This design comes from an exercise in tuning for small area on the open sky130 flow, not from production work. At most, simulation tests tie the RTL to the original design; equivalence was not proved. Not every run is shown, and edits may drop behaviour that the tests do not exercise. For runs 3 to 9, 12 and 13, only the layout was checked, not whether the RTL still works.

<file path="constraint.sdc">
create_clock -name core_clock -period 5.5 [get_ports {clk}]
set_input_delay 1.1000 -clock core_clock [delete_from_list [all_inputs] [get_ports {clk}]]
set_output_delay 1.1000 -clock core_clock [all_outputs]
set_load 0.01 [all_outputs]
</file>
<file path="config.mk">
export PLATFORM = sky130hd
export DESIGN_NAME = mini_fir
export DESIGN_NICKNAME = mini_fir
export VERILOG_FILES = /design/flow/design.v
export SDC_FILE = /design/flow/constraint.sdc
export NUM_CORES = 4
export LEC_CHECK = 0
export ABC_AREA = 1
export CAP_MARGIN = 20
export CORE_MARGIN = 2
export CORE_UTILIZATION = 40
export SLEW_MARGIN = 20
export SYNTH_HIERARCHICAL = 1
</file>
<file path="design.v">
module mini_fir_mac (
    input [7:0] i_c0, input [7:0] i_c1, input [7:0] i_c2, input [7:0] i_c3, input [7:0] i_c4, input [7:0] i_c5, input [7:0] i_c6,
    input [7:0] i_x0, input [7:0] i_x1, input [7:0] i_x2, input [7:0] i_x3, input [7:0] i_x4, input [7:0] i_x5, input [7:0] i_x6,
    output [9:0] o_a_n,
    output [9:0] o_b_n,
    output o_c_n
);
wire p0_0_0, p0_0_1, p0_0_2, p0_0_3, p0_0_4, p0_0_5, p0_0_6, p0_0_7, p0_1_0, p0_1_1, p0_1_2, p0_1_3;
wire p0_1_4, p0_1_5, p0_1_6, p0_1_7, p0_2_0, p0_2_1, p0_2_2, p0_2_3, p0_2_4, p0_2_5, p0_2_6, p0_2_7;
wire p0_3_0, p0_3_1, p0_3_2, p0_3_3, p0_3_4, p0_3_5, p0_3_6, p0_3_7, p0_4_0, p0_4_1, p0_4_2, p0_4_3;
wire p0_4_4, p0_4_5, p0_4_6, p0_4_7, p0_5_0, p0_5_1, p0_5_2, p0_5_3, p0_5_4, p0_5_5, p0_5_6, p0_5_7;
wire p0_6_0, p0_6_1, p0_6_2, p0_6_3, p0_6_4, p0_6_5, p0_6_6, p0_6_7, p0_7_0, p0_7_1, p0_7_2, p0_7_3;
wire p0_7_4, p0_7_5, p0_7_6, p0_7_7, p1_0_0, p1_0_1, p1_0_2, p1_0_3, p1_0_4, p1_0_5, p1_0_6, p1_0_7;
wire p1_1_0, p1_1_1, p1_1_2, p1_1_3, p1_1_4, p1_1_5, p1_1_6, p1_1_7, p1_2_0, p1_2_1, p1_2_2, p1_2_3;
wire p1_2_4, p1_2_5, p1_2_6, p1_2_7, p1_3_0, p1_3_1, p1_3_2, p1_3_3, p1_3_4, p1_3_5, p1_3_6, p1_3_7;
wire p1_4_0, p1_4_1, p1_4_2, p1_4_3, p1_4_4, p1_4_5, p1_4_6, p1_4_7, p1_5_0, p1_5_1, p1_5_2, p1_5_3;
wire p1_5_4, p1_5_5, p1_5_6, p1_5_7, p1_6_0, p1_6_1, p1_6_2, p1_6_3, p1_6_4, p1_6_5, p1_6_6, p1_6_7;
wire p1_7_0, p1_7_1, p1_7_2, p1_7_3, p1_7_4, p1_7_5, p1_7_6, p1_7_7, p2_0_0, p2_0_1, p2_0_2, p2_0_3;
wire p2_0_4, p2_0_5, p2_0_6, p2_0_7, p2_1_0, p2_1_1, p2_1_2, p2_1_3, p2_1_4, p2_1_5, p2_1_6, p2_1_7;
wire p2_2_0, p2_2_1, p2_2_2, p2_2_3, p2_2_4, p2_2_5, p2_2_6, p2_2_7, p2_3_0, p2_3_1, p2_3_2, p2_3_3;
wire p2_3_4, p2_3_5, p2_3_6, p2_3_7, p2_4_0, p2_4_1, p2_4_2, p2_4_3, p2_4_4, p2_4_5, p2_4_6, p2_4_7;
wire p2_5_0, p2_5_1, p2_5_2, p2_5_3, p2_5_4, p2_5_5, p2_5_6, p2_5_7, p2_6_0, p2_6_1, p2_6_2, p2_6_3;
wire p2_6_4, p2_6_5, p2_6_6, p2_6_7, p2_7_0, p2_7_1, p2_7_2, p2_7_3, p2_7_4, p2_7_5, p2_7_6, p2_7_7;
wire p3_0_0, p3_0_1, p3_0_2, p3_0_3, p3_0_4, p3_0_5, p3_0_6, p3_0_7, p3_1_0, p3_1_1, p3_1_2, p3_1_3;
wire p3_1_4, p3_1_5, p3_1_6, p3_1_7, p3_2_0, p3_2_1, p3_2_2, p3_2_3, p3_2_4, p3_2_5, p3_2_6, p3_2_7;
wire p3_3_0, p3_3_1, p3_3_2, p3_3_3, p3_3_4, p3_3_5, p3_3_6, p3_3_7, p3_4_0, p3_4_1, p3_4_2, p3_4_3;
wire p3_4_4, p3_4_5, p3_4_6, p3_4_7, p3_5_0, p3_5_1, p3_5_2, p3_5_3, p3_5_4, p3_5_5, p3_5_6, p3_5_7;
wire p3_6_0, p3_6_1, p3_6_2, p3_6_3, p3_6_4, p3_6_5, p3_6_6, p3_6_7, p3_7_0, p3_7_1, p3_7_2, p3_7_3;
wire p3_7_4, p3_7_5, p3_7_6, p3_7_7, p4_0_0, p4_0_1, p4_0_2, p4_0_3, p4_0_4, p4_0_5, p4_0_6, p4_0_7;
wire p4_1_0, p4_1_1, p4_1_2, p4_1_3, p4_1_4, p4_1_5, p4_1_6, p4_1_7, p4_2_0, p4_2_1, p4_2_2, p4_2_3;
wire p4_2_4, p4_2_5, p4_2_6, p4_2_7, p4_3_0, p4_3_1, p4_3_2, p4_3_3, p4_3_4, p4_3_5, p4_3_6, p4_3_7;
wire p4_4_0, p4_4_1, p4_4_2, p4_4_3, p4_4_4, p4_4_5, p4_4_6, p4_4_7, p4_5_0, p4_5_1, p4_5_2, p4_5_3;
wire p4_5_4, p4_5_5, p4_5_6, p4_5_7, p4_6_0, p4_6_1, p4_6_2, p4_6_3, p4_6_4, p4_6_5, p4_6_6, p4_6_7;
wire p4_7_0, p4_7_1, p4_7_2, p4_7_3, p4_7_4, p4_7_5, p4_7_6, p4_7_7, p5_0_0, p5_0_1, p5_0_2, p5_0_3;
wire p5_0_4, p5_0_5, p5_0_6, p5_0_7, p5_1_0, p5_1_1, p5_1_2, p5_1_3, p5_1_4, p5_1_5, p5_1_6, p5_1_7;
wire p5_2_0, p5_2_1, p5_2_2, p5_2_3, p5_2_4, p5_2_5, p5_2_6, p5_2_7, p5_3_0, p5_3_1, p5_3_2, p5_3_3;
wire p5_3_4, p5_3_5, p5_3_6, p5_3_7, p5_4_0, p5_4_1, p5_4_2, p5_4_3, p5_4_4, p5_4_5, p5_4_6, p5_4_7;
wire p5_5_0, p5_5_1, p5_5_2, p5_5_3, p5_5_4, p5_5_5, p5_5_6, p5_5_7, p5_6_0, p5_6_1, p5_6_2, p5_6_3;
wire p5_6_4, p5_6_5, p5_6_6, p5_6_7, p5_7_0, p5_7_1, p5_7_2, p5_7_3, p5_7_4, p5_7_5, p5_7_6, p5_7_7;
wire p6_0_0, p6_0_1, p6_0_2, p6_0_3, p6_0_4, p6_0_5, p6_0_6, p6_0_7, p6_1_0, p6_1_1, p6_1_2, p6_1_3;
wire p6_1_4, p6_1_5, p6_1_6, p6_1_7, p6_2_0, p6_2_1, p6_2_2, p6_2_3, p6_2_4, p6_2_5, p6_2_6, p6_2_7;
wire p6_3_0, p6_3_1, p6_3_2, p6_3_3, p6_3_4, p6_3_5, p6_3_6, p6_3_7, p6_4_0, p6_4_1, p6_4_2, p6_4_3;
wire p6_4_4, p6_4_5, p6_4_6, p6_4_7, p6_5_0, p6_5_1, p6_5_2, p6_5_3, p6_5_4, p6_5_5, p6_5_6, p6_5_7;
wire p6_6_0, p6_6_1, p6_6_2, p6_6_3, p6_6_4, p6_6_5, p6_6_6, p6_6_7, p6_7_0, p6_7_1, p6_7_2, p6_7_3;
wire p6_7_4, p6_7_5, p6_7_6, p6_7_7, fs0, fc0, fs1, fc1, fs2, fc2, hs0, hc0;
wire fs3, fc3, fs4, fc4, fs5, fc5, fs6, fc6, fs7, fc7, fs8, fc8;
wire fs9, fc9, fs10, fc10, fs11, fc11, fs12, fc12, fs13, fc13, fs14, fc14;
wire fs15, fc15, fs16, fc16, fs17, fc17, fs18, fc18, fs19, fc19, fs20, fc20;
wire fs21, fc21, fs22, fc22, fs23, fc23, fs24, fc24, fs25, fc25, fs26, fc26;
wire hs1, hc1, fs27, fc27, fs28, fc28, fs29, fc29, fs30, fc30, fs31, fc31;
wire fs32, fc32, fs33, fc33, fs34, fc34, fs35, fc35, fs36, fc36, fs37, fc37;
wire fs38, fc38, fs39, fc39, fs40, fc40, fs41, fc41, fs42, fc42, fs43, fc43;
wire fs44, fc44, fs45, fc45, fs46, fc46, hs2, hc2, fs47, fc47, fs48, fc48;
wire fs49, fc49, fs50, fc50, fs51, fc51, fs52, fc52, fs53, fc53, fs54, fc54;
wire fs55, fc55, fs56, fc56, fs57, fc57, fs58, fc58, fs59, fc59, fs60, fc60;
wire fs61, fc61, fs62, fc62, fs63, fc63, fs64, fc64, fs65, fc65, fs66, fc66;
wire fs67, fc67, fs68, fc68, fs69, fc69, fs70, fc70, fs71, fc71, fs72, fc72;
wire hs3, hc3, fs73, fc73, fs74, fc74, fs75, fc75, fs76, fc76, fs77, fc77;
wire fs78, fc78, fs79, fc79, fs80, fc80, fs81, fc81, fs82, fc82, fs83, fc83;
wire fs84, fc84, fs85, fc85, fs86, fc86, fs87, fc87, fs88, fc88, fs89, fc89;
wire fs90, fc90, fs91, fc91, fs92, fc92, fs93, fc93, fs94, fc94, fs95, fc95;
wire fs96, fc96, fs97, fc97, fs98, fc98, hs4, hc4, fs99, fc99, fs100, fc100;
wire fs101, fc101, fs102, fc102, fs103, fc103, fs104, fc104, hs5, hc5, fs105, fc105;
wire fs106, fc106, fs107, fc107, fs108, fc108, fs109, fc109, fs110, fc110, fs111, fc111;
wire fs112, fc112, fs113, fc113, fs114, fc114, fs115, fc115, fs116, fc116, fs117, fc117;
wire fs118, fc118, fs119, fc119, fs120, fc120, fs121, fc121, fs122, fc122, fs123, fc123;
wire fs124, fc124, fs125, fc125, fs126, fc126, fs127, fc127, fs128, fc128, fs129, fc129;
wire fs130, fc130, fs131, fc131, fs132, fc132, fs133, fc133, hs6, hc6, fs134, fc134;
wire fs135, fc135, fs136, fc136, fs137, fc137, fs138, fc138, fs139, fc139, fs140, fc140;
wire fs141, fc141, fs142, fc142, fs143, fc143, fs144, fc144, fs145, fc145, fs146, fc146;
wire fs147, fc147, fs148, fc148, fs149, fc149, fs150, fc150, fs151, fc151, fs152, fc152;
wire fs153, fc153, fs154, fc154, fs155, fc155, fs156, fc156, fs157, fc157, fs158, fc158;
wire fs159, fc159, fs160, fc160, fs161, fc161, fs162, fc162, fs163, fc163, fs164, fc164;
wire fs165, fc165, fs166, fc166, fs167, fc167, fs168, fc168, fs169, fc169, fs170, fc170;
wire fs171, fc171, fs172, fc172, fs173, fc173, fs174, fc174, fs175, fc175, fs176, fc176;
wire fs177, fc177, fs178, fc178, fs179, fc179, fs180, fc180, fs181, fc181, fs182, fc182;
wire fs183, fc183, fs184, fc184, fs185, fc185, fs186, fc186, fs187, fc187, fs188, fc188;
wire fs189, fc189, hs7, hc7, fs190, fc190, fs191, fc191, fs192, fc192, hs8, hc8;
wire fs193, fc193, fs194, fc194, fs195, fc195, fs196, fc196, fs197, fc197, fs198, fc198;
wire fs199, fc199, fs200, fc200, fs201, fc201, fs202, fc202, hs9, hc9, fs203, fc203;
wire fs204, fc204, fs205, fc205, fs206, fc206, fs207, fc207, fs208, fc208, fs209, fc209;
wire fs210, fc210, fs211, fc211, fs212, fc212, fs213, fc213, fs214, fc214, fs215, fc215;
wire fs216, fc216, fs217, fc217, fs218, fc218, fs219, fc219, fs220, fc220, fs221, fc221;
wire fs222, fc222, fs223, fc223, fs224, fc224, fs225, fc225, fs226, fc226, fs227, fc227;
wire fs228, fc228, fs229, fc229, fs230, fc230, fs231, fc231, fs232, fc232, fs233, fc233;
wire fs234, fc234, fs235, fc235, fs236, fc236, fs237, fc237, fs238, fc238, fs239, fc239;
wire fs240, fc240, fs241, fc241, fs242, fc242, fs243, fc243, fs244, fc244, fs245, fc245;
wire fs246, fc246, fs247, fc247, fs248, fc248, fs249, fc249, fs250, fc250, fs251, fc251;
wire fs252, fc252, fs253, fc253, fs254, fc254, fs255, fc255, fs256, fc256, fs257, fc257;
wire fs258, fc258, fs259, fc259, fs260, fc260, fs261, fc261, fs262, fc262, fs263, fc263;
wire fs264, fc264, fs265, fc265, hs10, hc10, fs266, fc266, fs267, fc267, fs268, fc268;
wire fs269, fc269, fs270, fc270, fs271, fc271, fs272, fc272, fs273, fc273, fs274, fc274;
wire fs275, fc275, fs276, fc276, fs277, fc277, fs278, fc278, fs279, fc279, fs280, fc280;
wire fs281, fc281, fs282, fc282, fs283, fc283, fs284, fc284, fs285, fc285, fs286, fc286;
wire fs287, fc287, fs288, fc288, fs289, fc289, fs290, fc290, fs291, fc291, fs292, fc292;
wire fs293, fc293, fs294, fc294, fs295, fc295, fs296, fc296, fs297, fc297, fs298, fc298;
wire fs299, fc299, fs300, fc300, fs301, fc301, fs302, fc302, fs303, fc303, fs304, fc304;
wire fs305, fc305, fs306, fc306, fs307, fc307, fs308, fc308, fs309, fc309, hs11, hc11;
wire fs310, fc310, fs311, fc311, fs312, fc312, fs313, fc313, hs12, hc12, fs314, fc314;
wire fs315, fc315, fs316, fc316, fs317, fc317, fs318, fc318, fs319, fc319, fs320, fc320;
wire fs321, fc321, fs322, fc322, fs323, fc323, fs324, fc324, fs325, fc325, fs326, fc326;
wire fs327, fc327, fs328, fc328, fs329, fc329, fs330, fc330, fs331, fc331, fs332, fc332;
wire fs333, fc333, fs334, fc334, fs335, fc335, fs336, fc336, fs337, fc337, fs338, fc338;
wire fs339, fc339, fs340, fc340, fs341, fc341, fs342, fc342, fs343, fc343, fs344, fc344;
wire fs345, fc345, fs346, fc346, fs347, fc347, fs348, fc348, fs349, fc349, fs350, fc350;
wire fs351, fc351, fs352, fc352, hs13, hc13, fs353, fc353, fs354, fc354, fs355, fc355;
wire fs356, fc356, fs357, fc357, fs358, fc358, fs359, fc359, fs360, fc360, fs361, fc361;
wire fs362, fc362, fs363, fc363, fs364, fc364, fs365, fc365, fs366, fc366, fs367, fc367;
wire fs368, fc368, fs369, fc369, fs370, fc370, fs371, fc371, fs372, fc372, fs373, fc373;
wire fs374, fc374, fs375, fc375, fs376, fc376, fs377, fc377, fs378, fc378, fs379, fc379;
wire fs380, fc380, hs14, hc14, fs381, fc381, fs382, fc382, fs383, fc383, fs384, fc384;
wire fs385, fc385, fs386, fc386, fs387, fc387, fs388, fc388, fs389, fc389, fs390, fc390;
wire fs391, fc391, fs392, fc392, fs393, fc393, fs394, fc394, fs395, fc395, hs15, hc15;
wire hs16, hc16, fs396, fc396, fs397, fc397, fs398, fc398, fs399, fc399, fs400, fc400;
wire fs401, fc401, fs402, fc402, fs403, fc403, fs404, fc404, fs405, fc405, fs406, fc406;
wire fs407, fc407, fs408, fc408, fs409, fc409, fs410, fc410, fs411, fc411, mc0, mc1;
wire mc2, mc3, mc4, mc5, mc6, mc7;
assign p0_0_0 = ~(i_c0[0] & i_x0[0]);
assign p0_0_1 = ~(i_c0[0] & i_x0[1]);
assign p0_0_2 = ~(i_c0[0] & i_x0[2]);
assign p0_0_3 = ~(i_c0[0] & i_x0[3]);
assign p0_0_4 = ~(i_c0[0] & i_x0[4]);
assign p0_0_5 = ~(i_c0[0] & i_x0[5]);
assign p0_0_6 = ~(i_c0[0] & i_x0[6]);
assign p0_0_7 = ~(i_c0[0] & i_x0[7]);
assign p0_1_0 = ~(i_c0[1] & i_x0[0]);
assign p0_1_1 = ~(i_c0[1] & i_x0[1]);
assign p0_1_2 = ~(i_c0[1] & i_x0[2]);
assign p0_1_3 = ~(i_c0[1] & i_x0[3]);
assign p0_1_4 = ~(i_c0[1] & i_x0[4]);
assign p0_1_5 = ~(i_c0[1] & i_x0[5]);
assign p0_1_6 = ~(i_c0[1] & i_x0[6]);
assign p0_1_7 = ~(i_c0[1] & i_x0[7]);
assign p0_2_0 = ~(i_c0[2] & i_x0[0]);
assign p0_2_1 = ~(i_c0[2] & i_x0[1]);
assign p0_2_2 = ~(i_c0[2] & i_x0[2]);
assign p0_2_3 = ~(i_c0[2] & i_x0[3]);
assign p0_2_4 = ~(i_c0[2] & i_x0[4]);
assign p0_2_5 = ~(i_c0[2] & i_x0[5]);
assign p0_2_6 = ~(i_c0[2] & i_x0[6]);
assign p0_2_7 = ~(i_c0[2] & i_x0[7]);
assign p0_3_0 = ~(i_c0[3] & i_x0[0]);
assign p0_3_1 = ~(i_c0[3] & i_x0[1]);
assign p0_3_2 = ~(i_c0[3] & i_x0[2]);
assign p0_3_3 = ~(i_c0[3] & i_x0[3]);
assign p0_3_4 = ~(i_c0[3] & i_x0[4]);
assign p0_3_5 = ~(i_c0[3] & i_x0[5]);
assign p0_3_6 = ~(i_c0[3] & i_x0[6]);
assign p0_3_7 = ~(i_c0[3] & i_x0[7]);
assign p0_4_0 = ~(i_c0[4] & i_x0[0]);
assign p0_4_1 = ~(i_c0[4] & i_x0[1]);
assign p0_4_2 = ~(i_c0[4] & i_x0[2]);
assign p0_4_3 = ~(i_c0[4] & i_x0[3]);
assign p0_4_4 = ~(i_c0[4] & i_x0[4]);
assign p0_4_5 = ~(i_c0[4] & i_x0[5]);
assign p0_4_6 = ~(i_c0[4] & i_x0[6]);
assign p0_4_7 = ~(i_c0[4] & i_x0[7]);
assign p0_5_0 = ~(i_c0[5] & i_x0[0]);
assign p0_5_1 = ~(i_c0[5] & i_x0[1]);
assign p0_5_2 = ~(i_c0[5] & i_x0[2]);
assign p0_5_3 = ~(i_c0[5] & i_x0[3]);
assign p0_5_4 = ~(i_c0[5] & i_x0[4]);
assign p0_5_5 = ~(i_c0[5] & i_x0[5]);
assign p0_5_6 = ~(i_c0[5] & i_x0[6]);
assign p0_5_7 = ~(i_c0[5] & i_x0[7]);
assign p0_6_0 = ~(i_c0[6] & i_x0[0]);
assign p0_6_1 = ~(i_c0[6] & i_x0[1]);
assign p0_6_2 = ~(i_c0[6] & i_x0[2]);
assign p0_6_3 = ~(i_c0[6] & i_x0[3]);
assign p0_6_4 = ~(i_c0[6] & i_x0[4]);
assign p0_6_5 = ~(i_c0[6] & i_x0[5]);
assign p0_6_6 = ~(i_c0[6] & i_x0[6]);
assign p0_6_7 = ~(i_c0[6] & i_x0[7]);
assign p0_7_0 = ~(i_c0[7] & i_x0[0]);
assign p0_7_1 = ~(i_c0[7] & i_x0[1]);
assign p0_7_2 = ~(i_c0[7] & i_x0[2]);
assign p0_7_3 = ~(i_c0[7] & i_x0[3]);
assign p0_7_4 = ~(i_c0[7] & i_x0[4]);
assign p0_7_5 = ~(i_c0[7] & i_x0[5]);
assign p0_7_6 = ~(i_c0[7] & i_x0[6]);
assign p0_7_7 = ~(i_c0[7] & i_x0[7]);
assign p1_0_0 = ~(i_c1[0] & i_x1[0]);
assign p1_0_1 = ~(i_c1[0] & i_x1[1]);
assign p1_0_2 = ~(i_c1[0] & i_x1[2]);
assign p1_0_3 = ~(i_c1[0] & i_x1[3]);
assign p1_0_4 = ~(i_c1[0] & i_x1[4]);
assign p1_0_5 = ~(i_c1[0] & i_x1[5]);
assign p1_0_6 = ~(i_c1[0] & i_x1[6]);
assign p1_0_7 = ~(i_c1[0] & i_x1[7]);
assign p1_1_0 = ~(i_c1[1] & i_x1[0]);
assign p1_1_1 = ~(i_c1[1] & i_x1[1]);
assign p1_1_2 = ~(i_c1[1] & i_x1[2]);
assign p1_1_3 = ~(i_c1[1] & i_x1[3]);
assign p1_1_4 = ~(i_c1[1] & i_x1[4]);
assign p1_1_5 = ~(i_c1[1] & i_x1[5]);
assign p1_1_6 = ~(i_c1[1] & i_x1[6]);
assign p1_1_7 = ~(i_c1[1] & i_x1[7]);
assign p1_2_0 = ~(i_c1[2] & i_x1[0]);
assign p1_2_1 = ~(i_c1[2] & i_x1[1]);
assign p1_2_2 = ~(i_c1[2] & i_x1[2]);
assign p1_2_3 = ~(i_c1[2] & i_x1[3]);
assign p1_2_4 = ~(i_c1[2] & i_x1[4]);
assign p1_2_5 = ~(i_c1[2] & i_x1[5]);
assign p1_2_6 = ~(i_c1[2] & i_x1[6]);
assign p1_2_7 = ~(i_c1[2] & i_x1[7]);
assign p1_3_0 = ~(i_c1[3] & i_x1[0]);
assign p1_3_1 = ~(i_c1[3] & i_x1[1]);
assign p1_3_2 = ~(i_c1[3] & i_x1[2]);
assign p1_3_3 = ~(i_c1[3] & i_x1[3]);
assign p1_3_4 = ~(i_c1[3] & i_x1[4]);
assign p1_3_5 = ~(i_c1[3] & i_x1[5]);
assign p1_3_6 = ~(i_c1[3] & i_x1[6]);
assign p1_3_7 = ~(i_c1[3] & i_x1[7]);
assign p1_4_0 = ~(i_c1[4] & i_x1[0]);
assign p1_4_1 = ~(i_c1[4] & i_x1[1]);
assign p1_4_2 = ~(i_c1[4] & i_x1[2]);
assign p1_4_3 = ~(i_c1[4] & i_x1[3]);
assign p1_4_4 = ~(i_c1[4] & i_x1[4]);
assign p1_4_5 = ~(i_c1[4] & i_x1[5]);
assign p1_4_6 = ~(i_c1[4] & i_x1[6]);
assign p1_4_7 = ~(i_c1[4] & i_x1[7]);
assign p1_5_0 = ~(i_c1[5] & i_x1[0]);
assign p1_5_1 = ~(i_c1[5] & i_x1[1]);
assign p1_5_2 = ~(i_c1[5] & i_x1[2]);
assign p1_5_3 = ~(i_c1[5] & i_x1[3]);
assign p1_5_4 = ~(i_c1[5] & i_x1[4]);
assign p1_5_5 = ~(i_c1[5] & i_x1[5]);
assign p1_5_6 = ~(i_c1[5] & i_x1[6]);
assign p1_5_7 = ~(i_c1[5] & i_x1[7]);
assign p1_6_0 = ~(i_c1[6] & i_x1[0]);
assign p1_6_1 = ~(i_c1[6] & i_x1[1]);
assign p1_6_2 = ~(i_c1[6] & i_x1[2]);
assign p1_6_3 = ~(i_c1[6] & i_x1[3]);
assign p1_6_4 = ~(i_c1[6] & i_x1[4]);
assign p1_6_5 = ~(i_c1[6] & i_x1[5]);
assign p1_6_6 = ~(i_c1[6] & i_x1[6]);
assign p1_6_7 = ~(i_c1[6] & i_x1[7]);
assign p1_7_0 = ~(i_c1[7] & i_x1[0]);
assign p1_7_1 = ~(i_c1[7] & i_x1[1]);
assign p1_7_2 = ~(i_c1[7] & i_x1[2]);
assign p1_7_3 = ~(i_c1[7] & i_x1[3]);
assign p1_7_4 = ~(i_c1[7] & i_x1[4]);
assign p1_7_5 = ~(i_c1[7] & i_x1[5]);
assign p1_7_6 = ~(i_c1[7] & i_x1[6]);
assign p1_7_7 = ~(i_c1[7] & i_x1[7]);
assign p2_0_0 = ~(i_c2[0] & i_x2[0]);
assign p2_0_1 = ~(i_c2[0] & i_x2[1]);
assign p2_0_2 = ~(i_c2[0] & i_x2[2]);
assign p2_0_3 = ~(i_c2[0] & i_x2[3]);
assign p2_0_4 = ~(i_c2[0] & i_x2[4]);
assign p2_0_5 = ~(i_c2[0] & i_x2[5]);
assign p2_0_6 = ~(i_c2[0] & i_x2[6]);
assign p2_0_7 = ~(i_c2[0] & i_x2[7]);
assign p2_1_0 = ~(i_c2[1] & i_x2[0]);
assign p2_1_1 = ~(i_c2[1] & i_x2[1]);
assign p2_1_2 = ~(i_c2[1] & i_x2[2]);
assign p2_1_3 = ~(i_c2[1] & i_x2[3]);
assign p2_1_4 = ~(i_c2[1] & i_x2[4]);
assign p2_1_5 = ~(i_c2[1] & i_x2[5]);
assign p2_1_6 = ~(i_c2[1] & i_x2[6]);
assign p2_1_7 = ~(i_c2[1] & i_x2[7]);
assign p2_2_0 = ~(i_c2[2] & i_x2[0]);
assign p2_2_1 = ~(i_c2[2] & i_x2[1]);
assign p2_2_2 = ~(i_c2[2] & i_x2[2]);
assign p2_2_3 = ~(i_c2[2] & i_x2[3]);
assign p2_2_4 = ~(i_c2[2] & i_x2[4]);
assign p2_2_5 = ~(i_c2[2] & i_x2[5]);
assign p2_2_6 = ~(i_c2[2] & i_x2[6]);
assign p2_2_7 = ~(i_c2[2] & i_x2[7]);
assign p2_3_0 = ~(i_c2[3] & i_x2[0]);
assign p2_3_1 = ~(i_c2[3] & i_x2[1]);
assign p2_3_2 = ~(i_c2[3] & i_x2[2]);
assign p2_3_3 = ~(i_c2[3] & i_x2[3]);
assign p2_3_4 = ~(i_c2[3] & i_x2[4]);
assign p2_3_5 = ~(i_c2[3] & i_x2[5]);
assign p2_3_6 = ~(i_c2[3] & i_x2[6]);
assign p2_3_7 = ~(i_c2[3] & i_x2[7]);
assign p2_4_0 = ~(i_c2[4] & i_x2[0]);
assign p2_4_1 = ~(i_c2[4] & i_x2[1]);
assign p2_4_2 = ~(i_c2[4] & i_x2[2]);
assign p2_4_3 = ~(i_c2[4] & i_x2[3]);
assign p2_4_4 = ~(i_c2[4] & i_x2[4]);
assign p2_4_5 = ~(i_c2[4] & i_x2[5]);
assign p2_4_6 = ~(i_c2[4] & i_x2[6]);
assign p2_4_7 = ~(i_c2[4] & i_x2[7]);
assign p2_5_0 = ~(i_c2[5] & i_x2[0]);
assign p2_5_1 = ~(i_c2[5] & i_x2[1]);
assign p2_5_2 = ~(i_c2[5] & i_x2[2]);
assign p2_5_3 = ~(i_c2[5] & i_x2[3]);
assign p2_5_4 = ~(i_c2[5] & i_x2[4]);
assign p2_5_5 = ~(i_c2[5] & i_x2[5]);
assign p2_5_6 = ~(i_c2[5] & i_x2[6]);
assign p2_5_7 = ~(i_c2[5] & i_x2[7]);
assign p2_6_0 = ~(i_c2[6] & i_x2[0]);
assign p2_6_1 = ~(i_c2[6] & i_x2[1]);
assign p2_6_2 = ~(i_c2[6] & i_x2[2]);
assign p2_6_3 = ~(i_c2[6] & i_x2[3]);
assign p2_6_4 = ~(i_c2[6] & i_x2[4]);
assign p2_6_5 = ~(i_c2[6] & i_x2[5]);
assign p2_6_6 = ~(i_c2[6] & i_x2[6]);
assign p2_6_7 = ~(i_c2[6] & i_x2[7]);
assign p2_7_0 = ~(i_c2[7] & i_x2[0]);
assign p2_7_1 = ~(i_c2[7] & i_x2[1]);
assign p2_7_2 = ~(i_c2[7] & i_x2[2]);
assign p2_7_3 = ~(i_c2[7] & i_x2[3]);
assign p2_7_4 = ~(i_c2[7] & i_x2[4]);
assign p2_7_5 = ~(i_c2[7] & i_x2[5]);
assign p2_7_6 = ~(i_c2[7] & i_x2[6]);
assign p2_7_7 = ~(i_c2[7] & i_x2[7]);
assign p3_0_0 = ~(i_c3[0] & i_x3[0]);
assign p3_0_1 = ~(i_c3[0] & i_x3[1]);
assign p3_0_2 = ~(i_c3[0] & i_x3[2]);
assign p3_0_3 = ~(i_c3[0] & i_x3[3]);
assign p3_0_4 = ~(i_c3[0] & i_x3[4]);
assign p3_0_5 = ~(i_c3[0] & i_x3[5]);
assign p3_0_6 = ~(i_c3[0] & i_x3[6]);
assign p3_0_7 = ~(i_c3[0] & i_x3[7]);
assign p3_1_0 = ~(i_c3[1] & i_x3[0]);
assign p3_1_1 = ~(i_c3[1] & i_x3[1]);
assign p3_1_2 = ~(i_c3[1] & i_x3[2]);
assign p3_1_3 = ~(i_c3[1] & i_x3[3]);
assign p3_1_4 = ~(i_c3[1] & i_x3[4]);
assign p3_1_5 = ~(i_c3[1] & i_x3[5]);
assign p3_1_6 = ~(i_c3[1] & i_x3[6]);
assign p3_1_7 = ~(i_c3[1] & i_x3[7]);
assign p3_2_0 = ~(i_c3[2] & i_x3[0]);
assign p3_2_1 = ~(i_c3[2] & i_x3[1]);
assign p3_2_2 = ~(i_c3[2] & i_x3[2]);
assign p3_2_3 = ~(i_c3[2] & i_x3[3]);
assign p3_2_4 = ~(i_c3[2] & i_x3[4]);
assign p3_2_5 = ~(i_c3[2] & i_x3[5]);
assign p3_2_6 = ~(i_c3[2] & i_x3[6]);
assign p3_2_7 = ~(i_c3[2] & i_x3[7]);
assign p3_3_0 = ~(i_c3[3] & i_x3[0]);
assign p3_3_1 = ~(i_c3[3] & i_x3[1]);
assign p3_3_2 = ~(i_c3[3] & i_x3[2]);
assign p3_3_3 = ~(i_c3[3] & i_x3[3]);
assign p3_3_4 = ~(i_c3[3] & i_x3[4]);
assign p3_3_5 = ~(i_c3[3] & i_x3[5]);
assign p3_3_6 = ~(i_c3[3] & i_x3[6]);
assign p3_3_7 = ~(i_c3[3] & i_x3[7]);
assign p3_4_0 = ~(i_c3[4] & i_x3[0]);
assign p3_4_1 = ~(i_c3[4] & i_x3[1]);
assign p3_4_2 = ~(i_c3[4] & i_x3[2]);
assign p3_4_3 = ~(i_c3[4] & i_x3[3]);
assign p3_4_4 = ~(i_c3[4] & i_x3[4]);
assign p3_4_5 = ~(i_c3[4] & i_x3[5]);
assign p3_4_6 = ~(i_c3[4] & i_x3[6]);
assign p3_4_7 = ~(i_c3[4] & i_x3[7]);
assign p3_5_0 = ~(i_c3[5] & i_x3[0]);
assign p3_5_1 = ~(i_c3[5] & i_x3[1]);
assign p3_5_2 = ~(i_c3[5] & i_x3[2]);
assign p3_5_3 = ~(i_c3[5] & i_x3[3]);
assign p3_5_4 = ~(i_c3[5] & i_x3[4]);
assign p3_5_5 = ~(i_c3[5] & i_x3[5]);
assign p3_5_6 = ~(i_c3[5] & i_x3[6]);
assign p3_5_7 = ~(i_c3[5] & i_x3[7]);
assign p3_6_0 = ~(i_c3[6] & i_x3[0]);
assign p3_6_1 = ~(i_c3[6] & i_x3[1]);
assign p3_6_2 = ~(i_c3[6] & i_x3[2]);
assign p3_6_3 = ~(i_c3[6] & i_x3[3]);
assign p3_6_4 = ~(i_c3[6] & i_x3[4]);
assign p3_6_5 = ~(i_c3[6] & i_x3[5]);
assign p3_6_6 = ~(i_c3[6] & i_x3[6]);
assign p3_6_7 = ~(i_c3[6] & i_x3[7]);
assign p3_7_0 = ~(i_c3[7] & i_x3[0]);
assign p3_7_1 = ~(i_c3[7] & i_x3[1]);
assign p3_7_2 = ~(i_c3[7] & i_x3[2]);
assign p3_7_3 = ~(i_c3[7] & i_x3[3]);
assign p3_7_4 = ~(i_c3[7] & i_x3[4]);
assign p3_7_5 = ~(i_c3[7] & i_x3[5]);
assign p3_7_6 = ~(i_c3[7] & i_x3[6]);
assign p3_7_7 = ~(i_c3[7] & i_x3[7]);
assign p4_0_0 = ~(i_c4[0] & i_x4[0]);
assign p4_0_1 = ~(i_c4[0] & i_x4[1]);
assign p4_0_2 = ~(i_c4[0] & i_x4[2]);
assign p4_0_3 = ~(i_c4[0] & i_x4[3]);
assign p4_0_4 = ~(i_c4[0] & i_x4[4]);
assign p4_0_5 = ~(i_c4[0] & i_x4[5]);
assign p4_0_6 = ~(i_c4[0] & i_x4[6]);
assign p4_0_7 = ~(i_c4[0] & i_x4[7]);
assign p4_1_0 = ~(i_c4[1] & i_x4[0]);
assign p4_1_1 = ~(i_c4[1] & i_x4[1]);
assign p4_1_2 = ~(i_c4[1] & i_x4[2]);
assign p4_1_3 = ~(i_c4[1] & i_x4[3]);
assign p4_1_4 = ~(i_c4[1] & i_x4[4]);
assign p4_1_5 = ~(i_c4[1] & i_x4[5]);
assign p4_1_6 = ~(i_c4[1] & i_x4[6]);
assign p4_1_7 = ~(i_c4[1] & i_x4[7]);
assign p4_2_0 = ~(i_c4[2] & i_x4[0]);
assign p4_2_1 = ~(i_c4[2] & i_x4[1]);
assign p4_2_2 = ~(i_c4[2] & i_x4[2]);
assign p4_2_3 = ~(i_c4[2] & i_x4[3]);
assign p4_2_4 = ~(i_c4[2] & i_x4[4]);
assign p4_2_5 = ~(i_c4[2] & i_x4[5]);
assign p4_2_6 = ~(i_c4[2] & i_x4[6]);
assign p4_2_7 = ~(i_c4[2] & i_x4[7]);
assign p4_3_0 = ~(i_c4[3] & i_x4[0]);
assign p4_3_1 = ~(i_c4[3] & i_x4[1]);
assign p4_3_2 = ~(i_c4[3] & i_x4[2]);
assign p4_3_3 = ~(i_c4[3] & i_x4[3]);
assign p4_3_4 = ~(i_c4[3] & i_x4[4]);
assign p4_3_5 = ~(i_c4[3] & i_x4[5]);
assign p4_3_6 = ~(i_c4[3] & i_x4[6]);
assign p4_3_7 = ~(i_c4[3] & i_x4[7]);
assign p4_4_0 = ~(i_c4[4] & i_x4[0]);
assign p4_4_1 = ~(i_c4[4] & i_x4[1]);
assign p4_4_2 = ~(i_c4[4] & i_x4[2]);
assign p4_4_3 = ~(i_c4[4] & i_x4[3]);
assign p4_4_4 = ~(i_c4[4] & i_x4[4]);
assign p4_4_5 = ~(i_c4[4] & i_x4[5]);
assign p4_4_6 = ~(i_c4[4] & i_x4[6]);
assign p4_4_7 = ~(i_c4[4] & i_x4[7]);
assign p4_5_0 = ~(i_c4[5] & i_x4[0]);
assign p4_5_1 = ~(i_c4[5] & i_x4[1]);
assign p4_5_2 = ~(i_c4[5] & i_x4[2]);
assign p4_5_3 = ~(i_c4[5] & i_x4[3]);
assign p4_5_4 = ~(i_c4[5] & i_x4[4]);
assign p4_5_5 = ~(i_c4[5] & i_x4[5]);
assign p4_5_6 = ~(i_c4[5] & i_x4[6]);
assign p4_5_7 = ~(i_c4[5] & i_x4[7]);
assign p4_6_0 = ~(i_c4[6] & i_x4[0]);
assign p4_6_1 = ~(i_c4[6] & i_x4[1]);
assign p4_6_2 = ~(i_c4[6] & i_x4[2]);
assign p4_6_3 = ~(i_c4[6] & i_x4[3]);
assign p4_6_4 = ~(i_c4[6] & i_x4[4]);
assign p4_6_5 = ~(i_c4[6] & i_x4[5]);
assign p4_6_6 = ~(i_c4[6] & i_x4[6]);
assign p4_6_7 = ~(i_c4[6] & i_x4[7]);
assign p4_7_0 = ~(i_c4[7] & i_x4[0]);
assign p4_7_1 = ~(i_c4[7] & i_x4[1]);
assign p4_7_2 = ~(i_c4[7] & i_x4[2]);
assign p4_7_3 = ~(i_c4[7] & i_x4[3]);
assign p4_7_4 = ~(i_c4[7] & i_x4[4]);
assign p4_7_5 = ~(i_c4[7] & i_x4[5]);
assign p4_7_6 = ~(i_c4[7] & i_x4[6]);
assign p4_7_7 = ~(i_c4[7] & i_x4[7]);
assign p5_0_0 = ~(i_c5[0] & i_x5[0]);
assign p5_0_1 = ~(i_c5[0] & i_x5[1]);
assign p5_0_2 = ~(i_c5[0] & i_x5[2]);
assign p5_0_3 = ~(i_c5[0] & i_x5[3]);
assign p5_0_4 = ~(i_c5[0] & i_x5[4]);
assign p5_0_5 = ~(i_c5[0] & i_x5[5]);
assign p5_0_6 = ~(i_c5[0] & i_x5[6]);
assign p5_0_7 = ~(i_c5[0] & i_x5[7]);
assign p5_1_0 = ~(i_c5[1] & i_x5[0]);
assign p5_1_1 = ~(i_c5[1] & i_x5[1]);
assign p5_1_2 = ~(i_c5[1] & i_x5[2]);
assign p5_1_3 = ~(i_c5[1] & i_x5[3]);
assign p5_1_4 = ~(i_c5[1] & i_x5[4]);
assign p5_1_5 = ~(i_c5[1] & i_x5[5]);
assign p5_1_6 = ~(i_c5[1] & i_x5[6]);
assign p5_1_7 = ~(i_c5[1] & i_x5[7]);
assign p5_2_0 = ~(i_c5[2] & i_x5[0]);
assign p5_2_1 = ~(i_c5[2] & i_x5[1]);
assign p5_2_2 = ~(i_c5[2] & i_x5[2]);
assign p5_2_3 = ~(i_c5[2] & i_x5[3]);
assign p5_2_4 = ~(i_c5[2] & i_x5[4]);
assign p5_2_5 = ~(i_c5[2] & i_x5[5]);
assign p5_2_6 = ~(i_c5[2] & i_x5[6]);
assign p5_2_7 = ~(i_c5[2] & i_x5[7]);
assign p5_3_0 = ~(i_c5[3] & i_x5[0]);
assign p5_3_1 = ~(i_c5[3] & i_x5[1]);
assign p5_3_2 = ~(i_c5[3] & i_x5[2]);
assign p5_3_3 = ~(i_c5[3] & i_x5[3]);
assign p5_3_4 = ~(i_c5[3] & i_x5[4]);
assign p5_3_5 = ~(i_c5[3] & i_x5[5]);
assign p5_3_6 = ~(i_c5[3] & i_x5[6]);
assign p5_3_7 = ~(i_c5[3] & i_x5[7]);
assign p5_4_0 = ~(i_c5[4] & i_x5[0]);
assign p5_4_1 = ~(i_c5[4] & i_x5[1]);
assign p5_4_2 = ~(i_c5[4] & i_x5[2]);
assign p5_4_3 = ~(i_c5[4] & i_x5[3]);
assign p5_4_4 = ~(i_c5[4] & i_x5[4]);
assign p5_4_5 = ~(i_c5[4] & i_x5[5]);
assign p5_4_6 = ~(i_c5[4] & i_x5[6]);
assign p5_4_7 = ~(i_c5[4] & i_x5[7]);
assign p5_5_0 = ~(i_c5[5] & i_x5[0]);
assign p5_5_1 = ~(i_c5[5] & i_x5[1]);
assign p5_5_2 = ~(i_c5[5] & i_x5[2]);
assign p5_5_3 = ~(i_c5[5] & i_x5[3]);
assign p5_5_4 = ~(i_c5[5] & i_x5[4]);
assign p5_5_5 = ~(i_c5[5] & i_x5[5]);
assign p5_5_6 = ~(i_c5[5] & i_x5[6]);
assign p5_5_7 = ~(i_c5[5] & i_x5[7]);
assign p5_6_0 = ~(i_c5[6] & i_x5[0]);
assign p5_6_1 = ~(i_c5[6] & i_x5[1]);
assign p5_6_2 = ~(i_c5[6] & i_x5[2]);
assign p5_6_3 = ~(i_c5[6] & i_x5[3]);
assign p5_6_4 = ~(i_c5[6] & i_x5[4]);
assign p5_6_5 = ~(i_c5[6] & i_x5[5]);
assign p5_6_6 = ~(i_c5[6] & i_x5[6]);
assign p5_6_7 = ~(i_c5[6] & i_x5[7]);
assign p5_7_0 = ~(i_c5[7] & i_x5[0]);
assign p5_7_1 = ~(i_c5[7] & i_x5[1]);
assign p5_7_2 = ~(i_c5[7] & i_x5[2]);
assign p5_7_3 = ~(i_c5[7] & i_x5[3]);
assign p5_7_4 = ~(i_c5[7] & i_x5[4]);
assign p5_7_5 = ~(i_c5[7] & i_x5[5]);
assign p5_7_6 = ~(i_c5[7] & i_x5[6]);
assign p5_7_7 = ~(i_c5[7] & i_x5[7]);
assign p6_0_0 = ~(i_c6[0] & i_x6[0]);
assign p6_0_1 = ~(i_c6[0] & i_x6[1]);
assign p6_0_2 = ~(i_c6[0] & i_x6[2]);
assign p6_0_3 = ~(i_c6[0] & i_x6[3]);
assign p6_0_4 = ~(i_c6[0] & i_x6[4]);
assign p6_0_5 = ~(i_c6[0] & i_x6[5]);
assign p6_0_6 = ~(i_c6[0] & i_x6[6]);
assign p6_0_7 = ~(i_c6[0] & i_x6[7]);
assign p6_1_0 = ~(i_c6[1] & i_x6[0]);
assign p6_1_1 = ~(i_c6[1] & i_x6[1]);
assign p6_1_2 = ~(i_c6[1] & i_x6[2]);
assign p6_1_3 = ~(i_c6[1] & i_x6[3]);
assign p6_1_4 = ~(i_c6[1] & i_x6[4]);
assign p6_1_5 = ~(i_c6[1] & i_x6[5]);
assign p6_1_6 = ~(i_c6[1] & i_x6[6]);
assign p6_1_7 = ~(i_c6[1] & i_x6[7]);
assign p6_2_0 = ~(i_c6[2] & i_x6[0]);
assign p6_2_1 = ~(i_c6[2] & i_x6[1]);
assign p6_2_2 = ~(i_c6[2] & i_x6[2]);
assign p6_2_3 = ~(i_c6[2] & i_x6[3]);
assign p6_2_4 = ~(i_c6[2] & i_x6[4]);
assign p6_2_5 = ~(i_c6[2] & i_x6[5]);
assign p6_2_6 = ~(i_c6[2] & i_x6[6]);
assign p6_2_7 = ~(i_c6[2] & i_x6[7]);
assign p6_3_0 = ~(i_c6[3] & i_x6[0]);
assign p6_3_1 = ~(i_c6[3] & i_x6[1]);
assign p6_3_2 = ~(i_c6[3] & i_x6[2]);
assign p6_3_3 = ~(i_c6[3] & i_x6[3]);
assign p6_3_4 = ~(i_c6[3] & i_x6[4]);
assign p6_3_5 = ~(i_c6[3] & i_x6[5]);
assign p6_3_6 = ~(i_c6[3] & i_x6[6]);
assign p6_3_7 = ~(i_c6[3] & i_x6[7]);
assign p6_4_0 = ~(i_c6[4] & i_x6[0]);
assign p6_4_1 = ~(i_c6[4] & i_x6[1]);
assign p6_4_2 = ~(i_c6[4] & i_x6[2]);
assign p6_4_3 = ~(i_c6[4] & i_x6[3]);
assign p6_4_4 = ~(i_c6[4] & i_x6[4]);
assign p6_4_5 = ~(i_c6[4] & i_x6[5]);
assign p6_4_6 = ~(i_c6[4] & i_x6[6]);
assign p6_4_7 = ~(i_c6[4] & i_x6[7]);
assign p6_5_0 = ~(i_c6[5] & i_x6[0]);
assign p6_5_1 = ~(i_c6[5] & i_x6[1]);
assign p6_5_2 = ~(i_c6[5] & i_x6[2]);
assign p6_5_3 = ~(i_c6[5] & i_x6[3]);
assign p6_5_4 = ~(i_c6[5] & i_x6[4]);
assign p6_5_5 = ~(i_c6[5] & i_x6[5]);
assign p6_5_6 = ~(i_c6[5] & i_x6[6]);
assign p6_5_7 = ~(i_c6[5] & i_x6[7]);
assign p6_6_0 = ~(i_c6[6] & i_x6[0]);
assign p6_6_1 = ~(i_c6[6] & i_x6[1]);
assign p6_6_2 = ~(i_c6[6] & i_x6[2]);
assign p6_6_3 = ~(i_c6[6] & i_x6[3]);
assign p6_6_4 = ~(i_c6[6] & i_x6[4]);
assign p6_6_5 = ~(i_c6[6] & i_x6[5]);
assign p6_6_6 = ~(i_c6[6] & i_x6[6]);
assign p6_6_7 = ~(i_c6[6] & i_x6[7]);
assign p6_7_0 = ~(i_c6[7] & i_x6[0]);
assign p6_7_1 = ~(i_c6[7] & i_x6[1]);
assign p6_7_2 = ~(i_c6[7] & i_x6[2]);
assign p6_7_3 = ~(i_c6[7] & i_x6[3]);
assign p6_7_4 = ~(i_c6[7] & i_x6[4]);
assign p6_7_5 = ~(i_c6[7] & i_x6[5]);
assign p6_7_6 = ~(i_c6[7] & i_x6[6]);
assign p6_7_7 = ~(i_c6[7] & i_x6[7]);
mini_fir_fa u_fa0 (.a(p0_0_6), .b(p0_1_5), .c(p0_2_4), .s(fs0), .co(fc0));
mini_fir_fa u_fa1 (.a(p0_3_3), .b(p0_4_2), .c(p0_5_1), .s(fs1), .co(fc1));
mini_fir_fa u_fa2 (.a(p0_6_0), .b(p1_0_6), .c(p1_1_5), .s(fs2), .co(fc2));
mini_fir_iha u_ha0 (.a(p1_2_4), .b(p1_3_3), .s(hs0), .co(hc0));
mini_fir_fa u_fa3 (.a(p0_0_7), .b(p0_1_6), .c(p0_2_5), .s(fs3), .co(fc3));
mini_fir_fa u_fa4 (.a(p0_3_4), .b(p0_4_3), .c(p0_5_2), .s(fs4), .co(fc4));
mini_fir_fa u_fa5 (.a(p0_6_1), .b(p0_7_0), .c(p1_0_7), .s(fs5), .co(fc5));
mini_fir_fa u_fa6 (.a(p1_1_6), .b(p1_2_5), .c(p1_3_4), .s(fs6), .co(fc6));
mini_fir_fa u_fa7 (.a(p1_4_3), .b(p1_5_2), .c(p1_6_1), .s(fs7), .co(fc7));
mini_fir_fa u_fa8 (.a(p1_7_0), .b(p2_0_7), .c(p2_1_6), .s(fs8), .co(fc8));
mini_fir_fa u_fa9 (.a(p2_2_5), .b(p2_3_4), .c(p2_4_3), .s(fs9), .co(fc9));
mini_fir_fa u_fa10 (.a(p2_5_2), .b(p2_6_1), .c(p2_7_0), .s(fs10), .co(fc10));
mini_fir_fa u_fa11 (.a(p3_0_7), .b(p3_1_6), .c(p3_2_5), .s(fs11), .co(fc11));
mini_fir_fa u_fa12 (.a(p0_1_7), .b(p0_2_6), .c(p0_3_5), .s(fs12), .co(fc12));
mini_fir_fa u_fa13 (.a(p0_4_4), .b(p0_5_3), .c(p0_6_2), .s(fs13), .co(fc13));
mini_fir_fa u_fa14 (.a(p0_7_1), .b(p1_1_7), .c(p1_2_6), .s(fs14), .co(fc14));
mini_fir_fa u_fa15 (.a(p1_3_5), .b(p1_4_4), .c(p1_5_3), .s(fs15), .co(fc15));
mini_fir_fa u_fa16 (.a(p1_6_2), .b(p1_7_1), .c(p2_1_7), .s(fs16), .co(fc16));
mini_fir_fa u_fa17 (.a(p2_2_6), .b(p2_3_5), .c(p2_4_4), .s(fs17), .co(fc17));
mini_fir_fa u_fa18 (.a(p2_5_3), .b(p2_6_2), .c(p2_7_1), .s(fs18), .co(fc18));
mini_fir_fa u_fa19 (.a(p3_1_7), .b(p3_2_6), .c(p3_3_5), .s(fs19), .co(fc19));
mini_fir_fa u_fa20 (.a(p0_2_7), .b(p0_3_6), .c(p0_4_5), .s(fs20), .co(fc20));
mini_fir_fa u_fa21 (.a(p0_5_4), .b(p0_6_3), .c(p0_7_2), .s(fs21), .co(fc21));
mini_fir_fa u_fa22 (.a(p1_2_7), .b(p1_3_6), .c(p1_4_5), .s(fs22), .co(fc22));
mini_fir_fa u_fa23 (.a(p1_5_4), .b(p1_6_3), .c(p1_7_2), .s(fs23), .co(fc23));
mini_fir_fa u_fa24 (.a(p0_0_4), .b(p0_1_3), .c(p0_2_2), .s(fs24), .co(fc24));
mini_fir_fa u_fa25 (.a(p0_3_1), .b(p0_4_0), .c(p1_0_4), .s(fs25), .co(fc25));
mini_fir_fa u_fa26 (.a(p1_1_3), .b(p1_2_2), .c(p1_3_1), .s(fs26), .co(fc26));
mini_fir_iha u_ha1 (.a(p1_4_0), .b(p2_0_4), .s(hs1), .co(hc1));
mini_fir_fa u_fa27 (.a(p0_0_5), .b(p0_1_4), .c(p0_2_3), .s(fs27), .co(fc27));
mini_fir_fa u_fa28 (.a(p0_3_2), .b(p0_4_1), .c(p0_5_0), .s(fs28), .co(fc28));
mini_fir_fa u_fa29 (.a(p1_0_5), .b(p1_1_4), .c(p1_2_3), .s(fs29), .co(fc29));
mini_fir_fa u_fa30 (.a(p1_3_2), .b(p1_4_1), .c(p1_5_0), .s(fs30), .co(fc30));
mini_fir_fa u_fa31 (.a(p2_0_5), .b(p2_1_4), .c(p2_2_3), .s(fs31), .co(fc31));
mini_fir_fa u_fa32 (.a(p2_3_2), .b(p2_4_1), .c(p2_5_0), .s(fs32), .co(fc32));
mini_fir_fa u_fa33 (.a(p3_0_5), .b(p3_1_4), .c(p3_2_3), .s(fs33), .co(fc33));
mini_fir_fa u_fa34 (.a(p3_3_2), .b(p3_4_1), .c(p3_5_0), .s(fs34), .co(fc34));
mini_fir_fa u_fa35 (.a(p4_0_5), .b(p4_1_4), .c(p4_2_3), .s(fs35), .co(fc35));
mini_fir_fa u_fa36 (.a(p1_4_2), .b(p1_5_1), .c(p1_6_0), .s(fs36), .co(fc36));
mini_fir_fa u_fa37 (.a(p2_0_6), .b(p2_1_5), .c(p2_2_4), .s(fs37), .co(fc37));
mini_fir_fa u_fa38 (.a(p2_3_3), .b(p2_4_2), .c(p2_5_1), .s(fs38), .co(fc38));
mini_fir_fa u_fa39 (.a(p2_6_0), .b(p3_0_6), .c(p3_1_5), .s(fs39), .co(fc39));
mini_fir_fa u_fa40 (.a(p3_2_4), .b(p3_3_3), .c(p3_4_2), .s(fs40), .co(fc40));
mini_fir_fa u_fa41 (.a(p3_5_1), .b(p3_6_0), .c(p4_0_6), .s(fs41), .co(fc41));
mini_fir_fa u_fa42 (.a(p4_1_5), .b(p4_2_4), .c(p4_3_3), .s(fs42), .co(fc42));
mini_fir_fa u_fa43 (.a(p4_4_2), .b(p4_5_1), .c(p4_6_0), .s(fs43), .co(fc43));
mini_fir_fa u_fa44 (.a(p5_0_6), .b(p5_1_5), .c(p5_2_4), .s(fs44), .co(fc44));
mini_fir_fa u_fa45 (.a(p5_3_3), .b(p5_4_2), .c(p5_5_1), .s(fs45), .co(fc45));
mini_fir_fa u_fa46 (.a(p5_6_0), .b(p6_0_6), .c(p6_1_5), .s(fs46), .co(fc46));
mini_fir_iha u_ha2 (.a(p6_2_4), .b(p6_3_3), .s(hs2), .co(hc2));
mini_fir_fa u_fa47 (.a(p3_3_4), .b(p3_4_3), .c(p3_5_2), .s(fs47), .co(fc47));
mini_fir_fa u_fa48 (.a(p3_6_1), .b(p3_7_0), .c(p4_0_7), .s(fs48), .co(fc48));
mini_fir_fa u_fa49 (.a(p4_1_6), .b(p4_2_5), .c(p4_3_4), .s(fs49), .co(fc49));
mini_fir_fa u_fa50 (.a(p4_4_3), .b(p4_5_2), .c(p4_6_1), .s(fs50), .co(fc50));
mini_fir_fa u_fa51 (.a(p4_7_0), .b(p5_0_7), .c(p5_1_6), .s(fs51), .co(fc51));
mini_fir_fa u_fa52 (.a(p5_2_5), .b(p5_3_4), .c(p5_4_3), .s(fs52), .co(fc52));
mini_fir_fa u_fa53 (.a(p5_5_2), .b(p5_6_1), .c(p5_7_0), .s(fs53), .co(fc53));
mini_fir_fa u_fa54 (.a(p6_0_7), .b(p6_1_6), .c(p6_2_5), .s(fs54), .co(fc54));
mini_fir_fa u_fa55 (.a(p6_3_4), .b(p6_4_3), .c(p6_5_2), .s(fs55), .co(fc55));
mini_fir_fa u_fa56 (.a(p6_6_1), .b(p6_7_0), .c(hc0), .s(fs56), .co(fc56));
mini_fir_fa u_fa57 (.a(fc0), .b(fc1), .c(fc2), .s(fs57), .co(fc57));
mini_fir_fa u_fa58 (.a(fs10), .b(fs11), .c(fs3), .s(fs58), .co(fc58));
mini_fir_fa u_fa59 (.a(fs4), .b(fs5), .c(fs6), .s(fs59), .co(fc59));
mini_fir_fa u_fa60 (.a(p3_4_4), .b(p3_5_3), .c(p3_6_2), .s(fs60), .co(fc60));
mini_fir_fa u_fa61 (.a(p3_7_1), .b(p4_1_7), .c(p4_2_6), .s(fs61), .co(fc61));
mini_fir_fa u_fa62 (.a(p4_3_5), .b(p4_4_4), .c(p4_5_3), .s(fs62), .co(fc62));
mini_fir_fa u_fa63 (.a(p4_6_2), .b(p4_7_1), .c(p5_1_7), .s(fs63), .co(fc63));
mini_fir_fa u_fa64 (.a(p5_2_6), .b(p5_3_5), .c(p5_4_4), .s(fs64), .co(fc64));
mini_fir_fa u_fa65 (.a(p5_5_3), .b(p5_6_2), .c(p5_7_1), .s(fs65), .co(fc65));
mini_fir_fa u_fa66 (.a(p6_1_7), .b(p6_2_6), .c(p6_3_5), .s(fs66), .co(fc66));
mini_fir_fa u_fa67 (.a(p6_4_4), .b(p6_5_3), .c(p6_6_2), .s(fs67), .co(fc67));
mini_fir_fa u_fa68 (.a(p6_7_1), .b(fc10), .c(fc11), .s(fs68), .co(fc68));
mini_fir_fa u_fa69 (.a(fc3), .b(fc4), .c(fc5), .s(fs69), .co(fc69));
mini_fir_fa u_fa70 (.a(fc6), .b(fc7), .c(fc8), .s(fs70), .co(fc70));
mini_fir_fa u_fa71 (.a(fc9), .b(fs12), .c(fs13), .s(fs71), .co(fc71));
mini_fir_fa u_fa72 (.a(fs14), .b(fs15), .c(fs16), .s(fs72), .co(fc72));
mini_fir_iha u_ha3 (.a(fs17), .b(fs18), .s(hs3), .co(hc3));
mini_fir_fa u_fa73 (.a(p2_2_7), .b(p2_3_6), .c(p2_4_5), .s(fs73), .co(fc73));
mini_fir_fa u_fa74 (.a(p2_5_4), .b(p2_6_3), .c(p2_7_2), .s(fs74), .co(fc74));
mini_fir_fa u_fa75 (.a(p3_2_7), .b(p3_3_6), .c(p3_4_5), .s(fs75), .co(fc75));
mini_fir_fa u_fa76 (.a(p3_5_4), .b(p3_6_3), .c(p3_7_2), .s(fs76), .co(fc76));
mini_fir_fa u_fa77 (.a(p4_2_7), .b(p4_3_6), .c(p4_4_5), .s(fs77), .co(fc77));
mini_fir_fa u_fa78 (.a(p4_5_4), .b(p4_6_3), .c(p4_7_2), .s(fs78), .co(fc78));
mini_fir_fa u_fa79 (.a(p5_2_7), .b(p5_3_6), .c(p5_4_5), .s(fs79), .co(fc79));
mini_fir_fa u_fa80 (.a(p5_5_4), .b(p5_6_3), .c(p5_7_2), .s(fs80), .co(fc80));
mini_fir_fa u_fa81 (.a(p6_2_7), .b(p6_3_6), .c(p6_4_5), .s(fs81), .co(fc81));
mini_fir_fa u_fa82 (.a(p6_5_4), .b(p6_6_3), .c(p6_7_2), .s(fs82), .co(fc82));
mini_fir_fa u_fa83 (.a(fc12), .b(fc13), .c(fc14), .s(fs83), .co(fc83));
mini_fir_fa u_fa84 (.a(fc15), .b(fc16), .c(fc17), .s(fs84), .co(fc84));
mini_fir_fa u_fa85 (.a(fc18), .b(fc19), .c(fs20), .s(fs85), .co(fc85));
mini_fir_fa u_fa86 (.a(fs21), .b(fs22), .c(fs23), .s(fs86), .co(fc86));
mini_fir_fa u_fa87 (.a(p0_3_7), .b(p0_4_6), .c(p0_5_5), .s(fs87), .co(fc87));
mini_fir_fa u_fa88 (.a(p0_6_4), .b(p0_7_3), .c(p1_3_7), .s(fs88), .co(fc88));
mini_fir_fa u_fa89 (.a(p1_4_6), .b(p1_5_5), .c(p1_6_4), .s(fs89), .co(fc89));
mini_fir_fa u_fa90 (.a(p1_7_3), .b(p2_3_7), .c(p2_4_6), .s(fs90), .co(fc90));
mini_fir_fa u_fa91 (.a(p2_5_5), .b(p2_6_4), .c(p2_7_3), .s(fs91), .co(fc91));
mini_fir_fa u_fa92 (.a(p3_3_7), .b(p3_4_6), .c(p3_5_5), .s(fs92), .co(fc92));
mini_fir_fa u_fa93 (.a(p3_6_4), .b(p3_7_3), .c(p4_3_7), .s(fs93), .co(fc93));
mini_fir_fa u_fa94 (.a(p4_4_6), .b(p4_5_5), .c(p4_6_4), .s(fs94), .co(fc94));
mini_fir_fa u_fa95 (.a(p4_7_3), .b(p5_3_7), .c(p5_4_6), .s(fs95), .co(fc95));
mini_fir_fa u_fa96 (.a(p5_5_5), .b(p5_6_4), .c(p5_7_3), .s(fs96), .co(fc96));
mini_fir_fa u_fa97 (.a(p6_3_7), .b(p6_4_6), .c(p6_5_5), .s(fs97), .co(fc97));
mini_fir_fa u_fa98 (.a(p6_6_4), .b(p6_7_3), .c(fc20), .s(fs98), .co(fc98));
mini_fir_iha u_ha4 (.a(fc21), .b(fc22), .s(hs4), .co(hc4));
mini_fir_fa u_fa99 (.a(p0_4_7), .b(p0_5_6), .c(p0_6_5), .s(fs99), .co(fc99));
mini_fir_fa u_fa100 (.a(p0_7_4), .b(p1_4_7), .c(p1_5_6), .s(fs100), .co(fc100));
mini_fir_fa u_fa101 (.a(p1_6_5), .b(p1_7_4), .c(p2_4_7), .s(fs101), .co(fc101));
mini_fir_fa u_fa102 (.a(p2_5_6), .b(p2_6_5), .c(p2_7_4), .s(fs102), .co(fc102));
mini_fir_fa u_fa103 (.a(p3_4_7), .b(p3_5_6), .c(p3_6_5), .s(fs103), .co(fc103));
mini_fir_fa u_fa104 (.a(p3_7_4), .b(p4_4_7), .c(p4_5_6), .s(fs104), .co(fc104));
mini_fir_iha u_ha5 (.a(p4_6_5), .b(p4_7_4), .s(hs5), .co(hc5));
mini_fir_fa u_fa105 (.a(p0_0_2), .b(p0_1_1), .c(p0_2_0), .s(fs105), .co(fc105));
mini_fir_fa u_fa106 (.a(p0_0_3), .b(p0_1_2), .c(p0_2_1), .s(fs106), .co(fc106));
mini_fir_fa u_fa107 (.a(p0_3_0), .b(p1_0_3), .c(p1_1_2), .s(fs107), .co(fc107));
mini_fir_fa u_fa108 (.a(p1_2_1), .b(p1_3_0), .c(p2_0_3), .s(fs108), .co(fc108));
mini_fir_fa u_fa109 (.a(p2_1_2), .b(p2_2_1), .c(p2_3_0), .s(fs109), .co(fc109));
mini_fir_fa u_fa110 (.a(p3_0_3), .b(p3_1_2), .c(p3_2_1), .s(fs110), .co(fc110));
mini_fir_fa u_fa111 (.a(p2_1_3), .b(p2_2_2), .c(p2_3_1), .s(fs111), .co(fc111));
mini_fir_fa u_fa112 (.a(p2_4_0), .b(p3_0_4), .c(p3_1_3), .s(fs112), .co(fc112));
mini_fir_fa u_fa113 (.a(p3_2_2), .b(p3_3_1), .c(p3_4_0), .s(fs113), .co(fc113));
mini_fir_fa u_fa114 (.a(p4_0_4), .b(p4_1_3), .c(p4_2_2), .s(fs114), .co(fc114));
mini_fir_fa u_fa115 (.a(p4_3_1), .b(p4_4_0), .c(p5_0_4), .s(fs115), .co(fc115));
mini_fir_fa u_fa116 (.a(p5_1_3), .b(p5_2_2), .c(p5_3_1), .s(fs116), .co(fc116));
mini_fir_fa u_fa117 (.a(p5_4_0), .b(p6_0_4), .c(p6_1_3), .s(fs117), .co(fc117));
mini_fir_fa u_fa118 (.a(p4_3_2), .b(p4_4_1), .c(p4_5_0), .s(fs118), .co(fc118));
mini_fir_fa u_fa119 (.a(p5_0_5), .b(p5_1_4), .c(p5_2_3), .s(fs119), .co(fc119));
mini_fir_fa u_fa120 (.a(p5_3_2), .b(p5_4_1), .c(p5_5_0), .s(fs120), .co(fc120));
mini_fir_fa u_fa121 (.a(p6_0_5), .b(p6_1_4), .c(p6_2_3), .s(fs121), .co(fc121));
mini_fir_fa u_fa122 (.a(p6_3_2), .b(p6_4_1), .c(p6_5_0), .s(fs122), .co(fc122));
mini_fir_fa u_fa123 (.a(hc1), .b(fc24), .c(fc25), .s(fs123), .co(fc123));
mini_fir_fa u_fa124 (.a(fc26), .b(fs27), .c(fs28), .s(fs124), .co(fc124));
mini_fir_fa u_fa125 (.a(fs29), .b(fs30), .c(fs31), .s(fs125), .co(fc125));
mini_fir_fa u_fa126 (.a(p6_4_2), .b(p6_5_1), .c(p6_6_0), .s(fs126), .co(fc126));
mini_fir_fa u_fa127 (.a(hs0), .b(hs2), .c(fc27), .s(fs127), .co(fc127));
mini_fir_fa u_fa128 (.a(fc28), .b(fc29), .c(fc30), .s(fs128), .co(fc128));
mini_fir_fa u_fa129 (.a(fc31), .b(fc32), .c(fc33), .s(fs129), .co(fc129));
mini_fir_fa u_fa130 (.a(fc34), .b(fc35), .c(fs0), .s(fs130), .co(fc130));
mini_fir_fa u_fa131 (.a(fs1), .b(fs2), .c(fs36), .s(fs131), .co(fc131));
mini_fir_fa u_fa132 (.a(fs37), .b(fs38), .c(fs39), .s(fs132), .co(fc132));
mini_fir_fa u_fa133 (.a(fs40), .b(fs41), .c(fs42), .s(fs133), .co(fc133));
mini_fir_iha u_ha6 (.a(fs43), .b(fs44), .s(hs6), .co(hc6));
mini_fir_fa u_fa134 (.a(hc2), .b(fc36), .c(fc37), .s(fs134), .co(fc134));
mini_fir_fa u_fa135 (.a(fc38), .b(fc39), .c(fc40), .s(fs135), .co(fc135));
mini_fir_fa u_fa136 (.a(fc41), .b(fc42), .c(fc43), .s(fs136), .co(fc136));
mini_fir_fa u_fa137 (.a(fc44), .b(fc45), .c(fc46), .s(fs137), .co(fc137));
mini_fir_fa u_fa138 (.a(fs47), .b(fs48), .c(fs49), .s(fs138), .co(fc138));
mini_fir_fa u_fa139 (.a(fs50), .b(fs51), .c(fs52), .s(fs139), .co(fc139));
mini_fir_fa u_fa140 (.a(fs53), .b(fs54), .c(fs55), .s(fs140), .co(fc140));
mini_fir_fa u_fa141 (.a(fs7), .b(fs8), .c(fs9), .s(fs141), .co(fc141));
mini_fir_fa u_fa142 (.a(fs56), .b(fs57), .c(fs58), .s(fs142), .co(fc142));
mini_fir_fa u_fa143 (.a(fc47), .b(fc48), .c(fc49), .s(fs143), .co(fc143));
mini_fir_fa u_fa144 (.a(fc50), .b(fc51), .c(fc52), .s(fs144), .co(fc144));
mini_fir_fa u_fa145 (.a(fc53), .b(fc54), .c(fc55), .s(fs145), .co(fc145));
mini_fir_fa u_fa146 (.a(fs19), .b(fs60), .c(fs61), .s(fs146), .co(fc146));
mini_fir_fa u_fa147 (.a(fs62), .b(fs63), .c(fs64), .s(fs147), .co(fc147));
mini_fir_fa u_fa148 (.a(fs65), .b(fs66), .c(fs67), .s(fs148), .co(fc148));
mini_fir_fa u_fa149 (.a(fc56), .b(hs3), .c(fc57), .s(fs149), .co(fc149));
mini_fir_fa u_fa150 (.a(fc58), .b(fc59), .c(fs68), .s(fs150), .co(fc150));
mini_fir_fa u_fa151 (.a(fs69), .b(fs70), .c(fs71), .s(fs151), .co(fc151));
mini_fir_fa u_fa152 (.a(fc60), .b(fc61), .c(fc62), .s(fs152), .co(fc152));
mini_fir_fa u_fa153 (.a(fc63), .b(fc64), .c(fc65), .s(fs153), .co(fc153));
mini_fir_fa u_fa154 (.a(fc66), .b(fc67), .c(fs73), .s(fs154), .co(fc154));
mini_fir_fa u_fa155 (.a(fs74), .b(fs75), .c(fs76), .s(fs155), .co(fc155));
mini_fir_fa u_fa156 (.a(fs77), .b(fs78), .c(fs79), .s(fs156), .co(fc156));
mini_fir_fa u_fa157 (.a(fs80), .b(fs81), .c(fs82), .s(fs157), .co(fc157));
mini_fir_fa u_fa158 (.a(hc3), .b(fc68), .c(fc69), .s(fs158), .co(fc158));
mini_fir_fa u_fa159 (.a(fc70), .b(fc71), .c(fc72), .s(fs159), .co(fc159));
mini_fir_fa u_fa160 (.a(fs83), .b(fs84), .c(fs85), .s(fs160), .co(fc160));
mini_fir_fa u_fa161 (.a(fc23), .b(fc73), .c(fc74), .s(fs161), .co(fc161));
mini_fir_fa u_fa162 (.a(fc75), .b(fc76), .c(fc77), .s(fs162), .co(fc162));
mini_fir_fa u_fa163 (.a(fc78), .b(fc79), .c(fc80), .s(fs163), .co(fc163));
mini_fir_fa u_fa164 (.a(fc81), .b(fc82), .c(fs87), .s(fs164), .co(fc164));
mini_fir_fa u_fa165 (.a(fs88), .b(fs89), .c(fs90), .s(fs165), .co(fc165));
mini_fir_fa u_fa166 (.a(fs91), .b(fs92), .c(fs93), .s(fs166), .co(fc166));
mini_fir_fa u_fa167 (.a(fs94), .b(fs95), .c(fs96), .s(fs167), .co(fc167));
mini_fir_fa u_fa168 (.a(fs97), .b(hs4), .c(fc83), .s(fs168), .co(fc168));
mini_fir_fa u_fa169 (.a(fc84), .b(fc85), .c(fc86), .s(fs169), .co(fc169));
mini_fir_fa u_fa170 (.a(p5_4_7), .b(p5_5_6), .c(p5_6_5), .s(fs170), .co(fc170));
mini_fir_fa u_fa171 (.a(p5_7_4), .b(p6_4_7), .c(p6_5_6), .s(fs171), .co(fc171));
mini_fir_fa u_fa172 (.a(p6_6_5), .b(p6_7_4), .c(hs5), .s(fs172), .co(fc172));
mini_fir_fa u_fa173 (.a(fc87), .b(fc88), .c(fc89), .s(fs173), .co(fc173));
mini_fir_fa u_fa174 (.a(fc90), .b(fc91), .c(fc92), .s(fs174), .co(fc174));
mini_fir_fa u_fa175 (.a(fc93), .b(fc94), .c(fc95), .s(fs175), .co(fc175));
mini_fir_fa u_fa176 (.a(fc96), .b(fc97), .c(fs100), .s(fs176), .co(fc176));
mini_fir_fa u_fa177 (.a(fs101), .b(fs102), .c(fs103), .s(fs177), .co(fc177));
mini_fir_fa u_fa178 (.a(fs104), .b(fs99), .c(hc4), .s(fs178), .co(fc178));
mini_fir_fa u_fa179 (.a(p0_5_7), .b(p0_6_6), .c(p0_7_5), .s(fs179), .co(fc179));
mini_fir_fa u_fa180 (.a(p1_5_7), .b(p1_6_6), .c(p1_7_5), .s(fs180), .co(fc180));
mini_fir_fa u_fa181 (.a(p2_5_7), .b(p2_6_6), .c(p2_7_5), .s(fs181), .co(fc181));
mini_fir_fa u_fa182 (.a(p3_5_7), .b(p3_6_6), .c(p3_7_5), .s(fs182), .co(fc182));
mini_fir_fa u_fa183 (.a(p4_5_7), .b(p4_6_6), .c(p4_7_5), .s(fs183), .co(fc183));
mini_fir_fa u_fa184 (.a(p5_5_7), .b(p5_6_6), .c(p5_7_5), .s(fs184), .co(fc184));
mini_fir_fa u_fa185 (.a(p6_5_7), .b(p6_6_6), .c(p6_7_5), .s(fs185), .co(fc185));
mini_fir_fa u_fa186 (.a(hc5), .b(fc100), .c(fc101), .s(fs186), .co(fc186));
mini_fir_fa u_fa187 (.a(fc102), .b(fc103), .c(fc104), .s(fs187), .co(fc187));
mini_fir_fa u_fa188 (.a(p0_6_7), .b(p0_7_6), .c(p1_6_7), .s(fs188), .co(fc188));
mini_fir_fa u_fa189 (.a(p1_7_6), .b(p2_6_7), .c(p2_7_6), .s(fs189), .co(fc189));
mini_fir_iha u_ha7 (.a(p0_0_1), .b(p0_1_0), .s(hs7), .co(hc7));
mini_fir_fa u_fa190 (.a(p1_0_2), .b(p1_1_1), .c(p1_2_0), .s(fs190), .co(fc190));
mini_fir_fa u_fa191 (.a(p2_0_2), .b(p2_1_1), .c(p2_2_0), .s(fs191), .co(fc191));
mini_fir_fa u_fa192 (.a(p3_0_2), .b(p3_1_1), .c(p3_2_0), .s(fs192), .co(fc192));
mini_fir_iha u_ha8 (.a(p4_0_2), .b(p4_1_1), .s(hs8), .co(hc8));
mini_fir_fa u_fa193 (.a(p3_3_0), .b(p4_0_3), .c(p4_1_2), .s(fs193), .co(fc193));
mini_fir_fa u_fa194 (.a(p4_2_1), .b(p4_3_0), .c(p5_0_3), .s(fs194), .co(fc194));
mini_fir_fa u_fa195 (.a(p5_1_2), .b(p5_2_1), .c(p5_3_0), .s(fs195), .co(fc195));
mini_fir_fa u_fa196 (.a(p6_0_3), .b(p6_1_2), .c(p6_2_1), .s(fs196), .co(fc196));
mini_fir_fa u_fa197 (.a(p6_3_0), .b(fc105), .c(fs106), .s(fs197), .co(fc197));
mini_fir_fa u_fa198 (.a(p6_2_2), .b(p6_3_1), .c(p6_4_0), .s(fs198), .co(fc198));
mini_fir_fa u_fa199 (.a(hs1), .b(fc106), .c(fc107), .s(fs199), .co(fc199));
mini_fir_fa u_fa200 (.a(fc108), .b(fc109), .c(fc110), .s(fs200), .co(fc200));
mini_fir_fa u_fa201 (.a(fs111), .b(fs112), .c(fs113), .s(fs201), .co(fc201));
mini_fir_fa u_fa202 (.a(fs114), .b(fs115), .c(fs116), .s(fs202), .co(fc202));
mini_fir_iha u_ha9 (.a(fs117), .b(fs24), .s(hs9), .co(hc9));
mini_fir_fa u_fa203 (.a(fc111), .b(fc112), .c(fc113), .s(fs203), .co(fc203));
mini_fir_fa u_fa204 (.a(fc114), .b(fc115), .c(fc116), .s(fs204), .co(fc204));
mini_fir_fa u_fa205 (.a(fc117), .b(fs118), .c(fs119), .s(fs205), .co(fc205));
mini_fir_fa u_fa206 (.a(fs120), .b(fs121), .c(fs122), .s(fs206), .co(fc206));
mini_fir_fa u_fa207 (.a(fs32), .b(fs33), .c(fs34), .s(fs207), .co(fc207));
mini_fir_fa u_fa208 (.a(fs35), .b(fs123), .c(fs124), .s(fs208), .co(fc208));
mini_fir_fa u_fa209 (.a(fc118), .b(fc119), .c(fc120), .s(fs209), .co(fc209));
mini_fir_fa u_fa210 (.a(fc121), .b(fc122), .c(fs126), .s(fs210), .co(fc210));
mini_fir_fa u_fa211 (.a(fs45), .b(fs46), .c(hs6), .s(fs211), .co(fc211));
mini_fir_fa u_fa212 (.a(fc123), .b(fc124), .c(fc125), .s(fs212), .co(fc212));
mini_fir_fa u_fa213 (.a(fs127), .b(fs128), .c(fs129), .s(fs213), .co(fc213));
mini_fir_fa u_fa214 (.a(fs130), .b(fs131), .c(fs132), .s(fs214), .co(fc214));
mini_fir_fa u_fa215 (.a(fc126), .b(hc6), .c(fc127), .s(fs215), .co(fc215));
mini_fir_fa u_fa216 (.a(fc128), .b(fc129), .c(fc130), .s(fs216), .co(fc216));
mini_fir_fa u_fa217 (.a(fc131), .b(fc132), .c(fc133), .s(fs217), .co(fc217));
mini_fir_fa u_fa218 (.a(fs134), .b(fs135), .c(fs136), .s(fs218), .co(fc218));
mini_fir_fa u_fa219 (.a(fs137), .b(fs138), .c(fs139), .s(fs219), .co(fc219));
mini_fir_fa u_fa220 (.a(fs140), .b(fs141), .c(fs59), .s(fs220), .co(fc220));
mini_fir_fa u_fa221 (.a(fc134), .b(fc135), .c(fc136), .s(fs221), .co(fc221));
mini_fir_fa u_fa222 (.a(fc137), .b(fc138), .c(fc139), .s(fs222), .co(fc222));
mini_fir_fa u_fa223 (.a(fc140), .b(fc141), .c(fs143), .s(fs223), .co(fc223));
mini_fir_fa u_fa224 (.a(fs144), .b(fs145), .c(fs146), .s(fs224), .co(fc224));
mini_fir_fa u_fa225 (.a(fs147), .b(fs148), .c(fs72), .s(fs225), .co(fc225));
mini_fir_fa u_fa226 (.a(fc142), .b(fs149), .c(fs150), .s(fs226), .co(fc226));
mini_fir_fa u_fa227 (.a(fc143), .b(fc144), .c(fc145), .s(fs227), .co(fc227));
mini_fir_fa u_fa228 (.a(fc146), .b(fc147), .c(fc148), .s(fs228), .co(fc228));
mini_fir_fa u_fa229 (.a(fs152), .b(fs153), .c(fs154), .s(fs229), .co(fc229));
mini_fir_fa u_fa230 (.a(fs155), .b(fs156), .c(fs157), .s(fs230), .co(fc230));
mini_fir_fa u_fa231 (.a(fs86), .b(fc149), .c(fc150), .s(fs231), .co(fc231));
mini_fir_fa u_fa232 (.a(fc151), .b(fs158), .c(fs159), .s(fs232), .co(fc232));
mini_fir_fa u_fa233 (.a(fc152), .b(fc153), .c(fc154), .s(fs233), .co(fc233));
mini_fir_fa u_fa234 (.a(fc155), .b(fc156), .c(fc157), .s(fs234), .co(fc234));
mini_fir_fa u_fa235 (.a(fs161), .b(fs162), .c(fs163), .s(fs235), .co(fc235));
mini_fir_fa u_fa236 (.a(fs164), .b(fs165), .c(fs166), .s(fs236), .co(fc236));
mini_fir_fa u_fa237 (.a(fs167), .b(fs98), .c(fc158), .s(fs237), .co(fc237));
mini_fir_fa u_fa238 (.a(fc159), .b(fc160), .c(fs168), .s(fs238), .co(fc238));
mini_fir_fa u_fa239 (.a(fs170), .b(fs171), .c(fs172), .s(fs239), .co(fc239));
mini_fir_fa u_fa240 (.a(fc161), .b(fc162), .c(fc163), .s(fs240), .co(fc240));
mini_fir_fa u_fa241 (.a(fc164), .b(fc165), .c(fc166), .s(fs241), .co(fc241));
mini_fir_fa u_fa242 (.a(fc167), .b(fc98), .c(fs173), .s(fs242), .co(fc242));
mini_fir_fa u_fa243 (.a(fs174), .b(fs175), .c(fs176), .s(fs243), .co(fc243));
mini_fir_fa u_fa244 (.a(fs177), .b(fs178), .c(fc168), .s(fs244), .co(fc244));
mini_fir_fa u_fa245 (.a(fc170), .b(fc171), .c(fc99), .s(fs245), .co(fc245));
mini_fir_fa u_fa246 (.a(fs179), .b(fs180), .c(fs181), .s(fs246), .co(fc246));
mini_fir_fa u_fa247 (.a(fs182), .b(fs183), .c(fs184), .s(fs247), .co(fc247));
mini_fir_fa u_fa248 (.a(fs185), .b(fc172), .c(fc173), .s(fs248), .co(fc248));
mini_fir_fa u_fa249 (.a(fc174), .b(fc175), .c(fc176), .s(fs249), .co(fc249));
mini_fir_fa u_fa250 (.a(fc177), .b(fs186), .c(fs187), .s(fs250), .co(fc250));
mini_fir_fa u_fa251 (.a(p3_6_7), .b(p3_7_6), .c(p4_6_7), .s(fs251), .co(fc251));
mini_fir_fa u_fa252 (.a(p4_7_6), .b(p5_6_7), .c(p5_7_6), .s(fs252), .co(fc252));
mini_fir_fa u_fa253 (.a(p6_6_7), .b(p6_7_6), .c(fc179), .s(fs253), .co(fc253));
mini_fir_fa u_fa254 (.a(fc180), .b(fc181), .c(fc182), .s(fs254), .co(fc254));
mini_fir_fa u_fa255 (.a(fc183), .b(fc184), .c(fc185), .s(fs255), .co(fc255));
mini_fir_fa u_fa256 (.a(fs188), .b(fs189), .c(fc186), .s(fs256), .co(fc256));
mini_fir_fa u_fa257 (.a(p0_7_7), .b(p1_7_7), .c(p2_7_7), .s(fs257), .co(fc257));
mini_fir_fa u_fa258 (.a(p1_0_1), .b(p1_1_0), .c(p2_0_1), .s(fs258), .co(fc258));
mini_fir_fa u_fa259 (.a(p2_1_0), .b(p3_0_1), .c(p3_1_0), .s(fs259), .co(fc259));
mini_fir_fa u_fa260 (.a(p4_2_0), .b(p5_0_2), .c(p5_1_1), .s(fs260), .co(fc260));
mini_fir_fa u_fa261 (.a(p5_2_0), .b(p6_0_2), .c(p6_1_1), .s(fs261), .co(fc261));
mini_fir_fa u_fa262 (.a(p6_2_0), .b(hc7), .c(hs8), .s(fs262), .co(fc262));
mini_fir_fa u_fa263 (.a(hc8), .b(fc190), .c(fc191), .s(fs263), .co(fc263));
mini_fir_fa u_fa264 (.a(fc192), .b(fs107), .c(fs108), .s(fs264), .co(fc264));
mini_fir_fa u_fa265 (.a(fs109), .b(fs110), .c(fs193), .s(fs265), .co(fc265));
mini_fir_iha u_ha10 (.a(fs194), .b(fs195), .s(hs10), .co(hc10));
mini_fir_fa u_fa266 (.a(fc193), .b(fc194), .c(fc195), .s(fs266), .co(fc266));
mini_fir_fa u_fa267 (.a(fc196), .b(fs198), .c(fs25), .s(fs267), .co(fc267));
mini_fir_fa u_fa268 (.a(fs26), .b(hs9), .c(fc197), .s(fs268), .co(fc268));
mini_fir_fa u_fa269 (.a(fs199), .b(fs200), .c(fs201), .s(fs269), .co(fc269));
mini_fir_fa u_fa270 (.a(fc198), .b(hc9), .c(fc199), .s(fs270), .co(fc270));
mini_fir_fa u_fa271 (.a(fc200), .b(fc201), .c(fc202), .s(fs271), .co(fc271));
mini_fir_fa u_fa272 (.a(fs125), .b(fs203), .c(fs204), .s(fs272), .co(fc272));
mini_fir_fa u_fa273 (.a(fs205), .b(fs206), .c(fs207), .s(fs273), .co(fc273));
mini_fir_fa u_fa274 (.a(fc203), .b(fc204), .c(fc205), .s(fs274), .co(fc274));
mini_fir_fa u_fa275 (.a(fc206), .b(fc207), .c(fs133), .s(fs275), .co(fc275));
mini_fir_fa u_fa276 (.a(fs209), .b(fs210), .c(fs211), .s(fs276), .co(fc276));
mini_fir_fa u_fa277 (.a(fc208), .b(fs212), .c(fs213), .s(fs277), .co(fc277));
mini_fir_fa u_fa278 (.a(fc209), .b(fc210), .c(fc211), .s(fs278), .co(fc278));
mini_fir_fa u_fa279 (.a(fc212), .b(fc213), .c(fc214), .s(fs279), .co(fc279));
mini_fir_fa u_fa280 (.a(fs142), .b(fs215), .c(fs216), .s(fs280), .co(fc280));
mini_fir_fa u_fa281 (.a(fs217), .b(fs218), .c(fs219), .s(fs281), .co(fc281));
mini_fir_fa u_fa282 (.a(fc215), .b(fc216), .c(fc217), .s(fs282), .co(fc282));
mini_fir_fa u_fa283 (.a(fc218), .b(fc219), .c(fc220), .s(fs283), .co(fc283));
mini_fir_fa u_fa284 (.a(fs151), .b(fs221), .c(fs222), .s(fs284), .co(fc284));
mini_fir_fa u_fa285 (.a(fs223), .b(fs224), .c(fs225), .s(fs285), .co(fc285));
mini_fir_fa u_fa286 (.a(fc221), .b(fc222), .c(fc223), .s(fs286), .co(fc286));
mini_fir_fa u_fa287 (.a(fc224), .b(fc225), .c(fs160), .s(fs287), .co(fc287));
mini_fir_fa u_fa288 (.a(fs227), .b(fs228), .c(fs229), .s(fs288), .co(fc288));
mini_fir_fa u_fa289 (.a(fs230), .b(fc226), .c(fs231), .s(fs289), .co(fc289));
mini_fir_fa u_fa290 (.a(fc227), .b(fc228), .c(fc229), .s(fs290), .co(fc290));
mini_fir_fa u_fa291 (.a(fc230), .b(fs169), .c(fs233), .s(fs291), .co(fc291));
mini_fir_fa u_fa292 (.a(fs234), .b(fs235), .c(fs236), .s(fs292), .co(fc292));
mini_fir_fa u_fa293 (.a(fc231), .b(fc232), .c(fs237), .s(fs293), .co(fc293));
mini_fir_fa u_fa294 (.a(fs239), .b(fc169), .c(fc233), .s(fs294), .co(fc294));
mini_fir_fa u_fa295 (.a(fc234), .b(fc235), .c(fc236), .s(fs295), .co(fc295));
mini_fir_fa u_fa296 (.a(fs240), .b(fs241), .c(fs242), .s(fs296), .co(fc296));
mini_fir_fa u_fa297 (.a(fs243), .b(fc237), .c(fc238), .s(fs297), .co(fc297));
mini_fir_fa u_fa298 (.a(fs245), .b(fs246), .c(fs247), .s(fs298), .co(fc298));
mini_fir_fa u_fa299 (.a(fc178), .b(fc239), .c(fc240), .s(fs299), .co(fc299));
mini_fir_fa u_fa300 (.a(fc241), .b(fc242), .c(fc243), .s(fs300), .co(fc300));
mini_fir_fa u_fa301 (.a(fs248), .b(fs249), .c(fs250), .s(fs301), .co(fc301));
mini_fir_fa u_fa302 (.a(fs251), .b(fs252), .c(fc187), .s(fs302), .co(fc302));
mini_fir_fa u_fa303 (.a(fc245), .b(fc246), .c(fc247), .s(fs303), .co(fc303));
mini_fir_fa u_fa304 (.a(fs253), .b(fs254), .c(fs255), .s(fs304), .co(fc304));
mini_fir_fa u_fa305 (.a(fc248), .b(fc249), .c(fc250), .s(fs305), .co(fc305));
mini_fir_fa u_fa306 (.a(p3_7_7), .b(p4_7_7), .c(p5_7_7), .s(fs306), .co(fc306));
mini_fir_fa u_fa307 (.a(p6_7_7), .b(fc188), .c(fc189), .s(fs307), .co(fc307));
mini_fir_fa u_fa308 (.a(fc251), .b(fc252), .c(fs257), .s(fs308), .co(fc308));
mini_fir_fa u_fa309 (.a(fc253), .b(fc254), .c(fc255), .s(fs309), .co(fc309));
mini_fir_iha u_ha11 (.a(p0_0_0), .b(p1_0_0), .s(hs11), .co(hc11));
mini_fir_fa u_fa310 (.a(p4_0_1), .b(p4_1_0), .c(p5_0_1), .s(fs310), .co(fc310));
mini_fir_fa u_fa311 (.a(p5_1_0), .b(p6_0_1), .c(p6_1_0), .s(fs311), .co(fc311));
mini_fir_fa u_fa312 (.a(fc258), .b(fc259), .c(fs105), .s(fs312), .co(fc312));
mini_fir_fa u_fa313 (.a(fs190), .b(fs191), .c(fs192), .s(fs313), .co(fc313));
mini_fir_iha u_ha12 (.a(fs260), .b(fs261), .s(hs12), .co(hc12));
mini_fir_fa u_fa314 (.a(fc260), .b(fc261), .c(fs196), .s(fs314), .co(fc314));
mini_fir_fa u_fa315 (.a(fc262), .b(hs10), .c(fs197), .s(fs315), .co(fc315));
mini_fir_fa u_fa316 (.a(fs263), .b(fs264), .c(fs265), .s(fs316), .co(fc316));
mini_fir_fa u_fa317 (.a(hc10), .b(fc263), .c(fc264), .s(fs317), .co(fc317));
mini_fir_fa u_fa318 (.a(fc265), .b(fs202), .c(fs266), .s(fs318), .co(fc318));
mini_fir_fa u_fa319 (.a(fs267), .b(fs268), .c(fs269), .s(fs319), .co(fc319));
mini_fir_fa u_fa320 (.a(fc266), .b(fc267), .c(fc268), .s(fs320), .co(fc320));
mini_fir_fa u_fa321 (.a(fc269), .b(fs208), .c(fs270), .s(fs321), .co(fc321));
mini_fir_fa u_fa322 (.a(fs271), .b(fs272), .c(fs273), .s(fs322), .co(fc322));
mini_fir_fa u_fa323 (.a(fc270), .b(fc271), .c(fc272), .s(fs323), .co(fc323));
mini_fir_fa u_fa324 (.a(fc273), .b(fs214), .c(fs274), .s(fs324), .co(fc324));
mini_fir_fa u_fa325 (.a(fs275), .b(fs276), .c(fs277), .s(fs325), .co(fc325));
mini_fir_fa u_fa326 (.a(fc274), .b(fc275), .c(fs220), .s(fs326), .co(fc326));
mini_fir_fa u_fa327 (.a(fc276), .b(fs278), .c(fc277), .s(fs327), .co(fc327));
mini_fir_fa u_fa328 (.a(fs279), .b(fs280), .c(fs281), .s(fs328), .co(fc328));
mini_fir_fa u_fa329 (.a(fc278), .b(fc279), .c(fc280), .s(fs329), .co(fc329));
mini_fir_fa u_fa330 (.a(fc281), .b(fs226), .c(fs282), .s(fs330), .co(fc330));
mini_fir_fa u_fa331 (.a(fs283), .b(fs284), .c(fs285), .s(fs331), .co(fc331));
mini_fir_fa u_fa332 (.a(fc282), .b(fc283), .c(fc284), .s(fs332), .co(fc332));
mini_fir_fa u_fa333 (.a(fc285), .b(fs232), .c(fs286), .s(fs333), .co(fc333));
mini_fir_fa u_fa334 (.a(fs287), .b(fs288), .c(fs289), .s(fs334), .co(fc334));
mini_fir_fa u_fa335 (.a(fc286), .b(fc287), .c(fc288), .s(fs335), .co(fc335));
mini_fir_fa u_fa336 (.a(fs238), .b(fs290), .c(fs291), .s(fs336), .co(fc336));
mini_fir_fa u_fa337 (.a(fs292), .b(fc289), .c(fs293), .s(fs337), .co(fc337));
mini_fir_fa u_fa338 (.a(fc290), .b(fc291), .c(fc292), .s(fs338), .co(fc338));
mini_fir_fa u_fa339 (.a(fs244), .b(fs294), .c(fs295), .s(fs339), .co(fc339));
mini_fir_fa u_fa340 (.a(fs296), .b(fc293), .c(fs297), .s(fs340), .co(fc340));
mini_fir_fa u_fa341 (.a(fs298), .b(fc244), .c(fc294), .s(fs341), .co(fc341));
mini_fir_fa u_fa342 (.a(fc295), .b(fc296), .c(fs299), .s(fs342), .co(fc342));
mini_fir_fa u_fa343 (.a(fs300), .b(fs301), .c(fc297), .s(fs343), .co(fc343));
mini_fir_fa u_fa344 (.a(fc298), .b(fs256), .c(fs302), .s(fs344), .co(fc344));
mini_fir_fa u_fa345 (.a(fs303), .b(fs304), .c(fc299), .s(fs345), .co(fc345));
mini_fir_fa u_fa346 (.a(fc300), .b(fc301), .c(fs305), .s(fs346), .co(fc346));
mini_fir_fa u_fa347 (.a(fs306), .b(fs307), .c(fs308), .s(fs347), .co(fc347));
mini_fir_fa u_fa348 (.a(fc256), .b(fc302), .c(fc303), .s(fs348), .co(fc348));
mini_fir_fa u_fa349 (.a(fc304), .b(fs309), .c(fc305), .s(fs349), .co(fc349));
mini_fir_fa u_fa350 (.a(fc257), .b(fc306), .c(fc307), .s(fs350), .co(fc350));
mini_fir_fa u_fa351 (.a(p2_0_0), .b(p3_0_0), .c(p4_0_0), .s(fs351), .co(fc351));
mini_fir_fa u_fa352 (.a(hc11), .b(hs7), .c(fs258), .s(fs352), .co(fc352));
mini_fir_iha u_ha13 (.a(fs259), .b(fs310), .s(hs13), .co(hc13));
mini_fir_fa u_fa353 (.a(fc310), .b(fc311), .c(fs262), .s(fs353), .co(fc353));
mini_fir_fa u_fa354 (.a(hs12), .b(fs312), .c(fs313), .s(fs354), .co(fc354));
mini_fir_fa u_fa355 (.a(hc12), .b(fc312), .c(fc313), .s(fs355), .co(fc355));
mini_fir_fa u_fa356 (.a(fs314), .b(fs315), .c(fs316), .s(fs356), .co(fc356));
mini_fir_fa u_fa357 (.a(fc314), .b(fc315), .c(fc316), .s(fs357), .co(fc357));
mini_fir_fa u_fa358 (.a(fs317), .b(fs318), .c(fs319), .s(fs358), .co(fc358));
mini_fir_fa u_fa359 (.a(fc317), .b(fc318), .c(fc319), .s(fs359), .co(fc359));
mini_fir_fa u_fa360 (.a(fs320), .b(fs321), .c(fs322), .s(fs360), .co(fc360));
mini_fir_fa u_fa361 (.a(fc320), .b(fc321), .c(fc322), .s(fs361), .co(fc361));
mini_fir_fa u_fa362 (.a(fs323), .b(fs324), .c(fs325), .s(fs362), .co(fc362));
mini_fir_fa u_fa363 (.a(fc323), .b(fc324), .c(fs326), .s(fs363), .co(fc363));
mini_fir_fa u_fa364 (.a(fc325), .b(fs327), .c(fs328), .s(fs364), .co(fc364));
mini_fir_fa u_fa365 (.a(fc326), .b(fc327), .c(fc328), .s(fs365), .co(fc365));
mini_fir_fa u_fa366 (.a(fs329), .b(fs330), .c(fs331), .s(fs366), .co(fc366));
mini_fir_fa u_fa367 (.a(fc329), .b(fc330), .c(fc331), .s(fs367), .co(fc367));
mini_fir_fa u_fa368 (.a(fs332), .b(fs333), .c(fs334), .s(fs368), .co(fc368));
mini_fir_fa u_fa369 (.a(fc332), .b(fc333), .c(fs335), .s(fs369), .co(fc369));
mini_fir_fa u_fa370 (.a(fs336), .b(fc334), .c(fs337), .s(fs370), .co(fc370));
mini_fir_fa u_fa371 (.a(fc335), .b(fc336), .c(fs338), .s(fs371), .co(fc371));
mini_fir_fa u_fa372 (.a(fs339), .b(fc337), .c(fs340), .s(fs372), .co(fc372));
mini_fir_fa u_fa373 (.a(fc338), .b(fc339), .c(fs341), .s(fs373), .co(fc373));
mini_fir_fa u_fa374 (.a(fs342), .b(fc340), .c(fs343), .s(fs374), .co(fc374));
mini_fir_fa u_fa375 (.a(fs344), .b(fc341), .c(fc342), .s(fs375), .co(fc375));
mini_fir_fa u_fa376 (.a(fs345), .b(fs346), .c(fc343), .s(fs376), .co(fc376));
mini_fir_fa u_fa377 (.a(fs347), .b(fc344), .c(fs348), .s(fs377), .co(fc377));
mini_fir_fa u_fa378 (.a(fc345), .b(fc346), .c(fs349), .s(fs378), .co(fc378));
mini_fir_fa u_fa379 (.a(fc308), .b(fc309), .c(fc347), .s(fs379), .co(fc379));
mini_fir_fa u_fa380 (.a(fs350), .b(fc348), .c(fc349), .s(fs380), .co(fc380));
mini_fir_iha u_ha14 (.a(p5_0_0), .b(p6_0_0), .s(hs14), .co(hc14));
mini_fir_fa u_fa381 (.a(fc351), .b(fs311), .c(hs13), .s(fs381), .co(fc381));
mini_fir_fa u_fa382 (.a(hc13), .b(fc352), .c(fs353), .s(fs382), .co(fc382));
mini_fir_fa u_fa383 (.a(fc353), .b(fc354), .c(fs355), .s(fs383), .co(fc383));
mini_fir_fa u_fa384 (.a(fc355), .b(fc356), .c(fs357), .s(fs384), .co(fc384));
mini_fir_fa u_fa385 (.a(fc357), .b(fc358), .c(fs359), .s(fs385), .co(fc385));
mini_fir_fa u_fa386 (.a(fc359), .b(fc360), .c(fs361), .s(fs386), .co(fc386));
mini_fir_fa u_fa387 (.a(fc361), .b(fs363), .c(fc362), .s(fs387), .co(fc387));
mini_fir_fa u_fa388 (.a(fc363), .b(fc364), .c(fs365), .s(fs388), .co(fc388));
mini_fir_fa u_fa389 (.a(fc365), .b(fc366), .c(fs367), .s(fs389), .co(fc389));
mini_fir_fa u_fa390 (.a(fc367), .b(fs369), .c(fc368), .s(fs390), .co(fc390));
mini_fir_fa u_fa391 (.a(fc369), .b(fs371), .c(fc370), .s(fs391), .co(fc391));
mini_fir_fa u_fa392 (.a(fc371), .b(fs373), .c(fc372), .s(fs392), .co(fc392));
mini_fir_fa u_fa393 (.a(fc373), .b(fs375), .c(fc374), .s(fs393), .co(fc393));
mini_fir_fa u_fa394 (.a(fs377), .b(fc375), .c(fs378), .s(fs394), .co(fc394));
mini_fir_fa u_fa395 (.a(fs379), .b(fc377), .c(fc378), .s(fs395), .co(fc395));
mini_fir_iha u_ha15 (.a(fc350), .b(fc379), .s(hs15), .co(hc15));
mini_fir_iha u_ha16 (.a(hs11), .b(hs14), .s(hs16), .co(hc16));
mini_fir_fa u_fa396 (.a(hc14), .b(fs352), .c(fs381), .s(fs396), .co(fc396));
mini_fir_fa u_fa397 (.a(fc381), .b(fs354), .c(fs382), .s(fs397), .co(fc397));
mini_fir_fa u_fa398 (.a(fc382), .b(fs356), .c(fs383), .s(fs398), .co(fc398));
mini_fir_fa u_fa399 (.a(fc383), .b(fs358), .c(fs384), .s(fs399), .co(fc399));
mini_fir_fa u_fa400 (.a(fc384), .b(fs360), .c(fs385), .s(fs400), .co(fc400));
mini_fir_fa u_fa401 (.a(fc385), .b(fs362), .c(fs386), .s(fs401), .co(fc401));
mini_fir_fa u_fa402 (.a(fc386), .b(fs364), .c(fs387), .s(fs402), .co(fc402));
mini_fir_fa u_fa403 (.a(fs366), .b(fc387), .c(fs388), .s(fs403), .co(fc403));
mini_fir_fa u_fa404 (.a(fc388), .b(fs368), .c(fs389), .s(fs404), .co(fc404));
mini_fir_fa u_fa405 (.a(fc389), .b(fs370), .c(fs390), .s(fs405), .co(fc405));
mini_fir_fa u_fa406 (.a(fs372), .b(fc390), .c(fs391), .s(fs406), .co(fc406));
mini_fir_fa u_fa407 (.a(fs374), .b(fc391), .c(fs392), .s(fs407), .co(fc407));
mini_fir_fa u_fa408 (.a(fs376), .b(fc392), .c(fs393), .s(fs408), .co(fc408));
mini_fir_fa u_fa409 (.a(fc376), .b(fs394), .c(fc393), .s(fs409), .co(fc409));
mini_fir_fa u_fa410 (.a(fs380), .b(fc394), .c(fs395), .s(fs410), .co(fc410));
mini_fir_fa u_fa411 (.a(hs15), .b(fc380), .c(fc395), .s(fs411), .co(fc411));
assign mc0 = hs16 | fs351;
assign mc1 = (hc16 & fs396) | (mc0 & (hc16 | fs396));
assign mc2 = (fc396 & fs397) | (mc1 & (fc396 | fs397));
assign mc3 = (fc397 & fs398) | (mc2 & (fc397 | fs398));
assign mc4 = (fc398 & fs399) | (mc3 & (fc398 | fs399));
assign mc5 = (fc399 & fs400) | (mc4 & (fc399 | fs400));
assign mc6 = (fc400 & fs401) | (mc5 & (fc400 | fs401));
assign mc7 = (fc401 & fs402) | (mc6 & (fc401 | fs402));
assign o_a_n = {fc411, fc410, fc409, fc408, fc407, fc406, fc405, fc404, fc403, fc402};
assign o_b_n = {hc15, fs411, fs410, fs409, fs408, fs407, fs406, fs405, fs404, fs403};
assign o_c_n = mc7;
endmodule
module mini_fir_cpa (
    input  [9:0] i_a_n,
    input  [9:0] i_b_n,
    input         i_c_n,
    output [10:0] o_sum
);
wire [10:0] c_n;
wire [9:0] s_n;
assign c_n[0] = i_c_n;
genvar i;
generate
    for (i = 0; i < 10; i = i + 1) begin : g_rip
        mini_fir_fa u_fa (.a(i_a_n[i]), .b(i_b_n[i]), .c(c_n[i]), .s(s_n[i]), .co(c_n[i+1]));
    end
endgenerate
assign o_sum = ~{c_n[10], s_n};
endmodule
module mini_fir_fa (input a, input b, input c, output s, output co);
assign s  = a ^ b ^ c;
assign co = (a & b) | (c & (a ^ b));
endmodule
module mini_fir_iha (input a, input b, output s, output co);
assign s  = ~(a ^ b);
assign co = a | b;
endmodule
module mini_fir_dp (
    input        clk,
    input  [7:0] i_coeff_00,
    input  [7:0] i_coeff_01,
    input  [7:0] i_coeff_02,
    input  [7:0] i_coeff_03,
    input  [7:0] i_coeff_04,
    input  [7:0] i_coeff_05,
    input  [7:0] i_coeff_06,
    input  [7:0] i_din,
    output [7:0] o_dout
);
reg [55:0] x_d;
always @(posedge clk)
    x_d <= {x_d[47:0], i_din};
wire [9:0] a_n, b_n;
wire       c_n;
mini_fir_mac u_mac (
    .i_c0(i_coeff_00), .i_c1(i_coeff_01), .i_c2(i_coeff_02), .i_c3(i_coeff_03),
    .i_c4(i_coeff_04), .i_c5(i_coeff_05), .i_c6(i_coeff_06),
    .i_x0(x_d[55:48]), .i_x1(x_d[47:40]), .i_x2(x_d[39:32]), .i_x3(x_d[31:24]),
    .i_x4(x_d[23:16]), .i_x5(x_d[15:8]), .i_x6(x_d[7:0]),
    .o_a_n(a_n), .o_b_n(b_n), .o_c_n(c_n)
);
reg [9:0] sa_n, sb_n;
reg       sc_n;
always @(posedge clk) begin
    sa_n <= a_n;
    sb_n <= b_n;
    sc_n <= c_n;
end
wire [10:0] sum;
mini_fir_cpa u_cpa (.i_a_n(sa_n), .i_b_n(sb_n), .i_c_n(sc_n), .o_sum(sum));
assign o_dout = (|sum[10:8]) ? 8'hff : sum[7:0];
endmodule
module mini_fir_ctrl (
    input        clk,
    input        rst_n,
    input  [3:0] i_addr,
    input  [7:0] i_data_wr,
    input        i_wr,
    input        i_rd,
    output     [7:0] o_data_rd,
    output reg [7:0] o_fir_ctrl,
    output reg [7:0] o_coeff_00,
    output reg [7:0] o_coeff_01,
    output reg [7:0] o_coeff_02,
    output reg [7:0] o_coeff_03,
    output reg [7:0] o_coeff_04,
    output reg [7:0] o_coeff_05,
    output reg [7:0] o_coeff_06
);
always @(posedge clk or negedge rst_n) begin
    if (~rst_n) begin
        o_coeff_00 <= 8'h00;
        o_coeff_01 <= 8'h00;
        o_coeff_02 <= 8'h00;
        o_coeff_03 <= 8'h00;
        o_coeff_04 <= 8'h00;
        o_coeff_05 <= 8'h00;
        o_coeff_06 <= 8'h00;
        o_fir_ctrl <= 8'h00;
    end else if (i_wr) begin
        case (i_addr)
            4'h0: o_coeff_00 <= i_data_wr;
            4'h1: o_coeff_01 <= i_data_wr;
            4'h2: o_coeff_02 <= i_data_wr;
            4'h3: o_coeff_03 <= i_data_wr;
            4'h4: o_coeff_04 <= i_data_wr;
            4'h5: o_coeff_05 <= i_data_wr;
            4'h6: o_coeff_06 <= i_data_wr;
            4'hf: o_fir_ctrl <= i_data_wr;
            default: ;
        endcase
    end
end
reg [7:0] reg_out_mux;
always @* begin
    case (i_addr)
        4'h0: reg_out_mux = o_coeff_00;
        4'h1: reg_out_mux = o_coeff_01;
        4'h2: reg_out_mux = o_coeff_02;
        4'h3: reg_out_mux = o_coeff_03;
        4'h4: reg_out_mux = o_coeff_04;
        4'h5: reg_out_mux = o_coeff_05;
        4'h6: reg_out_mux = o_coeff_06;
        4'hf: reg_out_mux = o_fir_ctrl;
        default: reg_out_mux = 8'd0;
    endcase
end
assign o_data_rd = i_rd ? reg_out_mux : 8'd0;
endmodule
module mini_fir #(
    parameter NUM = 1
)(
    input        clk,
    input        rst_n,
    input  [3:0] i_addr,
    input  [7:0] i_data_wr,
    input        i_wr,
    input        i_rd,
    output [7:0] o_data_rd,
    input  [7:0] i_din,
    output reg [7:0] o_dout
);
wire [7:0] fir_ctrl;
wire [7:0] coeff_00, coeff_01, coeff_02, coeff_03, coeff_04, coeff_05, coeff_06;
wire [7:0] fir_out;
mini_fir_ctrl u_fir_ctrl (
    .clk        (clk),
    .rst_n      (rst_n),
    .i_addr     (i_addr),
    .i_data_wr  (i_data_wr),
    .i_wr       (i_wr),
    .i_rd       (i_rd),
    .o_data_rd  (o_data_rd),
    .o_fir_ctrl (fir_ctrl),
    .o_coeff_00 (coeff_00),
    .o_coeff_01 (coeff_01),
    .o_coeff_02 (coeff_02),
    .o_coeff_03 (coeff_03),
    .o_coeff_04 (coeff_04),
    .o_coeff_05 (coeff_05),
    .o_coeff_06 (coeff_06)
);
mini_fir_dp u_fir_dp (
    .clk        (clk),
    .i_coeff_00 (coeff_00),
    .i_coeff_01 (coeff_01),
    .i_coeff_02 (coeff_02),
    .i_coeff_03 (coeff_03),
    .i_coeff_04 (coeff_04),
    .i_coeff_05 (coeff_05),
    .i_coeff_06 (coeff_06),
    .i_din      (i_din),
    .o_dout     (fir_out)
);
always @(posedge clk or negedge rst_n) begin
    if (~rst_n)
        o_dout <= 8'd0;
    else if (fir_ctrl[0])
        o_dout <= fir_out;
    else
        o_dout <= i_din;
end
endmodule
</file>
<file path="run.sh">
#!/bin/bash
# synth_recipe.tcl (not shown) runs the flow's synth.tcl, then flattens the netlist and writes it again
# the make line also repeats each setting of config.mk as NAME=value (left out here)
make -C /OpenROAD-flow-scripts/flow DESIGN_CONFIG=/design/flow/config.mk WORK_HOME=/design/flow/orfs CLKGATE_MAP_FILE= SYNTH_SCRIPT=/design/flow/synth_recipe.tcl finish
</file>
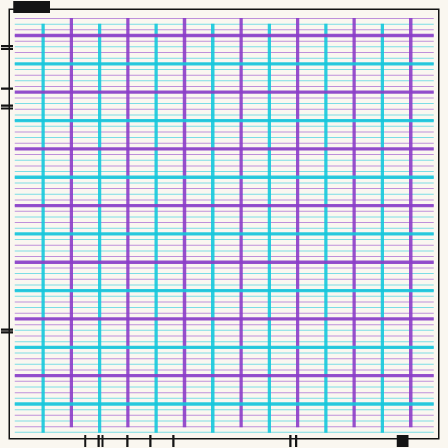
run_1/floorplan.png
Pins as bars on the die edge.
legend:
  purple:
    net: VDD
  cyan:
    net: VSS
met4 straps: 14
met1 rails: 74
met5 straps: 14
signal pins: 40
Core ar.: 39900 sq um
Die Y-Extent: 205 microns
Die X: 205 microns

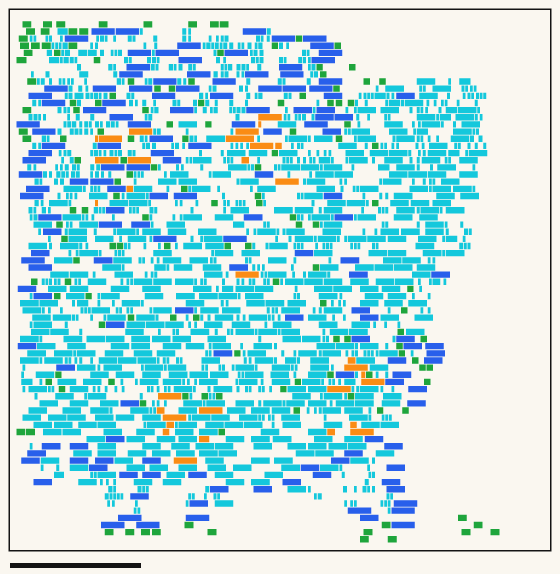
run_1/class_map.png
Scale bar: 50 microns.
legend:
  orange:
    class: clock drivers and dummy loads
    cells: 32
    share_of_their_area: 3.2%
  cyan:
    class: remaining logic cells
    cells: 1320
    share_of_their_area: 71%
  blue:
    class: registers
    cells: 149
    share_of_their_area: 19%
  green:
    class: remaining buffers and delay cells
    cells: 144
    share_of_their_area: 6.8%
share of the core filled with cells in the final layout: 45.0%
register share of the cell area: 18.6%
Core Rows: 73

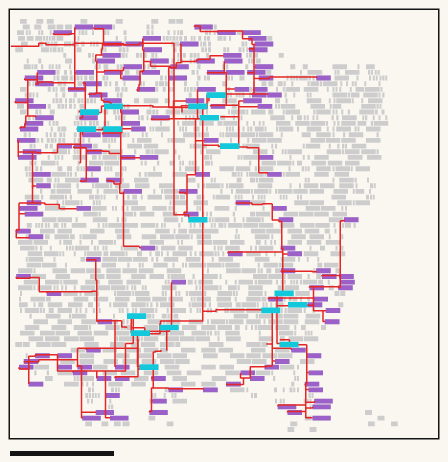
run_1/clock_wires.png
Scale bar: 50 microns.
legend:
  purple:
    item: flip-flops
    count: 149
  red:
    item: clock wires
    length: 2460 microns
  cyan:
    item: clock-net drivers
    count: 17
flops lie: widely spread
Clk Latency, worst-skew pair: 0.43 ns
Worst Skew: 0.0164 ns

==> implementation parameters, run 1 <==
Parameter                              Value

Run status
  Outcome ... finished clean

Critical path
  Sort of element at the end of the critical path ... flip-flop
  Depth of the critical timing path with buffers and inverters included ... 10
  R2r setup slk ... 0.30 ns
  Required time of the critical path ... 5.80 ns
  Delay of the slowest cell on the worst path ... 0.59 ns
  Slowest library cell on the worst path ... fa_1
  Highest fanout seen on the critical path ... 10
  Signal arrival time at the worst endpoint ... around 5.5 ns
  Cell repeated most along the worst path ... fa_1
  Number of buffer and inverter instances along the worst setup path ... 0
  Launch instance of the worst register-to-register path ... u_fir_ctrl.o_coeff_00[3]$_DFFE_PN0P_

Route
  Per-cell routed wire length ... 24.0 microns
  Initial DRC Count ... 993
  Met3 routed wirelength ... 3.86 mm

Global route
  Busiest metal layer after global routing ... met2
  Met2 demand-to-capacity share in global routing ... 41.0%
  Fraction of met3 tracks used by global routing ... under 10%
  Tot GR Track Use ... 26.4%
  GR Overflow Total ... 0

Final layout
  Number of clock buffers in the layout ... 20
  Most used cells in the layout excluding fill and tap cells ... nand2_1, fa_1, inv_1
  Number of cells in the finished layout apart from fillers ... 2170
  Non-clock buffers, area share ... approximately 6.6%
  Total area of multi-input combinational cells ... 11800 sq um
  Share of cells above drive strength 1 ... just under 9%
  Final Instance Area ... approximately 18000 sq um
  Multi-input gate share of total cell area ... 65.7%
  Clock-cell share of area ... 3.10%
  Most frequent standard cell in the layout excluding fill and tap cells ... nand2_1
  Diodes inserted ... 0

Yosys
  Number of library cell types mapped by synthesis ... 22
  Count of flip-flops with a built-in enable after synthesis ... 0
  Synth Warn # ... 9
  Share of the synthesized area in compound gates (AO/OA/AOI/OAI) ... 2.40%
  Flip-flop cell with the highest count after synthesis ... dfxtp_1
  Share of synthesized cell area in and, or, nand and nor gates ... 16.9%
  Flip-flop and latch count after synthesis ... around 150
  Post-synth top area share ... a little over half
  Dominant combinational cell family by area after synthesis ... adder cells
  Most used standard cell by instance count after synthesis ... nand2_1
  Avg Cell Area, Syn ... 10.0 sq um
  Most instantiated cells after synthesis ... nand2_1, fa_1, clkbuf_1
  Synthesized area ... ~16000 sq um

Die
  Full die area ... 42200 sq um

Place
  Placed Cells incl. Taps ... 2138
  Total cell area at the placement stage ... 17400 sq um
  Detailed placer's ending HPWL ... 44.4 mm

CTS
  Number of gates resized after CTS ... 0
  TritonCTS Buffers ... 17
  Bufs on Longest Clock Path ... 2
  Clock tree sinks ... 149
  Level count of the clock H-tree ... 4
  Clock transition at path regs ... 0.07 ns

Flow run
  Number of max-cap violations ... 0

STA
  Relative slew slack ... 46.8%
  Final worst path period need ... 5.20 ns
  Final worst path period share ... a little over nine tenths
  Worst hold slack ... around 0.45 ns

Worst hold path
  End point of the most critical hold path ... u_fir_dp.x_d[20]$_DFF_P_
run_1/congestion_map.png
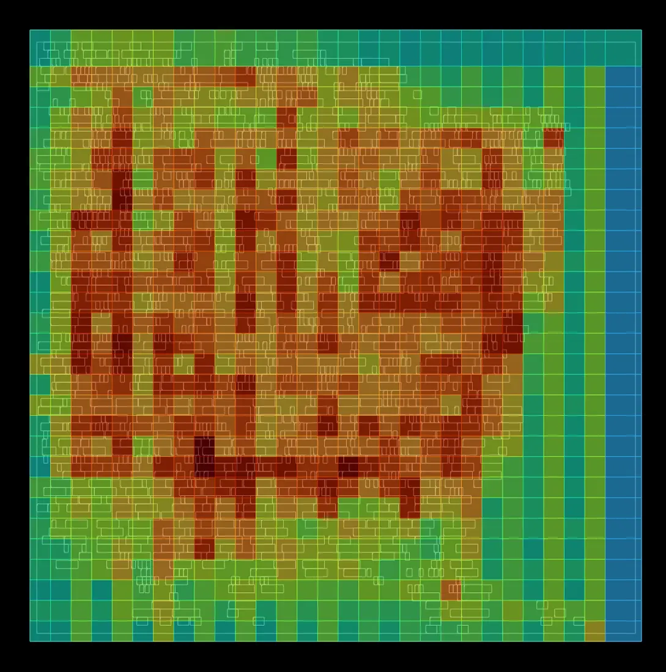

==> run 2: changes to the inputs <==
--- a/config.mk
+++ b/config.mk
@@ -8,6 +8,7 @@
 export ABC_AREA = 1
 export CAP_MARGIN = 20
 export CORE_MARGIN = 2
-export CORE_UTILIZATION = 40
+export CORE_UTILIZATION = 65
+export GPL_TIMING_DRIVEN = 0
 export SLEW_MARGIN = 20
 export SYNTH_HIERARCHICAL = 1
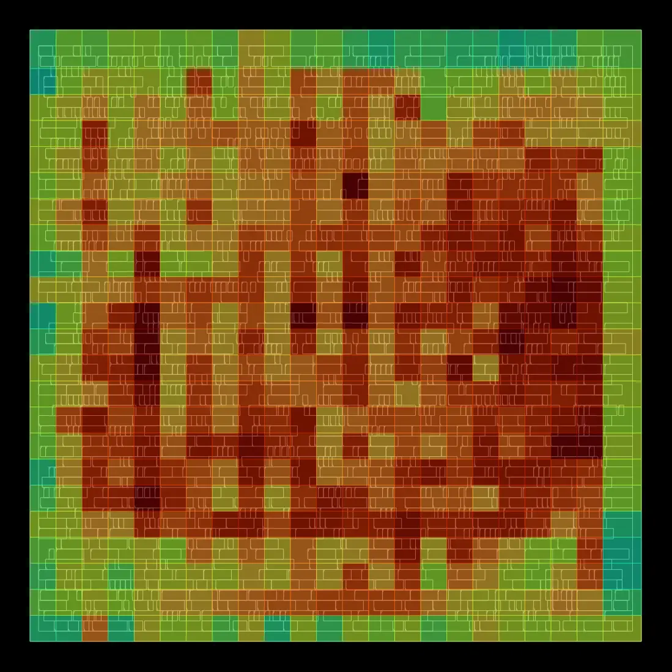
run_2/congestion_map.png
met1 track demand over resource: 52.4%
Tot GR Track Use: 40.1%

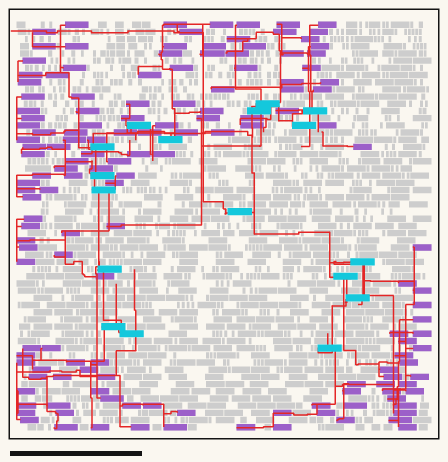
run_2/clock_wires.png
Scale bar: 50 microns.
legend:
  purple:
    item: flip-flops
    count: 149
  cyan:
    item: clock-net drivers
    count: 17
  red:
    item: clock wires
    length: 2470 microns
routed clock nets: 18
Worst Skew: 0.0195 ns
Clk Latency, worst-skew pair: 0.45 ns

==> run 2 against run 1 <==
Effect of this change: maximum frequency fell by 3.9%; non-clock buffer count rose by 11; critical endpoint unchanged.
==> implementation parameters, run 2 <==
Parameter                              Value

Yosys
  Share of synthesized cell area in and, or, nand and nor gates ... between 15 and 20%
  Fraction of synthesis flops using an asynchronous set or reset pin ... 48.3%
  Area share of xor/xnor cells in the synthesized design ... 0%
  Fraction of the mapped netlist area in adder cells ... a little over half
  Synthesized area ... 16200 sq um
  Count of flip-flops with a built-in enable after synthesis ... 0
  Synth Warn # ... 9
  Top cells by area, synth ... fa_1, nand2_1, dfrtp_1, dfxtp_1, clkbuf_1
  Number of library cell types mapped by synthesis ... 22
  Flip-flop and latch count after synthesis ... 149
  Post-synth top area share ... 52.1%
  Share of the synthesized area in compound gates (AO/OA/AOI/OAI) ... 2.40%
  Largest area contributor in the synthesized netlist ... fa_1
  Sequential element share of the synthesized area ... 20.6%
  Dominant combinational cell family by area after synthesis ... adder cells
  Number of cells produced by synthesis ... ~1.6k
  Multiplexer share of the synthesized area ... 0%
  Most instantiated cells after synthesis ... nand2_1, fa_1, clkbuf_1
  Most used standard cell by instance count after synthesis ... nand2_1
  Flip-flop cell with the highest count after synthesis ... dfxtp_1
  Avg Cell Area, Syn ... 10.0 sq um

STA
  Final worst path period share ... between 90% and 100%
  Final max-slew violation count ... 0
  Unrepaired setup endpoints after global routing ... no
  Final hold violation count ... 0
  Number of failing setup endpoints in the final timing report ... 0
  Tightest Pin Transition ... 0.881 ns
  Final worst path period need ... 5.42 ns
  Worst hold slack ... 0.346 ns
  Setup Total Neg Slack ... 0 ns
  Final worst setup slack ... 0.0830 ns
  Relative slew slack ... 41.2%
  Achievable clock frequency ... 185 MHz

Critical path
  End of the worst register-to-register path ... u_fir_dp.sb_n[3]$_DFF_P_
  Signal arrival time at the worst endpoint ... about 5.8 ns
  CP Launch Point ... u_fir_dp.x_d[38]$_DFF_P_
  Highest fanout seen on the critical path ... 8
  Launch instance of the worst register-to-register path ... u_fir_dp.x_d[38]$_DFF_P_
  Sort of element at the end of the critical path ... flip-flop
  List of cells traversed by the critical path ... buf_1 -> nand2_1 -> fa_1 -> inv_1 -> ha_1 -> inv_1 -> fa_1 -> fa_1 -> fa_1 -> fa_1 -> fa_1 -> fa_1 -> fa_1 -> buf_4
  Cell repeated most along the worst path ... fa_1
  Startpoint kind of the worst setup timing path ... flip-flop
  Required time of the critical path ... 5.84 ns
  Slowest library cell on the worst path ... fa_1
  Number of cells on the worst reg-to-reg path ... 14
  Depth of the critical timing path with buffers and inverters included ... 14
  R2r setup slk ... 0.08 ns
  Delay of the slowest cell on the worst path ... 0.62 ns
  Capture point of the worst path ... u_fir_dp.sb_n[3]$_DFF_P_
  Critical setup path kind ... reg -> reg
  Critical path's top delay family ... adder cells
  Number of buffer and inverter instances along the worst setup path ... 4

Route
  Total routed wirelength ... a little under 50 mm
  Post-route DRC violation count ... 0
  Per-cell routed wire length ... 24.6 microns
  Initial DRC Count ... 1411
  DR top layer ... met4
  Count of nets left with antenna violations after detail routing ... 0
  Met3 routed wirelength ... 5.34 mm
  Total met2 wirelength after detailed routing ... about 23 mm
  Routed met1 length ... 17.3 mm
  DR vias/cell ... 6.02
  Number of optimization iterations in the first detailed-route pass ... 6
  Number of vias in the routed layout ... 11.9k

Global route
  Vias in the first global route ... roughly 13k
  Busiest metal layer after global routing ... met2
  Fraction of met3 tracks used by global routing ... 10.6%
  First-pass GRT wire length ... 75.5 mm
  Met2 demand-to-capacity share in global routing ... 61.4%
  Pin count of the biggest net entering global routing ... 48
  GR Overflow Total ... 0
  Initial antenna violation count ... 0

Die
  Die X ... 162 microns
  Die Y-Extent ... 162 microns
  Core Rows ... 57
  Io pins ... 40
  Starting Density ... between 60% and 70%
  Core ar. ... 24400 sq um
  Full die area ... 26200 sq um
  Well-Tap Cells ... 324

Final layout
  Most frequent standard cell in the layout excluding fill and tap cells ... nand2_1
  Clock-cell share of area ... 3.53%
  Cell type taking the most area ... multi-input gates
  Number of flip-flops in the largest register ... 56
  Sequential cell count ... about 150
  Share of cells above drive strength 1 ... 6.34%
  Nonclk buf count ... 155
  Registers with the highest flip-flop counts ... u_fir_dp.x_d: 56 flops, u_fir_dp.sa_n: 10 flops, u_fir_dp.sb_n: 10 flops
  Area growth, synth to finish ... 8.22%
  Register share of the cell area ... 19.1%
  Register name with the most flops ... u_fir_dp.x_d
  Fin nets ... 2106
  Number of cells in the finished layout apart from fillers ... 1980
  Final Instance Area ... 17600 sq um
  Filler Cells Inserted ... 1892
  Diodes inserted ... 0
  Number of clock buffers in the layout ... 17
  Share of the core filled with cells in the final layout ... 72.0%
  Area of all sequential standard cells ... 3340 sq um
  Total area of multi-input combinational cells ... roughly 12000 sq um
  Multi-input gates ... 1207
  Most used cells in the layout excluding fill and tap cells ... nand2_1, fa_1, inv_1
  Multi-input gate share of total cell area ... 67.1%
  Logic inverters ... about 110
  Non-clock buffers, area share ... 5.55%

Worst hold path
  End point of the most critical hold path ... u_fir_dp.x_d[22]$_DFF_P_
  Hold path startpoint ... u_fir_dp.x_d[14]$_DFF_P_
  Hold Crit Class ... reg -> reg
  Worst Hold Path Cells ... 0

Place
  Routability congestion estimate from global placement ... 1.00
  Post-place setup slack ... -0.0830 ns
  Detailed placer's ending HPWL ... 39.4 mm
  Total cell area at the placement stage ... 17000 sq um
  Count of input and output buffers ... 38
  Placed Cells incl. Taps ... 1982

CTS
  Clock tree sinks ... 149
  Level count of the clock H-tree ... 4
  Bufs on Longest Clock Path ... 2
  TritonCTS Buffers ... 17
  Post-CTS Setup Inserts ... 0
  Number of gates resized after CTS ... 9
  Count of hold buffers inserted by post-cts repair ... 0
  Clock tree from TritonCTS ... done
  Clock transition at path regs ... 0.08 ns
  Cell at the root of the clock tree ... clkbuf_16

Run status
  Outcome ... finished clean

Flow run
  Number of max-cap violations ... 0
run_2/floorplan.png
Pins as bars on the die edge.
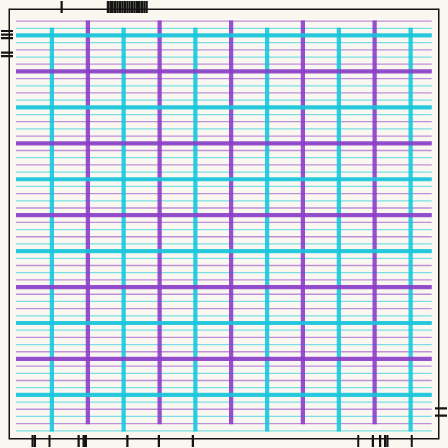

==> run 3: changes to the inputs <==
--- a/design.v
+++ b/design.v
@@ -1,9 +1,7 @@
 module mini_fir_mac (
     input [7:0] i_c0, input [7:0] i_c1, input [7:0] i_c2, input [7:0] i_c3, input [7:0] i_c4, input [7:0] i_c5, input [7:0] i_c6,
     input [7:0] i_x0, input [7:0] i_x1, input [7:0] i_x2, input [7:0] i_x3, input [7:0] i_x4, input [7:0] i_x5, input [7:0] i_x6,
-    output [9:0] o_a_n,
-    output [9:0] o_b_n,
-    output o_c_n
+    output [10:0] o_sum
 );
 wire p0_0_0, p0_0_1, p0_0_2, p0_0_3, p0_0_4, p0_0_5, p0_0_6, p0_0_7, p0_1_0, p0_1_1, p0_1_2, p0_1_3;
 wire p0_1_4, p0_1_5, p0_1_6, p0_1_7, p0_2_0, p0_2_1, p0_2_2, p0_2_3, p0_2_4, p0_2_5, p0_2_6, p0_2_7;
@@ -113,8 +111,10 @@
 wire fs391, fc391, fs392, fc392, fs393, fc393, fs394, fc394, fs395, fc395, hs15, hc15;
 wire hs16, hc16, fs396, fc396, fs397, fc397, fs398, fc398, fs399, fc399, fs400, fc400;
 wire fs401, fc401, fs402, fc402, fs403, fc403, fs404, fc404, fs405, fc405, fs406, fc406;
-wire fs407, fc407, fs408, fc408, fs409, fc409, fs410, fc410, fs411, fc411, mc0, mc1;
-wire mc2, mc3, mc4, mc5, mc6, mc7;
+wire fs407, fc407, fs408, fc408, fs409, fc409, fs410, fc410, fs411, fc411, mh17, mc412;
+wire mc413, mc414, mc415, mc416, mc417, mc418, fs419, fc419, fs420, fc420, fs421, fc421;
+wire fs422, fc422, fs423, fc423, fs424, fc424, fs425, fc425, fs426, fc426, fs427, fc427;
+wire fs428, fc428;
 assign p0_0_0 = ~(i_c0[0] & i_x0[0]);
 assign p0_0_1 = ~(i_c0[0] & i_x0[1]);
 assign p0_0_2 = ~(i_c0[0] & i_x0[2]);
@@ -992,34 +992,25 @@
 mini_fir_fa u_fa409 (.a(fc376), .b(fs394), .c(fc393), .s(fs409), .co(fc409));
 mini_fir_fa u_fa410 (.a(fs380), .b(fc394), .c(fs395), .s(fs410), .co(fc410));
 mini_fir_fa u_fa411 (.a(hs15), .b(fc380), .c(fc395), .s(fs411), .co(fc411));
-assign mc0 = hs16 | fs351;
-assign mc1 = (hc16 & fs396) | (mc0 & (hc16 | fs396));
-assign mc2 = (fc396 & fs397) | (mc1 & (fc396 | fs397));
-assign mc3 = (fc397 & fs398) | (mc2 & (fc397 | fs398));
-assign mc4 = (fc398 & fs399) | (mc3 & (fc398 | fs399));
-assign mc5 = (fc399 & fs400) | (mc4 & (fc399 | fs400));
-assign mc6 = (fc400 & fs401) | (mc5 & (fc400 | fs401));
-assign mc7 = (fc401 & fs402) | (mc6 & (fc401 | fs402));
-assign o_a_n = {fc411, fc410, fc409, fc408, fc407, fc406, fc405, fc404, fc403, fc402};
-assign o_b_n = {hc15, fs411, fs410, fs409, fs408, fs407, fs406, fs405, fs404, fs403};
-assign o_c_n = mc7;
-endmodule
-module mini_fir_cpa (
-    input  [9:0] i_a_n,
-    input  [9:0] i_b_n,
-    input         i_c_n,
-    output [10:0] o_sum
-);
-wire [10:0] c_n;
-wire [9:0] s_n;
-assign c_n[0] = i_c_n;
-genvar i;
-generate
-    for (i = 0; i < 10; i = i + 1) begin : g_rip
-        mini_fir_fa u_fa (.a(i_a_n[i]), .b(i_b_n[i]), .c(c_n[i]), .s(s_n[i]), .co(c_n[i+1]));
-    end
-endgenerate
-assign o_sum = ~{c_n[10], s_n};
+assign mh17 = hs16 | fs351;
+assign mc412 = (hc16 & fs396) | (mh17 & (hc16 | fs396));
+assign mc413 = (fc396 & fs397) | (mc412 & (fc396 | fs397));
+assign mc414 = (fc397 & fs398) | (mc413 & (fc397 | fs398));
+assign mc415 = (fc398 & fs399) | (mc414 & (fc398 | fs399));
+assign mc416 = (fc399 & fs400) | (mc415 & (fc399 | fs400));
+assign mc417 = (fc400 & fs401) | (mc416 & (fc400 | fs401));
+assign mc418 = (fc401 & fs402) | (mc417 & (fc401 | fs402));
+mini_fir_fa u_fa419 (.a(fc402), .b(fs403), .c(mc418), .s(fs419), .co(fc419));
+mini_fir_fa u_fa420 (.a(fc403), .b(fs404), .c(fc419), .s(fs420), .co(fc420));
+mini_fir_fa u_fa421 (.a(fc404), .b(fs405), .c(fc420), .s(fs421), .co(fc421));
+mini_fir_fa u_fa422 (.a(fc405), .b(fs406), .c(fc421), .s(fs422), .co(fc422));
+mini_fir_fa u_fa423 (.a(fc406), .b(fs407), .c(fc422), .s(fs423), .co(fc423));
+mini_fir_fa u_fa424 (.a(fc407), .b(fs408), .c(fc423), .s(fs424), .co(fc424));
+mini_fir_fa u_fa425 (.a(fc408), .b(fs409), .c(fc424), .s(fs425), .co(fc425));
+mini_fir_fa u_fa426 (.a(fc409), .b(fs410), .c(fc425), .s(fs426), .co(fc426));
+mini_fir_fa u_fa427 (.a(fc410), .b(fs411), .c(fc426), .s(fs427), .co(fc427));
+mini_fir_fa u_fa428 (.a(fc411), .b(hc15), .c(fc427), .s(fs428), .co(fc428));
+assign o_sum = ~{fc428, fs428, fs427, fs426, fs425, fs424, fs423, fs422, fs421, fs420, fs419};
 endmodule
 module mini_fir_fa (input a, input b, input c, output s, output co);
 assign s  = a ^ b ^ c;
@@ -1039,30 +1030,21 @@
     input  [7:0] i_coeff_05,
     input  [7:0] i_coeff_06,
     input  [7:0] i_din,
-    output [7:0] o_dout
+    output reg [7:0] o_dout
 );
 reg [55:0] x_d;
 always @(posedge clk)
     x_d <= {x_d[47:0], i_din};
-wire [9:0] a_n, b_n;
-wire       c_n;
+wire [10:0] sum;
 mini_fir_mac u_mac (
     .i_c0(i_coeff_00), .i_c1(i_coeff_01), .i_c2(i_coeff_02), .i_c3(i_coeff_03),
     .i_c4(i_coeff_04), .i_c5(i_coeff_05), .i_c6(i_coeff_06),
     .i_x0(x_d[55:48]), .i_x1(x_d[47:40]), .i_x2(x_d[39:32]), .i_x3(x_d[31:24]),
     .i_x4(x_d[23:16]), .i_x5(x_d[15:8]), .i_x6(x_d[7:0]),
-    .o_a_n(a_n), .o_b_n(b_n), .o_c_n(c_n)
+    .o_sum(sum)
 );
-reg [9:0] sa_n, sb_n;
-reg       sc_n;
-always @(posedge clk) begin
-    sa_n <= a_n;
-    sb_n <= b_n;
-    sc_n <= c_n;
-end
-wire [10:0] sum;
-mini_fir_cpa u_cpa (.i_a_n(sa_n), .i_b_n(sb_n), .i_c_n(sc_n), .o_sum(sum));
-assign o_dout = (|sum[10:8]) ? 8'hff : sum[7:0];
+always @(posedge clk)
+    o_dout <= (|sum[10:8]) ? 8'hff : sum[7:0];
 endmodule
 module mini_fir_ctrl (
     input        clk,
--- a/config.mk
+++ b/config.mk
@@ -8,7 +8,6 @@
 export ABC_AREA = 1
 export CAP_MARGIN = 20
 export CORE_MARGIN = 2
-export CORE_UTILIZATION = 65
-export GPL_TIMING_DRIVEN = 0
+export CORE_UTILIZATION = 40
 export SLEW_MARGIN = 20
 export SYNTH_HIERARCHICAL = 1
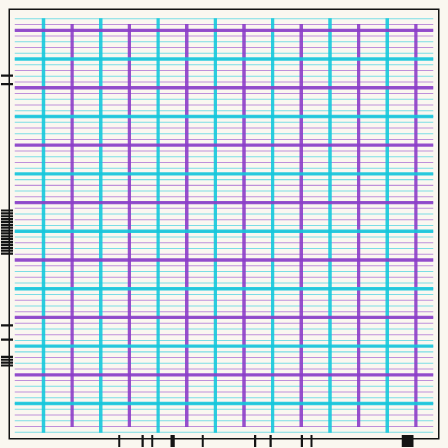
run_3/floorplan.png
Pins as bars on the die edge.
legend:
  purple:
    net: VDD
  cyan:
    net: VSS
signal pins: 40
met4 straps: 14
rows: 72
met5 straps: 14
Die Y-Extent: 203 microns
Core ar.: 38800 sq um
Die X: 203 microns

==> run 3 against run 2 <==
Effect of this change: now fails the layout checks on setup timing; final cell count increased by 12%; via count decreased by 3.2%; global-route usage decreased by 13 points; setup slack got worse by 3.3 ns; maximum frequency decreased by 38%; clock skew decreased by 0.0083 ns; routed wire length increased by 5.7%; largest cell class unchanged.
==> implementation parameters, run 3 <==
Parameter                              Value

Run status
  Outcome ... complete, but fails checks
  Layout check faults ... setup timing

Critical path
  Startpoint kind of the worst setup timing path ... flip-flop
  Critical setup path kind ... reg -> reg
  Depth of the critical timing path with buffers and inverters included ... 25
  Cell repeated most along the worst path ... fa_2
  Required time of the critical path ... 5.83 ns
  Launch instance of the worst register-to-register path ... u_fir_ctrl.o_coeff_06[3]$_DFFE_PN0P_
  Sort of element at the end of the critical path ... flip-flop

Final layout
  Nonclk buf count ... 223
  Non-clock buffers, area share ... 10.0%
  Area of all sequential standard cells ... 3100 sq um
  Clock-cell share of area ... under 10%
  Multi-input gate share of total cell area ... ~64%
  Logic inverters ... 110
  Diodes inserted ... 0
  Final Instance Area ... 18500 sq um
  Area growth, synth to finish ... 17.0%
  Number of flip-flops in the largest register ... 56
  Multi-input gates ... 1207
  Most frequent standard cell in the layout excluding fill and tap cells ... nand2_1
  Filler Cells Inserted ... 3610
  Register share of the cell area ... 16.8%
  Fin nets ... between 2k and 2.5k
  Sequential cell count ... approximately 140
  Most used cells in the layout excluding fill and tap cells ... nand2_1, fa_1, buf_4
  Total area of multi-input combinational cells ... 11900 sq um

Yosys
  Number of library cell types mapped by synthesis ... 23
  Sequential element share of the synthesized area ... roughly 20%
  Fraction of the mapped netlist area in adder cells ... 54.8%
  Post-synth top area share ... 53.5%
  Count of flip-flops with a built-in enable after synthesis ... 0
  Dominant combinational cell family by area after synthesis ... adder cells
  Most used standard cell by instance count after synthesis ... nand2_1
  Top cells by area, synth ... fa_1, nand2_1, dfrtp_1, dfxtp_1, clkbuf_1
  Area share of xor/xnor cells in the synthesized design ... 0%
  Share of synthesized cell area in and, or, nand and nor gates ... 17.4%
  Fraction of synthesis flops using an asynchronous set or reset pin ... 52.9%
  Number of cells produced by synthesis ... 1583
  Multiplexer share of the synthesized area ... 0%

STA
  Number of failing setup endpoints in the final timing report ... 8
  Achievable clock frequency ... approximately 110 MHz
  Setup Total Neg Slack ... -25.93 ns
  Final worst setup slack ... -3.25 ns
  Tightest Pin Transition ... 0.804 ns
  Final max-slew violation count ... 0
  Final worst path period need ... 8.75 ns
  Unrepaired setup endpoints after global routing ... yes
  Relative slew slack ... between 40% and 50%
  Final hold violation count ... 0
  Worst hold slack ... 0.425 ns

Worst hold path
  Hold Crit Class ... reg -> reg
  Hold path startpoint ... u_fir_dp.o_dout[7]$_SDFF_PP1_
  Worst Hold Path Cells ... 2

CTS
  Clock tree sinks ... 136
  Clk Latency, worst-skew pair ... 0.45 ns
  Clock transition at path regs ... 0.06 ns
  Bufs on Longest Clock Path ... 2
  Count of hold buffers inserted by post-cts repair ... 0
  Number of gates resized after CTS ... 22

Route
  Total met2 wirelength after detailed routing ... 24.7 mm
  Post-route DRC violation count ... 0
  Routed met1 length ... between 20 and 25 mm
  DR vias/cell ... a little over 5

Place
  Detailed placer's ending HPWL ... 43.6 mm
  Count of input and output buffers ... 39
  Total cell area at the placement stage ... 17800 sq um

Die
  Well-Tap Cells ... 518
  Full die area ... 41100 sq um
  Starting Density ... 40.7%
  Core Rows ... 72

Global route
  Vias in the first global route ... between 10k and 15k
  Pin count of the biggest net entering global routing ... 51
  Initial antenna violation count ... 0
  First-pass GRT wire length ... 79.2 mm
  Busiest metal layer after global routing ... met2
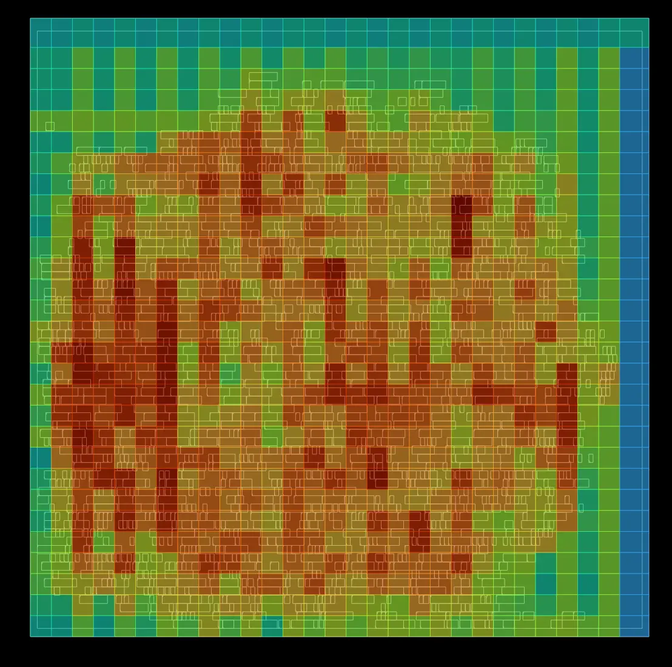
run_3/congestion_map.png
Tot GR Track Use: 26.9%
fraction of met3 tracks used by global routing: 4.80%
share of the core filled with cells in the final layout: 47.6%
per-cell routed wire length: 23.1 microns

run_3/layers.png
Only two layers are drawn.
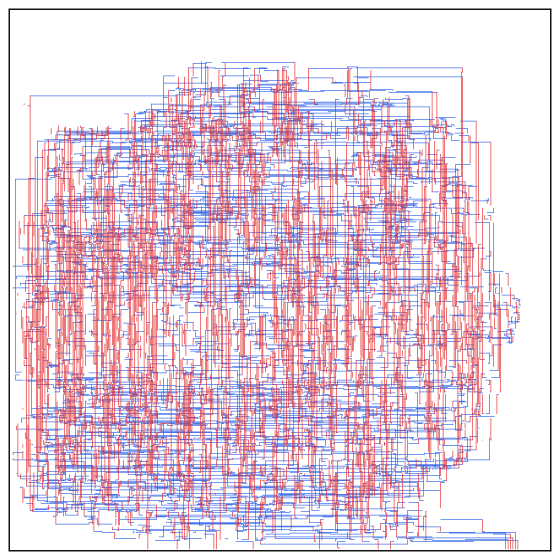

## Run 4: files that changed since run 3, shown whole
==> design.v <==
module mini_fir_mac (
    input             clk,
    input             rst_n,
    input      [ 7:0] i_data,
    input      [ 7:0] i_coeff,
    input      [18:0] i_prev,
    output reg [18:0] o_next    
);
localparam MPY_BITS = 8+8;
localparam ACCU_BITS = MPY_BITS + 3;
wire [MPY_BITS-1:0] mult;
wire [ACCU_BITS-1:0] adder;
assign mult  = i_data * i_coeff;
assign adder = i_prev + {{(ACCU_BITS-MPY_BITS){1'b0}}, mult[MPY_BITS-1:0]};
always @(posedge clk or negedge rst_n) begin
    if(~rst_n) 
        o_next <= 'd0;
    else
        o_next <= adder;
end
endmodule
module mini_fir_dp (
    input        clk,
    input        rst_n,
    input  [7:0] i_coeff_00,
    input  [7:0] i_coeff_01,
    input  [7:0] i_coeff_02,
    input  [7:0] i_coeff_03,
    input  [7:0] i_coeff_04,
    input  [7:0] i_coeff_05,
    input  [7:0] i_coeff_06,
    input  [7:0] i_din,
    output reg [7:0] o_dout
);
wire [18:0] tmp_00;
wire [18:0] tmp_01;
wire [18:0] tmp_02;
wire [18:0] tmp_03;
wire [18:0] tmp_04;
wire [18:0] tmp_05;
wire [18:0] tmp_06;
mini_fir_mac u_mac_00 (.clk (clk), .rst_n (rst_n), .i_data ( i_din), .i_coeff(i_coeff_00), .i_prev( 19'd0), .o_next(tmp_00));
mini_fir_mac u_mac_01 (.clk (clk), .rst_n (rst_n), .i_data ( i_din), .i_coeff(i_coeff_01), .i_prev(tmp_00), .o_next(tmp_01));
mini_fir_mac u_mac_02 (.clk (clk), .rst_n (rst_n), .i_data ( i_din), .i_coeff(i_coeff_02), .i_prev(tmp_01), .o_next(tmp_02));
mini_fir_mac u_mac_03 (.clk (clk), .rst_n (rst_n), .i_data ( i_din), .i_coeff(i_coeff_03), .i_prev(tmp_02), .o_next(tmp_03));
mini_fir_mac u_mac_04 (.clk (clk), .rst_n (rst_n), .i_data ( i_din), .i_coeff(i_coeff_04), .i_prev(tmp_03), .o_next(tmp_04));
mini_fir_mac u_mac_05 (.clk (clk), .rst_n (rst_n), .i_data ( i_din), .i_coeff(i_coeff_05), .i_prev(tmp_04), .o_next(tmp_05));
mini_fir_mac u_mac_06 (.clk (clk), .rst_n (rst_n), .i_data ( i_din), .i_coeff(i_coeff_06), .i_prev(tmp_05), .o_next(tmp_06));
wire [10:0] shift_nbits = tmp_06>>8;
wire [7:0]  clip_out = (|shift_nbits[10:8]) ? 8'hff : shift_nbits[7:0];
always @(posedge clk or negedge rst_n) begin
    if(~rst_n) begin
        o_dout <= 'd0;
    end
    else begin
        o_dout <= clip_out;
    end
end
endmodule
module mini_fir_ctrl (    
    input        clk,
    input        rst_n,
    input  [3:0] i_addr,
    input  [7:0] i_data_wr,
    input        i_wr,
    input        i_rd,
    output     [7:0] o_data_rd,
    output reg [7:0] o_fir_ctrl,
    output reg [7:0] o_coeff_00,
    output reg [7:0] o_coeff_01,
    output reg [7:0] o_coeff_02,
    output reg [7:0] o_coeff_03,
    output reg [7:0] o_coeff_04,
    output reg [7:0] o_coeff_05,
    output reg [7:0] o_coeff_06
);
localparam COEFF_00_ID = 4'h0;
localparam COEFF_01_ID = 4'h1;
localparam COEFF_02_ID = 4'h2;
localparam COEFF_03_ID = 4'h3;
localparam COEFF_04_ID = 4'h4;
localparam COEFF_05_ID = 4'h5;
localparam COEFF_06_ID = 4'h6;
localparam FIR_CTRL_ID = 4'hf;
always @(posedge clk or negedge rst_n) begin
    if(~rst_n) begin        
        o_coeff_00 <= 8'h00;
        o_coeff_01 <= 8'h00;
        o_coeff_02 <= 8'h00;
        o_coeff_03 <= 8'h00;
        o_coeff_04 <= 8'h00;
        o_coeff_05 <= 8'h00;
        o_coeff_06 <= 8'h00;
        o_fir_ctrl <= 8'h00;
    end
    else if(i_wr) begin
        case(i_addr[3:0])            
            COEFF_00_ID: o_coeff_00 <= i_data_wr; 
            COEFF_01_ID: o_coeff_01 <= i_data_wr; 
            COEFF_02_ID: o_coeff_02 <= i_data_wr; 
            COEFF_03_ID: o_coeff_03 <= i_data_wr; 
            COEFF_04_ID: o_coeff_04 <= i_data_wr; 
            COEFF_05_ID: o_coeff_05 <= i_data_wr; 
            COEFF_06_ID: o_coeff_06 <= i_data_wr; 
            FIR_CTRL_ID: o_fir_ctrl <= i_data_wr; 
            default ;
        endcase
    end
end
reg [7:0] reg_out_mux;
always @* begin
    case(i_addr[3:0])            
        COEFF_00_ID: reg_out_mux = o_coeff_00; 
        COEFF_01_ID: reg_out_mux = o_coeff_01; 
        COEFF_02_ID: reg_out_mux = o_coeff_02; 
        COEFF_03_ID: reg_out_mux = o_coeff_03; 
        COEFF_04_ID: reg_out_mux = o_coeff_04; 
        COEFF_05_ID: reg_out_mux = o_coeff_05; 
        COEFF_06_ID: reg_out_mux = o_coeff_06; 
        FIR_CTRL_ID: reg_out_mux = o_fir_ctrl;    
            default: reg_out_mux = 8'd0;     
    endcase
end
assign o_data_rd = i_rd ? reg_out_mux : 8'd0;
endmodule
module mini_fir #(
    parameter NUM = 1
)(    
    input        clk,
    input        rst_n,
    input  [3:0] i_addr,
    input  [7:0] i_data_wr,
    input        i_wr,
    input        i_rd,
    output [7:0] o_data_rd,
    input  [7:0] i_din,
    output reg [7:0] o_dout
);
wire [7:0] fir_ctrl;
wire [7:0] coeff_00;
wire [7:0] coeff_01;
wire [7:0] coeff_02;
wire [7:0] coeff_03;
wire [7:0] coeff_04;
wire [7:0] coeff_05;
wire [7:0] coeff_06;
wire fir_enable;
assign fir_enable = fir_ctrl[0];
wire [8*(NUM+1)-1 :0] fir_temp;
genvar i;
mini_fir_ctrl u_fir_ctrl (    
    .clk         ( clk        ),
    .rst_n       ( rst_n      ),
    .i_addr      ( i_addr     ),
    .i_data_wr   ( i_data_wr  ),
    .i_wr        ( i_wr       ),
    .i_rd        ( i_rd       ),
    .o_data_rd   ( o_data_rd  ),
    .o_fir_ctrl  (   fir_ctrl ),
    .o_coeff_00  (   coeff_00 ),
    .o_coeff_01  (   coeff_01 ),
    .o_coeff_02  (   coeff_02 ),
    .o_coeff_03  (   coeff_03 ),
    .o_coeff_04  (   coeff_04 ),
    .o_coeff_05  (   coeff_05 ),
    .o_coeff_06  (   coeff_06 )
);
assign fir_temp[7:0] = i_din;
generate
for(i=0; i< NUM; i=i+1) begin: loop_fir_dp
    mini_fir_dp u_fir_dp(
        .clk         ( clk        ),
        .rst_n       ( rst_n      ),
        .i_coeff_00  (   coeff_00 ),
        .i_coeff_01  (   coeff_01 ),
        .i_coeff_02  (   coeff_02 ),
        .i_coeff_03  (   coeff_03 ),
        .i_coeff_04  (   coeff_04 ),
        .i_coeff_05  (   coeff_05 ),
        .i_coeff_06  (   coeff_06 ),
        .i_din       ( fir_temp[    i*8+:8] ),
        .o_dout      ( fir_temp[(i+1)*8+:8] )
    );
    end
endgenerate
always @(posedge clk or negedge rst_n) begin
    if(~rst_n) begin
        o_dout <= 'd0;
    end
    else if(fir_enable) begin
        o_dout <= fir_temp[8*NUM+:8];
    end
    else begin
        o_dout <= i_din;
    end
end
endmodule
==> config.mk <==
export PLATFORM = sky130hd
export DESIGN_NAME = mini_fir
export DESIGN_NICKNAME = mini_fir
export VERILOG_FILES = /design/flow/design.v
export SDC_FILE = /design/flow/constraint.sdc
export NUM_CORES = 4
export LEC_CHECK = 0
export CAP_MARGIN = 20
export CORE_MARGIN = 2
export CORE_UTILIZATION = 40
export SLEW_MARGIN = 20
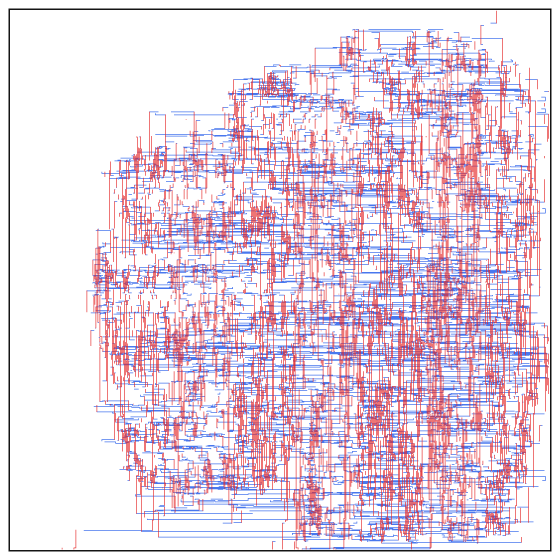
run_4/layers.png
Only two layers are drawn.
legend:
  red:
    layer: M2
    wire_length: 26.1 mm
  blue:
    layer: M1
    wire_length: 26.7 mm
per-cell routed wire length: 16.1 microns
number of vias in the routed layout: 16.9k
Tot GR Track Use: 19.4%

==> run 4 against run 3 <==
Effect of this change: the run now finishes clean; critical endpoint is now loop_fir_dp[0].u_fir_dp.u_mac_01.o_next[16]$_DFF_PN0_; global-route usage down 7.5 points; via count increased by 47%; synthesized area is 54% higher.
==> implementation parameters, run 4 <==
Parameter                              Value

Run status
  Outcome ... finished clean

Final layout
  Share of the core filled with cells in the final layout ... 45.3%
  Most used cells in the layout excluding fill and tap cells ... inv_1, fa_1, ha_1
  Fin nets ... 3309
  Area of all sequential standard cells ... 4980 sq um
  Diodes inserted ... 3
  Number of clock buffers in the layout ... 19
  Nonclk buf count ... 211
  Register share of the cell area ... 18.3%
  Total area of multi-input combinational cells ... between 15000 and 20000 sq um
  Clock-cell share of area ... 2.13%
  Final Instance Area ... between 20000 and 30000 sq um
  Non-clock buffers, area share ... 6.56%
  Share of cells above drive strength 1 ... between 10 and 15%
  Logic inverters ... about 640
  Area growth, synth to finish ... 12.1%
  Cell type taking the most area ... multi-input gates
  Multi-input gates ... 1612
  Number of cells in the finished layout apart from fillers ... between 3k and 4k
  Filler Cells Inserted ... 5751
  Sequential cell count ... 199
  Most frequent standard cell in the layout excluding fill and tap cells ... inv_1
  Multi-input gate share of total cell area ... just over 60%
  Registers with the highest flip-flop counts ... loop_fir_dp.u_fir_dp.u_mac_03.o_next: 19 flops, loop_fir_dp.u_fir_dp.u_mac_04.o_next: 19 flops, loop_fir_dp.u_fir_dp.u_mac_05.o_next: 19 flops

CTS
  Bufs on Longest Clock Path ... 2
  Clock tree sinks ... 199
  Clock tree from TritonCTS ... done
  Count of hold buffers inserted by post-cts repair ... 0
  Post-CTS Setup Inserts ... 0
  Clk Latency, worst-skew pair ... 0.50 ns
  Clock transition at path regs ... 0.08 ns
  TritonCTS Buffers ... 17
  Level count of the clock H-tree ... 4
  Cell at the root of the clock tree ... clkbuf_16
  Number of gates resized after CTS ... 0

Yosys
  Post-synth top area share ... approximately 28%
  Synthesized area ... 24300 sq um
  Sequential element share of the synthesized area ... about a fifth
  Flip-flop and latch count after synthesis ... 199
  Share of synthesized cell area in and, or, nand and nor gates ... between 10% and 20%
  Share of the synthesized area in compound gates (AO/OA/AOI/OAI) ... 6.23%
  Largest area contributor in the synthesized netlist ... fa_1
  Area share of xor/xnor cells in the synthesized design ... about 3%
  Flip-flop cell with the highest count after synthesis ... dfrtp_1
  Most instantiated cells after synthesis ... inv_1, fa_1, ha_1
  Top cells by area, synth ... fa_1, dfrtp_1, ha_1, inv_1, and2_1
  Most used standard cell by instance count after synthesis ... inv_1
  Multiplexer share of the synthesized area ... 3.99%
  Number of library cell types mapped by synthesis ... 64
  Synth Warn # ... 4
  Fraction of the mapped netlist area in adder cells ... 41.7%
  Avg Cell Area, Syn ... 9.51 sq um
  Count of flip-flops with a built-in enable after synthesis ... 0
  Fraction of synthesis flops using an asynchronous set or reset pin ... 100%
  Dominant combinational cell family by area after synthesis ... adder cells
  Number of cells produced by synthesis ... 2553

Critical path
  Highest fanout seen on the critical path ... 14
  Capture point of the worst path ... loop_fir_dp[0].u_fir_dp.u_mac_01.o_next[16]$_DFF_PN0_
  Launch instance of the worst register-to-register path ... u_fir_ctrl.o_coeff_05[2]$_DFFE_PN0P_
  Sort of element at the end of the critical path ... flip-flop
  Signal arrival time at the worst endpoint ... 5.69 ns
  Required time of the critical path ... slightly below 6 ns
  End of the worst register-to-register path ... loop_fir_dp[0].u_fir_dp.u_mac_05.o_next[18]$_DFF_PN0_
  Critical path's top delay family ... adder cells
  Number of buffer and inverter instances along the worst setup path ... 5
  Critical setup path kind ... in -> reg
  CP Launch Point ... i_din[3]
  List of cells traversed by the critical path ... buf_2 -> buf_12 -> buf_12 -> and2_1 -> fa_1 -> fa_1 -> fa_1 -> inv_1 -> fa_1 -> inv_1 -> ha_1 -> and2_1 -> a221oi_1 -> a31oi_1 -> a21o_1 -> a21oi_1 -> xor2_1
  Delay of the slowest cell on the worst path ... 0.51 ns
  Number of cells on the worst reg-to-reg path ... 17
  R2r setup slk ... 0.82 ns
  Startpoint kind of the worst setup timing path ... input pin
  Cell repeated most along the worst path ... fa_1
  Slowest library cell on the worst path ... fa_1
  Depth of the critical timing path with buffers and inverters included ... 17

STA
  Worst Skew ... between 0.01 and 0.015 ns
  Final hold violation count ... 0
  Setup Total Neg Slack ... 0 ns
  Final worst path period share ... 96.5%
  Final worst setup slack ... 0.190 ns
  Worst hold slack ... 0.430 ns
  Achievable clock frequency ... approximately 190 MHz
  Final max-slew violation count ... 0
  Number of failing setup endpoints in the final timing report ... 0
  Relative slew slack ... 24.1%
  Tightest Pin Transition ... 1.14 ns
  Final worst path period need ... 5.31 ns
  Unrepaired setup endpoints after global routing ... no

Worst hold path
  End point of the most critical hold path ... loop_fir_dp[0].u_fir_dp.o_dout[3]$_DFF_PN0_
  Hold path startpoint ... loop_fir_dp[0].u_fir_dp.u_mac_06.o_next[11]$_DFF_PN0_
  Worst Hold Path Cells ... 1
  Hold Crit Class ... reg -> reg

Route
  Met3 routed wirelength ... 2.14 mm
  Number of optimization iterations in the first detailed-route pass ... 7
  Post-route DRC violation count ... 0
  Routed met1 length ... about 27 mm
  Initial DRC Count ... 854
  Total met2 wirelength after detailed routing ... 26.1 mm
  Total routed wirelength ... 56.0 mm
  DR top layer ... met4
  Count of nets left with antenna violations after detail routing ... 0
  DR vias/cell ... about 4.9

Global route
  Busiest metal layer after global routing ... met2
  Met1 track demand over resource ... 26.8%
  First-pass GRT wire length ... 95.7 mm
  Initial antenna violation count ... 1
  GR Overflow Total ... 0
  Fraction of met3 tracks used by global routing ... under 10%
  Vias in the first global route ... between 15k and 20k
  Pin count of the biggest net entering global routing ... between 150 and 200
  Met2 demand-to-capacity share in global routing ... 31.7%

Place
  Total cell area at the placement stage ... 26600 sq um
  Routability congestion estimate from global placement ... 0.846
  Count of input and output buffers ... 39
  Placed Cells incl. Taps ... 3440
  Detailed placer's ending HPWL ... between 40 and 50 mm
  Post-place setup slack ... -0.239 ns

Die
  Starting Density ... 40.4%
  Well-Tap Cells ... 782
  Core Rows ... 90
  Full die area ... about 63000 sq um
  Io pins ... 40

Flow run
  Number of max-cap violations ... 0
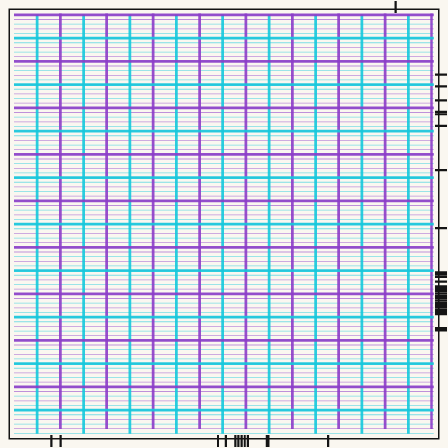
run_4/floorplan.png
Pins as bars on the die edge.
legend:
  purple:
    net: VDD
  cyan:
    net: VSS
met4 straps: 18
rows: 90
met5 straps: 18
met1 rails: 91
Core ar.: 60100 sq um
Die X: 250 microns

run_4/class_map.png
Scale bar: 100 microns.
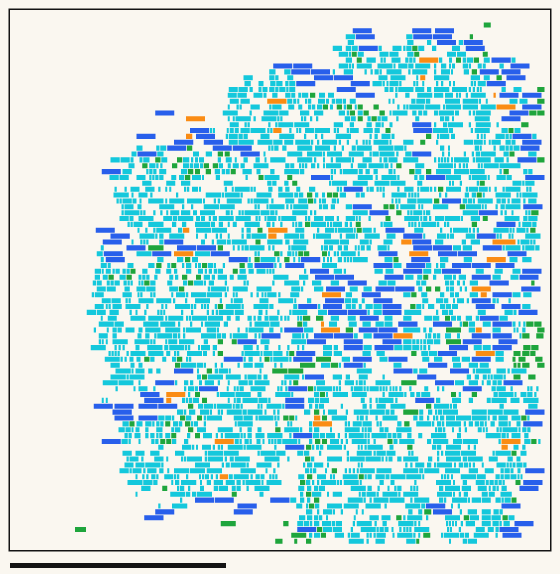

==> run 5: changes to the inputs <==
==> design.v (replaced) <==
module mini_fir_mac (
    input  [7:0]  i_c0, i_c1, i_c2, i_c3, i_c4, i_c5, i_c6,
    input  [7:0]  i_x0, i_x1, i_x2, i_x3, i_x4, i_x5, i_x6,
    output [18:0] o_sum
);
assign o_sum = i_c0 * i_x0 + i_c1 * i_x1 + i_c2 * i_x2 + i_c3 * i_x3
             + i_c4 * i_x4 + i_c5 * i_x5 + i_c6 * i_x6;
endmodule
module mini_fir_dp (
    input        clk,
    input  [7:0] i_coeff_00,
    input  [7:0] i_coeff_01,
    input  [7:0] i_coeff_02,
    input  [7:0] i_coeff_03,
    input  [7:0] i_coeff_04,
    input  [7:0] i_coeff_05,
    input  [7:0] i_coeff_06,
    input  [7:0] i_din,
    output reg [7:0] o_dout
);
reg [55:0] x_d;
always @(posedge clk)
    x_d <= {x_d[47:0], i_din};
wire [18:0] sum;
mini_fir_mac u_mac (
    .i_c0(i_coeff_00), .i_c1(i_coeff_01), .i_c2(i_coeff_02), .i_c3(i_coeff_03),
    .i_c4(i_coeff_04), .i_c5(i_coeff_05), .i_c6(i_coeff_06),
    .i_x0(x_d[55:48]), .i_x1(x_d[47:40]), .i_x2(x_d[39:32]), .i_x3(x_d[31:24]),
    .i_x4(x_d[23:16]), .i_x5(x_d[15:8]), .i_x6(x_d[7:0]),
    .o_sum(sum)
);
always @(posedge clk)
    o_dout <= (|sum[18:16]) ? 8'hff : sum[15:8];
endmodule
module mini_fir_ctrl (
    input        clk,
    input        rst_n,
    input  [3:0] i_addr,
    input  [7:0] i_data_wr,
    input        i_wr,
    input        i_rd,
    output     [7:0] o_data_rd,
    output reg [7:0] o_fir_ctrl,
    output reg [7:0] o_coeff_00,
    output reg [7:0] o_coeff_01,
    output reg [7:0] o_coeff_02,
    output reg [7:0] o_coeff_03,
    output reg [7:0] o_coeff_04,
    output reg [7:0] o_coeff_05,
    output reg [7:0] o_coeff_06
);
always @(posedge clk or negedge rst_n) begin
    if (~rst_n) begin
        o_coeff_00 <= 8'h00;
        o_coeff_01 <= 8'h00;
        o_coeff_02 <= 8'h00;
        o_coeff_03 <= 8'h00;
        o_coeff_04 <= 8'h00;
        o_coeff_05 <= 8'h00;
        o_coeff_06 <= 8'h00;
        o_fir_ctrl <= 8'h00;
    end else if (i_wr) begin
        case (i_addr)
            4'h0: o_coeff_00 <= i_data_wr;
            4'h1: o_coeff_01 <= i_data_wr;
            4'h2: o_coeff_02 <= i_data_wr;
            4'h3: o_coeff_03 <= i_data_wr;
            4'h4: o_coeff_04 <= i_data_wr;
            4'h5: o_coeff_05 <= i_data_wr;
            4'h6: o_coeff_06 <= i_data_wr;
            4'hf: o_fir_ctrl <= i_data_wr;
            default: ;
        endcase
    end
end
reg [7:0] reg_out_mux;
always @* begin
    case (i_addr)
        4'h0: reg_out_mux = o_coeff_00;
        4'h1: reg_out_mux = o_coeff_01;
        4'h2: reg_out_mux = o_coeff_02;
        4'h3: reg_out_mux = o_coeff_03;
        4'h4: reg_out_mux = o_coeff_04;
        4'h5: reg_out_mux = o_coeff_05;
        4'h6: reg_out_mux = o_coeff_06;
        4'hf: reg_out_mux = o_fir_ctrl;
        default: reg_out_mux = 8'd0;
    endcase
end
assign o_data_rd = i_rd ? reg_out_mux : 8'd0;
endmodule
module mini_fir #(
    parameter NUM = 1
)(
    input        clk,
    input        rst_n,
    input  [3:0] i_addr,
    input  [7:0] i_data_wr,
    input        i_wr,
    input        i_rd,
    output [7:0] o_data_rd,
    input  [7:0] i_din,
    output reg [7:0] o_dout
);
wire [7:0] fir_ctrl;
wire [7:0] coeff_00, coeff_01, coeff_02, coeff_03, coeff_04, coeff_05, coeff_06;
wire [7:0] fir_out;
mini_fir_ctrl u_fir_ctrl (
    .clk        (clk),
    .rst_n      (rst_n),
    .i_addr     (i_addr),
    .i_data_wr  (i_data_wr),
    .i_wr       (i_wr),
    .i_rd       (i_rd),
    .o_data_rd  (o_data_rd),
    .o_fir_ctrl (fir_ctrl),
    .o_coeff_00 (coeff_00),
    .o_coeff_01 (coeff_01),
    .o_coeff_02 (coeff_02),
    .o_coeff_03 (coeff_03),
    .o_coeff_04 (coeff_04),
    .o_coeff_05 (coeff_05),
    .o_coeff_06 (coeff_06)
);
mini_fir_dp u_fir_dp (
    .clk        (clk),
    .i_coeff_00 (coeff_00),
    .i_coeff_01 (coeff_01),
    .i_coeff_02 (coeff_02),
    .i_coeff_03 (coeff_03),
    .i_coeff_04 (coeff_04),
    .i_coeff_05 (coeff_05),
    .i_coeff_06 (coeff_06),
    .i_din      (i_din),
    .o_dout     (fir_out)
);
always @(posedge clk or negedge rst_n) begin
    if (~rst_n)
        o_dout <= 8'd0;
    else if (fir_ctrl[0])
        o_dout <= fir_out;
    else
        o_dout <= i_din;
end
endmodule
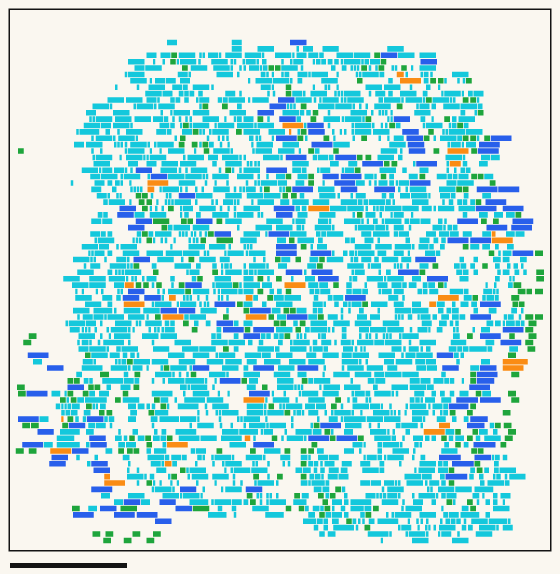
run_5/class_map.png
Scale bar: 50 microns.
legend:
  blue:
    class: registers
    cells: 136
    share_of_their_area: 13%
  cyan:
    class: remaining logic cells
    cells: 1825
    share_of_their_area: 75%
  orange:
    class: clock drivers and dummy loads
    cells: 32
    share_of_their_area: 2.5%
  green:
    class: remaining buffers and delay cells
    cells: 281
    share_of_their_area: 9.6%
register share of the cell area: 12.8%
Core ar.: 50300 sq um

==> run 5 against run 4 <==
Effect of this change: register-to-register slack got worse by 4.5 ns; setup slack worse by 3.9 ns; critical endpoint is now u_fir_dp.o_dout[6]$_SDFF_PP1_; non-clock buffer count up 70; clock skew shrank 0.0021 ns; critical path type is now reg -> reg; now fails the layout checks on setup timing.
==> implementation parameters, run 5 <==
Parameter                              Value

Route
  DR top layer ... met4
  Routed met1 length ... between 20 and 30 mm
  Initial DRC Count ... 1007
  Post-route DRC violation count ... 0
  Count of nets left with antenna violations after detail routing ... 0
  Number of vias in the routed layout ... 14.4k
  Met3 routed wirelength ... 2.72 mm
  Total met2 wirelength after detailed routing ... 27.5 mm
  Per-cell routed wire length ... between 15 and 20 microns
  Number of optimization iterations in the first detailed-route pass ... 6
  DR vias/cell ... 4.90

Global route
  First-pass GRT wire length ... 94.2 mm
  Vias in the first global route ... between 15k and 20k
  Initial antenna violation count ... 3
  Met2 demand-to-capacity share in global routing ... 37.8%
  Busiest metal layer after global routing ... met2
  GR Overflow Total ... 0
  Tot GR Track Use ... 23.8%
  Met1 track demand over resource ... 32.8%
  Pin count of the biggest net entering global routing ... 39

Final layout
  Total area of multi-input combinational cells ... between 15000 and 20000 sq um
  Clock-cell share of area ... 2.37%
  Most used cells in the layout excluding fill and tap cells ... inv_1, fa_1, and2_1
  Number of clock buffers in the layout ... 21
  Most frequent standard cell in the layout excluding fill and tap cells ... inv_1
  Number of flip-flops in the largest register ... 56
  Cell type taking the most area ... multi-input gates
  Multi-input gate share of total cell area ... 64.6%
  Filler Cells Inserted ... approximately 4.7k
  Area of all sequential standard cells ... between 3000 and 4000 sq um
  Diodes inserted ... 0
  Nonclk buf count ... approximately 280
  Share of cells above drive strength 1 ... about a fifth
  Area growth, synth to finish ... 18.6%
  Share of the core filled with cells in the final layout ... roughly half
  Register name with the most flops ... u_fir_dp.x_d
  Fin nets ... 2898
  Final Instance Area ... 24200 sq um
  Multi-input gates ... 1345

Worst hold path
  Worst Hold Path Cells ... 1
  Hold Crit Class ... reg -> reg
  End point of the most critical hold path ... o_dout[2]$_DFF_PN0_
  Hold path startpoint ... u_fir_dp.o_dout[2]$_SDFF_PP1_

Die
  Well-Tap Cells ... 672
  Io pins ... 40
  Starting Density ... 40.7%
  Core Rows ... 82
  Full die area ... 52900 sq um
  Die Y-Extent ... approximately 230 microns
  Die X ... between 200 and 250 microns

Place
  Placed Cells incl. Taps ... just under 3k
  Post-place setup slack ... -3.71 ns
  Count of input and output buffers ... 39
  Total cell area at the placement stage ... approximately 23000 sq um
  Routability congestion estimate from global placement ... 0.924
  Detailed placer's ending HPWL ... ~50 mm

Yosys
  Flip-flop and latch count after synthesis ... 136
  Synthesized area ... 20400 sq um
  Area share of xor/xnor cells in the synthesized design ... between 1 and 1.5%
  Number of cells produced by synthesis ... about 2k
  Share of synthesized cell area in and, or, nand and nor gates ... 14.0%
  Multiplexer share of the synthesized area ... 4.28%
  Count of flip-flops with a built-in enable after synthesis ... 0
  Top cells by area, synth ... fa_1, ha_1, dfrtp_1, inv_1, and2_1
  Fraction of synthesis flops using an asynchronous set or reset pin ... 52.9%
  Largest area contributor in the synthesized netlist ... fa_1
  Flip-flop cell with the highest count after synthesis ... dfrtp_1
  Dominant combinational cell family by area after synthesis ... adder cells
  Most used standard cell by instance count after synthesis ... inv_1
  Synth Warn # ... 3
  Avg Cell Area, Syn ... approximately 10 sq um
  Share of the synthesized area in compound gates (AO/OA/AOI/OAI) ... 3.37%

Critical path
  R2r setup slk ... -3.67 ns
  Sort of element at the end of the critical path ... flip-flop
  Signal arrival time at the worst endpoint ... 9.53 ns
  Launch instance of the worst register-to-register path ... u_fir_ctrl.o_coeff_00[4]$_DFFE_PN0P_
  Startpoint kind of the worst setup timing path ... flip-flop
  Cell repeated most along the worst path ... fa_1
  Slowest library cell on the worst path ... fa_2
  Depth of the critical timing path with buffers and inverters included ... 32
  Delay of the slowest cell on the worst path ... 0.53 ns
  Critical path's top delay family ... adder cells
  Number of buffer and inverter instances along the worst setup path ... 7
  CP Launch Point ... u_fir_ctrl.o_coeff_00[4]$_DFFE_PN0P_
  Highest fanout seen on the critical path ... 8
  Required time of the critical path ... 5.86 ns
  Number of cells on the worst reg-to-reg path ... 32
  Capture point of the worst path ... u_fir_dp.o_dout[6]$_SDFF_PP1_
  Critical setup path kind ... reg -> reg

STA
  Worst Skew ... around 0.011 ns
  Setup Total Neg Slack ... -29.25 ns
  Number of failing setup endpoints in the final timing report ... 8
  Final hold violation count ... 0
  Final worst setup slack ... -3.67 ns
  Final max-slew violation count ... 0
  Final worst path period need ... 9.17 ns
  Relative slew slack ... 46.1%

CTS
  Post-CTS Setup Inserts ... 0
  Number of gates resized after CTS ... 14
  Count of hold buffers inserted by post-cts repair ... 0
  Bufs on Longest Clock Path ... 2
  Clk Latency, worst-skew pair ... 0.49 ns
  Clock transition at path regs ... 0.07 ns

Flow run
  Number of max-cap violations ... 0

Run status
  Outcome ... complete, but fails checks
  Layout check faults ... setup timing
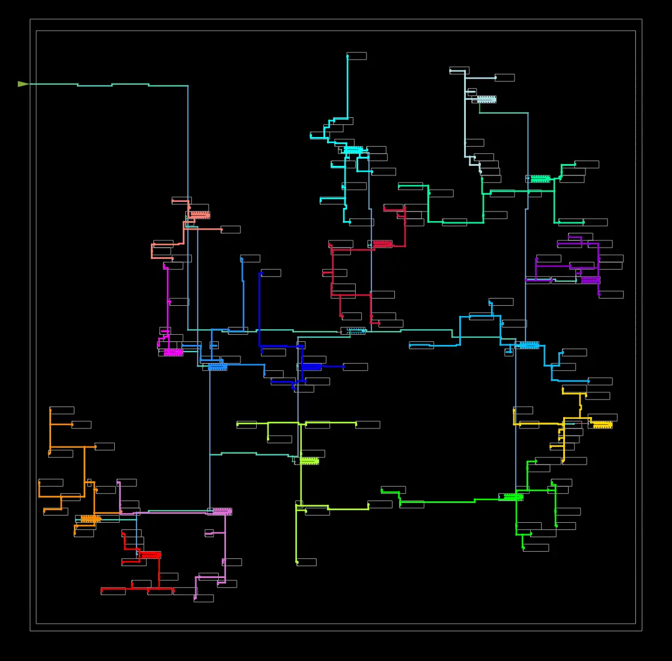
run_5/cts.png
cell at the root of the clock tree: clkbuf_16
level count of the clock H-tree: 4
clock tree sinks: 136
TritonCTS Buffers: 17
sequential cell count: 136

run_5/layers.png
Only two layers are drawn.
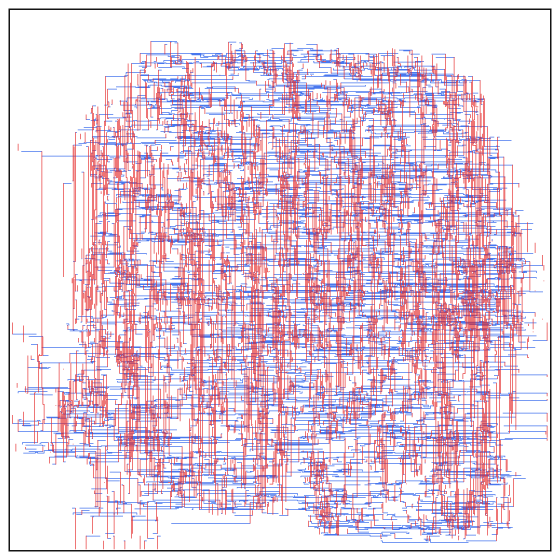

==> run 6: too many edits to list; what changed since run 5 <==
design.v: 145 -> 1175 lines; modules unchanged: 2
  mini_fir_mac: edited, 8 -> 998 lines
  mini_fir_cpa: new, 17 lines
  mini_fir_fa: new, 4 lines
  mini_fir_iha: new, 4 lines
  mini_fir_xnor2: new, 3 lines
  mini_fir_or2: new, 3 lines
  mini_fir_dp: edited, 26 -> 35 lines
==> module mini_fir_dp as of run 6 <==
module mini_fir_dp (
    input        clk,
    input  [7:0] i_coeff_00,
    input  [7:0] i_coeff_01,
    input  [7:0] i_coeff_02,
    input  [7:0] i_coeff_03,
    input  [7:0] i_coeff_04,
    input  [7:0] i_coeff_05,
    input  [7:0] i_coeff_06,
    input  [7:0] i_din,
    output [7:0] o_dout
);
reg [55:0] x_d;
always @(posedge clk)
    x_d <= {x_d[47:0], i_din};
wire [9:0] a_n, b_n;
wire       c_n;
mini_fir_mac u_mac (
    .i_c0(i_coeff_00), .i_c1(i_coeff_01), .i_c2(i_coeff_02), .i_c3(i_coeff_03),
    .i_c4(i_coeff_04), .i_c5(i_coeff_05), .i_c6(i_coeff_06),
    .i_x0(x_d[55:48]), .i_x1(x_d[47:40]), .i_x2(x_d[39:32]), .i_x3(x_d[31:24]),
    .i_x4(x_d[23:16]), .i_x5(x_d[15:8]), .i_x6(x_d[7:0]),
    .o_a_n(a_n), .o_b_n(b_n), .o_c_n(c_n)
);
reg [9:0] sa_n, sb_n;
reg       sc_n;
always @(posedge clk) begin
    sa_n <= a_n;
    sb_n <= b_n;
    sc_n <= c_n;
end
wire [10:0] sum;
mini_fir_cpa u_cpa (.i_a_n(sa_n), .i_b_n(sb_n), .i_c_n(sc_n), .o_sum(sum));
assign o_dout = (|sum[10:8]) ? 8'hff : sum[7:0];
endmodule
==> module mini_fir_cpa as of run 6 <==
module mini_fir_cpa (
    input  [9:0] i_a_n,
    input  [9:0] i_b_n,
    input         i_c_n,
    output [10:0] o_sum
);
wire [10:0] c_n;
wire [9:0] s_n;
assign c_n[0] = i_c_n;
genvar i;
generate
    for (i = 0; i < 10; i = i + 1) begin : g_rip
        mini_fir_fa u_fa (.a(i_a_n[i]), .b(i_b_n[i]), .c(c_n[i]), .s(s_n[i]), .co(c_n[i+1]));
    end
endgenerate
assign o_sum = ~{c_n[10], s_n};
endmodule
==> module mini_fir_iha as of run 6 <==
module mini_fir_iha (input a, input b, output s, output co);
mini_fir_xnor2 u_s (.a(a), .b(b), .y(s));
mini_fir_or2 u_co (.a(a), .b(b), .y(co));
endmodule
==> module mini_fir_or2 as of run 6 <==
module mini_fir_or2 (input a, input b, output y);
assign y = a | b;
endmodule
==> module mini_fir_fa as of run 6 <==
module mini_fir_fa (input a, input b, input c, output s, output co);
assign s  = a ^ b ^ c;
assign co = (a & b) | (c & (a ^ b));
endmodule
==> module mini_fir_xnor2 as of run 6 <==
module mini_fir_xnor2 (input a, input b, output y);
assign y = ~(a ^ b);
endmodule
--- a/config.mk
+++ b/config.mk
@@ -6,6 +6,10 @@
 export NUM_CORES = 4
 export LEC_CHECK = 0
+export ABC_AREA = 1
 export CAP_MARGIN = 20
 export CORE_MARGIN = 2
-export CORE_UTILIZATION = 40
+export CORE_UTILIZATION = 65
+export CTS_BUF_LIST = sky130_fd_sc_hd__clkbuf_4 sky130_fd_sc_hd__clkbuf_16
+export GPL_TIMING_DRIVEN = 0
 export SLEW_MARGIN = 20
+export SYNTH_HIERARCHICAL = 1
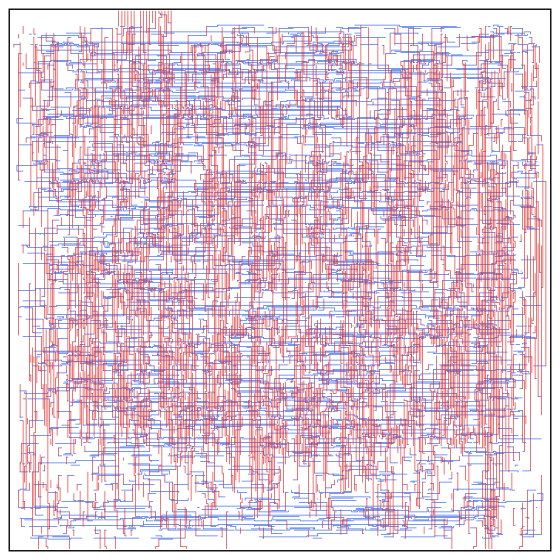
run_6/layers.png
Only two layers are drawn.
legend:
  blue:
    layer: M1
    wire_length: 17000 microns
  red:
    layer: M2
    wire_length: 22.5 mm
per-cell routed wire length: 24.8 microns
number of vias in the routed layout: 11.9k
Tot GR Track Use: 40.1%
total routed wirelength: 48.3 mm

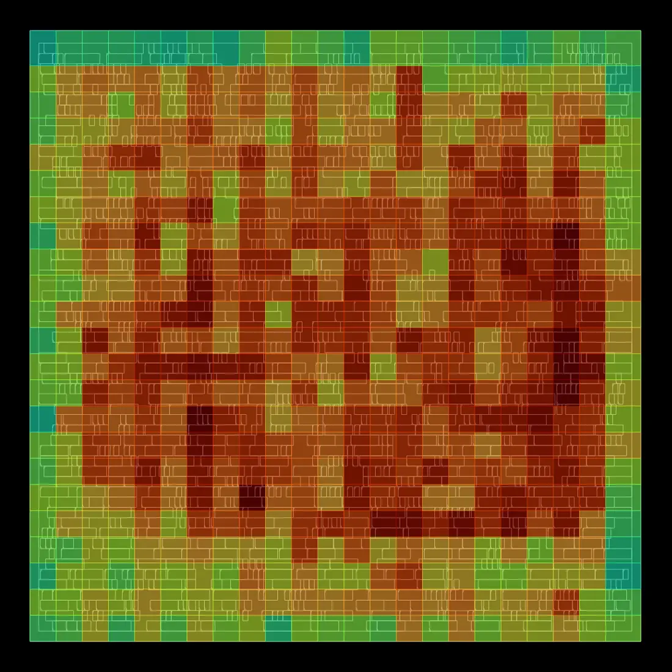
run_6/congestion_map.png
busiest metal layer after global routing: met2
met2 demand-to-capacity share in global routing: 61.6%
fraction of met3 tracks used by global routing: 8.99%

==> run 6 against run 5 <==
Effect of this change: now clean on timing, DRC and antenna; core utilization rose by 23 points; clock skew rose by 0.0047 ns; setup slack improved by 3.8 ns; highest routed layer unchanged.
==> implementation parameters, run 6 <==
Parameter                              Value

CTS
  Count of hold buffers inserted by post-cts repair ... 0
  Clk Latency, worst-skew pair ... 0.45 ns
  Number of gates resized after CTS ... 1
  Level count of the clock H-tree ... 4
  Clock tree from TritonCTS ... done
  Cell at the root of the clock tree ... clkbuf_16
  TritonCTS Buffers ... 17

Final layout
  Nonclk buf count ... 132
  Multi-input gate share of total cell area ... 67.8%
  Register share of the cell area ... 19.4%
  Diodes inserted ... 0
  Area growth, synth to finish ... 7.89%
  Number of clock buffers in the layout ... 17
  Multi-input gates ... roughly 1.2k
  Sequential cell count ... 149
  Share of cells above drive strength 1 ... 7.71%
  Number of flip-flops in the largest register ... 56
  Most frequent standard cell in the layout excluding fill and tap cells ... nand2_1
  Final Instance Area ... about 17000 sq um
  Clock-cell share of area ... 3.58%
  Share of the core filled with cells in the final layout ... 71.4%
  Area of all sequential standard cells ... 3360 sq um

STA
  Worst hold slack ... around 0.35 ns
  Final hold violation count ... 0
  Final worst path period need ... 5.39 ns
  Tightest Pin Transition ... between 0.8 and 0.9 ns
  Number of failing setup endpoints in the final timing report ... 0

Critical path
  End of the worst register-to-register path ... u_fir_dp.sb_n[2]$_DFF_P_
  Required time of the critical path ... 5.85 ns
  Sort of element at the end of the critical path ... flip-flop
  Number of buffer and inverter instances along the worst setup path ... 1
  Highest fanout seen on the critical path ... 10
  CP Launch Point ... u_fir_ctrl.o_coeff_02[6]$_DFFE_PN0P_
  List of cells traversed by the critical path ... nand2_1 -> fa_1 -> fa_1 -> fa_1 -> fa_1 -> fa_1 -> fa_1 -> fa_1 -> fa_1 -> fa_1 -> buf_4
  Signal arrival time at the worst endpoint ... 5.74 ns
  Slowest library cell on the worst path ... dfrtp_1
  Startpoint kind of the worst setup timing path ... flip-flop

Global route
  Met1 track demand over resource ... 53.4%
  GR Overflow Total ... 0
  Initial antenna violation count ... 0
  First-pass GRT wire length ... ~75 mm

Place
  Detailed placer's ending HPWL ... 39.0 mm
  Total cell area at the placement stage ... 16800 sq um

Route
  Number of optimization iterations in the first detailed-route pass ... 8
  Count of nets left with antenna violations after detail routing ... 0
  Post-route DRC violation count ... 0
  DR top layer ... met4

Yosys
  Post-synth top area share ... 52.8%
  Share of synthesized cell area in and, or, nand and nor gates ... 18.0%
  Number of cells produced by synthesis ... 1607
  Sequential element share of the synthesized area ... 20.8%
  Largest area contributor in the synthesized netlist ... fa_1
  Most instantiated cells after synthesis ... nand2_1, fa_1, clkbuf_1
  Flip-flop and latch count after synthesis ... 149
  Fraction of the mapped netlist area in adder cells ... roughly 53%

Worst hold path
  End point of the most critical hold path ... u_fir_dp.x_d[26]$_DFF_P_
  Worst Hold Path Cells ... 0

Die
  Die X ... 161 microns
  Core ar. ... 24200 sq um
  Full die area ... 25900 sq um

Run status
  Outcome ... finished clean
run_6/clock_wires.png
Scale bar: 50 microns.
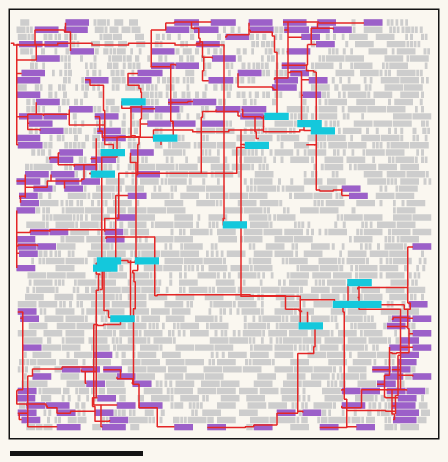

==> run 7: changes to the inputs <==
--- a/config.mk
+++ b/config.mk
@@ -9,7 +9,7 @@
 export CAP_MARGIN = 20
 export CORE_MARGIN = 2
 export CORE_UTILIZATION = 65
-export CTS_BUF_LIST = sky130_fd_sc_hd__clkbuf_4 sky130_fd_sc_hd__clkbuf_16
+export CTS_BUF_LIST = sky130_fd_sc_hd__clkbuf_8
 export GPL_TIMING_DRIVEN = 0
 export SLEW_MARGIN = 20
 export SYNTH_HIERARCHICAL = 1
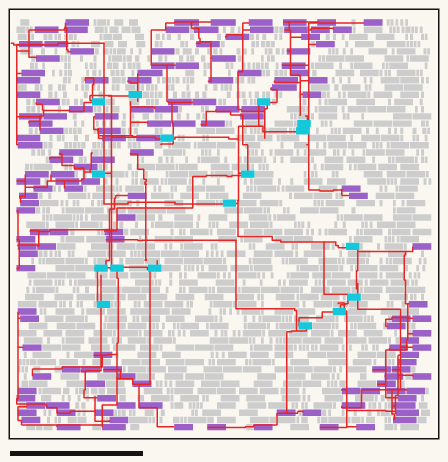
run_7/clock_wires.png
Scale bar: 50 microns.
legend:
  purple:
    item: flip-flops
    count: 149
  cyan:
    item: clock-net drivers
    count: 17
  red:
    item: clock wires
    length: 2500 microns
flops lie: widely spread
routed clock nets: 18
Worst Skew: 0.0300 ns
Clk Latency, worst-skew pair: 0.50 ns

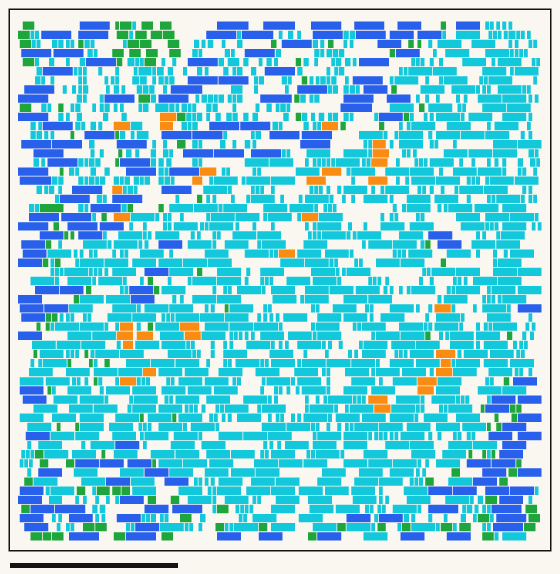
run_7/class_map.png
Scale bar: 50 microns.
legend:
  orange:
    class: clock drivers and dummy loads
    cells: 32
    share_of_their_area: 2.6%
  blue:
    class: registers
    cells: 149
    share_of_their_area: 20%
  green:
    class: remaining buffers and delay cells
    cells: 136
    share_of_their_area: 5.4%
  cyan:
    class: remaining logic cells
    cells: 1308
    share_of_their_area: 72%

==> run 7 against run 6 <==
Effect of this change: still clean on timing, DRC and antenna; setup slack better by 0.0091 ns; core utilization down 0.75 points; first-iteration DRC count down 7.6%; clock skew up 0.015 ns; maximum frequency up 0.17%; sequential share of layout area up 0.17 points; via count down 0.70%; die area unchanged; final cell count up 0.21%.
==> implementation parameters, run 7 <==
Parameter                              Value

Critical path
  Delay of the slowest cell on the worst path ... around 0.64 ns
  Depth of the critical timing path with buffers and inverters included ... 11
  Critical setup path kind ... reg -> reg
  R2r setup slk ... between 0.1 and 0.15 ns
  Signal arrival time at the worst endpoint ... around 5.8 ns
  Number of buffer and inverter instances along the worst setup path ... 2
  CP Launch Point ... u_fir_ctrl.o_coeff_06[6]$_DFFE_PN0P_
  Startpoint kind of the worst setup timing path ... flip-flop
  Cell repeated most along the worst path ... fa_1
  Slowest library cell on the worst path ... clkbuf_1
  Critical path's top delay family ... adder cells
  List of cells traversed by the critical path ... clkbuf_1 -> nand2_1 -> fa_1 -> fa_1 -> fa_1 -> fa_1 -> fa_1 -> fa_1 -> fa_1 -> fa_1 -> buf_4
  Capture point of the worst path ... u_fir_dp.sb_n[2]$_DFF_P_
  Number of cells on the worst reg-to-reg path ... 11
  Highest fanout seen on the critical path ... 8
  Sort of element at the end of the critical path ... flip-flop

Route
  Post-route DRC violation count ... 0
  Count of nets left with antenna violations after detail routing ... 0
  Per-cell routed wire length ... about 24 microns
  DR top layer ... met4
  Total met2 wirelength after detailed routing ... around 22 mm
  Number of optimization iterations in the first detailed-route pass ... 9
  DR vias/cell ... 6.07
  Routed met1 length ... 16.8 mm
  Initial DRC Count ... 1390

Global route
  Initial antenna violation count ... 1
  Pin count of the biggest net entering global routing ... 44
  Tot GR Track Use ... 39.6%
  Vias in the first global route ... between 10k and 15k
  Busiest metal layer after global routing ... met2
  Met2 demand-to-capacity share in global routing ... 61.9%
  Met1 track demand over resource ... 52.6%
  GR Overflow Total ... 0

Run status
  Outcome ... finished clean

CTS
  Clock transition at path regs ... 0.13 ns
  Clock tree from TritonCTS ... done
  Level count of the clock H-tree ... 4
  Number of gates resized after CTS ... 3
  Cell at the root of the clock tree ... clkbuf_8
  Count of hold buffers inserted by post-cts repair ... 0
  Bufs on Longest Clock Path ... 2
  TritonCTS Buffers ... 17

Final layout
  Share of the core filled with cells in the final layout ... 70.6%
  Logic inverters ... 78
  Multi-input gates ... around 1.2k
  Sequential cell count ... around 150
  Register share of the cell area ... 19.6%
  Number of cells in the finished layout apart from fillers ... 1949
  Clock-cell share of area ... 2.50%
  Nonclk buf count ... 136
  Most used cells in the layout excluding fill and tap cells ... nand2_1, fa_1, dfxtp_1
  Number of flip-flops in the largest register ... 56
  Registers with the highest flip-flop counts ... u_fir_dp.x_d: 56 flops, u_fir_dp.sa_n: 10 flops, u_fir_dp.sb_n: 10 flops
  Cell type taking the most area ... multi-input gates
  Register name with the most flops ... u_fir_dp.x_d

Worst hold path
  Worst Hold Path Cells ... 0
  Hold path startpoint ... u_fir_dp.x_d[18]$_DFF_P_
  Hold Crit Class ... reg -> reg

STA
  Final hold violation count ... 0
  Worst hold slack ... 0.351 ns
  Final worst setup slack ... ~0.12 ns
  Final max-slew violation count ... 0
  Final worst path period need ... 5.38 ns
  Tightest Pin Transition ... 0.832 ns
  Number of failing setup endpoints in the final timing report ... 0
  Setup Total Neg Slack ... 0 ns
  Relative slew slack ... 44.5%

Yosys
  Flip-flop cell with the highest count after synthesis ... dfxtp_1
  Largest area contributor in the synthesized netlist ... fa_1
  Multiplexer share of the synthesized area ... 0%
  Most instantiated cells after synthesis ... nand2_1, fa_1, clkbuf_1
  Fraction of the mapped netlist area in adder cells ... 52.8%
  Top cells by area, synth ... fa_1, nand2_1, dfrtp_1, dfxtp_1, clkbuf_1
  Fraction of synthesis flops using an asynchronous set or reset pin ... between 40% and 50%
  Dominant combinational cell family by area after synthesis ... adder cells
  Number of cells produced by synthesis ... 1607
  Synth Warn # ... 9
  Share of synthesized cell area in and, or, nand and nor gates ... 18.0%
  Synthesized area ... ~16000 sq um
  Avg Cell Area, Syn ... 9.98 sq um
  Post-synth top area share ... 52.8%
  Sequential element share of the synthesized area ... between 20% and 30%
  Flip-flop and latch count after synthesis ... approximately 150

Die
  Core ar. ... 24200 sq um
  Well-Tap Cells ... 324
  Starting Density ... about two thirds
  Io pins ... 40
  Die X ... 161 microns
  Die Y-Extent ... 161 microns

Flow run
  Number of max-cap violations ... 0

Place
  Count of input and output buffers ... 38
  Post-place setup slack ... -0.0547 ns
  Placed Cells incl. Taps ... 1970
  Routability congestion estimate from global placement ... 0.981
  Detailed placer's ending HPWL ... 39.0 mm
==> run 8: changes to the inputs <==
--- a/config.mk
+++ b/config.mk
@@ -10,6 +10,7 @@
 export CORE_MARGIN = 2
 export CORE_UTILIZATION = 65
 export CTS_BUF_LIST = sky130_fd_sc_hd__clkbuf_8
+export CTS_CLUSTER_SIZE = 10
 export GPL_TIMING_DRIVEN = 0
 export SLEW_MARGIN = 20
 export SYNTH_HIERARCHICAL = 1
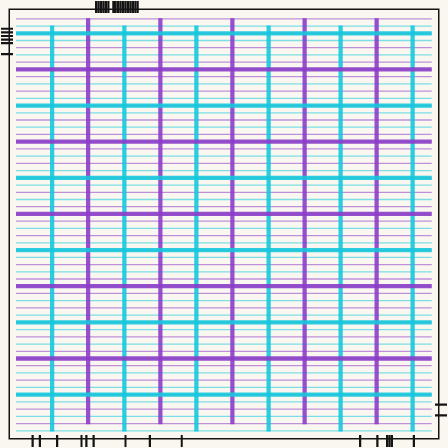
run_8/floorplan.png
Pins as bars on the die edge.
legend:
  purple:
    net: VDD
  cyan:
    net: VSS
met1 rails: 58
rows: 57
met4 straps: 11
met5 straps: 11
signal pins: 40
Core ar.: 24200 sq um
Die X: 161 microns
Die Y-Extent: 161 microns

==> run 8 against run 7 <==
Effect of this change: final cell count stayed put; die area did not move; sequential share of layout area did not move; via count did not move; non-clock buffer count unchanged; setup slack is the same; sequential cell count is the same; routed wire length unchanged; first-iteration DRC count did not move; critical path type unchanged; largest cell class unchanged.
==> implementation parameters, run 8 <==
Parameter                              Value

Run status
  Outcome ... finished clean

Yosys
  Dominant combinational cell family by area after synthesis ... adder cells
  Sequential element share of the synthesized area ... 20.8%
  Fraction of synthesis flops using an asynchronous set or reset pin ... between 40% and 50%
  Largest area contributor in the synthesized netlist ... fa_1
  Flip-flop and latch count after synthesis ... 149
  Share of synthesized cell area in and, or, nand and nor gates ... a little under a fifth
  Post-synth top area share ... 52.8%
  Share of the synthesized area in compound gates (AO/OA/AOI/OAI) ... between 2 and 2.5%
  Avg Cell Area, Syn ... approximately 10 sq um
  Synth Warn # ... 9
  Number of cells produced by synthesis ... approximately 1.6k
  Count of flip-flops with a built-in enable after synthesis ... 0
  Fraction of the mapped netlist area in adder cells ... 52.8%
  Most instantiated cells after synthesis ... nand2_1, fa_1, clkbuf_1
  Top cells by area, synth ... fa_1, nand2_1, dfrtp_1, dfxtp_1, clkbuf_1
  Multiplexer share of the synthesized area ... 0%
  Most used standard cell by instance count after synthesis ... nand2_1

CTS
  Level count of the clock H-tree ... 4
  Clock tree sinks ... 149
  TritonCTS Buffers ... 17
  Bufs on Longest Clock Path ... 2
  Clock transition at path regs ... 0.13 ns
  Clk Latency, worst-skew pair ... 0.50 ns
  Cell at the root of the clock tree ... clkbuf_8
  Number of gates resized after CTS ... 3
  Count of hold buffers inserted by post-cts repair ... 0
  Clock tree from TritonCTS ... done

Final layout
  Number of clock buffers in the layout ... 17
  Total area of multi-input combinational cells ... approximately 12000 sq um
  Register name with the most flops ... u_fir_dp.x_d
  Final Instance Area ... between 15000 and 20000 sq um
  Registers with the highest flip-flop counts ... u_fir_dp.x_d: 56 flops, u_fir_dp.sa_n: 10 flops, u_fir_dp.sb_n: 10 flops
  Area of all sequential standard cells ... 3350 sq um
  Filler Cells Inserted ... 1892
  Share of the core filled with cells in the final layout ... between 70% and 80%
  Logic inverters ... 78
  Cell type taking the most area ... multi-input gates
  Number of cells in the finished layout apart from fillers ... 1949
  Share of cells above drive strength 1 ... 7.38%
  Diodes inserted ... 0
  Number of flip-flops in the largest register ... 56
  Multi-input gates ... 1230
  Fin nets ... 2059
  Non-clock buffers, area share ... around 5.3%
  Sequential cell count ... 149
  Area growth, synth to finish ... 6.75%
  Register share of the cell area ... roughly 20%
  Nonclk buf count ... roughly 140

Worst hold path
  Hold path startpoint ... u_fir_dp.x_d[18]$_DFF_P_
  Hold Crit Class ... reg -> reg

STA
  Final worst setup slack ... roughly 0.12 ns
  Achievable clock frequency ... approximately 190 MHz
  Relative slew slack ... approximately 45%
  Number of failing setup endpoints in the final timing report ... 0
  Setup Total Neg Slack ... 0 ns
  Final hold violation count ... 0
  Worst Skew ... between 0.02 and 0.03 ns
  Worst hold slack ... 0.351 ns
  Final worst path period need ... roughly 5.4 ns
  Final worst path period share ... between 90 and 100%
  Unrepaired setup endpoints after global routing ... yes

Critical path
  CP Launch Point ... u_fir_ctrl.o_coeff_06[6]$_DFFE_PN0P_
  R2r setup slk ... 0.12 ns
  Highest fanout seen on the critical path ... 8
  Signal arrival time at the worst endpoint ... 5.80 ns
  Number of cells on the worst reg-to-reg path ... 11
  Launch instance of the worst register-to-register path ... u_fir_ctrl.o_coeff_06[6]$_DFFE_PN0P_
  Cell repeated most along the worst path ... fa_1
  List of cells traversed by the critical path ... clkbuf_1 -> nand2_1 -> fa_1 -> fa_1 -> fa_1 -> fa_1 -> fa_1 -> fa_1 -> fa_1 -> fa_1 -> buf_4
  End of the worst register-to-register path ... u_fir_dp.sb_n[2]$_DFF_P_
  Critical setup path kind ... reg -> reg
  Critical path's top delay family ... adder cells
  Sort of element at the end of the critical path ... flip-flop
  Required time of the critical path ... around 6 ns
  Delay of the slowest cell on the worst path ... 0.64 ns

Place
  Count of input and output buffers ... 38
  Placed Cells incl. Taps ... just under 2k
  Routability congestion estimate from global placement ... 0.981
  Post-place setup slack ... -0.0547 ns

Route
  Count of nets left with antenna violations after detail routing ... 0
  Initial DRC Count ... 1390
  DR top layer ... met4
  Routed met1 length ... ~17 mm
  Post-route DRC violation count ... 0
  Met3 routed wirelength ... between 5 and 6 mm
  Number of optimization iterations in the first detailed-route pass ... 9
  DR vias/cell ... 6.07

Global route
  GR Overflow Total ... 0
  Pin count of the biggest net entering global routing ... 44
  Busiest metal layer after global routing ... met2
  Initial antenna violation count ... 1
  Met1 track demand over resource ... 52.6%
  Met2 demand-to-capacity share in global routing ... 61.9%

Die
  Full die area ... 25900 sq um
  Well-Tap Cells ... roughly 320
  Starting Density ... 66.1%
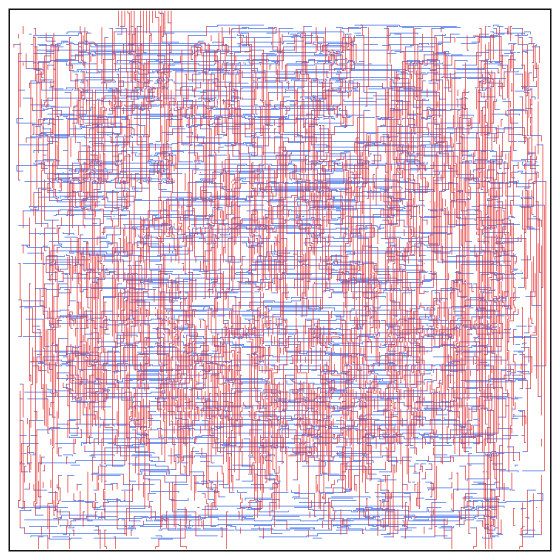
run_8/layers.png
Only two layers are drawn.
legend:
  red:
    layer: M2
    wire_length: 22.4 mm
  blue:
    layer: M1
    wire_length: 16800 microns
number of vias in the routed layout: 11.8k
total routed wirelength: 47.6 mm
per-cell routed wire length: 24.4 microns
Tot GR Track Use: 39.6%

run_8/cts.png
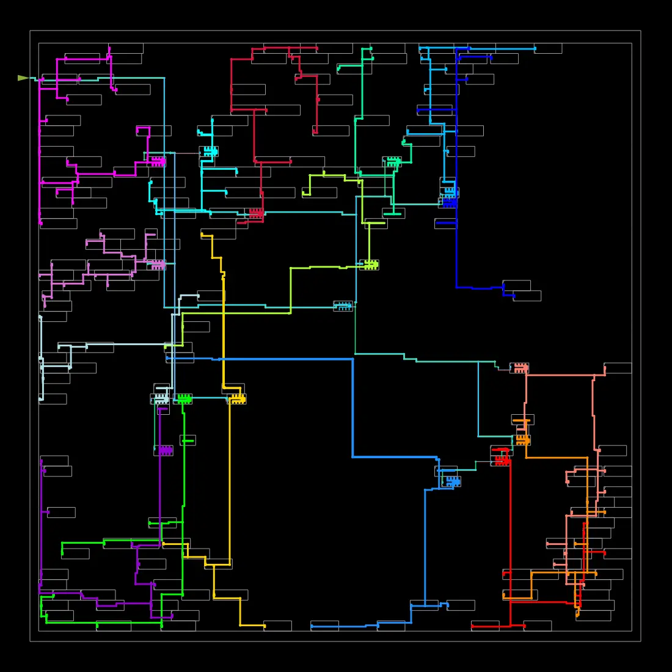

==> run 9: changes to the inputs <==
--- a/design.v
+++ b/design.v
@@ -893,25 +893,25 @@
 mini_fir_fa u_fa328 (.a(fs276), .b(fs277), .c(fs278), .s(fs328), .co(fc328));
 mini_fir_fa u_fa329 (.a(fc275), .b(fc276), .c(fc277), .s(fs329), .co(fc329));
 mini_fir_fa u_fa330 (.a(fc278), .b(fs279), .c(fs280), .s(fs330), .co(fc330));
-mini_fir_iha u_ha0 (.a(fs281), .b(fs282), .s(hs0), .co(hc0));
+mini_fir_fa u_ha0 (.a(fs281), .b(fs282), .c(1'b1), .s(hs0), .co(hc0));
 mini_fir_fa u_fa331 (.a(fc279), .b(fc280), .c(fc281), .s(fs331), .co(fc331));
 mini_fir_fa u_fa332 (.a(fs283), .b(fs284), .c(fc282), .s(fs332), .co(fc332));
-mini_fir_iha u_ha1 (.a(fs285), .b(fs286), .s(hs1), .co(hc1));
+mini_fir_fa u_ha1 (.a(fs285), .b(fs286), .c(1'b1), .s(hs1), .co(hc1));
 mini_fir_fa u_fa333 (.a(fc283), .b(fc284), .c(fc285), .s(fs333), .co(fc333));
 mini_fir_fa u_fa334 (.a(fc286), .b(fs287), .c(fs288), .s(fs334), .co(fc334));
-mini_fir_iha u_ha2 (.a(fs289), .b(fs290), .s(hs2), .co(hc2));
+mini_fir_fa u_ha2 (.a(fs289), .b(fs290), .c(1'b1), .s(hs2), .co(hc2));
 mini_fir_fa u_fa335 (.a(fc287), .b(fc288), .c(fc289), .s(fs335), .co(fc335));
 mini_fir_fa u_fa336 (.a(fs291), .b(fs292), .c(fs293), .s(fs336), .co(fc336));
-mini_fir_iha u_ha3 (.a(fc290), .b(fs294), .s(hs3), .co(hc3));
+mini_fir_fa u_ha3 (.a(fc290), .b(fs294), .c(1'b1), .s(hs3), .co(hc3));
 mini_fir_fa u_fa337 (.a(fc291), .b(fc292), .c(fc293), .s(fs337), .co(fc337));
 mini_fir_fa u_fa338 (.a(fs240), .b(fs295), .c(fs296), .s(fs338), .co(fc338));
 mini_fir_fa u_fa339 (.a(fs297), .b(fc294), .c(fs298), .s(fs339), .co(fc339));
 mini_fir_fa u_fa340 (.a(fc295), .b(fc296), .c(fc297), .s(fs340), .co(fc340));
 mini_fir_fa u_fa341 (.a(fs299), .b(fs300), .c(fc298), .s(fs341), .co(fc341));
-mini_fir_iha u_ha4 (.a(fs301), .b(fs302), .s(hs4), .co(hc4));
+mini_fir_fa u_ha4 (.a(fs301), .b(fs302), .c(1'b1), .s(hs4), .co(hc4));
 mini_fir_fa u_fa342 (.a(fc299), .b(fc300), .c(fs303), .s(fs342), .co(fc342));
 mini_fir_fa u_fa343 (.a(fs304), .b(fs305), .c(fc301), .s(fs343), .co(fc343));
-mini_fir_iha u_ha5 (.a(fc302), .b(fs306), .s(hs5), .co(hc5));
+mini_fir_fa u_ha5 (.a(fc302), .b(fs306), .c(1'b1), .s(hs5), .co(hc5));
 mini_fir_fa u_fa344 (.a(fs307), .b(fc252), .c(fc303), .s(fs344), .co(fc344));
 mini_fir_fa u_fa345 (.a(fc304), .b(fc305), .c(fs308), .s(fs345), .co(fc345));
 mini_fir_fa u_fa346 (.a(fs309), .b(fs310), .c(fc306), .s(fs346), .co(fc346));
@@ -929,7 +929,7 @@
 mini_fir_fa u_fa358 (.a(fc322), .b(fc323), .c(fs273), .s(fs358), .co(fc358));
 mini_fir_fa u_fa359 (.a(fs274), .b(fs324), .c(fs325), .s(fs359), .co(fc359));
 mini_fir_fa u_fa360 (.a(fc324), .b(fc325), .c(fs326), .s(fs360), .co(fc360));
-mini_fir_iha u_ha6 (.a(fs327), .b(fs328), .s(hs6), .co(hc6));
+mini_fir_fa u_ha6 (.a(fs327), .b(fs328), .c(1'b1), .s(hs6), .co(hc6));
 mini_fir_fa u_fa361 (.a(fc326), .b(fc327), .c(fc328), .s(fs361), .co(fc361));
 mini_fir_fa u_fa362 (.a(fs329), .b(fs330), .c(hs0), .s(fs362), .co(fc362));
 mini_fir_fa u_fa363 (.a(fc329), .b(fc330), .c(fs331), .s(fs363), .co(fc363));
@@ -969,8 +969,8 @@
 mini_fir_fa u_fa397 (.a(fs381), .b(fc379), .c(fc380), .s(fs397), .co(fc397));
 mini_fir_fa u_fa398 (.a(fc353), .b(fc381), .c(fc382), .s(fs398), .co(fc398));
 mini_fir_fa u_fa399 (.a(p6_0_0), .b(fs319), .c(fs354), .s(fs399), .co(fc399));
-mini_fir_iha u_ha7 (.a(fs355), .b(fs383), .s(hs7), .co(hc7));
-mini_fir_iha u_ha8 (.a(fc383), .b(fs384), .s(hs8), .co(hc8));
+mini_fir_fa u_ha7 (.a(fs355), .b(fs383), .c(1'b1), .s(hs7), .co(hc7));
+mini_fir_fa u_ha8 (.a(fc383), .b(fs384), .c(1'b1), .s(hs8), .co(hc8));
 mini_fir_fa u_fa400 (.a(fc384), .b(fs359), .c(fs385), .s(fs400), .co(fc400));
 mini_fir_fa u_fa401 (.a(fc385), .b(hs6), .c(fs386), .s(fs401), .co(fc401));
 mini_fir_fa u_fa402 (.a(fc386), .b(fs362), .c(fs387), .s(fs402), .co(fc402));
@@ -984,7 +984,7 @@
 mini_fir_fa u_fa410 (.a(fs378), .b(fc394), .c(fs395), .s(fs410), .co(fc410));
 mini_fir_fa u_fa411 (.a(fc378), .b(fs396), .c(fc395), .s(fs411), .co(fc411));
 mini_fir_fa u_fa412 (.a(fs382), .b(fc396), .c(fs397), .s(fs412), .co(fc412));
-mini_fir_iha u_ha9 (.a(fc397), .b(fs398), .s(hs9), .co(hc9));
+mini_fir_fa u_ha9 (.a(fc397), .b(fs398), .c(1'b1), .s(hs9), .co(hc9));
 assign mc0 = fc399 | hs7;
 assign mc1 = (hc7 & hs8) | (mc0 & (hc7 | hs8));
 assign mc2 = (hc8 & fs400) | (mc1 & (hc8 | fs400));
--- a/config.mk
+++ b/config.mk
@@ -10,7 +10,7 @@
 export CORE_MARGIN = 2
 export CORE_UTILIZATION = 65
 export CTS_BUF_LIST = sky130_fd_sc_hd__clkbuf_8
-export CTS_CLUSTER_SIZE = 10
+export CTS_CLUSTER_DIAMETER = 30
 export GPL_TIMING_DRIVEN = 0
 export SLEW_MARGIN = 20
 export SYNTH_HIERARCHICAL = 1
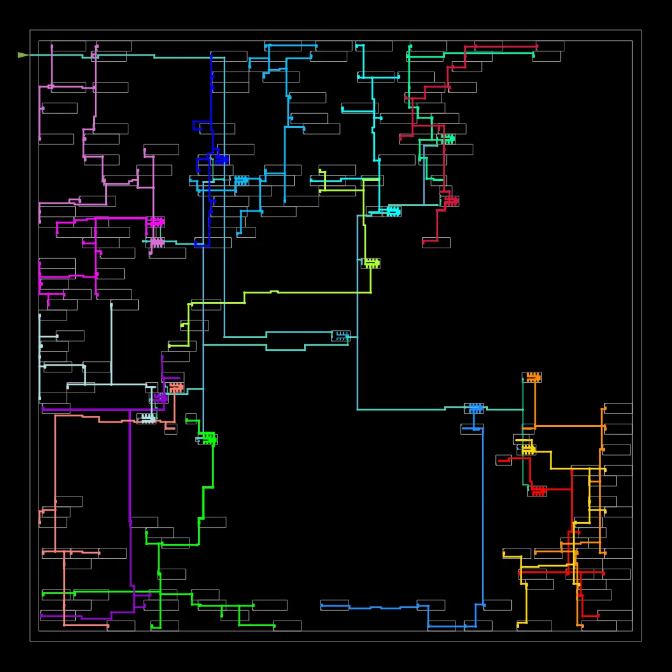
run_9/cts.png
clock tree sinks: 149
sequential cell count: 149
cell at the root of the clock tree: clkbuf_8

==> run 9 against run 8 <==
Effect of this change: critical endpoint is now u_fir_dp.sc_n$_DFF_P_; still clean on timing, DRC and antenna; global-route usage increased by 0.58 points; first-iteration DRC count decreased by 1.9%; hold slack got worse by 0.0017 ns.
==> implementation parameters, run 9 <==
Parameter                              Value

Yosys
  Sequential element share of the synthesized area ... 21.0%
  Largest area contributor in the synthesized netlist ... fa_1
  Flip-flop and latch count after synthesis ... 149
  Multiplexer share of the synthesized area ... 0%
  Number of cells produced by synthesis ... 1538
  Avg Cell Area, Syn ... 10.4 sq um
  Share of the synthesized area in compound gates (AO/OA/AOI/OAI) ... 2.35%
  Count of flip-flops with a built-in enable after synthesis ... 0
  Fraction of the mapped netlist area in adder cells ... between 50% and 60%
  Synthesized area ... 15900 sq um
  Most instantiated cells after synthesis ... nand2_1, fa_1, clkbuf_1
  Share of synthesized cell area in and, or, nand and nor gates ... 17.2%
  Synth Warn # ... 9
  Area share of xor/xnor cells in the synthesized design ... 0%

Global route
  Tot GR Track Use ... 40.2%
  Busiest metal layer after global routing ... met2
  Pin count of the biggest net entering global routing ... 54
  Met1 track demand over resource ... between 50% and 60%
  Met2 demand-to-capacity share in global routing ... 61.7%
  Fraction of met3 tracks used by global routing ... 10.2%
  First-pass GRT wire length ... roughly 75 mm
  Vias in the first global route ... around 13k
  GR Overflow Total ... 0

Die
  Core ar. ... 24200 sq um
  Well-Tap Cells ... between 300 and 400
  Io pins ... 40
  Die Y-Extent ... approximately 160 microns
  Die X ... 161 microns
  Core Rows ... 57

Route
  Total met2 wirelength after detailed routing ... 22.6 mm
  Count of nets left with antenna violations after detail routing ... 0
  DR vias/cell ... 6.07
  Post-route DRC violation count ... 0
  Routed met1 length ... around 17 mm
  Per-cell routed wire length ... 25.4 microns
  Number of vias in the routed layout ... around 12k

Critical path
  Depth of the critical timing path with buffers and inverters included ... 13
  List of cells traversed by the critical path ... nand2_1 -> fa_1 -> fa_1 -> fa_1 -> fa_1 -> fa_1 -> fa_1 -> fa_1 -> fa_2 -> nand2_1 -> o21ai_0 -> inv_1 -> a21oi_4
  Startpoint kind of the worst setup timing path ... flip-flop
  Sort of element at the end of the critical path ... flip-flop
  Critical setup path kind ... reg -> reg
  Number of cells on the worst reg-to-reg path ... 13
  Required time of the critical path ... 5.91 ns
  End of the worst register-to-register path ... u_fir_dp.sc_n$_DFF_P_
  Signal arrival time at the worst endpoint ... 5.83 ns
  Launch instance of the worst register-to-register path ... u_fir_ctrl.o_coeff_04[3]$_DFFE_PN0P_
  CP Launch Point ... u_fir_ctrl.o_coeff_04[3]$_DFFE_PN0P_
  Capture point of the worst path ... u_fir_dp.sc_n$_DFF_P_
  Critical path's top delay family ... adder cells

CTS
  Count of hold buffers inserted by post-cts repair ... 0
  Clk Latency, worst-skew pair ... 0.49 ns
  Post-CTS Setup Inserts ... 0
  TritonCTS Buffers ... 17
  Level count of the clock H-tree ... 4
  Number of gates resized after CTS ... 44
  Clock transition at path regs ... 0.10 ns
  Bufs on Longest Clock Path ... 2

Final layout
  Register share of the cell area ... 19.7%
  Cell type taking the most area ... multi-input gates
  Final Instance Area ... approximately 17000 sq um
  Nonclk buf count ... 143
  Register name with the most flops ... u_fir_dp.x_d
  Multi-input gates ... 1210
  Number of cells in the finished layout apart from fillers ... 1896
  Diodes inserted ... 0
  Most frequent standard cell in the layout excluding fill and tap cells ... nand2_1
  Clock-cell share of area ... 2.33%
  Registers with the highest flip-flop counts ... u_fir_dp.x_d: 56 flops, u_fir_dp.sa_n: 10 flops, u_fir_dp.sb_n: 10 flops
  Number of flip-flops in the largest register ... 56
  Non-clock buffers, area share ... 5.97%
  Most used cells in the layout excluding fill and tap cells ... nand2_1, fa_1, dfxtp_1

STA
  Final hold violation count ... 0
  Achievable clock frequency ... between 150 and 200 MHz
  Relative slew slack ... 44.1%
  Worst hold slack ... 0.349 ns
  Final worst setup slack ... 0.0832 ns
  Tightest Pin Transition ... 0.839 ns
  Setup Total Neg Slack ... 0 ns
  Final worst path period share ... 98.5%
  Number of failing setup endpoints in the final timing report ... 0
  Final worst path period need ... 5.42 ns

Place
  Placed Cells incl. Taps ... 1910
  Count of input and output buffers ... 38
  Detailed placer's ending HPWL ... around 39 mm
  Total cell area at the placement stage ... between 15000 and 20000 sq um
  Routability congestion estimate from global placement ... 0.979
  Post-place setup slack ... -0.463 ns

Worst hold path
  Hold path startpoint ... u_fir_dp.x_d[16]$_DFF_P_
  End point of the most critical hold path ... u_fir_dp.x_d[24]$_DFF_P_
  Worst Hold Path Cells ... 0

Run status
  Outcome ... finished clean
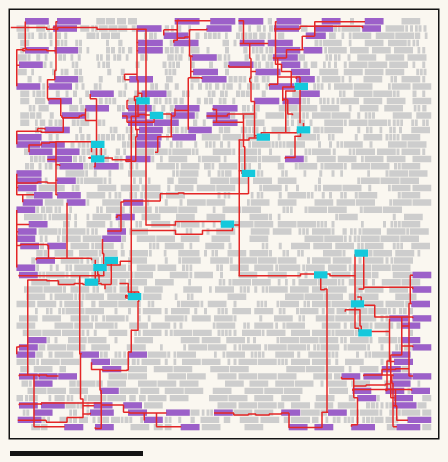
run_9/clock_wires.png
Scale bar: 50 microns.
legend:
  cyan:
    item: clock-net drivers
    count: 17
  purple:
    item: flip-flops
    count: 149
  red:
    item: clock wires
    length: 2400 microns
flops lie: widely spread
routed clock nets: 18

run_9/congestion_map.png
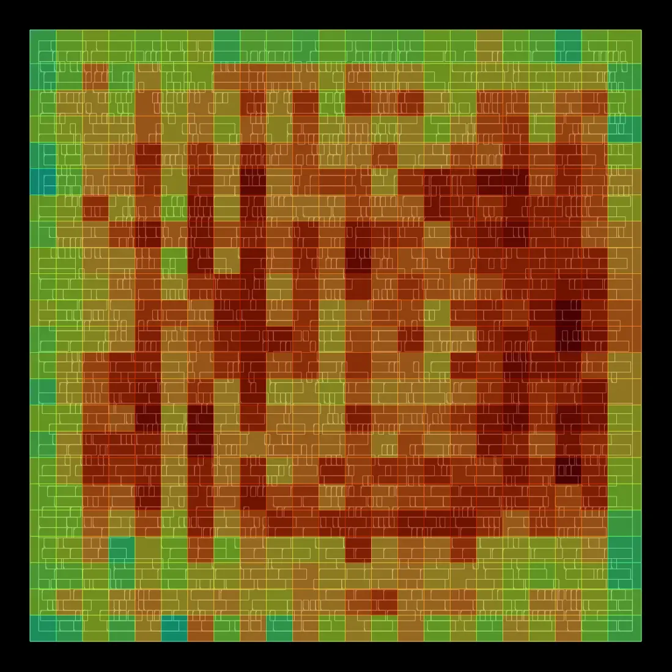

==> run 10: changes to the inputs <==
--- a/design.v
+++ b/design.v
@@ -112,8 +112,9 @@
 wire fs393, fc393, fs394, fc394, fs395, fc395, fs396, fc396, fs397, fc397, fs398, fc398;
 wire fs399, fc399, hs7, hc7, hs8, hc8, fs400, fc400, fs401, fc401, fs402, fc402;
 wire fs403, fc403, fs404, fc404, fs405, fc405, fs406, fc406, fs407, fc407, fs408, fc408;
-wire fs409, fc409, fs410, fc410, fs411, fc411, fs412, fc412, hs9, hc9, mc0, mc1;
-wire mc2, mc3, mc4, mc5, mc6;
+wire fs409, fc409, fs410, fc410, fs411, fc411, fs412, fc412, hs9, hc9, lg0, lp0;
+wire lg1, lp1, lg2, lp2, lg3, lp3, lg4, lp4, lg5, lp5, lg6, lp6;
+wire lg7, lp7, lc1, lc2, lc3, lc4, lgg, lpp, lcout_n;
 assign p0_0_0 = ~(i_c0[0] & i_x0[0]);
 assign p0_0_1 = ~(i_c0[0] & i_x0[1]);
 assign p0_0_2 = ~(i_c0[0] & i_x0[2]);
@@ -985,16 +986,32 @@
 mini_fir_fa u_fa411 (.a(fc378), .b(fs396), .c(fc395), .s(fs411), .co(fc411));
 mini_fir_fa u_fa412 (.a(fs382), .b(fc396), .c(fs397), .s(fs412), .co(fc412));
 mini_fir_fa u_ha9 (.a(fc397), .b(fs398), .c(1'b1), .s(hs9), .co(hc9));
-assign mc0 = fc399 | hs7;
-assign mc1 = (hc7 & hs8) | (mc0 & (hc7 | hs8));
-assign mc2 = (hc8 & fs400) | (mc1 & (hc8 | fs400));
-assign mc3 = (fc400 & fs401) | (mc2 & (fc400 | fs401));
-assign mc4 = (fc401 & fs402) | (mc3 & (fc401 | fs402));
-assign mc5 = (fc402 & fs403) | (mc4 & (fc402 | fs403));
-assign mc6 = (fc403 & fs404) | (mc5 & (fc403 | fs404));
+assign lg0 = 1'b0;
+assign lp0 = ~fs399;
+assign lg1 = (~fc399 & ~hs7);
+assign lp1 = (~fc399 | ~hs7);
+assign lg2 = (~hc7 & ~hs8);
+assign lp2 = (~hc7 | ~hs8);
+assign lg3 = (~hc8 & ~fs400);
+assign lp3 = (~hc8 | ~fs400);
+assign lg4 = (~fc400 & ~fs401);
+assign lp4 = (~fc400 | ~fs401);
+assign lg5 = (~fc401 & ~fs402);
+assign lp5 = (~fc401 | ~fs402);
+assign lg6 = (~fc402 & ~fs403);
+assign lp6 = (~fc402 | ~fs403);
+assign lg7 = (~fc403 & ~fs404);
+assign lp7 = (~fc403 | ~fs404);
+assign lc1 = lg0;
+assign lc2 = lg1 | (lp1 & lc1);
+assign lc3 = lg2 | (lp2 & lc2);
+assign lc4 = lg3 | (lp3 & lc3);
+assign lgg = (lg4 & lp5 & lp6 & lp7) | (lg5 & lp6 & lp7) | (lg6 & lp7) | (lg7);
+assign lpp = lp4 & lp5 & lp6 & lp7;
+assign lcout_n = ~(lgg | (lpp & lc4));
 assign o_a_n = {hc9, fc412, fc411, fc410, fc409, fc408, fc407, fc406, fc405, fc404};
 assign o_b_n = {fc398, hs9, fs412, fs411, fs410, fs409, fs408, fs407, fs406, fs405};
-assign o_c_n = mc6;
+assign o_c_n = lcout_n;
 endmodule
 module mini_fir_cpa (
     input  [9:0] i_a_n,
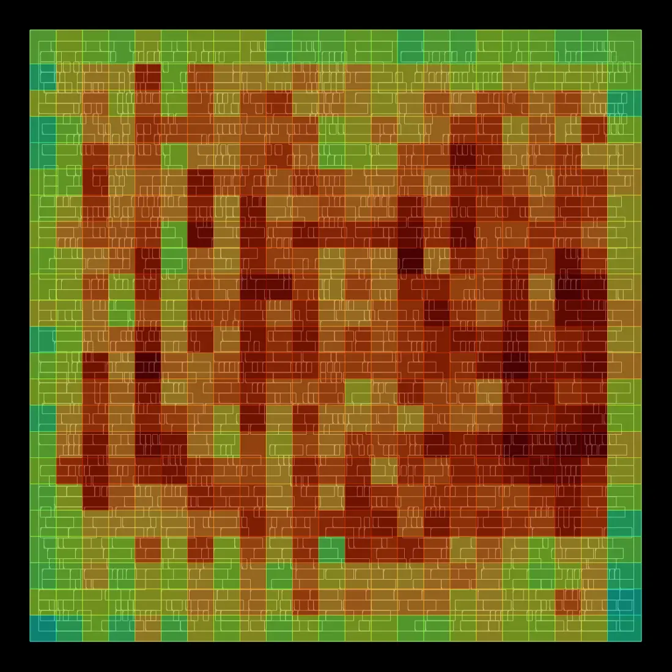
run_10/congestion_map.png
met1 track demand over resource: 52.9%
per-cell routed wire length: 25.8 microns

==> run 10 against run 9 <==
Effect of this change: critical path depth grew 2; critical endpoint unchanged; still clean; die area rose by 0.13%; sequential cell count unchanged; critical path type unchanged; via count grew 1.2%; maximum frequency barely moved; hold slack got worse by 0.017 ns.
==> implementation parameters, run 10 <==
Parameter                              Value

Route
  Routed met1 length ... 17.4 mm
  Total met2 wirelength after detailed routing ... 22.8 mm
  DR vias/cell ... 6.14
  Count of nets left with antenna violations after detail routing ... 0
  Number of optimization iterations in the first detailed-route pass ... 7
  Met3 routed wirelength ... about 5.7 mm
  Post-route DRC violation count ... 0
  DR top layer ... met4
  Initial DRC Count ... around 1.3k

STA
  Setup Total Neg Slack ... 0 ns
  Final hold violation count ... 0
  Worst hold slack ... approximately 0.33 ns
  Achievable clock frequency ... 185 MHz
  Worst Skew ... 0.0225 ns
  Final worst path period share ... just under 100%
  Final worst path period need ... ~5.4 ns
  Tightest Pin Transition ... 0.821 ns
  Final max-slew violation count ... 0
  Final worst setup slack ... 0.0869 ns
  Unrepaired setup endpoints after global routing ... no
  Number of failing setup endpoints in the final timing report ... 0
  Relative slew slack ... 45.3%

Worst hold path
  End point of the most critical hold path ... u_fir_dp.x_d[48]$_DFF_P_
  Hold Crit Class ... reg -> reg
  Worst Hold Path Cells ... 0
  Hold path startpoint ... u_fir_dp.x_d[40]$_DFF_P_

Die
  Full die area ... 25800 sq um
  Die X ... 161 microns
  Die Y-Extent ... about 160 microns
  Core ar. ... 24200 sq um
  Io pins ... 40
  Starting Density ... 65.8%
  Well-Tap Cells ... 324
  Core Rows ... 57

Final layout
  Area growth, synth to finish ... 7.79%
  Filler Cells Inserted ... 1850
  Number of flip-flops in the largest register ... 56
  Total area of multi-input combinational cells ... 11800 sq um
  Multi-input gates ... between 1k and 1.5k
  Nonclk buf count ... 137
  Most used cells in the layout excluding fill and tap cells ... nand2_1, fa_1, dfxtp_1
  Final Instance Area ... 17200 sq um
  Cell type taking the most area ... multi-input gates
  Number of cells in the finished layout apart from fillers ... 1895
  Area of all sequential standard cells ... 3410 sq um
  Clock-cell share of area ... 2.39%
  Non-clock buffers, area share ... 5.68%
  Fin nets ... 2015
  Registers with the highest flip-flop counts ... u_fir_dp.x_d: 56 flops, u_fir_dp.sa_n: 10 flops, u_fir_dp.sb_n: 10 flops
  Share of cells above drive strength 1 ... 11.5%
  Multi-input gate share of total cell area ... 68.9%
  Number of clock buffers in the layout ... 17
  Logic inverters ... 40
  Share of the core filled with cells in the final layout ... 71.0%
  Diodes inserted ... 0
  Most frequent standard cell in the layout excluding fill and tap cells ... nand2_1
  Register name with the most flops ... u_fir_dp.x_d
  Sequential cell count ... 149
  Register share of the cell area ... 19.8%

Flow run
  Number of max-cap violations ... 0

Yosys
  Area share of xor/xnor cells in the synthesized design ... 0%
  Most instantiated cells after synthesis ... nand2_1, fa_1, clkbuf_1
  Top cells by area, synth ... fa_1, nand2_1, dfrtp_1, dfxtp_1, clkbuf_1
  Flip-flop and latch count after synthesis ... 149
  Synthesized area ... 16000 sq um
  Largest area contributor in the synthesized netlist ... fa_1
  Post-synth top area share ... 54.3%
  Share of synthesized cell area in and, or, nand and nor gates ... between 15 and 20%
  Multiplexer share of the synthesized area ... 0%
  Fraction of the mapped netlist area in adder cells ... 54.3%
  Fraction of synthesis flops using an asynchronous set or reset pin ... 48.3%
  Dominant combinational cell family by area after synthesis ... adder cells
  Most used standard cell by instance count after synthesis ... nand2_1
  Number of library cell types mapped by synthesis ... 24
  Number of cells produced by synthesis ... 1543
  Sequential element share of the synthesized area ... 20.9%
  Count of flip-flops with a built-in enable after synthesis ... 0
  Flip-flop cell with the highest count after synthesis ... dfxtp_1
  Avg Cell Area, Syn ... around 10 sq um
  Synth Warn # ... 9
  Share of the synthesized area in compound gates (AO/OA/AOI/OAI) ... 2.29%

Global route
  Fraction of met3 tracks used by global routing ... around 12%
  Met2 demand-to-capacity share in global routing ... 63.2%
  Vias in the first global route ... approximately 13k
  Pin count of the biggest net entering global routing ... 44
  Busiest metal layer after global routing ... met2
  GR Overflow Total ... 0
  Initial antenna violation count ... 0
  First-pass GRT wire length ... ~75 mm

CTS
  Clock tree from TritonCTS ... done
  Cell at the root of the clock tree ... clkbuf_8
  Post-CTS Setup Inserts ... 0
  Bufs on Longest Clock Path ... 2
  Clk Latency, worst-skew pair ... slightly below 0.5 ns
  Clock tree sinks ... 149
  Clock transition at path regs ... about 0.12 ns
  TritonCTS Buffers ... 17
  Level count of the clock H-tree ... 4
  Count of hold buffers inserted by post-cts repair ... 0
  Number of gates resized after CTS ... 73

Critical path
  Delay of the slowest cell on the worst path ... 0.61 ns
  Capture point of the worst path ... u_fir_dp.sc_n$_DFF_P_
  Depth of the critical timing path with buffers and inverters included ... 15
  End of the worst register-to-register path ... u_fir_dp.sc_n$_DFF_P_
  CP Launch Point ... u_fir_ctrl.o_coeff_00[6]$_DFFE_PN0P_
  Number of cells on the worst reg-to-reg path ... 15
  R2r setup slk ... 0.09 ns
  List of cells traversed by the critical path ... nand2_1 -> fa_1 -> fa_1 -> fa_1 -> fa_1 -> fa_1 -> fa_1 -> fa_1 -> fa_1 -> nand2_1 -> nand2_1 -> inv_1 -> nand2_1 -> nand2_1 -> nor2_4
  Critical setup path kind ... reg -> reg
  Slowest library cell on the worst path ... fa_1
  Critical path's top delay family ... adder cells
  Cell repeated most along the worst path ... fa_1
  Number of buffer and inverter instances along the worst setup path ... 1
  Startpoint kind of the worst setup timing path ... flip-flop
  Sort of element at the end of the critical path ... flip-flop
  Launch instance of the worst register-to-register path ... u_fir_ctrl.o_coeff_00[6]$_DFFE_PN0P_
  Required time of the critical path ... 5.91 ns
  Highest fanout seen on the critical path ... 10
  Signal arrival time at the worst endpoint ... 5.82 ns

Place
  Routability congestion estimate from global placement ... about 0.99
  Detailed placer's ending HPWL ... 38.8 mm
  Total cell area at the placement stage ... 16800 sq um
  Post-place setup slack ... -0.432 ns
  Placed Cells incl. Taps ... ~1.9k
  Count of input and output buffers ... 38

Run status
  Outcome ... finished clean
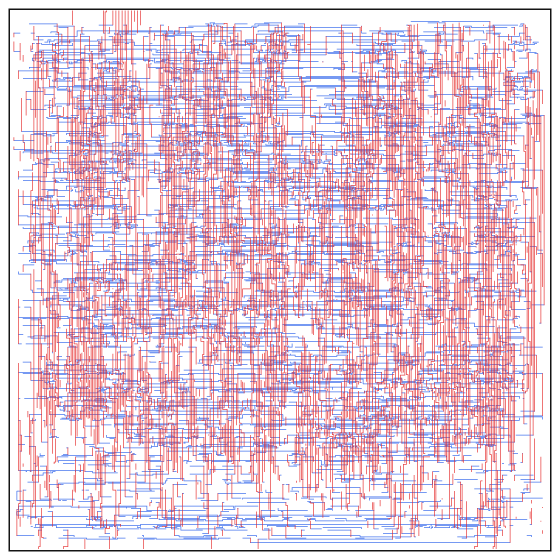
run_10/layers.png
Only two layers are drawn.
legend:
  red:
    layer: M2
    wire_length: 22.8 mm
  blue:
    layer: M1
    wire_length: 17400 microns
Tot GR Track Use: 40.6%
total routed wirelength: 48.9 mm
number of vias in the routed layout: 11.6k

run_10/class_map.png
Scale bar: 50 microns.
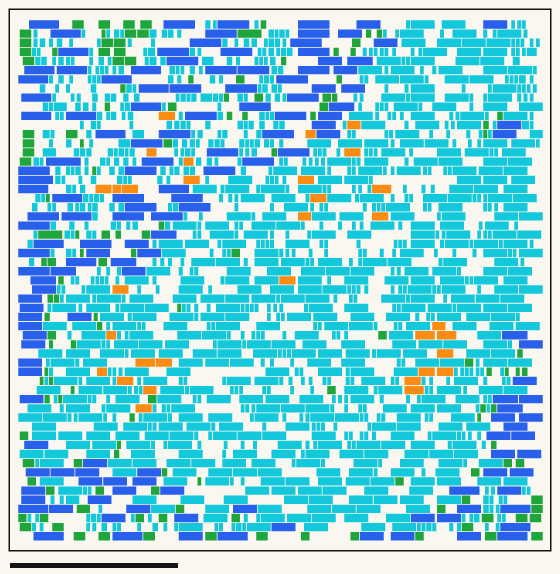

==> run 11: changes to the inputs <==
==> flow/run.sh (new file) <==
#!/bin/bash
# The standard layout, except that the port buffers are the smallest buffer
# (sky130_fd_sc_hd__buf_1) instead of ORFS's default choice.
set -euo pipefail
bash standard.sh "BUFFER_PORTS_ARGS=-buffer_cell sky130_fd_sc_hd__buf_1" finish > standard.log 2>&1
==> standard.sh (new file) <==
#!/bin/bash
# synth_recipe.tcl (not shown) runs the flow's synth.tcl, then flattens the netlist and writes it again
# the make line also repeats each setting of config.mk as NAME=value (left out here)
make -C /OpenROAD-flow-scripts/flow DESIGN_CONFIG=/design/flow/config.mk WORK_HOME=/design/flow/orfs CLKGATE_MAP_FILE= SYNTH_SCRIPT=/design/flow/synth_recipe.tcl "${@:-finish}"
removed: run.sh
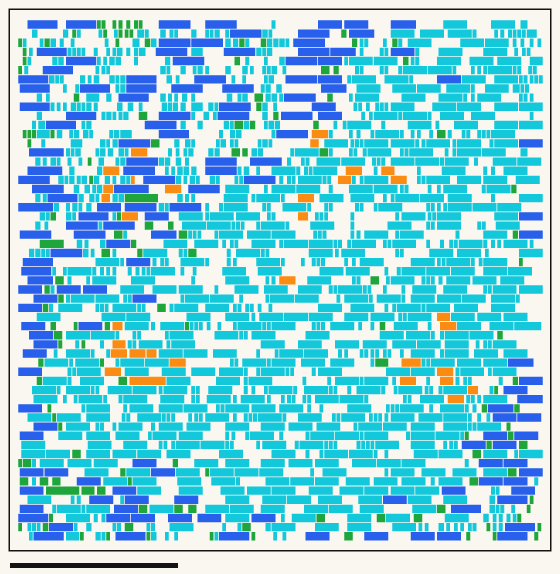
run_11/class_map.png
Scale bar: 50 microns.
legend:
  green:
    class: remaining buffers and delay cells
    cells: 138
    share_of_their_area: 4.8%
  blue:
    class: registers
    cells: 149
    share_of_their_area: 21%
  orange:
    class: clock drivers and dummy loads
    cells: 32
    share_of_their_area: 2.4%
  cyan:
    class: remaining logic cells
    cells: 1253
    share_of_their_area: 72%

==> run 11 against run 10 <==
Effect of this change: core utilization is 0.79 points lower; setup slack better by 0.020 ns; still clean on timing, DRC and antenna; critical path type unchanged; via count is 0.25% lower.
==> implementation parameters, run 11 <==
Parameter                              Value

CTS
  Number of gates resized after CTS ... 51
  Level count of the clock H-tree ... 4
  Cell at the root of the clock tree ... clkbuf_8
  Bufs on Longest Clock Path ... 2
  Post-CTS Setup Inserts ... 0
  Clock tree from TritonCTS ... done
  Clock transition at path regs ... 0.10 ns
  Count of hold buffers inserted by post-cts repair ... 0
  Clock tree sinks ... 149
  TritonCTS Buffers ... 17

STA
  Final hold violation count ... 0
  Achievable clock frequency ... 185 MHz
  Final worst path period share ... 98.1%
  Tightest Pin Transition ... 0.818 ns
  Final worst path period need ... around 5.4 ns
  Number of failing setup endpoints in the final timing report ... 0
  Worst hold slack ... 0.339 ns
  Final max-slew violation count ... 0
  Relative slew slack ... 45.5%
  Setup Total Neg Slack ... 0 ns
  Final worst setup slack ... approximately 0.11 ns

Yosys
  Area share of xor/xnor cells in the synthesized design ... 0%
  Share of synthesized cell area in and, or, nand and nor gates ... between 15 and 20%
  Multiplexer share of the synthesized area ... 0%
  Share of the synthesized area in compound gates (AO/OA/AOI/OAI) ... 2.29%
  Number of cells produced by synthesis ... 1543
  Dominant combinational cell family by area after synthesis ... adder cells
  Synth Warn # ... 9
  Fraction of the mapped netlist area in adder cells ... a little over half
  Largest area contributor in the synthesized netlist ... fa_1
  Most instantiated cells after synthesis ... nand2_1, fa_1, clkbuf_1
  Synthesized area ... 16000 sq um
  Post-synth top area share ... 54.3%
  Sequential element share of the synthesized area ... 20.9%
  Top cells by area, synth ... fa_1, nand2_1, dfrtp_1, dfxtp_1, clkbuf_1
  Most used standard cell by instance count after synthesis ... nand2_1
  Count of flip-flops with a built-in enable after synthesis ... 0
  Number of library cell types mapped by synthesis ... 24
  Flip-flop and latch count after synthesis ... 149
  Fraction of synthesis flops using an asynchronous set or reset pin ... 48.3%
  Avg Cell Area, Syn ... 10.3 sq um
  Flip-flop cell with the highest count after synthesis ... dfxtp_1

Global route
  Pin count of the biggest net entering global routing ... 28
  Vias in the first global route ... approximately 13k
  Initial antenna violation count ... 0
  Met1 track demand over resource ... 52.5%
  Met2 demand-to-capacity share in global routing ... about three fifths
  GR Overflow Total ... 0
  First-pass GRT wire length ... 75.4 mm
  Tot GR Track Use ... 40.4%
  Busiest metal layer after global routing ... met2
  Fraction of met3 tracks used by global routing ... 13.4%

Final layout
  Area growth, synth to finish ... 6.59%
  Register name with the most flops ... u_fir_dp.x_d
  Number of flip-flops in the largest register ... 56
  Register share of the cell area ... between 20 and 25%
  Registers with the highest flip-flop counts ... u_fir_dp.x_d: 56 flops, u_fir_dp.sa_n: 10 flops, u_fir_dp.sb_n: 10 flops
  Cell type taking the most area ... multi-input gates
  Most used cells in the layout excluding fill and tap cells ... nand2_1, fa_1, dfxtp_1
  Number of cells in the finished layout apart from fillers ... 1896
  Number of clock buffers in the layout ... 17
  Filler Cells Inserted ... 1874
  Multi-input gate share of total cell area ... 69.6%
  Most frequent standard cell in the layout excluding fill and tap cells ... nand2_1
  Fin nets ... 2016
  Clock-cell share of area ... 2.35%
  Diodes inserted ... 0
  Total area of multi-input combinational cells ... 11900 sq um
  Share of the core filled with cells in the final layout ... a little over two thirds
  Logic inverters ... 40
  Final Instance Area ... 17000 sq um
  Non-clock buffers, area share ... 4.64%
  Multi-input gates ... 1213
  Area of all sequential standard cells ... 3420 sq um
  Share of cells above drive strength 1 ... 11.7%
  Sequential cell count ... between 100 and 150
  Nonclk buf count ... around 140

Route
  DR top layer ... met4
  Total met2 wirelength after detailed routing ... 22.2 mm
  Post-route DRC violation count ... 0
  Initial DRC Count ... roughly 1.3k
  Number of optimization iterations in the first detailed-route pass ... 6
  Routed met1 length ... roughly 17 mm
  DR vias/cell ... 6.12
  Per-cell routed wire length ... 25.3 microns
  Met3 routed wirelength ... 5.64 mm
  Number of vias in the routed layout ... 11.6k
  Count of nets left with antenna violations after detail routing ... 0
  Total routed wirelength ... 48.0 mm

Run status
  Outcome ... finished clean

Die
  Die Y-Extent ... 161 microns
  Io pins ... 40
  Core ar. ... 24200 sq um
  Well-Tap Cells ... approximately 320
  Die X ... 161 microns
  Starting Density ... 65.8%
  Core Rows ... 57
  Full die area ... ~26000 sq um

Worst hold path
  Hold Crit Class ... reg -> reg
  Worst Hold Path Cells ... 0
  End point of the most critical hold path ... u_fir_dp.x_d[50]$_DFF_P_
  Hold path startpoint ... u_fir_dp.x_d[42]$_DFF_P_

Critical path
  Slowest library cell on the worst path ... fa_1
  Number of buffer and inverter instances along the worst setup path ... 2
  Launch instance of the worst register-to-register path ... u_fir_ctrl.o_coeff_06[5]$_DFFE_PN0P_
  R2r setup slk ... 0.11 ns
  End of the worst register-to-register path ... u_fir_dp.sb_n[3]$_DFF_P_
  Critical setup path kind ... reg -> reg
  Signal arrival time at the worst endpoint ... 5.76 ns
  List of cells traversed by the critical path ... clkbuf_1 -> nand2_1 -> fa_1 -> fa_1 -> fa_1 -> fa_1 -> fa_1 -> fa_1 -> fa_1 -> fa_1 -> buf_4
  Startpoint kind of the worst setup timing path ... flip-flop
  Delay of the slowest cell on the worst path ... 0.61 ns
  Depth of the critical timing path with buffers and inverters included ... 11
  Required time of the critical path ... 5.87 ns
  Critical path's top delay family ... adder cells
  CP Launch Point ... u_fir_ctrl.o_coeff_06[5]$_DFFE_PN0P_
  Number of cells on the worst reg-to-reg path ... 11
  Sort of element at the end of the critical path ... flip-flop
  Cell repeated most along the worst path ... fa_1
  Capture point of the worst path ... u_fir_dp.sb_n[3]$_DFF_P_
  Highest fanout seen on the critical path ... 8

Place
  Total cell area at the placement stage ... 16600 sq um
  Count of input and output buffers ... 38
  Detailed placer's ending HPWL ... 38.7 mm
  Placed Cells incl. Taps ... 1917
  Routability congestion estimate from global placement ... 0.993
  Post-place setup slack ... -0.512 ns

Flow run
  Number of max-cap violations ... 0
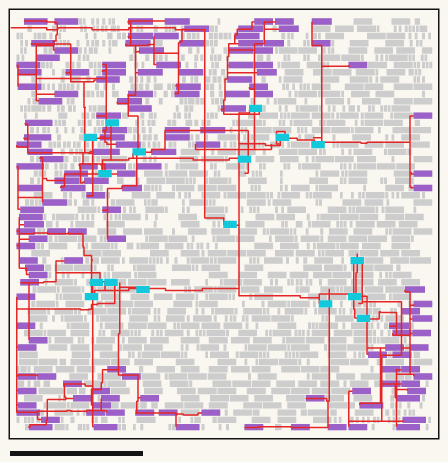
run_11/clock_wires.png
Scale bar: 50 microns.
legend:
  cyan:
    item: clock-net drivers
    count: 17
  purple:
    item: flip-flops
    count: 149
  red:
    item: clock wires
    length: 2410 microns
routed clock nets: 18
Clk Latency, worst-skew pair: 0.48 ns
Worst Skew: 0.0203 ns

run_11/cts.png
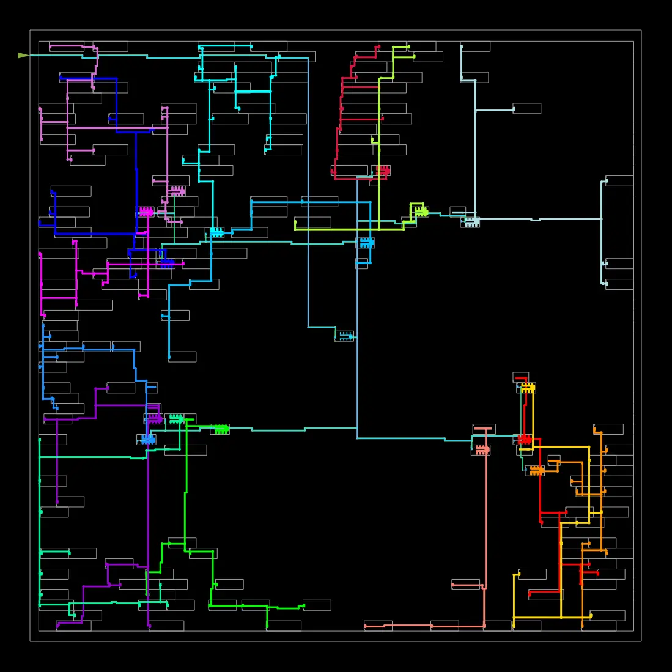

==> run 12: changes to the inputs <==
--- a/design.v
+++ b/design.v
@@ -109,12 +109,10 @@
 wire fs375, fc375, fs376, fc376, fs377, fc377, fs378, fc378, fs379, fc379, fs380, fc380;
 wire fs381, fc381, fs382, fc382, fs383, fc383, fs384, fc384, fs385, fc385, fs386, fc386;
 wire fs387, fc387, fs388, fc388, fs389, fc389, fs390, fc390, fs391, fc391, fs392, fc392;
-wire fs393, fc393, fs394, fc394, fs395, fc395, fs396, fc396, fs397, fc397, fs398, fc398;
-wire fs399, fc399, hs7, hc7, hs8, hc8, fs400, fc400, fs401, fc401, fs402, fc402;
-wire fs403, fc403, fs404, fc404, fs405, fc405, fs406, fc406, fs407, fc407, fs408, fc408;
-wire fs409, fc409, fs410, fc410, fs411, fc411, fs412, fc412, hs9, hc9, lg0, lp0;
-wire lg1, lp1, lg2, lp2, lg3, lp3, lg4, lp4, lg5, lp5, lg6, lp6;
-wire lg7, lp7, lc1, lc2, lc3, lc4, lgg, lpp, lcout_n;
+wire fs393, fc393, fs394, fc394, fs395, fc395, fs396, fc396, fs397, fc397, fs398, fs399;
+wire fc399, hs7, hc7, hs8, hc8, fs400, fc400, fs401, fc401, fs402, fc402, fs403;
+wire fc403, fs404, lg0, lp0, lg1, lp1, lg2, lp2, lg3, lp3, lg4, lp4;
+wire lg5, lp5, lg6, lp6, lg7, lp7, lc1, lc2, lc3, lc4, lgg, lpp;
 assign p0_0_0 = ~(i_c0[0] & i_x0[0]);
 assign p0_0_1 = ~(i_c0[0] & i_x0[1]);
 assign p0_0_2 = ~(i_c0[0] & i_x0[2]);
@@ -968,7 +966,7 @@
 mini_fir_fa u_fa395 (.a(fc375), .b(fs377), .c(fc376), .s(fs395), .co(fc395));
 mini_fir_fa u_fa396 (.a(fs379), .b(fc377), .c(fs380), .s(fs396), .co(fc396));
 mini_fir_fa u_fa397 (.a(fs381), .b(fc379), .c(fc380), .s(fs397), .co(fc397));
-mini_fir_fa u_fa398 (.a(fc353), .b(fc381), .c(fc382), .s(fs398), .co(fc398));
+mini_fir_fa u_fa398 (.a(fc353), .b(fc381), .c(fc382), .s(fs398), .co(o_b_n[9]));
 mini_fir_fa u_fa399 (.a(p6_0_0), .b(fs319), .c(fs354), .s(fs399), .co(fc399));
 mini_fir_fa u_ha7 (.a(fs355), .b(fs383), .c(1'b1), .s(hs7), .co(hc7));
 mini_fir_fa u_ha8 (.a(fc383), .b(fs384), .c(1'b1), .s(hs8), .co(hc8));
@@ -976,16 +974,16 @@
 mini_fir_fa u_fa401 (.a(fc385), .b(hs6), .c(fs386), .s(fs401), .co(fc401));
 mini_fir_fa u_fa402 (.a(fc386), .b(fs362), .c(fs387), .s(fs402), .co(fc402));
 mini_fir_fa u_fa403 (.a(fc387), .b(fs364), .c(fs388), .s(fs403), .co(fc403));
-mini_fir_fa u_fa404 (.a(fc388), .b(fs366), .c(fs389), .s(fs404), .co(fc404));
-mini_fir_fa u_fa405 (.a(fs368), .b(fc389), .c(fs390), .s(fs405), .co(fc405));
-mini_fir_fa u_fa406 (.a(fs370), .b(fc390), .c(fs391), .s(fs406), .co(fc406));
-mini_fir_fa u_fa407 (.a(fs372), .b(fc391), .c(fs392), .s(fs407), .co(fc407));
-mini_fir_fa u_fa408 (.a(fs374), .b(fc392), .c(fs393), .s(fs408), .co(fc408));
-mini_fir_fa u_fa409 (.a(fs376), .b(fc393), .c(fs394), .s(fs409), .co(fc409));
-mini_fir_fa u_fa410 (.a(fs378), .b(fc394), .c(fs395), .s(fs410), .co(fc410));
-mini_fir_fa u_fa411 (.a(fc378), .b(fs396), .c(fc395), .s(fs411), .co(fc411));
-mini_fir_fa u_fa412 (.a(fs382), .b(fc396), .c(fs397), .s(fs412), .co(fc412));
-mini_fir_fa u_ha9 (.a(fc397), .b(fs398), .c(1'b1), .s(hs9), .co(hc9));
+mini_fir_fa u_fa404 (.a(fc388), .b(fs366), .c(fs389), .s(fs404), .co(o_a_n[0]));
+mini_fir_fa u_fa405 (.a(fs368), .b(fc389), .c(fs390), .s(o_b_n[0]), .co(o_a_n[1]));
+mini_fir_fa u_fa406 (.a(fs370), .b(fc390), .c(fs391), .s(o_b_n[1]), .co(o_a_n[2]));
+mini_fir_fa u_fa407 (.a(fs372), .b(fc391), .c(fs392), .s(o_b_n[2]), .co(o_a_n[3]));
+mini_fir_fa u_fa408 (.a(fs374), .b(fc392), .c(fs393), .s(o_b_n[3]), .co(o_a_n[4]));
+mini_fir_fa u_fa409 (.a(fs376), .b(fc393), .c(fs394), .s(o_b_n[4]), .co(o_a_n[5]));
+mini_fir_fa u_fa410 (.a(fs378), .b(fc394), .c(fs395), .s(o_b_n[5]), .co(o_a_n[6]));
+mini_fir_fa u_fa411 (.a(fc378), .b(fs396), .c(fc395), .s(o_b_n[6]), .co(o_a_n[7]));
+mini_fir_fa u_fa412 (.a(fs382), .b(fc396), .c(fs397), .s(o_b_n[7]), .co(o_a_n[8]));
+mini_fir_fa u_ha9 (.a(fc397), .b(fs398), .c(1'b1), .s(o_b_n[8]), .co(o_a_n[9]));
 assign lg0 = 1'b0;
 assign lp0 = ~fs399;
 assign lg1 = (~fc399 & ~hs7);
@@ -1008,10 +1006,7 @@
 assign lc4 = lg3 | (lp3 & lc3);
 assign lgg = (lg4 & lp5 & lp6 & lp7) | (lg5 & lp6 & lp7) | (lg6 & lp7) | (lg7);
 assign lpp = lp4 & lp5 & lp6 & lp7;
-assign lcout_n = ~(lgg | (lpp & lc4));
-assign o_a_n = {hc9, fc412, fc411, fc410, fc409, fc408, fc407, fc406, fc405, fc404};
-assign o_b_n = {fc398, hs9, fs412, fs411, fs410, fs409, fs408, fs407, fs406, fs405};
-assign o_c_n = lcout_n;
+assign o_c_n = ~(lgg | (lpp & lc4));
 endmodule
 module mini_fir_cpa (
     input  [9:0] i_a_n,
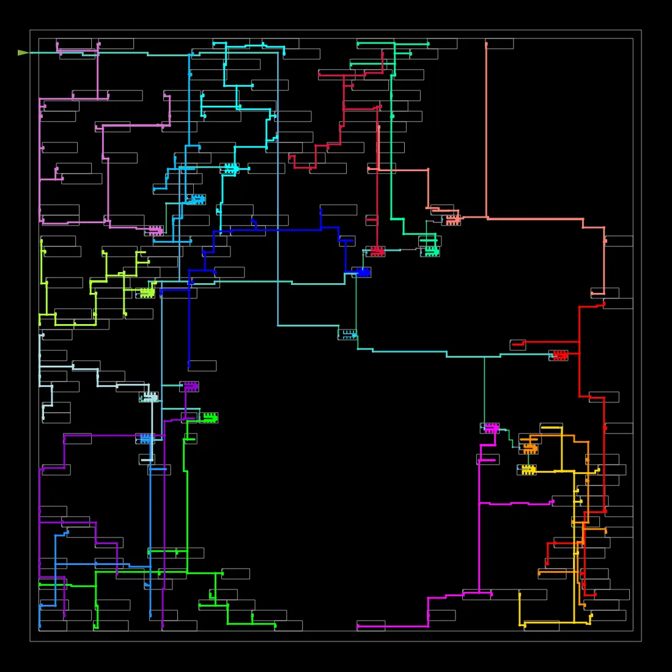
run_12/cts.png

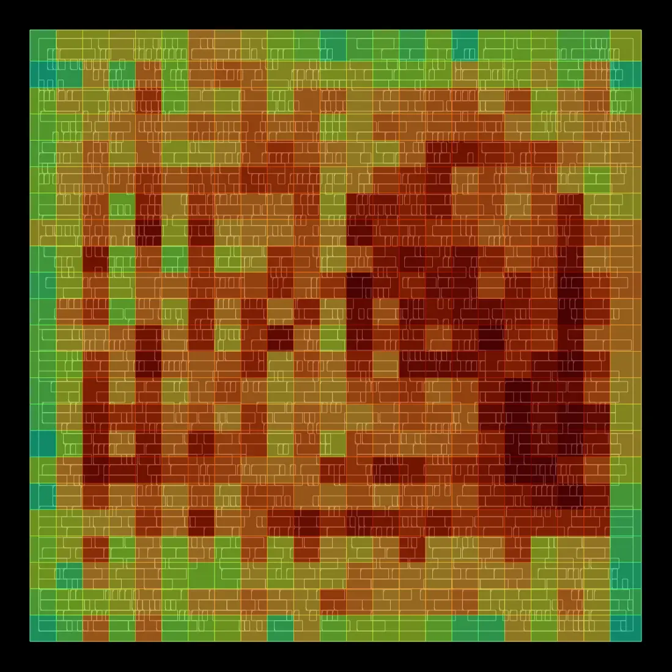
run_12/congestion_map.png
per-cell routed wire length: 25.7 microns
share of the core filled with cells in the final layout: 71.1%
Tot GR Track Use: 40.6%
fraction of met3 tracks used by global routing: 12.4%
met2 demand-to-capacity share in global routing: 63.6%

==> run 12 against run 11 <==
Effect of this change: still clean; clock-buffer cell count is the same; maximum frequency grew 0.59%; sequential share of layout area shrank 0.080 points; die area shrank 0.92%; synthesized cell count shrank 1.3%; design area grew 0.76%; sequential cell count is the same; routed wire length grew 1.5%; largest cell class unchanged.
==> implementation parameters, run 12 <==
Parameter                              Value

Final layout
  Sequential cell count ... around 150
  Most used cells in the layout excluding fill and tap cells ... nand2_1, fa_1, nand3_1
  Diodes inserted ... 0
  Multi-input gate share of total cell area ... around 69%
  Non-clock buffers, area share ... 5.00%
  Nonclk buf count ... between 100 and 150
  Logic inverters ... 40
  Register name with the most flops ... u_fir_dp.x_d
  Most frequent standard cell in the layout excluding fill and tap cells ... nand2_1
  Number of flip-flops in the largest register ... 56
  Area of all sequential standard cells ... 3430 sq um
  Multi-input gates ... 1213
  Share of cells above drive strength 1 ... about an eighth
  Registers with the highest flip-flop counts ... u_fir_dp.x_d: 56 flops, u_fir_dp.sa_n: 10 flops, u_fir_dp.sb_n: 10 flops
  Register share of the cell area ... 20.0%

Yosys
  Most used standard cell by instance count after synthesis ... nand2_1
  Dominant combinational cell family by area after synthesis ... adder cells
  Area share of xor/xnor cells in the synthesized design ... 0%
  Top cells by area, synth ... fa_1, nand2_1, dfrtp_1, dfxtp_1, clkbuf_1
  Most instantiated cells after synthesis ... nand2_1, fa_1, clkbuf_1
  Avg Cell Area, Syn ... 10.4 sq um
  Largest area contributor in the synthesized netlist ... fa_1
  Fraction of synthesis flops using an asynchronous set or reset pin ... 48.3%
  Multiplexer share of the synthesized area ... 0%
  Number of library cell types mapped by synthesis ... 24
  Synthesized area ... 15800 sq um
  Post-synth top area share ... 54.8%
  Count of flip-flops with a built-in enable after synthesis ... 0
  Share of synthesized cell area in and, or, nand and nor gates ... between 10% and 20%
  Flip-flop and latch count after synthesis ... 149

Worst hold path
  Worst Hold Path Cells ... 0
  End point of the most critical hold path ... u_fir_dp.x_d[22]$_DFF_P_
  Hold path startpoint ... u_fir_dp.x_d[14]$_DFF_P_
  Hold Crit Class ... reg -> reg

Critical path
  Launch instance of the worst register-to-register path ... u_fir_dp.x_d[21]$_DFF_P_
  Delay of the slowest cell on the worst path ... 0.58 ns
  Critical path's top delay family ... adder cells
  Required time of the critical path ... 5.87 ns
  Sort of element at the end of the critical path ... flip-flop
  R2r setup slk ... about 0.14 ns
  Slowest library cell on the worst path ... fa_1
  Startpoint kind of the worst setup timing path ... flip-flop
  List of cells traversed by the critical path ... buf_4 -> nand2_1 -> fa_1 -> fa_1 -> fa_1 -> fa_1 -> fa_1 -> fa_1 -> fa_1 -> fa_2 -> nand2_1 -> nand4_1 -> a21oi_1 -> nor2_4
  Number of buffer and inverter instances along the worst setup path ... 1
  Cell repeated most along the worst path ... fa_1

CTS
  Clk Latency, worst-skew pair ... 0.50 ns
  Clock tree sinks ... about 150
  Count of hold buffers inserted by post-cts repair ... 0
  TritonCTS Buffers ... 17
  Bufs on Longest Clock Path ... 2
  Post-CTS Setup Inserts ... 0
  Clock transition at path regs ... 0.12 ns

Global route
  Vias in the first global route ... 12.8k
  Pin count of the biggest net entering global routing ... 28

STA
  Relative slew slack ... 47.8%
  Worst hold slack ... about 0.35 ns
  Number of failing setup endpoints in the final timing report ... 0
  Final max-slew violation count ... 0
  Final hold violation count ... 0
  Final worst setup slack ... 0.139 ns
  Final worst path period share ... 97.5%

Run status
  Outcome ... finished clean

Die
  Full die area ... ~26000 sq um
  Die Y-Extent ... between 150 and 200 microns
  Core Rows ... 57
  Io pins ... 40
  Well-Tap Cells ... about 320

Place
  Detailed placer's ending HPWL ... roughly 39 mm
  Post-place setup slack ... -0.487 ns
  Placed Cells incl. Taps ... 1897

Flow run
  Number of max-cap violations ... 0

Route
  Count of nets left with antenna violations after detail routing ... 0
  Post-route DRC violation count ... 0
  Met3 routed wirelength ... ~5.5 mm
  Initial DRC Count ... 1518
  Total met2 wirelength after detailed routing ... 23.0 mm
  DR vias/cell ... 6.18
  Number of optimization iterations in the first detailed-route pass ... 6
  Number of vias in the routed layout ... between 10k and 15k
run_12/layers.png
Only two layers are drawn.
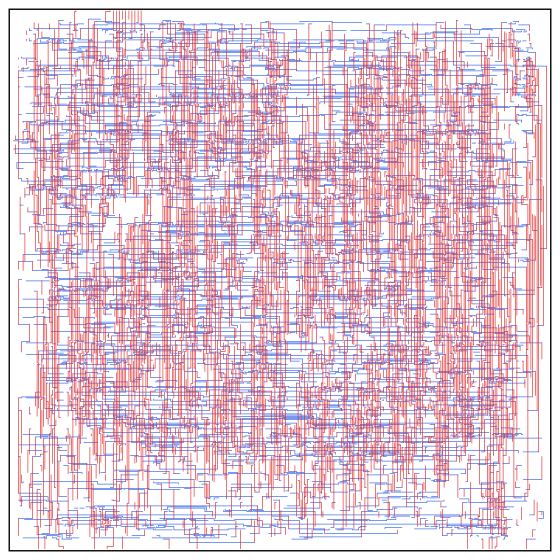

==> run 13: too many edits to list; what changed since run 12 <==
design.v: 1187 -> 1190 lines; modules unchanged: 8
  mini_fir_mac: edited, 1010 -> 1010 lines
  mini_fir_pp: new, 3 lines
==> module mini_fir_pp as of run 13 <==
module mini_fir_pp (input a, input b, output y);
assign y = ~(a & b);
endmodule
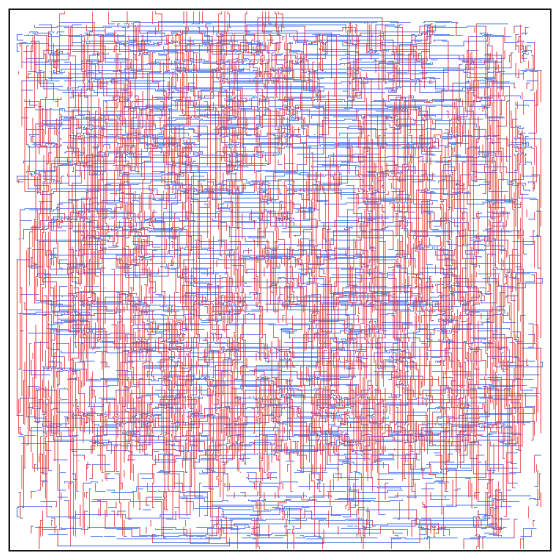
run_13/layers.png
Only two layers are drawn.
legend:
  red:
    layer: M2
    wire_length: 22.1 mm
  blue:
    layer: M1
    wire_length: 17700 microns

==> run 13 against run 12 <==
Effect of this change: via count is 0.54% lower; critical path depth is 1 higher; still clean; design area is 0.91% lower.
==> implementation parameters, run 13 <==
Parameter                              Value

Run status
  Outcome ... finished clean

Yosys
  Share of synthesized cell area in and, or, nand and nor gates ... 18.0%
  Sequential element share of the synthesized area ... 21.7%
  Largest area contributor in the synthesized netlist ... fa_1
  Share of the synthesized area in compound gates (AO/OA/AOI/OAI) ... 2.37%
  Dominant combinational cell family by area after synthesis ... adder cells
  Flip-flop and latch count after synthesis ... around 150
  Number of library cell types mapped by synthesis ... 23
  Fraction of synthesis flops using an asynchronous set or reset pin ... approximately 48%
  Area share of xor/xnor cells in the synthesized design ... 0%
  Post-synth top area share ... 56.3%
  Top cells by area, synth ... fa_1, nand2_1, dfrtp_1, dfxtp_1, nand3_1
  Most instantiated cells after synthesis ... nand2_1, fa_1, dfxtp_1
  Number of cells produced by synthesis ... 1411
  Count of flip-flops with a built-in enable after synthesis ... 0
  Synth Warn # ... 9
  Multiplexer share of the synthesized area ... 0%
  Flip-flop cell with the highest count after synthesis ... dfxtp_1
  Fraction of the mapped netlist area in adder cells ... 56.3%
  Avg Cell Area, Syn ... 10.9 sq um
  Synthesized area ... 15400 sq um
  Most used standard cell by instance count after synthesis ... nand2_1

Final layout
  Most used cells in the layout excluding fill and tap cells ... nand2_1, fa_1, nand3_1
  Clock-cell share of area ... 2.52%
  Multi-input gate share of total cell area ... 69.8%
  Register name with the most flops ... u_fir_dp.x_d
  Fin nets ... 1987
  Registers with the highest flip-flop counts ... u_fir_dp.x_d: 56 flops, u_fir_dp.sa_n: 10 flops, u_fir_dp.sb_n: 10 flops
  Most frequent standard cell in the layout excluding fill and tap cells ... nand2_1
  Logic inverters ... 40
  Number of flip-flops in the largest register ... 56
  Area of all sequential standard cells ... 3460 sq um
  Register share of the cell area ... a little over 20%
  Diodes inserted ... 1
  Final Instance Area ... 17000 sq um
  Cell type taking the most area ... multi-input gates
  Nonclk buf count ... 109
  Sequential cell count ... between 100 and 150
  Total area of multi-input combinational cells ... 11900 sq um
  Number of cells in the finished layout apart from fillers ... 1863
  Area growth, synth to finish ... 10.4%
  Multi-input gates ... 1213
  Filler Cells Inserted ... 1688
  Share of the core filled with cells in the final layout ... 72.8%
  Number of clock buffers in the layout ... 17
  Non-clock buffers, area share ... 4.08%
  Share of cells above drive strength 1 ... 13.0%

Place
  Detailed placer's ending HPWL ... 37.3 mm
  Post-place setup slack ... -0.198 ns
  Routability congestion estimate from global placement ... 0.991
  Count of input and output buffers ... 38
  Placed Cells incl. Taps ... 1779
  Total cell area at the placement stage ... 16000 sq um

Critical path
  Delay of the slowest cell on the worst path ... about 0.65 ns
  Sort of element at the end of the critical path ... flip-flop
  Slowest library cell on the worst path ... fa_2
  Number of cells on the worst reg-to-reg path ... 15
  Signal arrival time at the worst endpoint ... 5.82 ns
  Capture point of the worst path ... u_fir_dp.sc_n$_DFF_P_
  Startpoint kind of the worst setup timing path ... flip-flop
  Critical setup path kind ... reg -> reg
  List of cells traversed by the critical path ... nand2_1 -> fa_1 -> fa_1 -> fa_1 -> fa_2 -> fa_1 -> fa_1 -> fa_1 -> fa_2 -> nand2_1 -> nand2_1 -> inv_1 -> nand2_1 -> nand2_1 -> nor2_4
  CP Launch Point ... u_fir_dp.x_d[33]$_DFF_P_
  Number of buffer and inverter instances along the worst setup path ... 1
  Cell repeated most along the worst path ... fa_1
  Highest fanout seen on the critical path ... 9
  Launch instance of the worst register-to-register path ... u_fir_dp.x_d[33]$_DFF_P_
  Required time of the critical path ... 5.91 ns
  R2r setup slk ... roughly 0.092 ns
  Depth of the critical timing path with buffers and inverters included ... 15
  Critical path's top delay family ... adder cells
  End of the worst register-to-register path ... u_fir_dp.sc_n$_DFF_P_

Global route
  Initial antenna violation count ... 1
  Met1 track demand over resource ... 58.5%
  Tot GR Track Use ... 43.1%
  Fraction of met3 tracks used by global routing ... roughly 16%
  Met2 demand-to-capacity share in global routing ... 60.7%
  Vias in the first global route ... about 12k
  Pin count of the biggest net entering global routing ... 29
  Busiest metal layer after global routing ... met2
  GR Overflow Total ... 0
  First-pass GRT wire length ... ~74 mm

STA
  Final max-slew violation count ... 0
  Final worst setup slack ... 0.0921 ns
  Final worst path period share ... 98.3%
  Unrepaired setup endpoints after global routing ... yes
  Tightest Pin Transition ... about 0.77 ns
  Relative slew slack ... between 40 and 50%
  Final hold violation count ... 0
  Number of failing setup endpoints in the final timing report ... 0
  Setup Total Neg Slack ... 0 ns
  Achievable clock frequency ... 185 MHz
  Worst Skew ... 0.0178 ns
  Final worst path period need ... between 5 and 6 ns
  Worst hold slack ... around 0.43 ns

Die
  Die X ... around 160 microns
  Well-Tap Cells ... 319
  Starting Density ... 66.0%
  Full die area ... 24900 sq um
  Io pins ... 40
  Die Y-Extent ... 158 microns
  Core Rows ... 56
  Core ar. ... approximately 23000 sq um

CTS
  Cell at the root of the clock tree ... clkbuf_8
  Level count of the clock H-tree ... 4
  Count of hold buffers inserted by post-cts repair ... 0
  TritonCTS Buffers ... 17
  Bufs on Longest Clock Path ... 2
  Clock tree from TritonCTS ... done
  Clk Latency, worst-skew pair ... 0.48 ns
  Clock transition at path regs ... about 0.12 ns
  Clock tree sinks ... 149
  Number of gates resized after CTS ... 42
  Post-CTS Setup Inserts ... 17

Route
  Met3 routed wirelength ... ~7.2 mm
  Routed met1 length ... about 18 mm
  DR top layer ... met4
  Initial DRC Count ... 1415
  Post-route DRC violation count ... 0
  DR vias/cell ... 6.26
  Total met2 wirelength after detailed routing ... about 22 mm
  Number of vias in the routed layout ... 11.7k
  Per-cell routed wire length ... 27.0 microns
  Total routed wirelength ... 50.2 mm
  Number of optimization iterations in the first detailed-route pass ... 7
  Count of nets left with antenna violations after detail routing ... 0

Worst hold path
  Hold Crit Class ... reg -> reg
  Hold path startpoint ... u_fir_dp.x_d[41]$_DFF_P_
  Worst Hold Path Cells ... 0
  End point of the most critical hold path ... u_fir_dp.x_d[49]$_DFF_P_

Flow run
  Number of max-cap violations ... 0
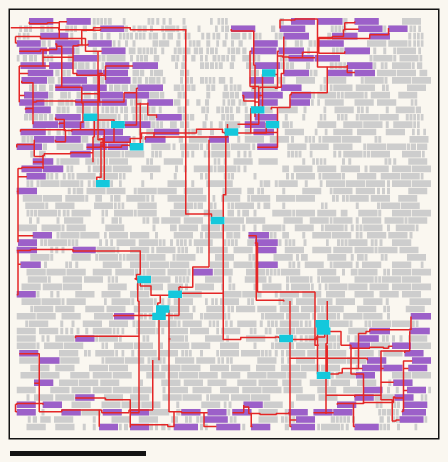
run_13/clock_wires.png
Scale bar: 50 microns.
legend:
  red:
    item: clock wires
    length: 2490 microns
  purple:
    item: flip-flops
    count: 149
  cyan:
    item: clock-net drivers
    count: 17
flops lie: widely spread

run_13/cts.png
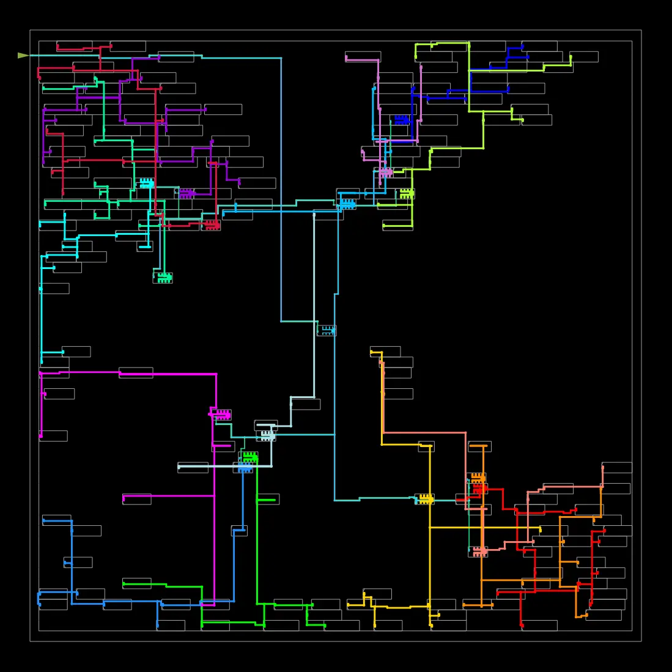

==> run 14: changes to the inputs <==
--- a/design.v
+++ b/design.v
@@ -1094,6 +1094,36 @@
     output reg [7:0] o_coeff_05,
     output reg [7:0] o_coeff_06
 );
+wire [7:0] hit;
+assign hit[0] = (i_addr == 4'h0);
+assign hit[1] = (i_addr == 4'h1);
+assign hit[2] = (i_addr == 4'h2);
+assign hit[3] = (i_addr == 4'h3);
+assign hit[4] = (i_addr == 4'h4);
+assign hit[5] = (i_addr == 4'h5);
+assign hit[6] = (i_addr == 4'h6);
+assign hit[7] = (i_addr == 4'hf);
+wire [7:0] we_n = ~({8{i_wr}} & hit);
+wire [7:0] rd   = {8{i_rd}} & hit;
+wire [7:0] d_n  = ~i_data_wr;
+wire [63:0] q = {o_fir_ctrl, o_coeff_06, o_coeff_05, o_coeff_04,
+                 o_coeff_03, o_coeff_02, o_coeff_01, o_coeff_00};
+wire [63:0] nxt;
+genvar k, b;
+generate
+    for (k = 0; k < 8; k = k + 1) begin : g_reg
+        for (b = 0; b < 8; b = b + 1) begin : g_bit
+            mini_fir_hold u_hold (.d_n(d_n[b]), .we_n(we_n[k]), .q(q[8*k+b]), .y(nxt[8*k+b]));
+        end
+    end
+    for (b = 0; b < 8; b = b + 1) begin : g_rd
+        mini_fir_rdbit u_rd (
+            .sel(rd),
+            .d({q[56+b], q[48+b], q[40+b], q[32+b], q[24+b], q[16+b], q[8+b], q[b]}),
+            .y(o_data_rd[b])
+        );
+    end
+endgenerate
 always @(posedge clk or negedge rst_n) begin
     if (~rst_n) begin
         o_coeff_00 <= 8'h00;
@@ -1104,35 +1134,28 @@
         o_coeff_05 <= 8'h00;
         o_coeff_06 <= 8'h00;
         o_fir_ctrl <= 8'h00;
-    end else if (i_wr) begin
-        case (i_addr)
-            4'h0: o_coeff_00 <= i_data_wr;
-            4'h1: o_coeff_01 <= i_data_wr;
-            4'h2: o_coeff_02 <= i_data_wr;
-            4'h3: o_coeff_03 <= i_data_wr;
-            4'h4: o_coeff_04 <= i_data_wr;
-            4'h5: o_coeff_05 <= i_data_wr;
-            4'h6: o_coeff_06 <= i_data_wr;
-            4'hf: o_fir_ctrl <= i_data_wr;
-            default: ;
-        endcase
+    end else begin
+        {o_fir_ctrl, o_coeff_06, o_coeff_05, o_coeff_04,
+         o_coeff_03, o_coeff_02, o_coeff_01, o_coeff_00} <= nxt;
     end
 end
-reg [7:0] reg_out_mux;
-always @* begin
-    case (i_addr)
-        4'h0: reg_out_mux = o_coeff_00;
-        4'h1: reg_out_mux = o_coeff_01;
-        4'h2: reg_out_mux = o_coeff_02;
-        4'h3: reg_out_mux = o_coeff_03;
-        4'h4: reg_out_mux = o_coeff_04;
-        4'h5: reg_out_mux = o_coeff_05;
-        4'h6: reg_out_mux = o_coeff_06;
-        4'hf: reg_out_mux = o_fir_ctrl;
-        default: reg_out_mux = 8'd0;
-    endcase
-end
-assign o_data_rd = i_rd ? reg_out_mux : 8'd0;
+endmodule
+module mini_fir_hold (input d_n, input we_n, input q, output y);
+assign y = ~((d_n | we_n) & ~(we_n & q));
+endmodule
+module mini_fir_rdbit (input [7:0] sel, input [7:0] d, output y);
+wire [3:0] t_n;
+mini_fir_aoi22 u_t0 (.a(sel[0]), .b(d[0]), .c(sel[1]), .d(d[1]), .y(t_n[0]));
+mini_fir_aoi22 u_t1 (.a(sel[2]), .b(d[2]), .c(sel[3]), .d(d[3]), .y(t_n[1]));
+mini_fir_aoi22 u_t2 (.a(sel[4]), .b(d[4]), .c(sel[5]), .d(d[5]), .y(t_n[2]));
+mini_fir_aoi22 u_t3 (.a(sel[6]), .b(d[6]), .c(sel[7]), .d(d[7]), .y(t_n[3]));
+mini_fir_nand4 u_or (.a(t_n[0]), .b(t_n[1]), .c(t_n[2]), .d(t_n[3]), .y(y));
+endmodule
+module mini_fir_aoi22 (input a, input b, input c, input d, output y);
+assign y = ~((a & b) | (c & d));
+endmodule
+module mini_fir_nand4 (input a, input b, input c, input d, output y);
+assign y = ~(a & b & c & d);
 endmodule
 module mini_fir #(
     parameter NUM = 1
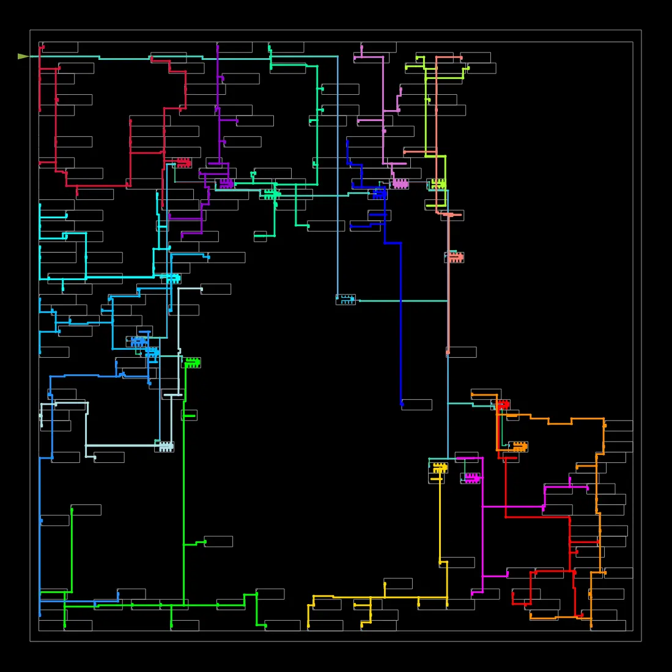
run_14/cts.png

==> run 14 against run 13 <==
Effect of this change: sequential share of layout area about the same; sequential cell count unchanged; global-route usage down 2.7 points; synthesized cell count up 3.3%; critical path type unchanged.
==> implementation parameters, run 14 <==
Parameter                              Value

Final layout
  Multi-input gates ... between 1k and 1.5k
  Multi-input gate share of total cell area ... around 70%
  Area of all sequential standard cells ... 3470 sq um
  Share of the core filled with cells in the final layout ... 72.7%
  Registers with the highest flip-flop counts ... u_fir_dp.x_d: 56 flops, u_fir_dp.sa_n: 10 flops, u_fir_dp.sb_n: 10 flops
  Non-clock buffers, area share ... 3.42%
  Number of cells in the finished layout apart from fillers ... 1909
  Clock-cell share of area ... 2.49%
  Register share of the cell area ... 20.4%
  Logic inverters ... 88
  Most used cells in the layout excluding fill and tap cells ... nand2_1, fa_1, inv_1
  Share of cells above drive strength 1 ... between 10% and 20%
  Sequential cell count ... around 150
  Area growth, synth to finish ... 10.2%
  Final Instance Area ... roughly 17000 sq um
  Diodes inserted ... 1

Global route
  Pin count of the biggest net entering global routing ... 30
  Vias in the first global route ... around 12k
  GR Overflow Total ... 0
  Initial antenna violation count ... 1
  Tot GR Track Use ... 40.4%
  Busiest metal layer after global routing ... met2
  First-pass GRT wire length ... just over 70 mm

STA
  Relative slew slack ... between 30% and 40%
  Final worst path period share ... 98.6%
  Worst Skew ... 0.0304 ns
  Final max-slew violation count ... 0
  Achievable clock frequency ... 184 MHz
  Number of failing setup endpoints in the final timing report ... 0

Critical path
  Sort of element at the end of the critical path ... flip-flop
  Number of buffer and inverter instances along the worst setup path ... 1
  Startpoint kind of the worst setup timing path ... flip-flop
  Depth of the critical timing path with buffers and inverters included ... 15
  Delay of the slowest cell on the worst path ... 0.70 ns
  Signal arrival time at the worst endpoint ... about 5.8 ns
  R2r setup slk ... about 0.074 ns
  Required time of the critical path ... 5.92 ns
  Launch instance of the worst register-to-register path ... u_fir_ctrl.o_coeff_03[2]$_DFF_PN0_
  Slowest library cell on the worst path ... fa_2
  Highest fanout seen on the critical path ... 10
  List of cells traversed by the critical path ... nand2_1 -> fa_1 -> fa_1 -> fa_1 -> fa_1 -> fa_1 -> fa_1 -> fa_1 -> fa_2 -> nand2_2 -> nand2_1 -> inv_1 -> nand2_1 -> nand2_1 -> nor2_4

CTS
  Clock tree sinks ... 149
  Level count of the clock H-tree ... 4
  Cell at the root of the clock tree ... clkbuf_8
  Clock transition at path regs ... 0.12 ns
  Post-CTS Setup Inserts ... 0
  Bufs on Longest Clock Path ... 2
  Count of hold buffers inserted by post-cts repair ... 0
  Clk Latency, worst-skew pair ... 0.49 ns

Die
  Io pins ... 40
  Full die area ... 25000 sq um
  Die Y-Extent ... between 150 and 200 microns
  Well-Tap Cells ... 319

Route
  Met3 routed wirelength ... about 5.6 mm
  DR vias/cell ... 6.01
  DR top layer ... met4
  Count of nets left with antenna violations after detail routing ... 0
  Post-route DRC violation count ... 0
  Total routed wirelength ... between 40 and 50 mm
  Number of vias in the routed layout ... ~11k
  Per-cell routed wire length ... 24.6 microns
  Routed met1 length ... roughly 17 mm

Yosys
  Area share of xor/xnor cells in the synthesized design ... 0%
  Fraction of synthesis flops using an asynchronous set or reset pin ... 48.3%
  Flip-flop and latch count after synthesis ... approximately 150
  Share of synthesized cell area in and, or, nand and nor gates ... between 10% and 20%
  Dominant combinational cell family by area after synthesis ... adder cells

Worst hold path
  End point of the most critical hold path ... u_fir_dp.x_d[48]$_DFF_P_
  Hold Crit Class ... reg -> reg

Run status
  Outcome ... finished clean

Place
  Placed Cells incl. Taps ... 1825
  Post-place setup slack ... -0.191 ns
  Detailed placer's ending HPWL ... 35.9 mm

Flow run
  Number of max-cap violations ... 0
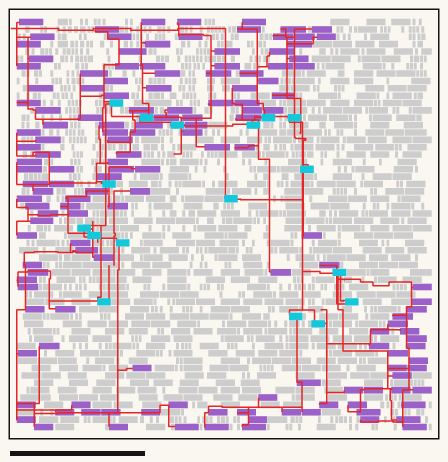
run_14/clock_wires.png
Scale bar: 50 microns.
legend:
  cyan:
    item: clock-net drivers
    count: 17
  red:
    item: clock wires
    length: 2260 microns
  purple:
    item: flip-flops
    count: 149
flops lie: widely spread

what the ideal ports hide:
In the flow no input, the clock included, has a driving cell. The finished layouts below were timed again as built, in two steps. Step 1, drivers: a clkbuf_16 drives clk and a buf_2 each remaining input, both assumed. Step 2 times the ports against the registers' clock, not the clock port: input delays grow and output delays shrink by t, the midpoint of the rising clock arrivals with the driver on. Slacks: ideal ports / drivers / drivers and shift; pairs: ideal ports / drivers.
run | t, ns | setup WS [ns] | worst data-port slew with drivers (ns)
run 1 | 0.480 | 0.296 / 0.296 / 0.296 | 0.07
run 2 | 0.494 | 0.083 / 0.083 / 0.083 | 0.04
run 3 | 0.502 | -3.253 / -3.253 / -3.253 | 0.05
run 4 | 0.544 | 0.190 / 0.210 / -0.335 | 0.11
run 5 | 0.540 | -3.673 / -3.673 / -3.673 | 0.04
run 6 | 0.488 | 0.111 / 0.111 / 0.111 | 0.04
run 7 | 0.534 | 0.120 / 0.120 / 0.120 | 0.05
run 8 | 0.534 | 0.120 / 0.120 / 0.120 | 0.05
run 9 | 0.528 | 0.083 / 0.083 / 0.083 | 0.04
run 10 | 0.528 | 0.087 / 0.087 / 0.087 | 0.03
run 11 | 0.522 | 0.107 / 0.107 / 0.107 | 0.03
run 12 | 0.538 | 0.139 / 0.139 / 0.139 | 0.03
run 13 | 0.516 | 0.092 / 0.092 / 0.092 | 0.03
run 14 | 0.520 | 0.074 / 0.074 / 0.074 | 0.03
With both steps, setup timing fails in run 4, where it was met with ideal ports. For run 4, which loses most, drivers alone change the setup slack by +0.020 ns; drivers and shift together by -0.525 ns.
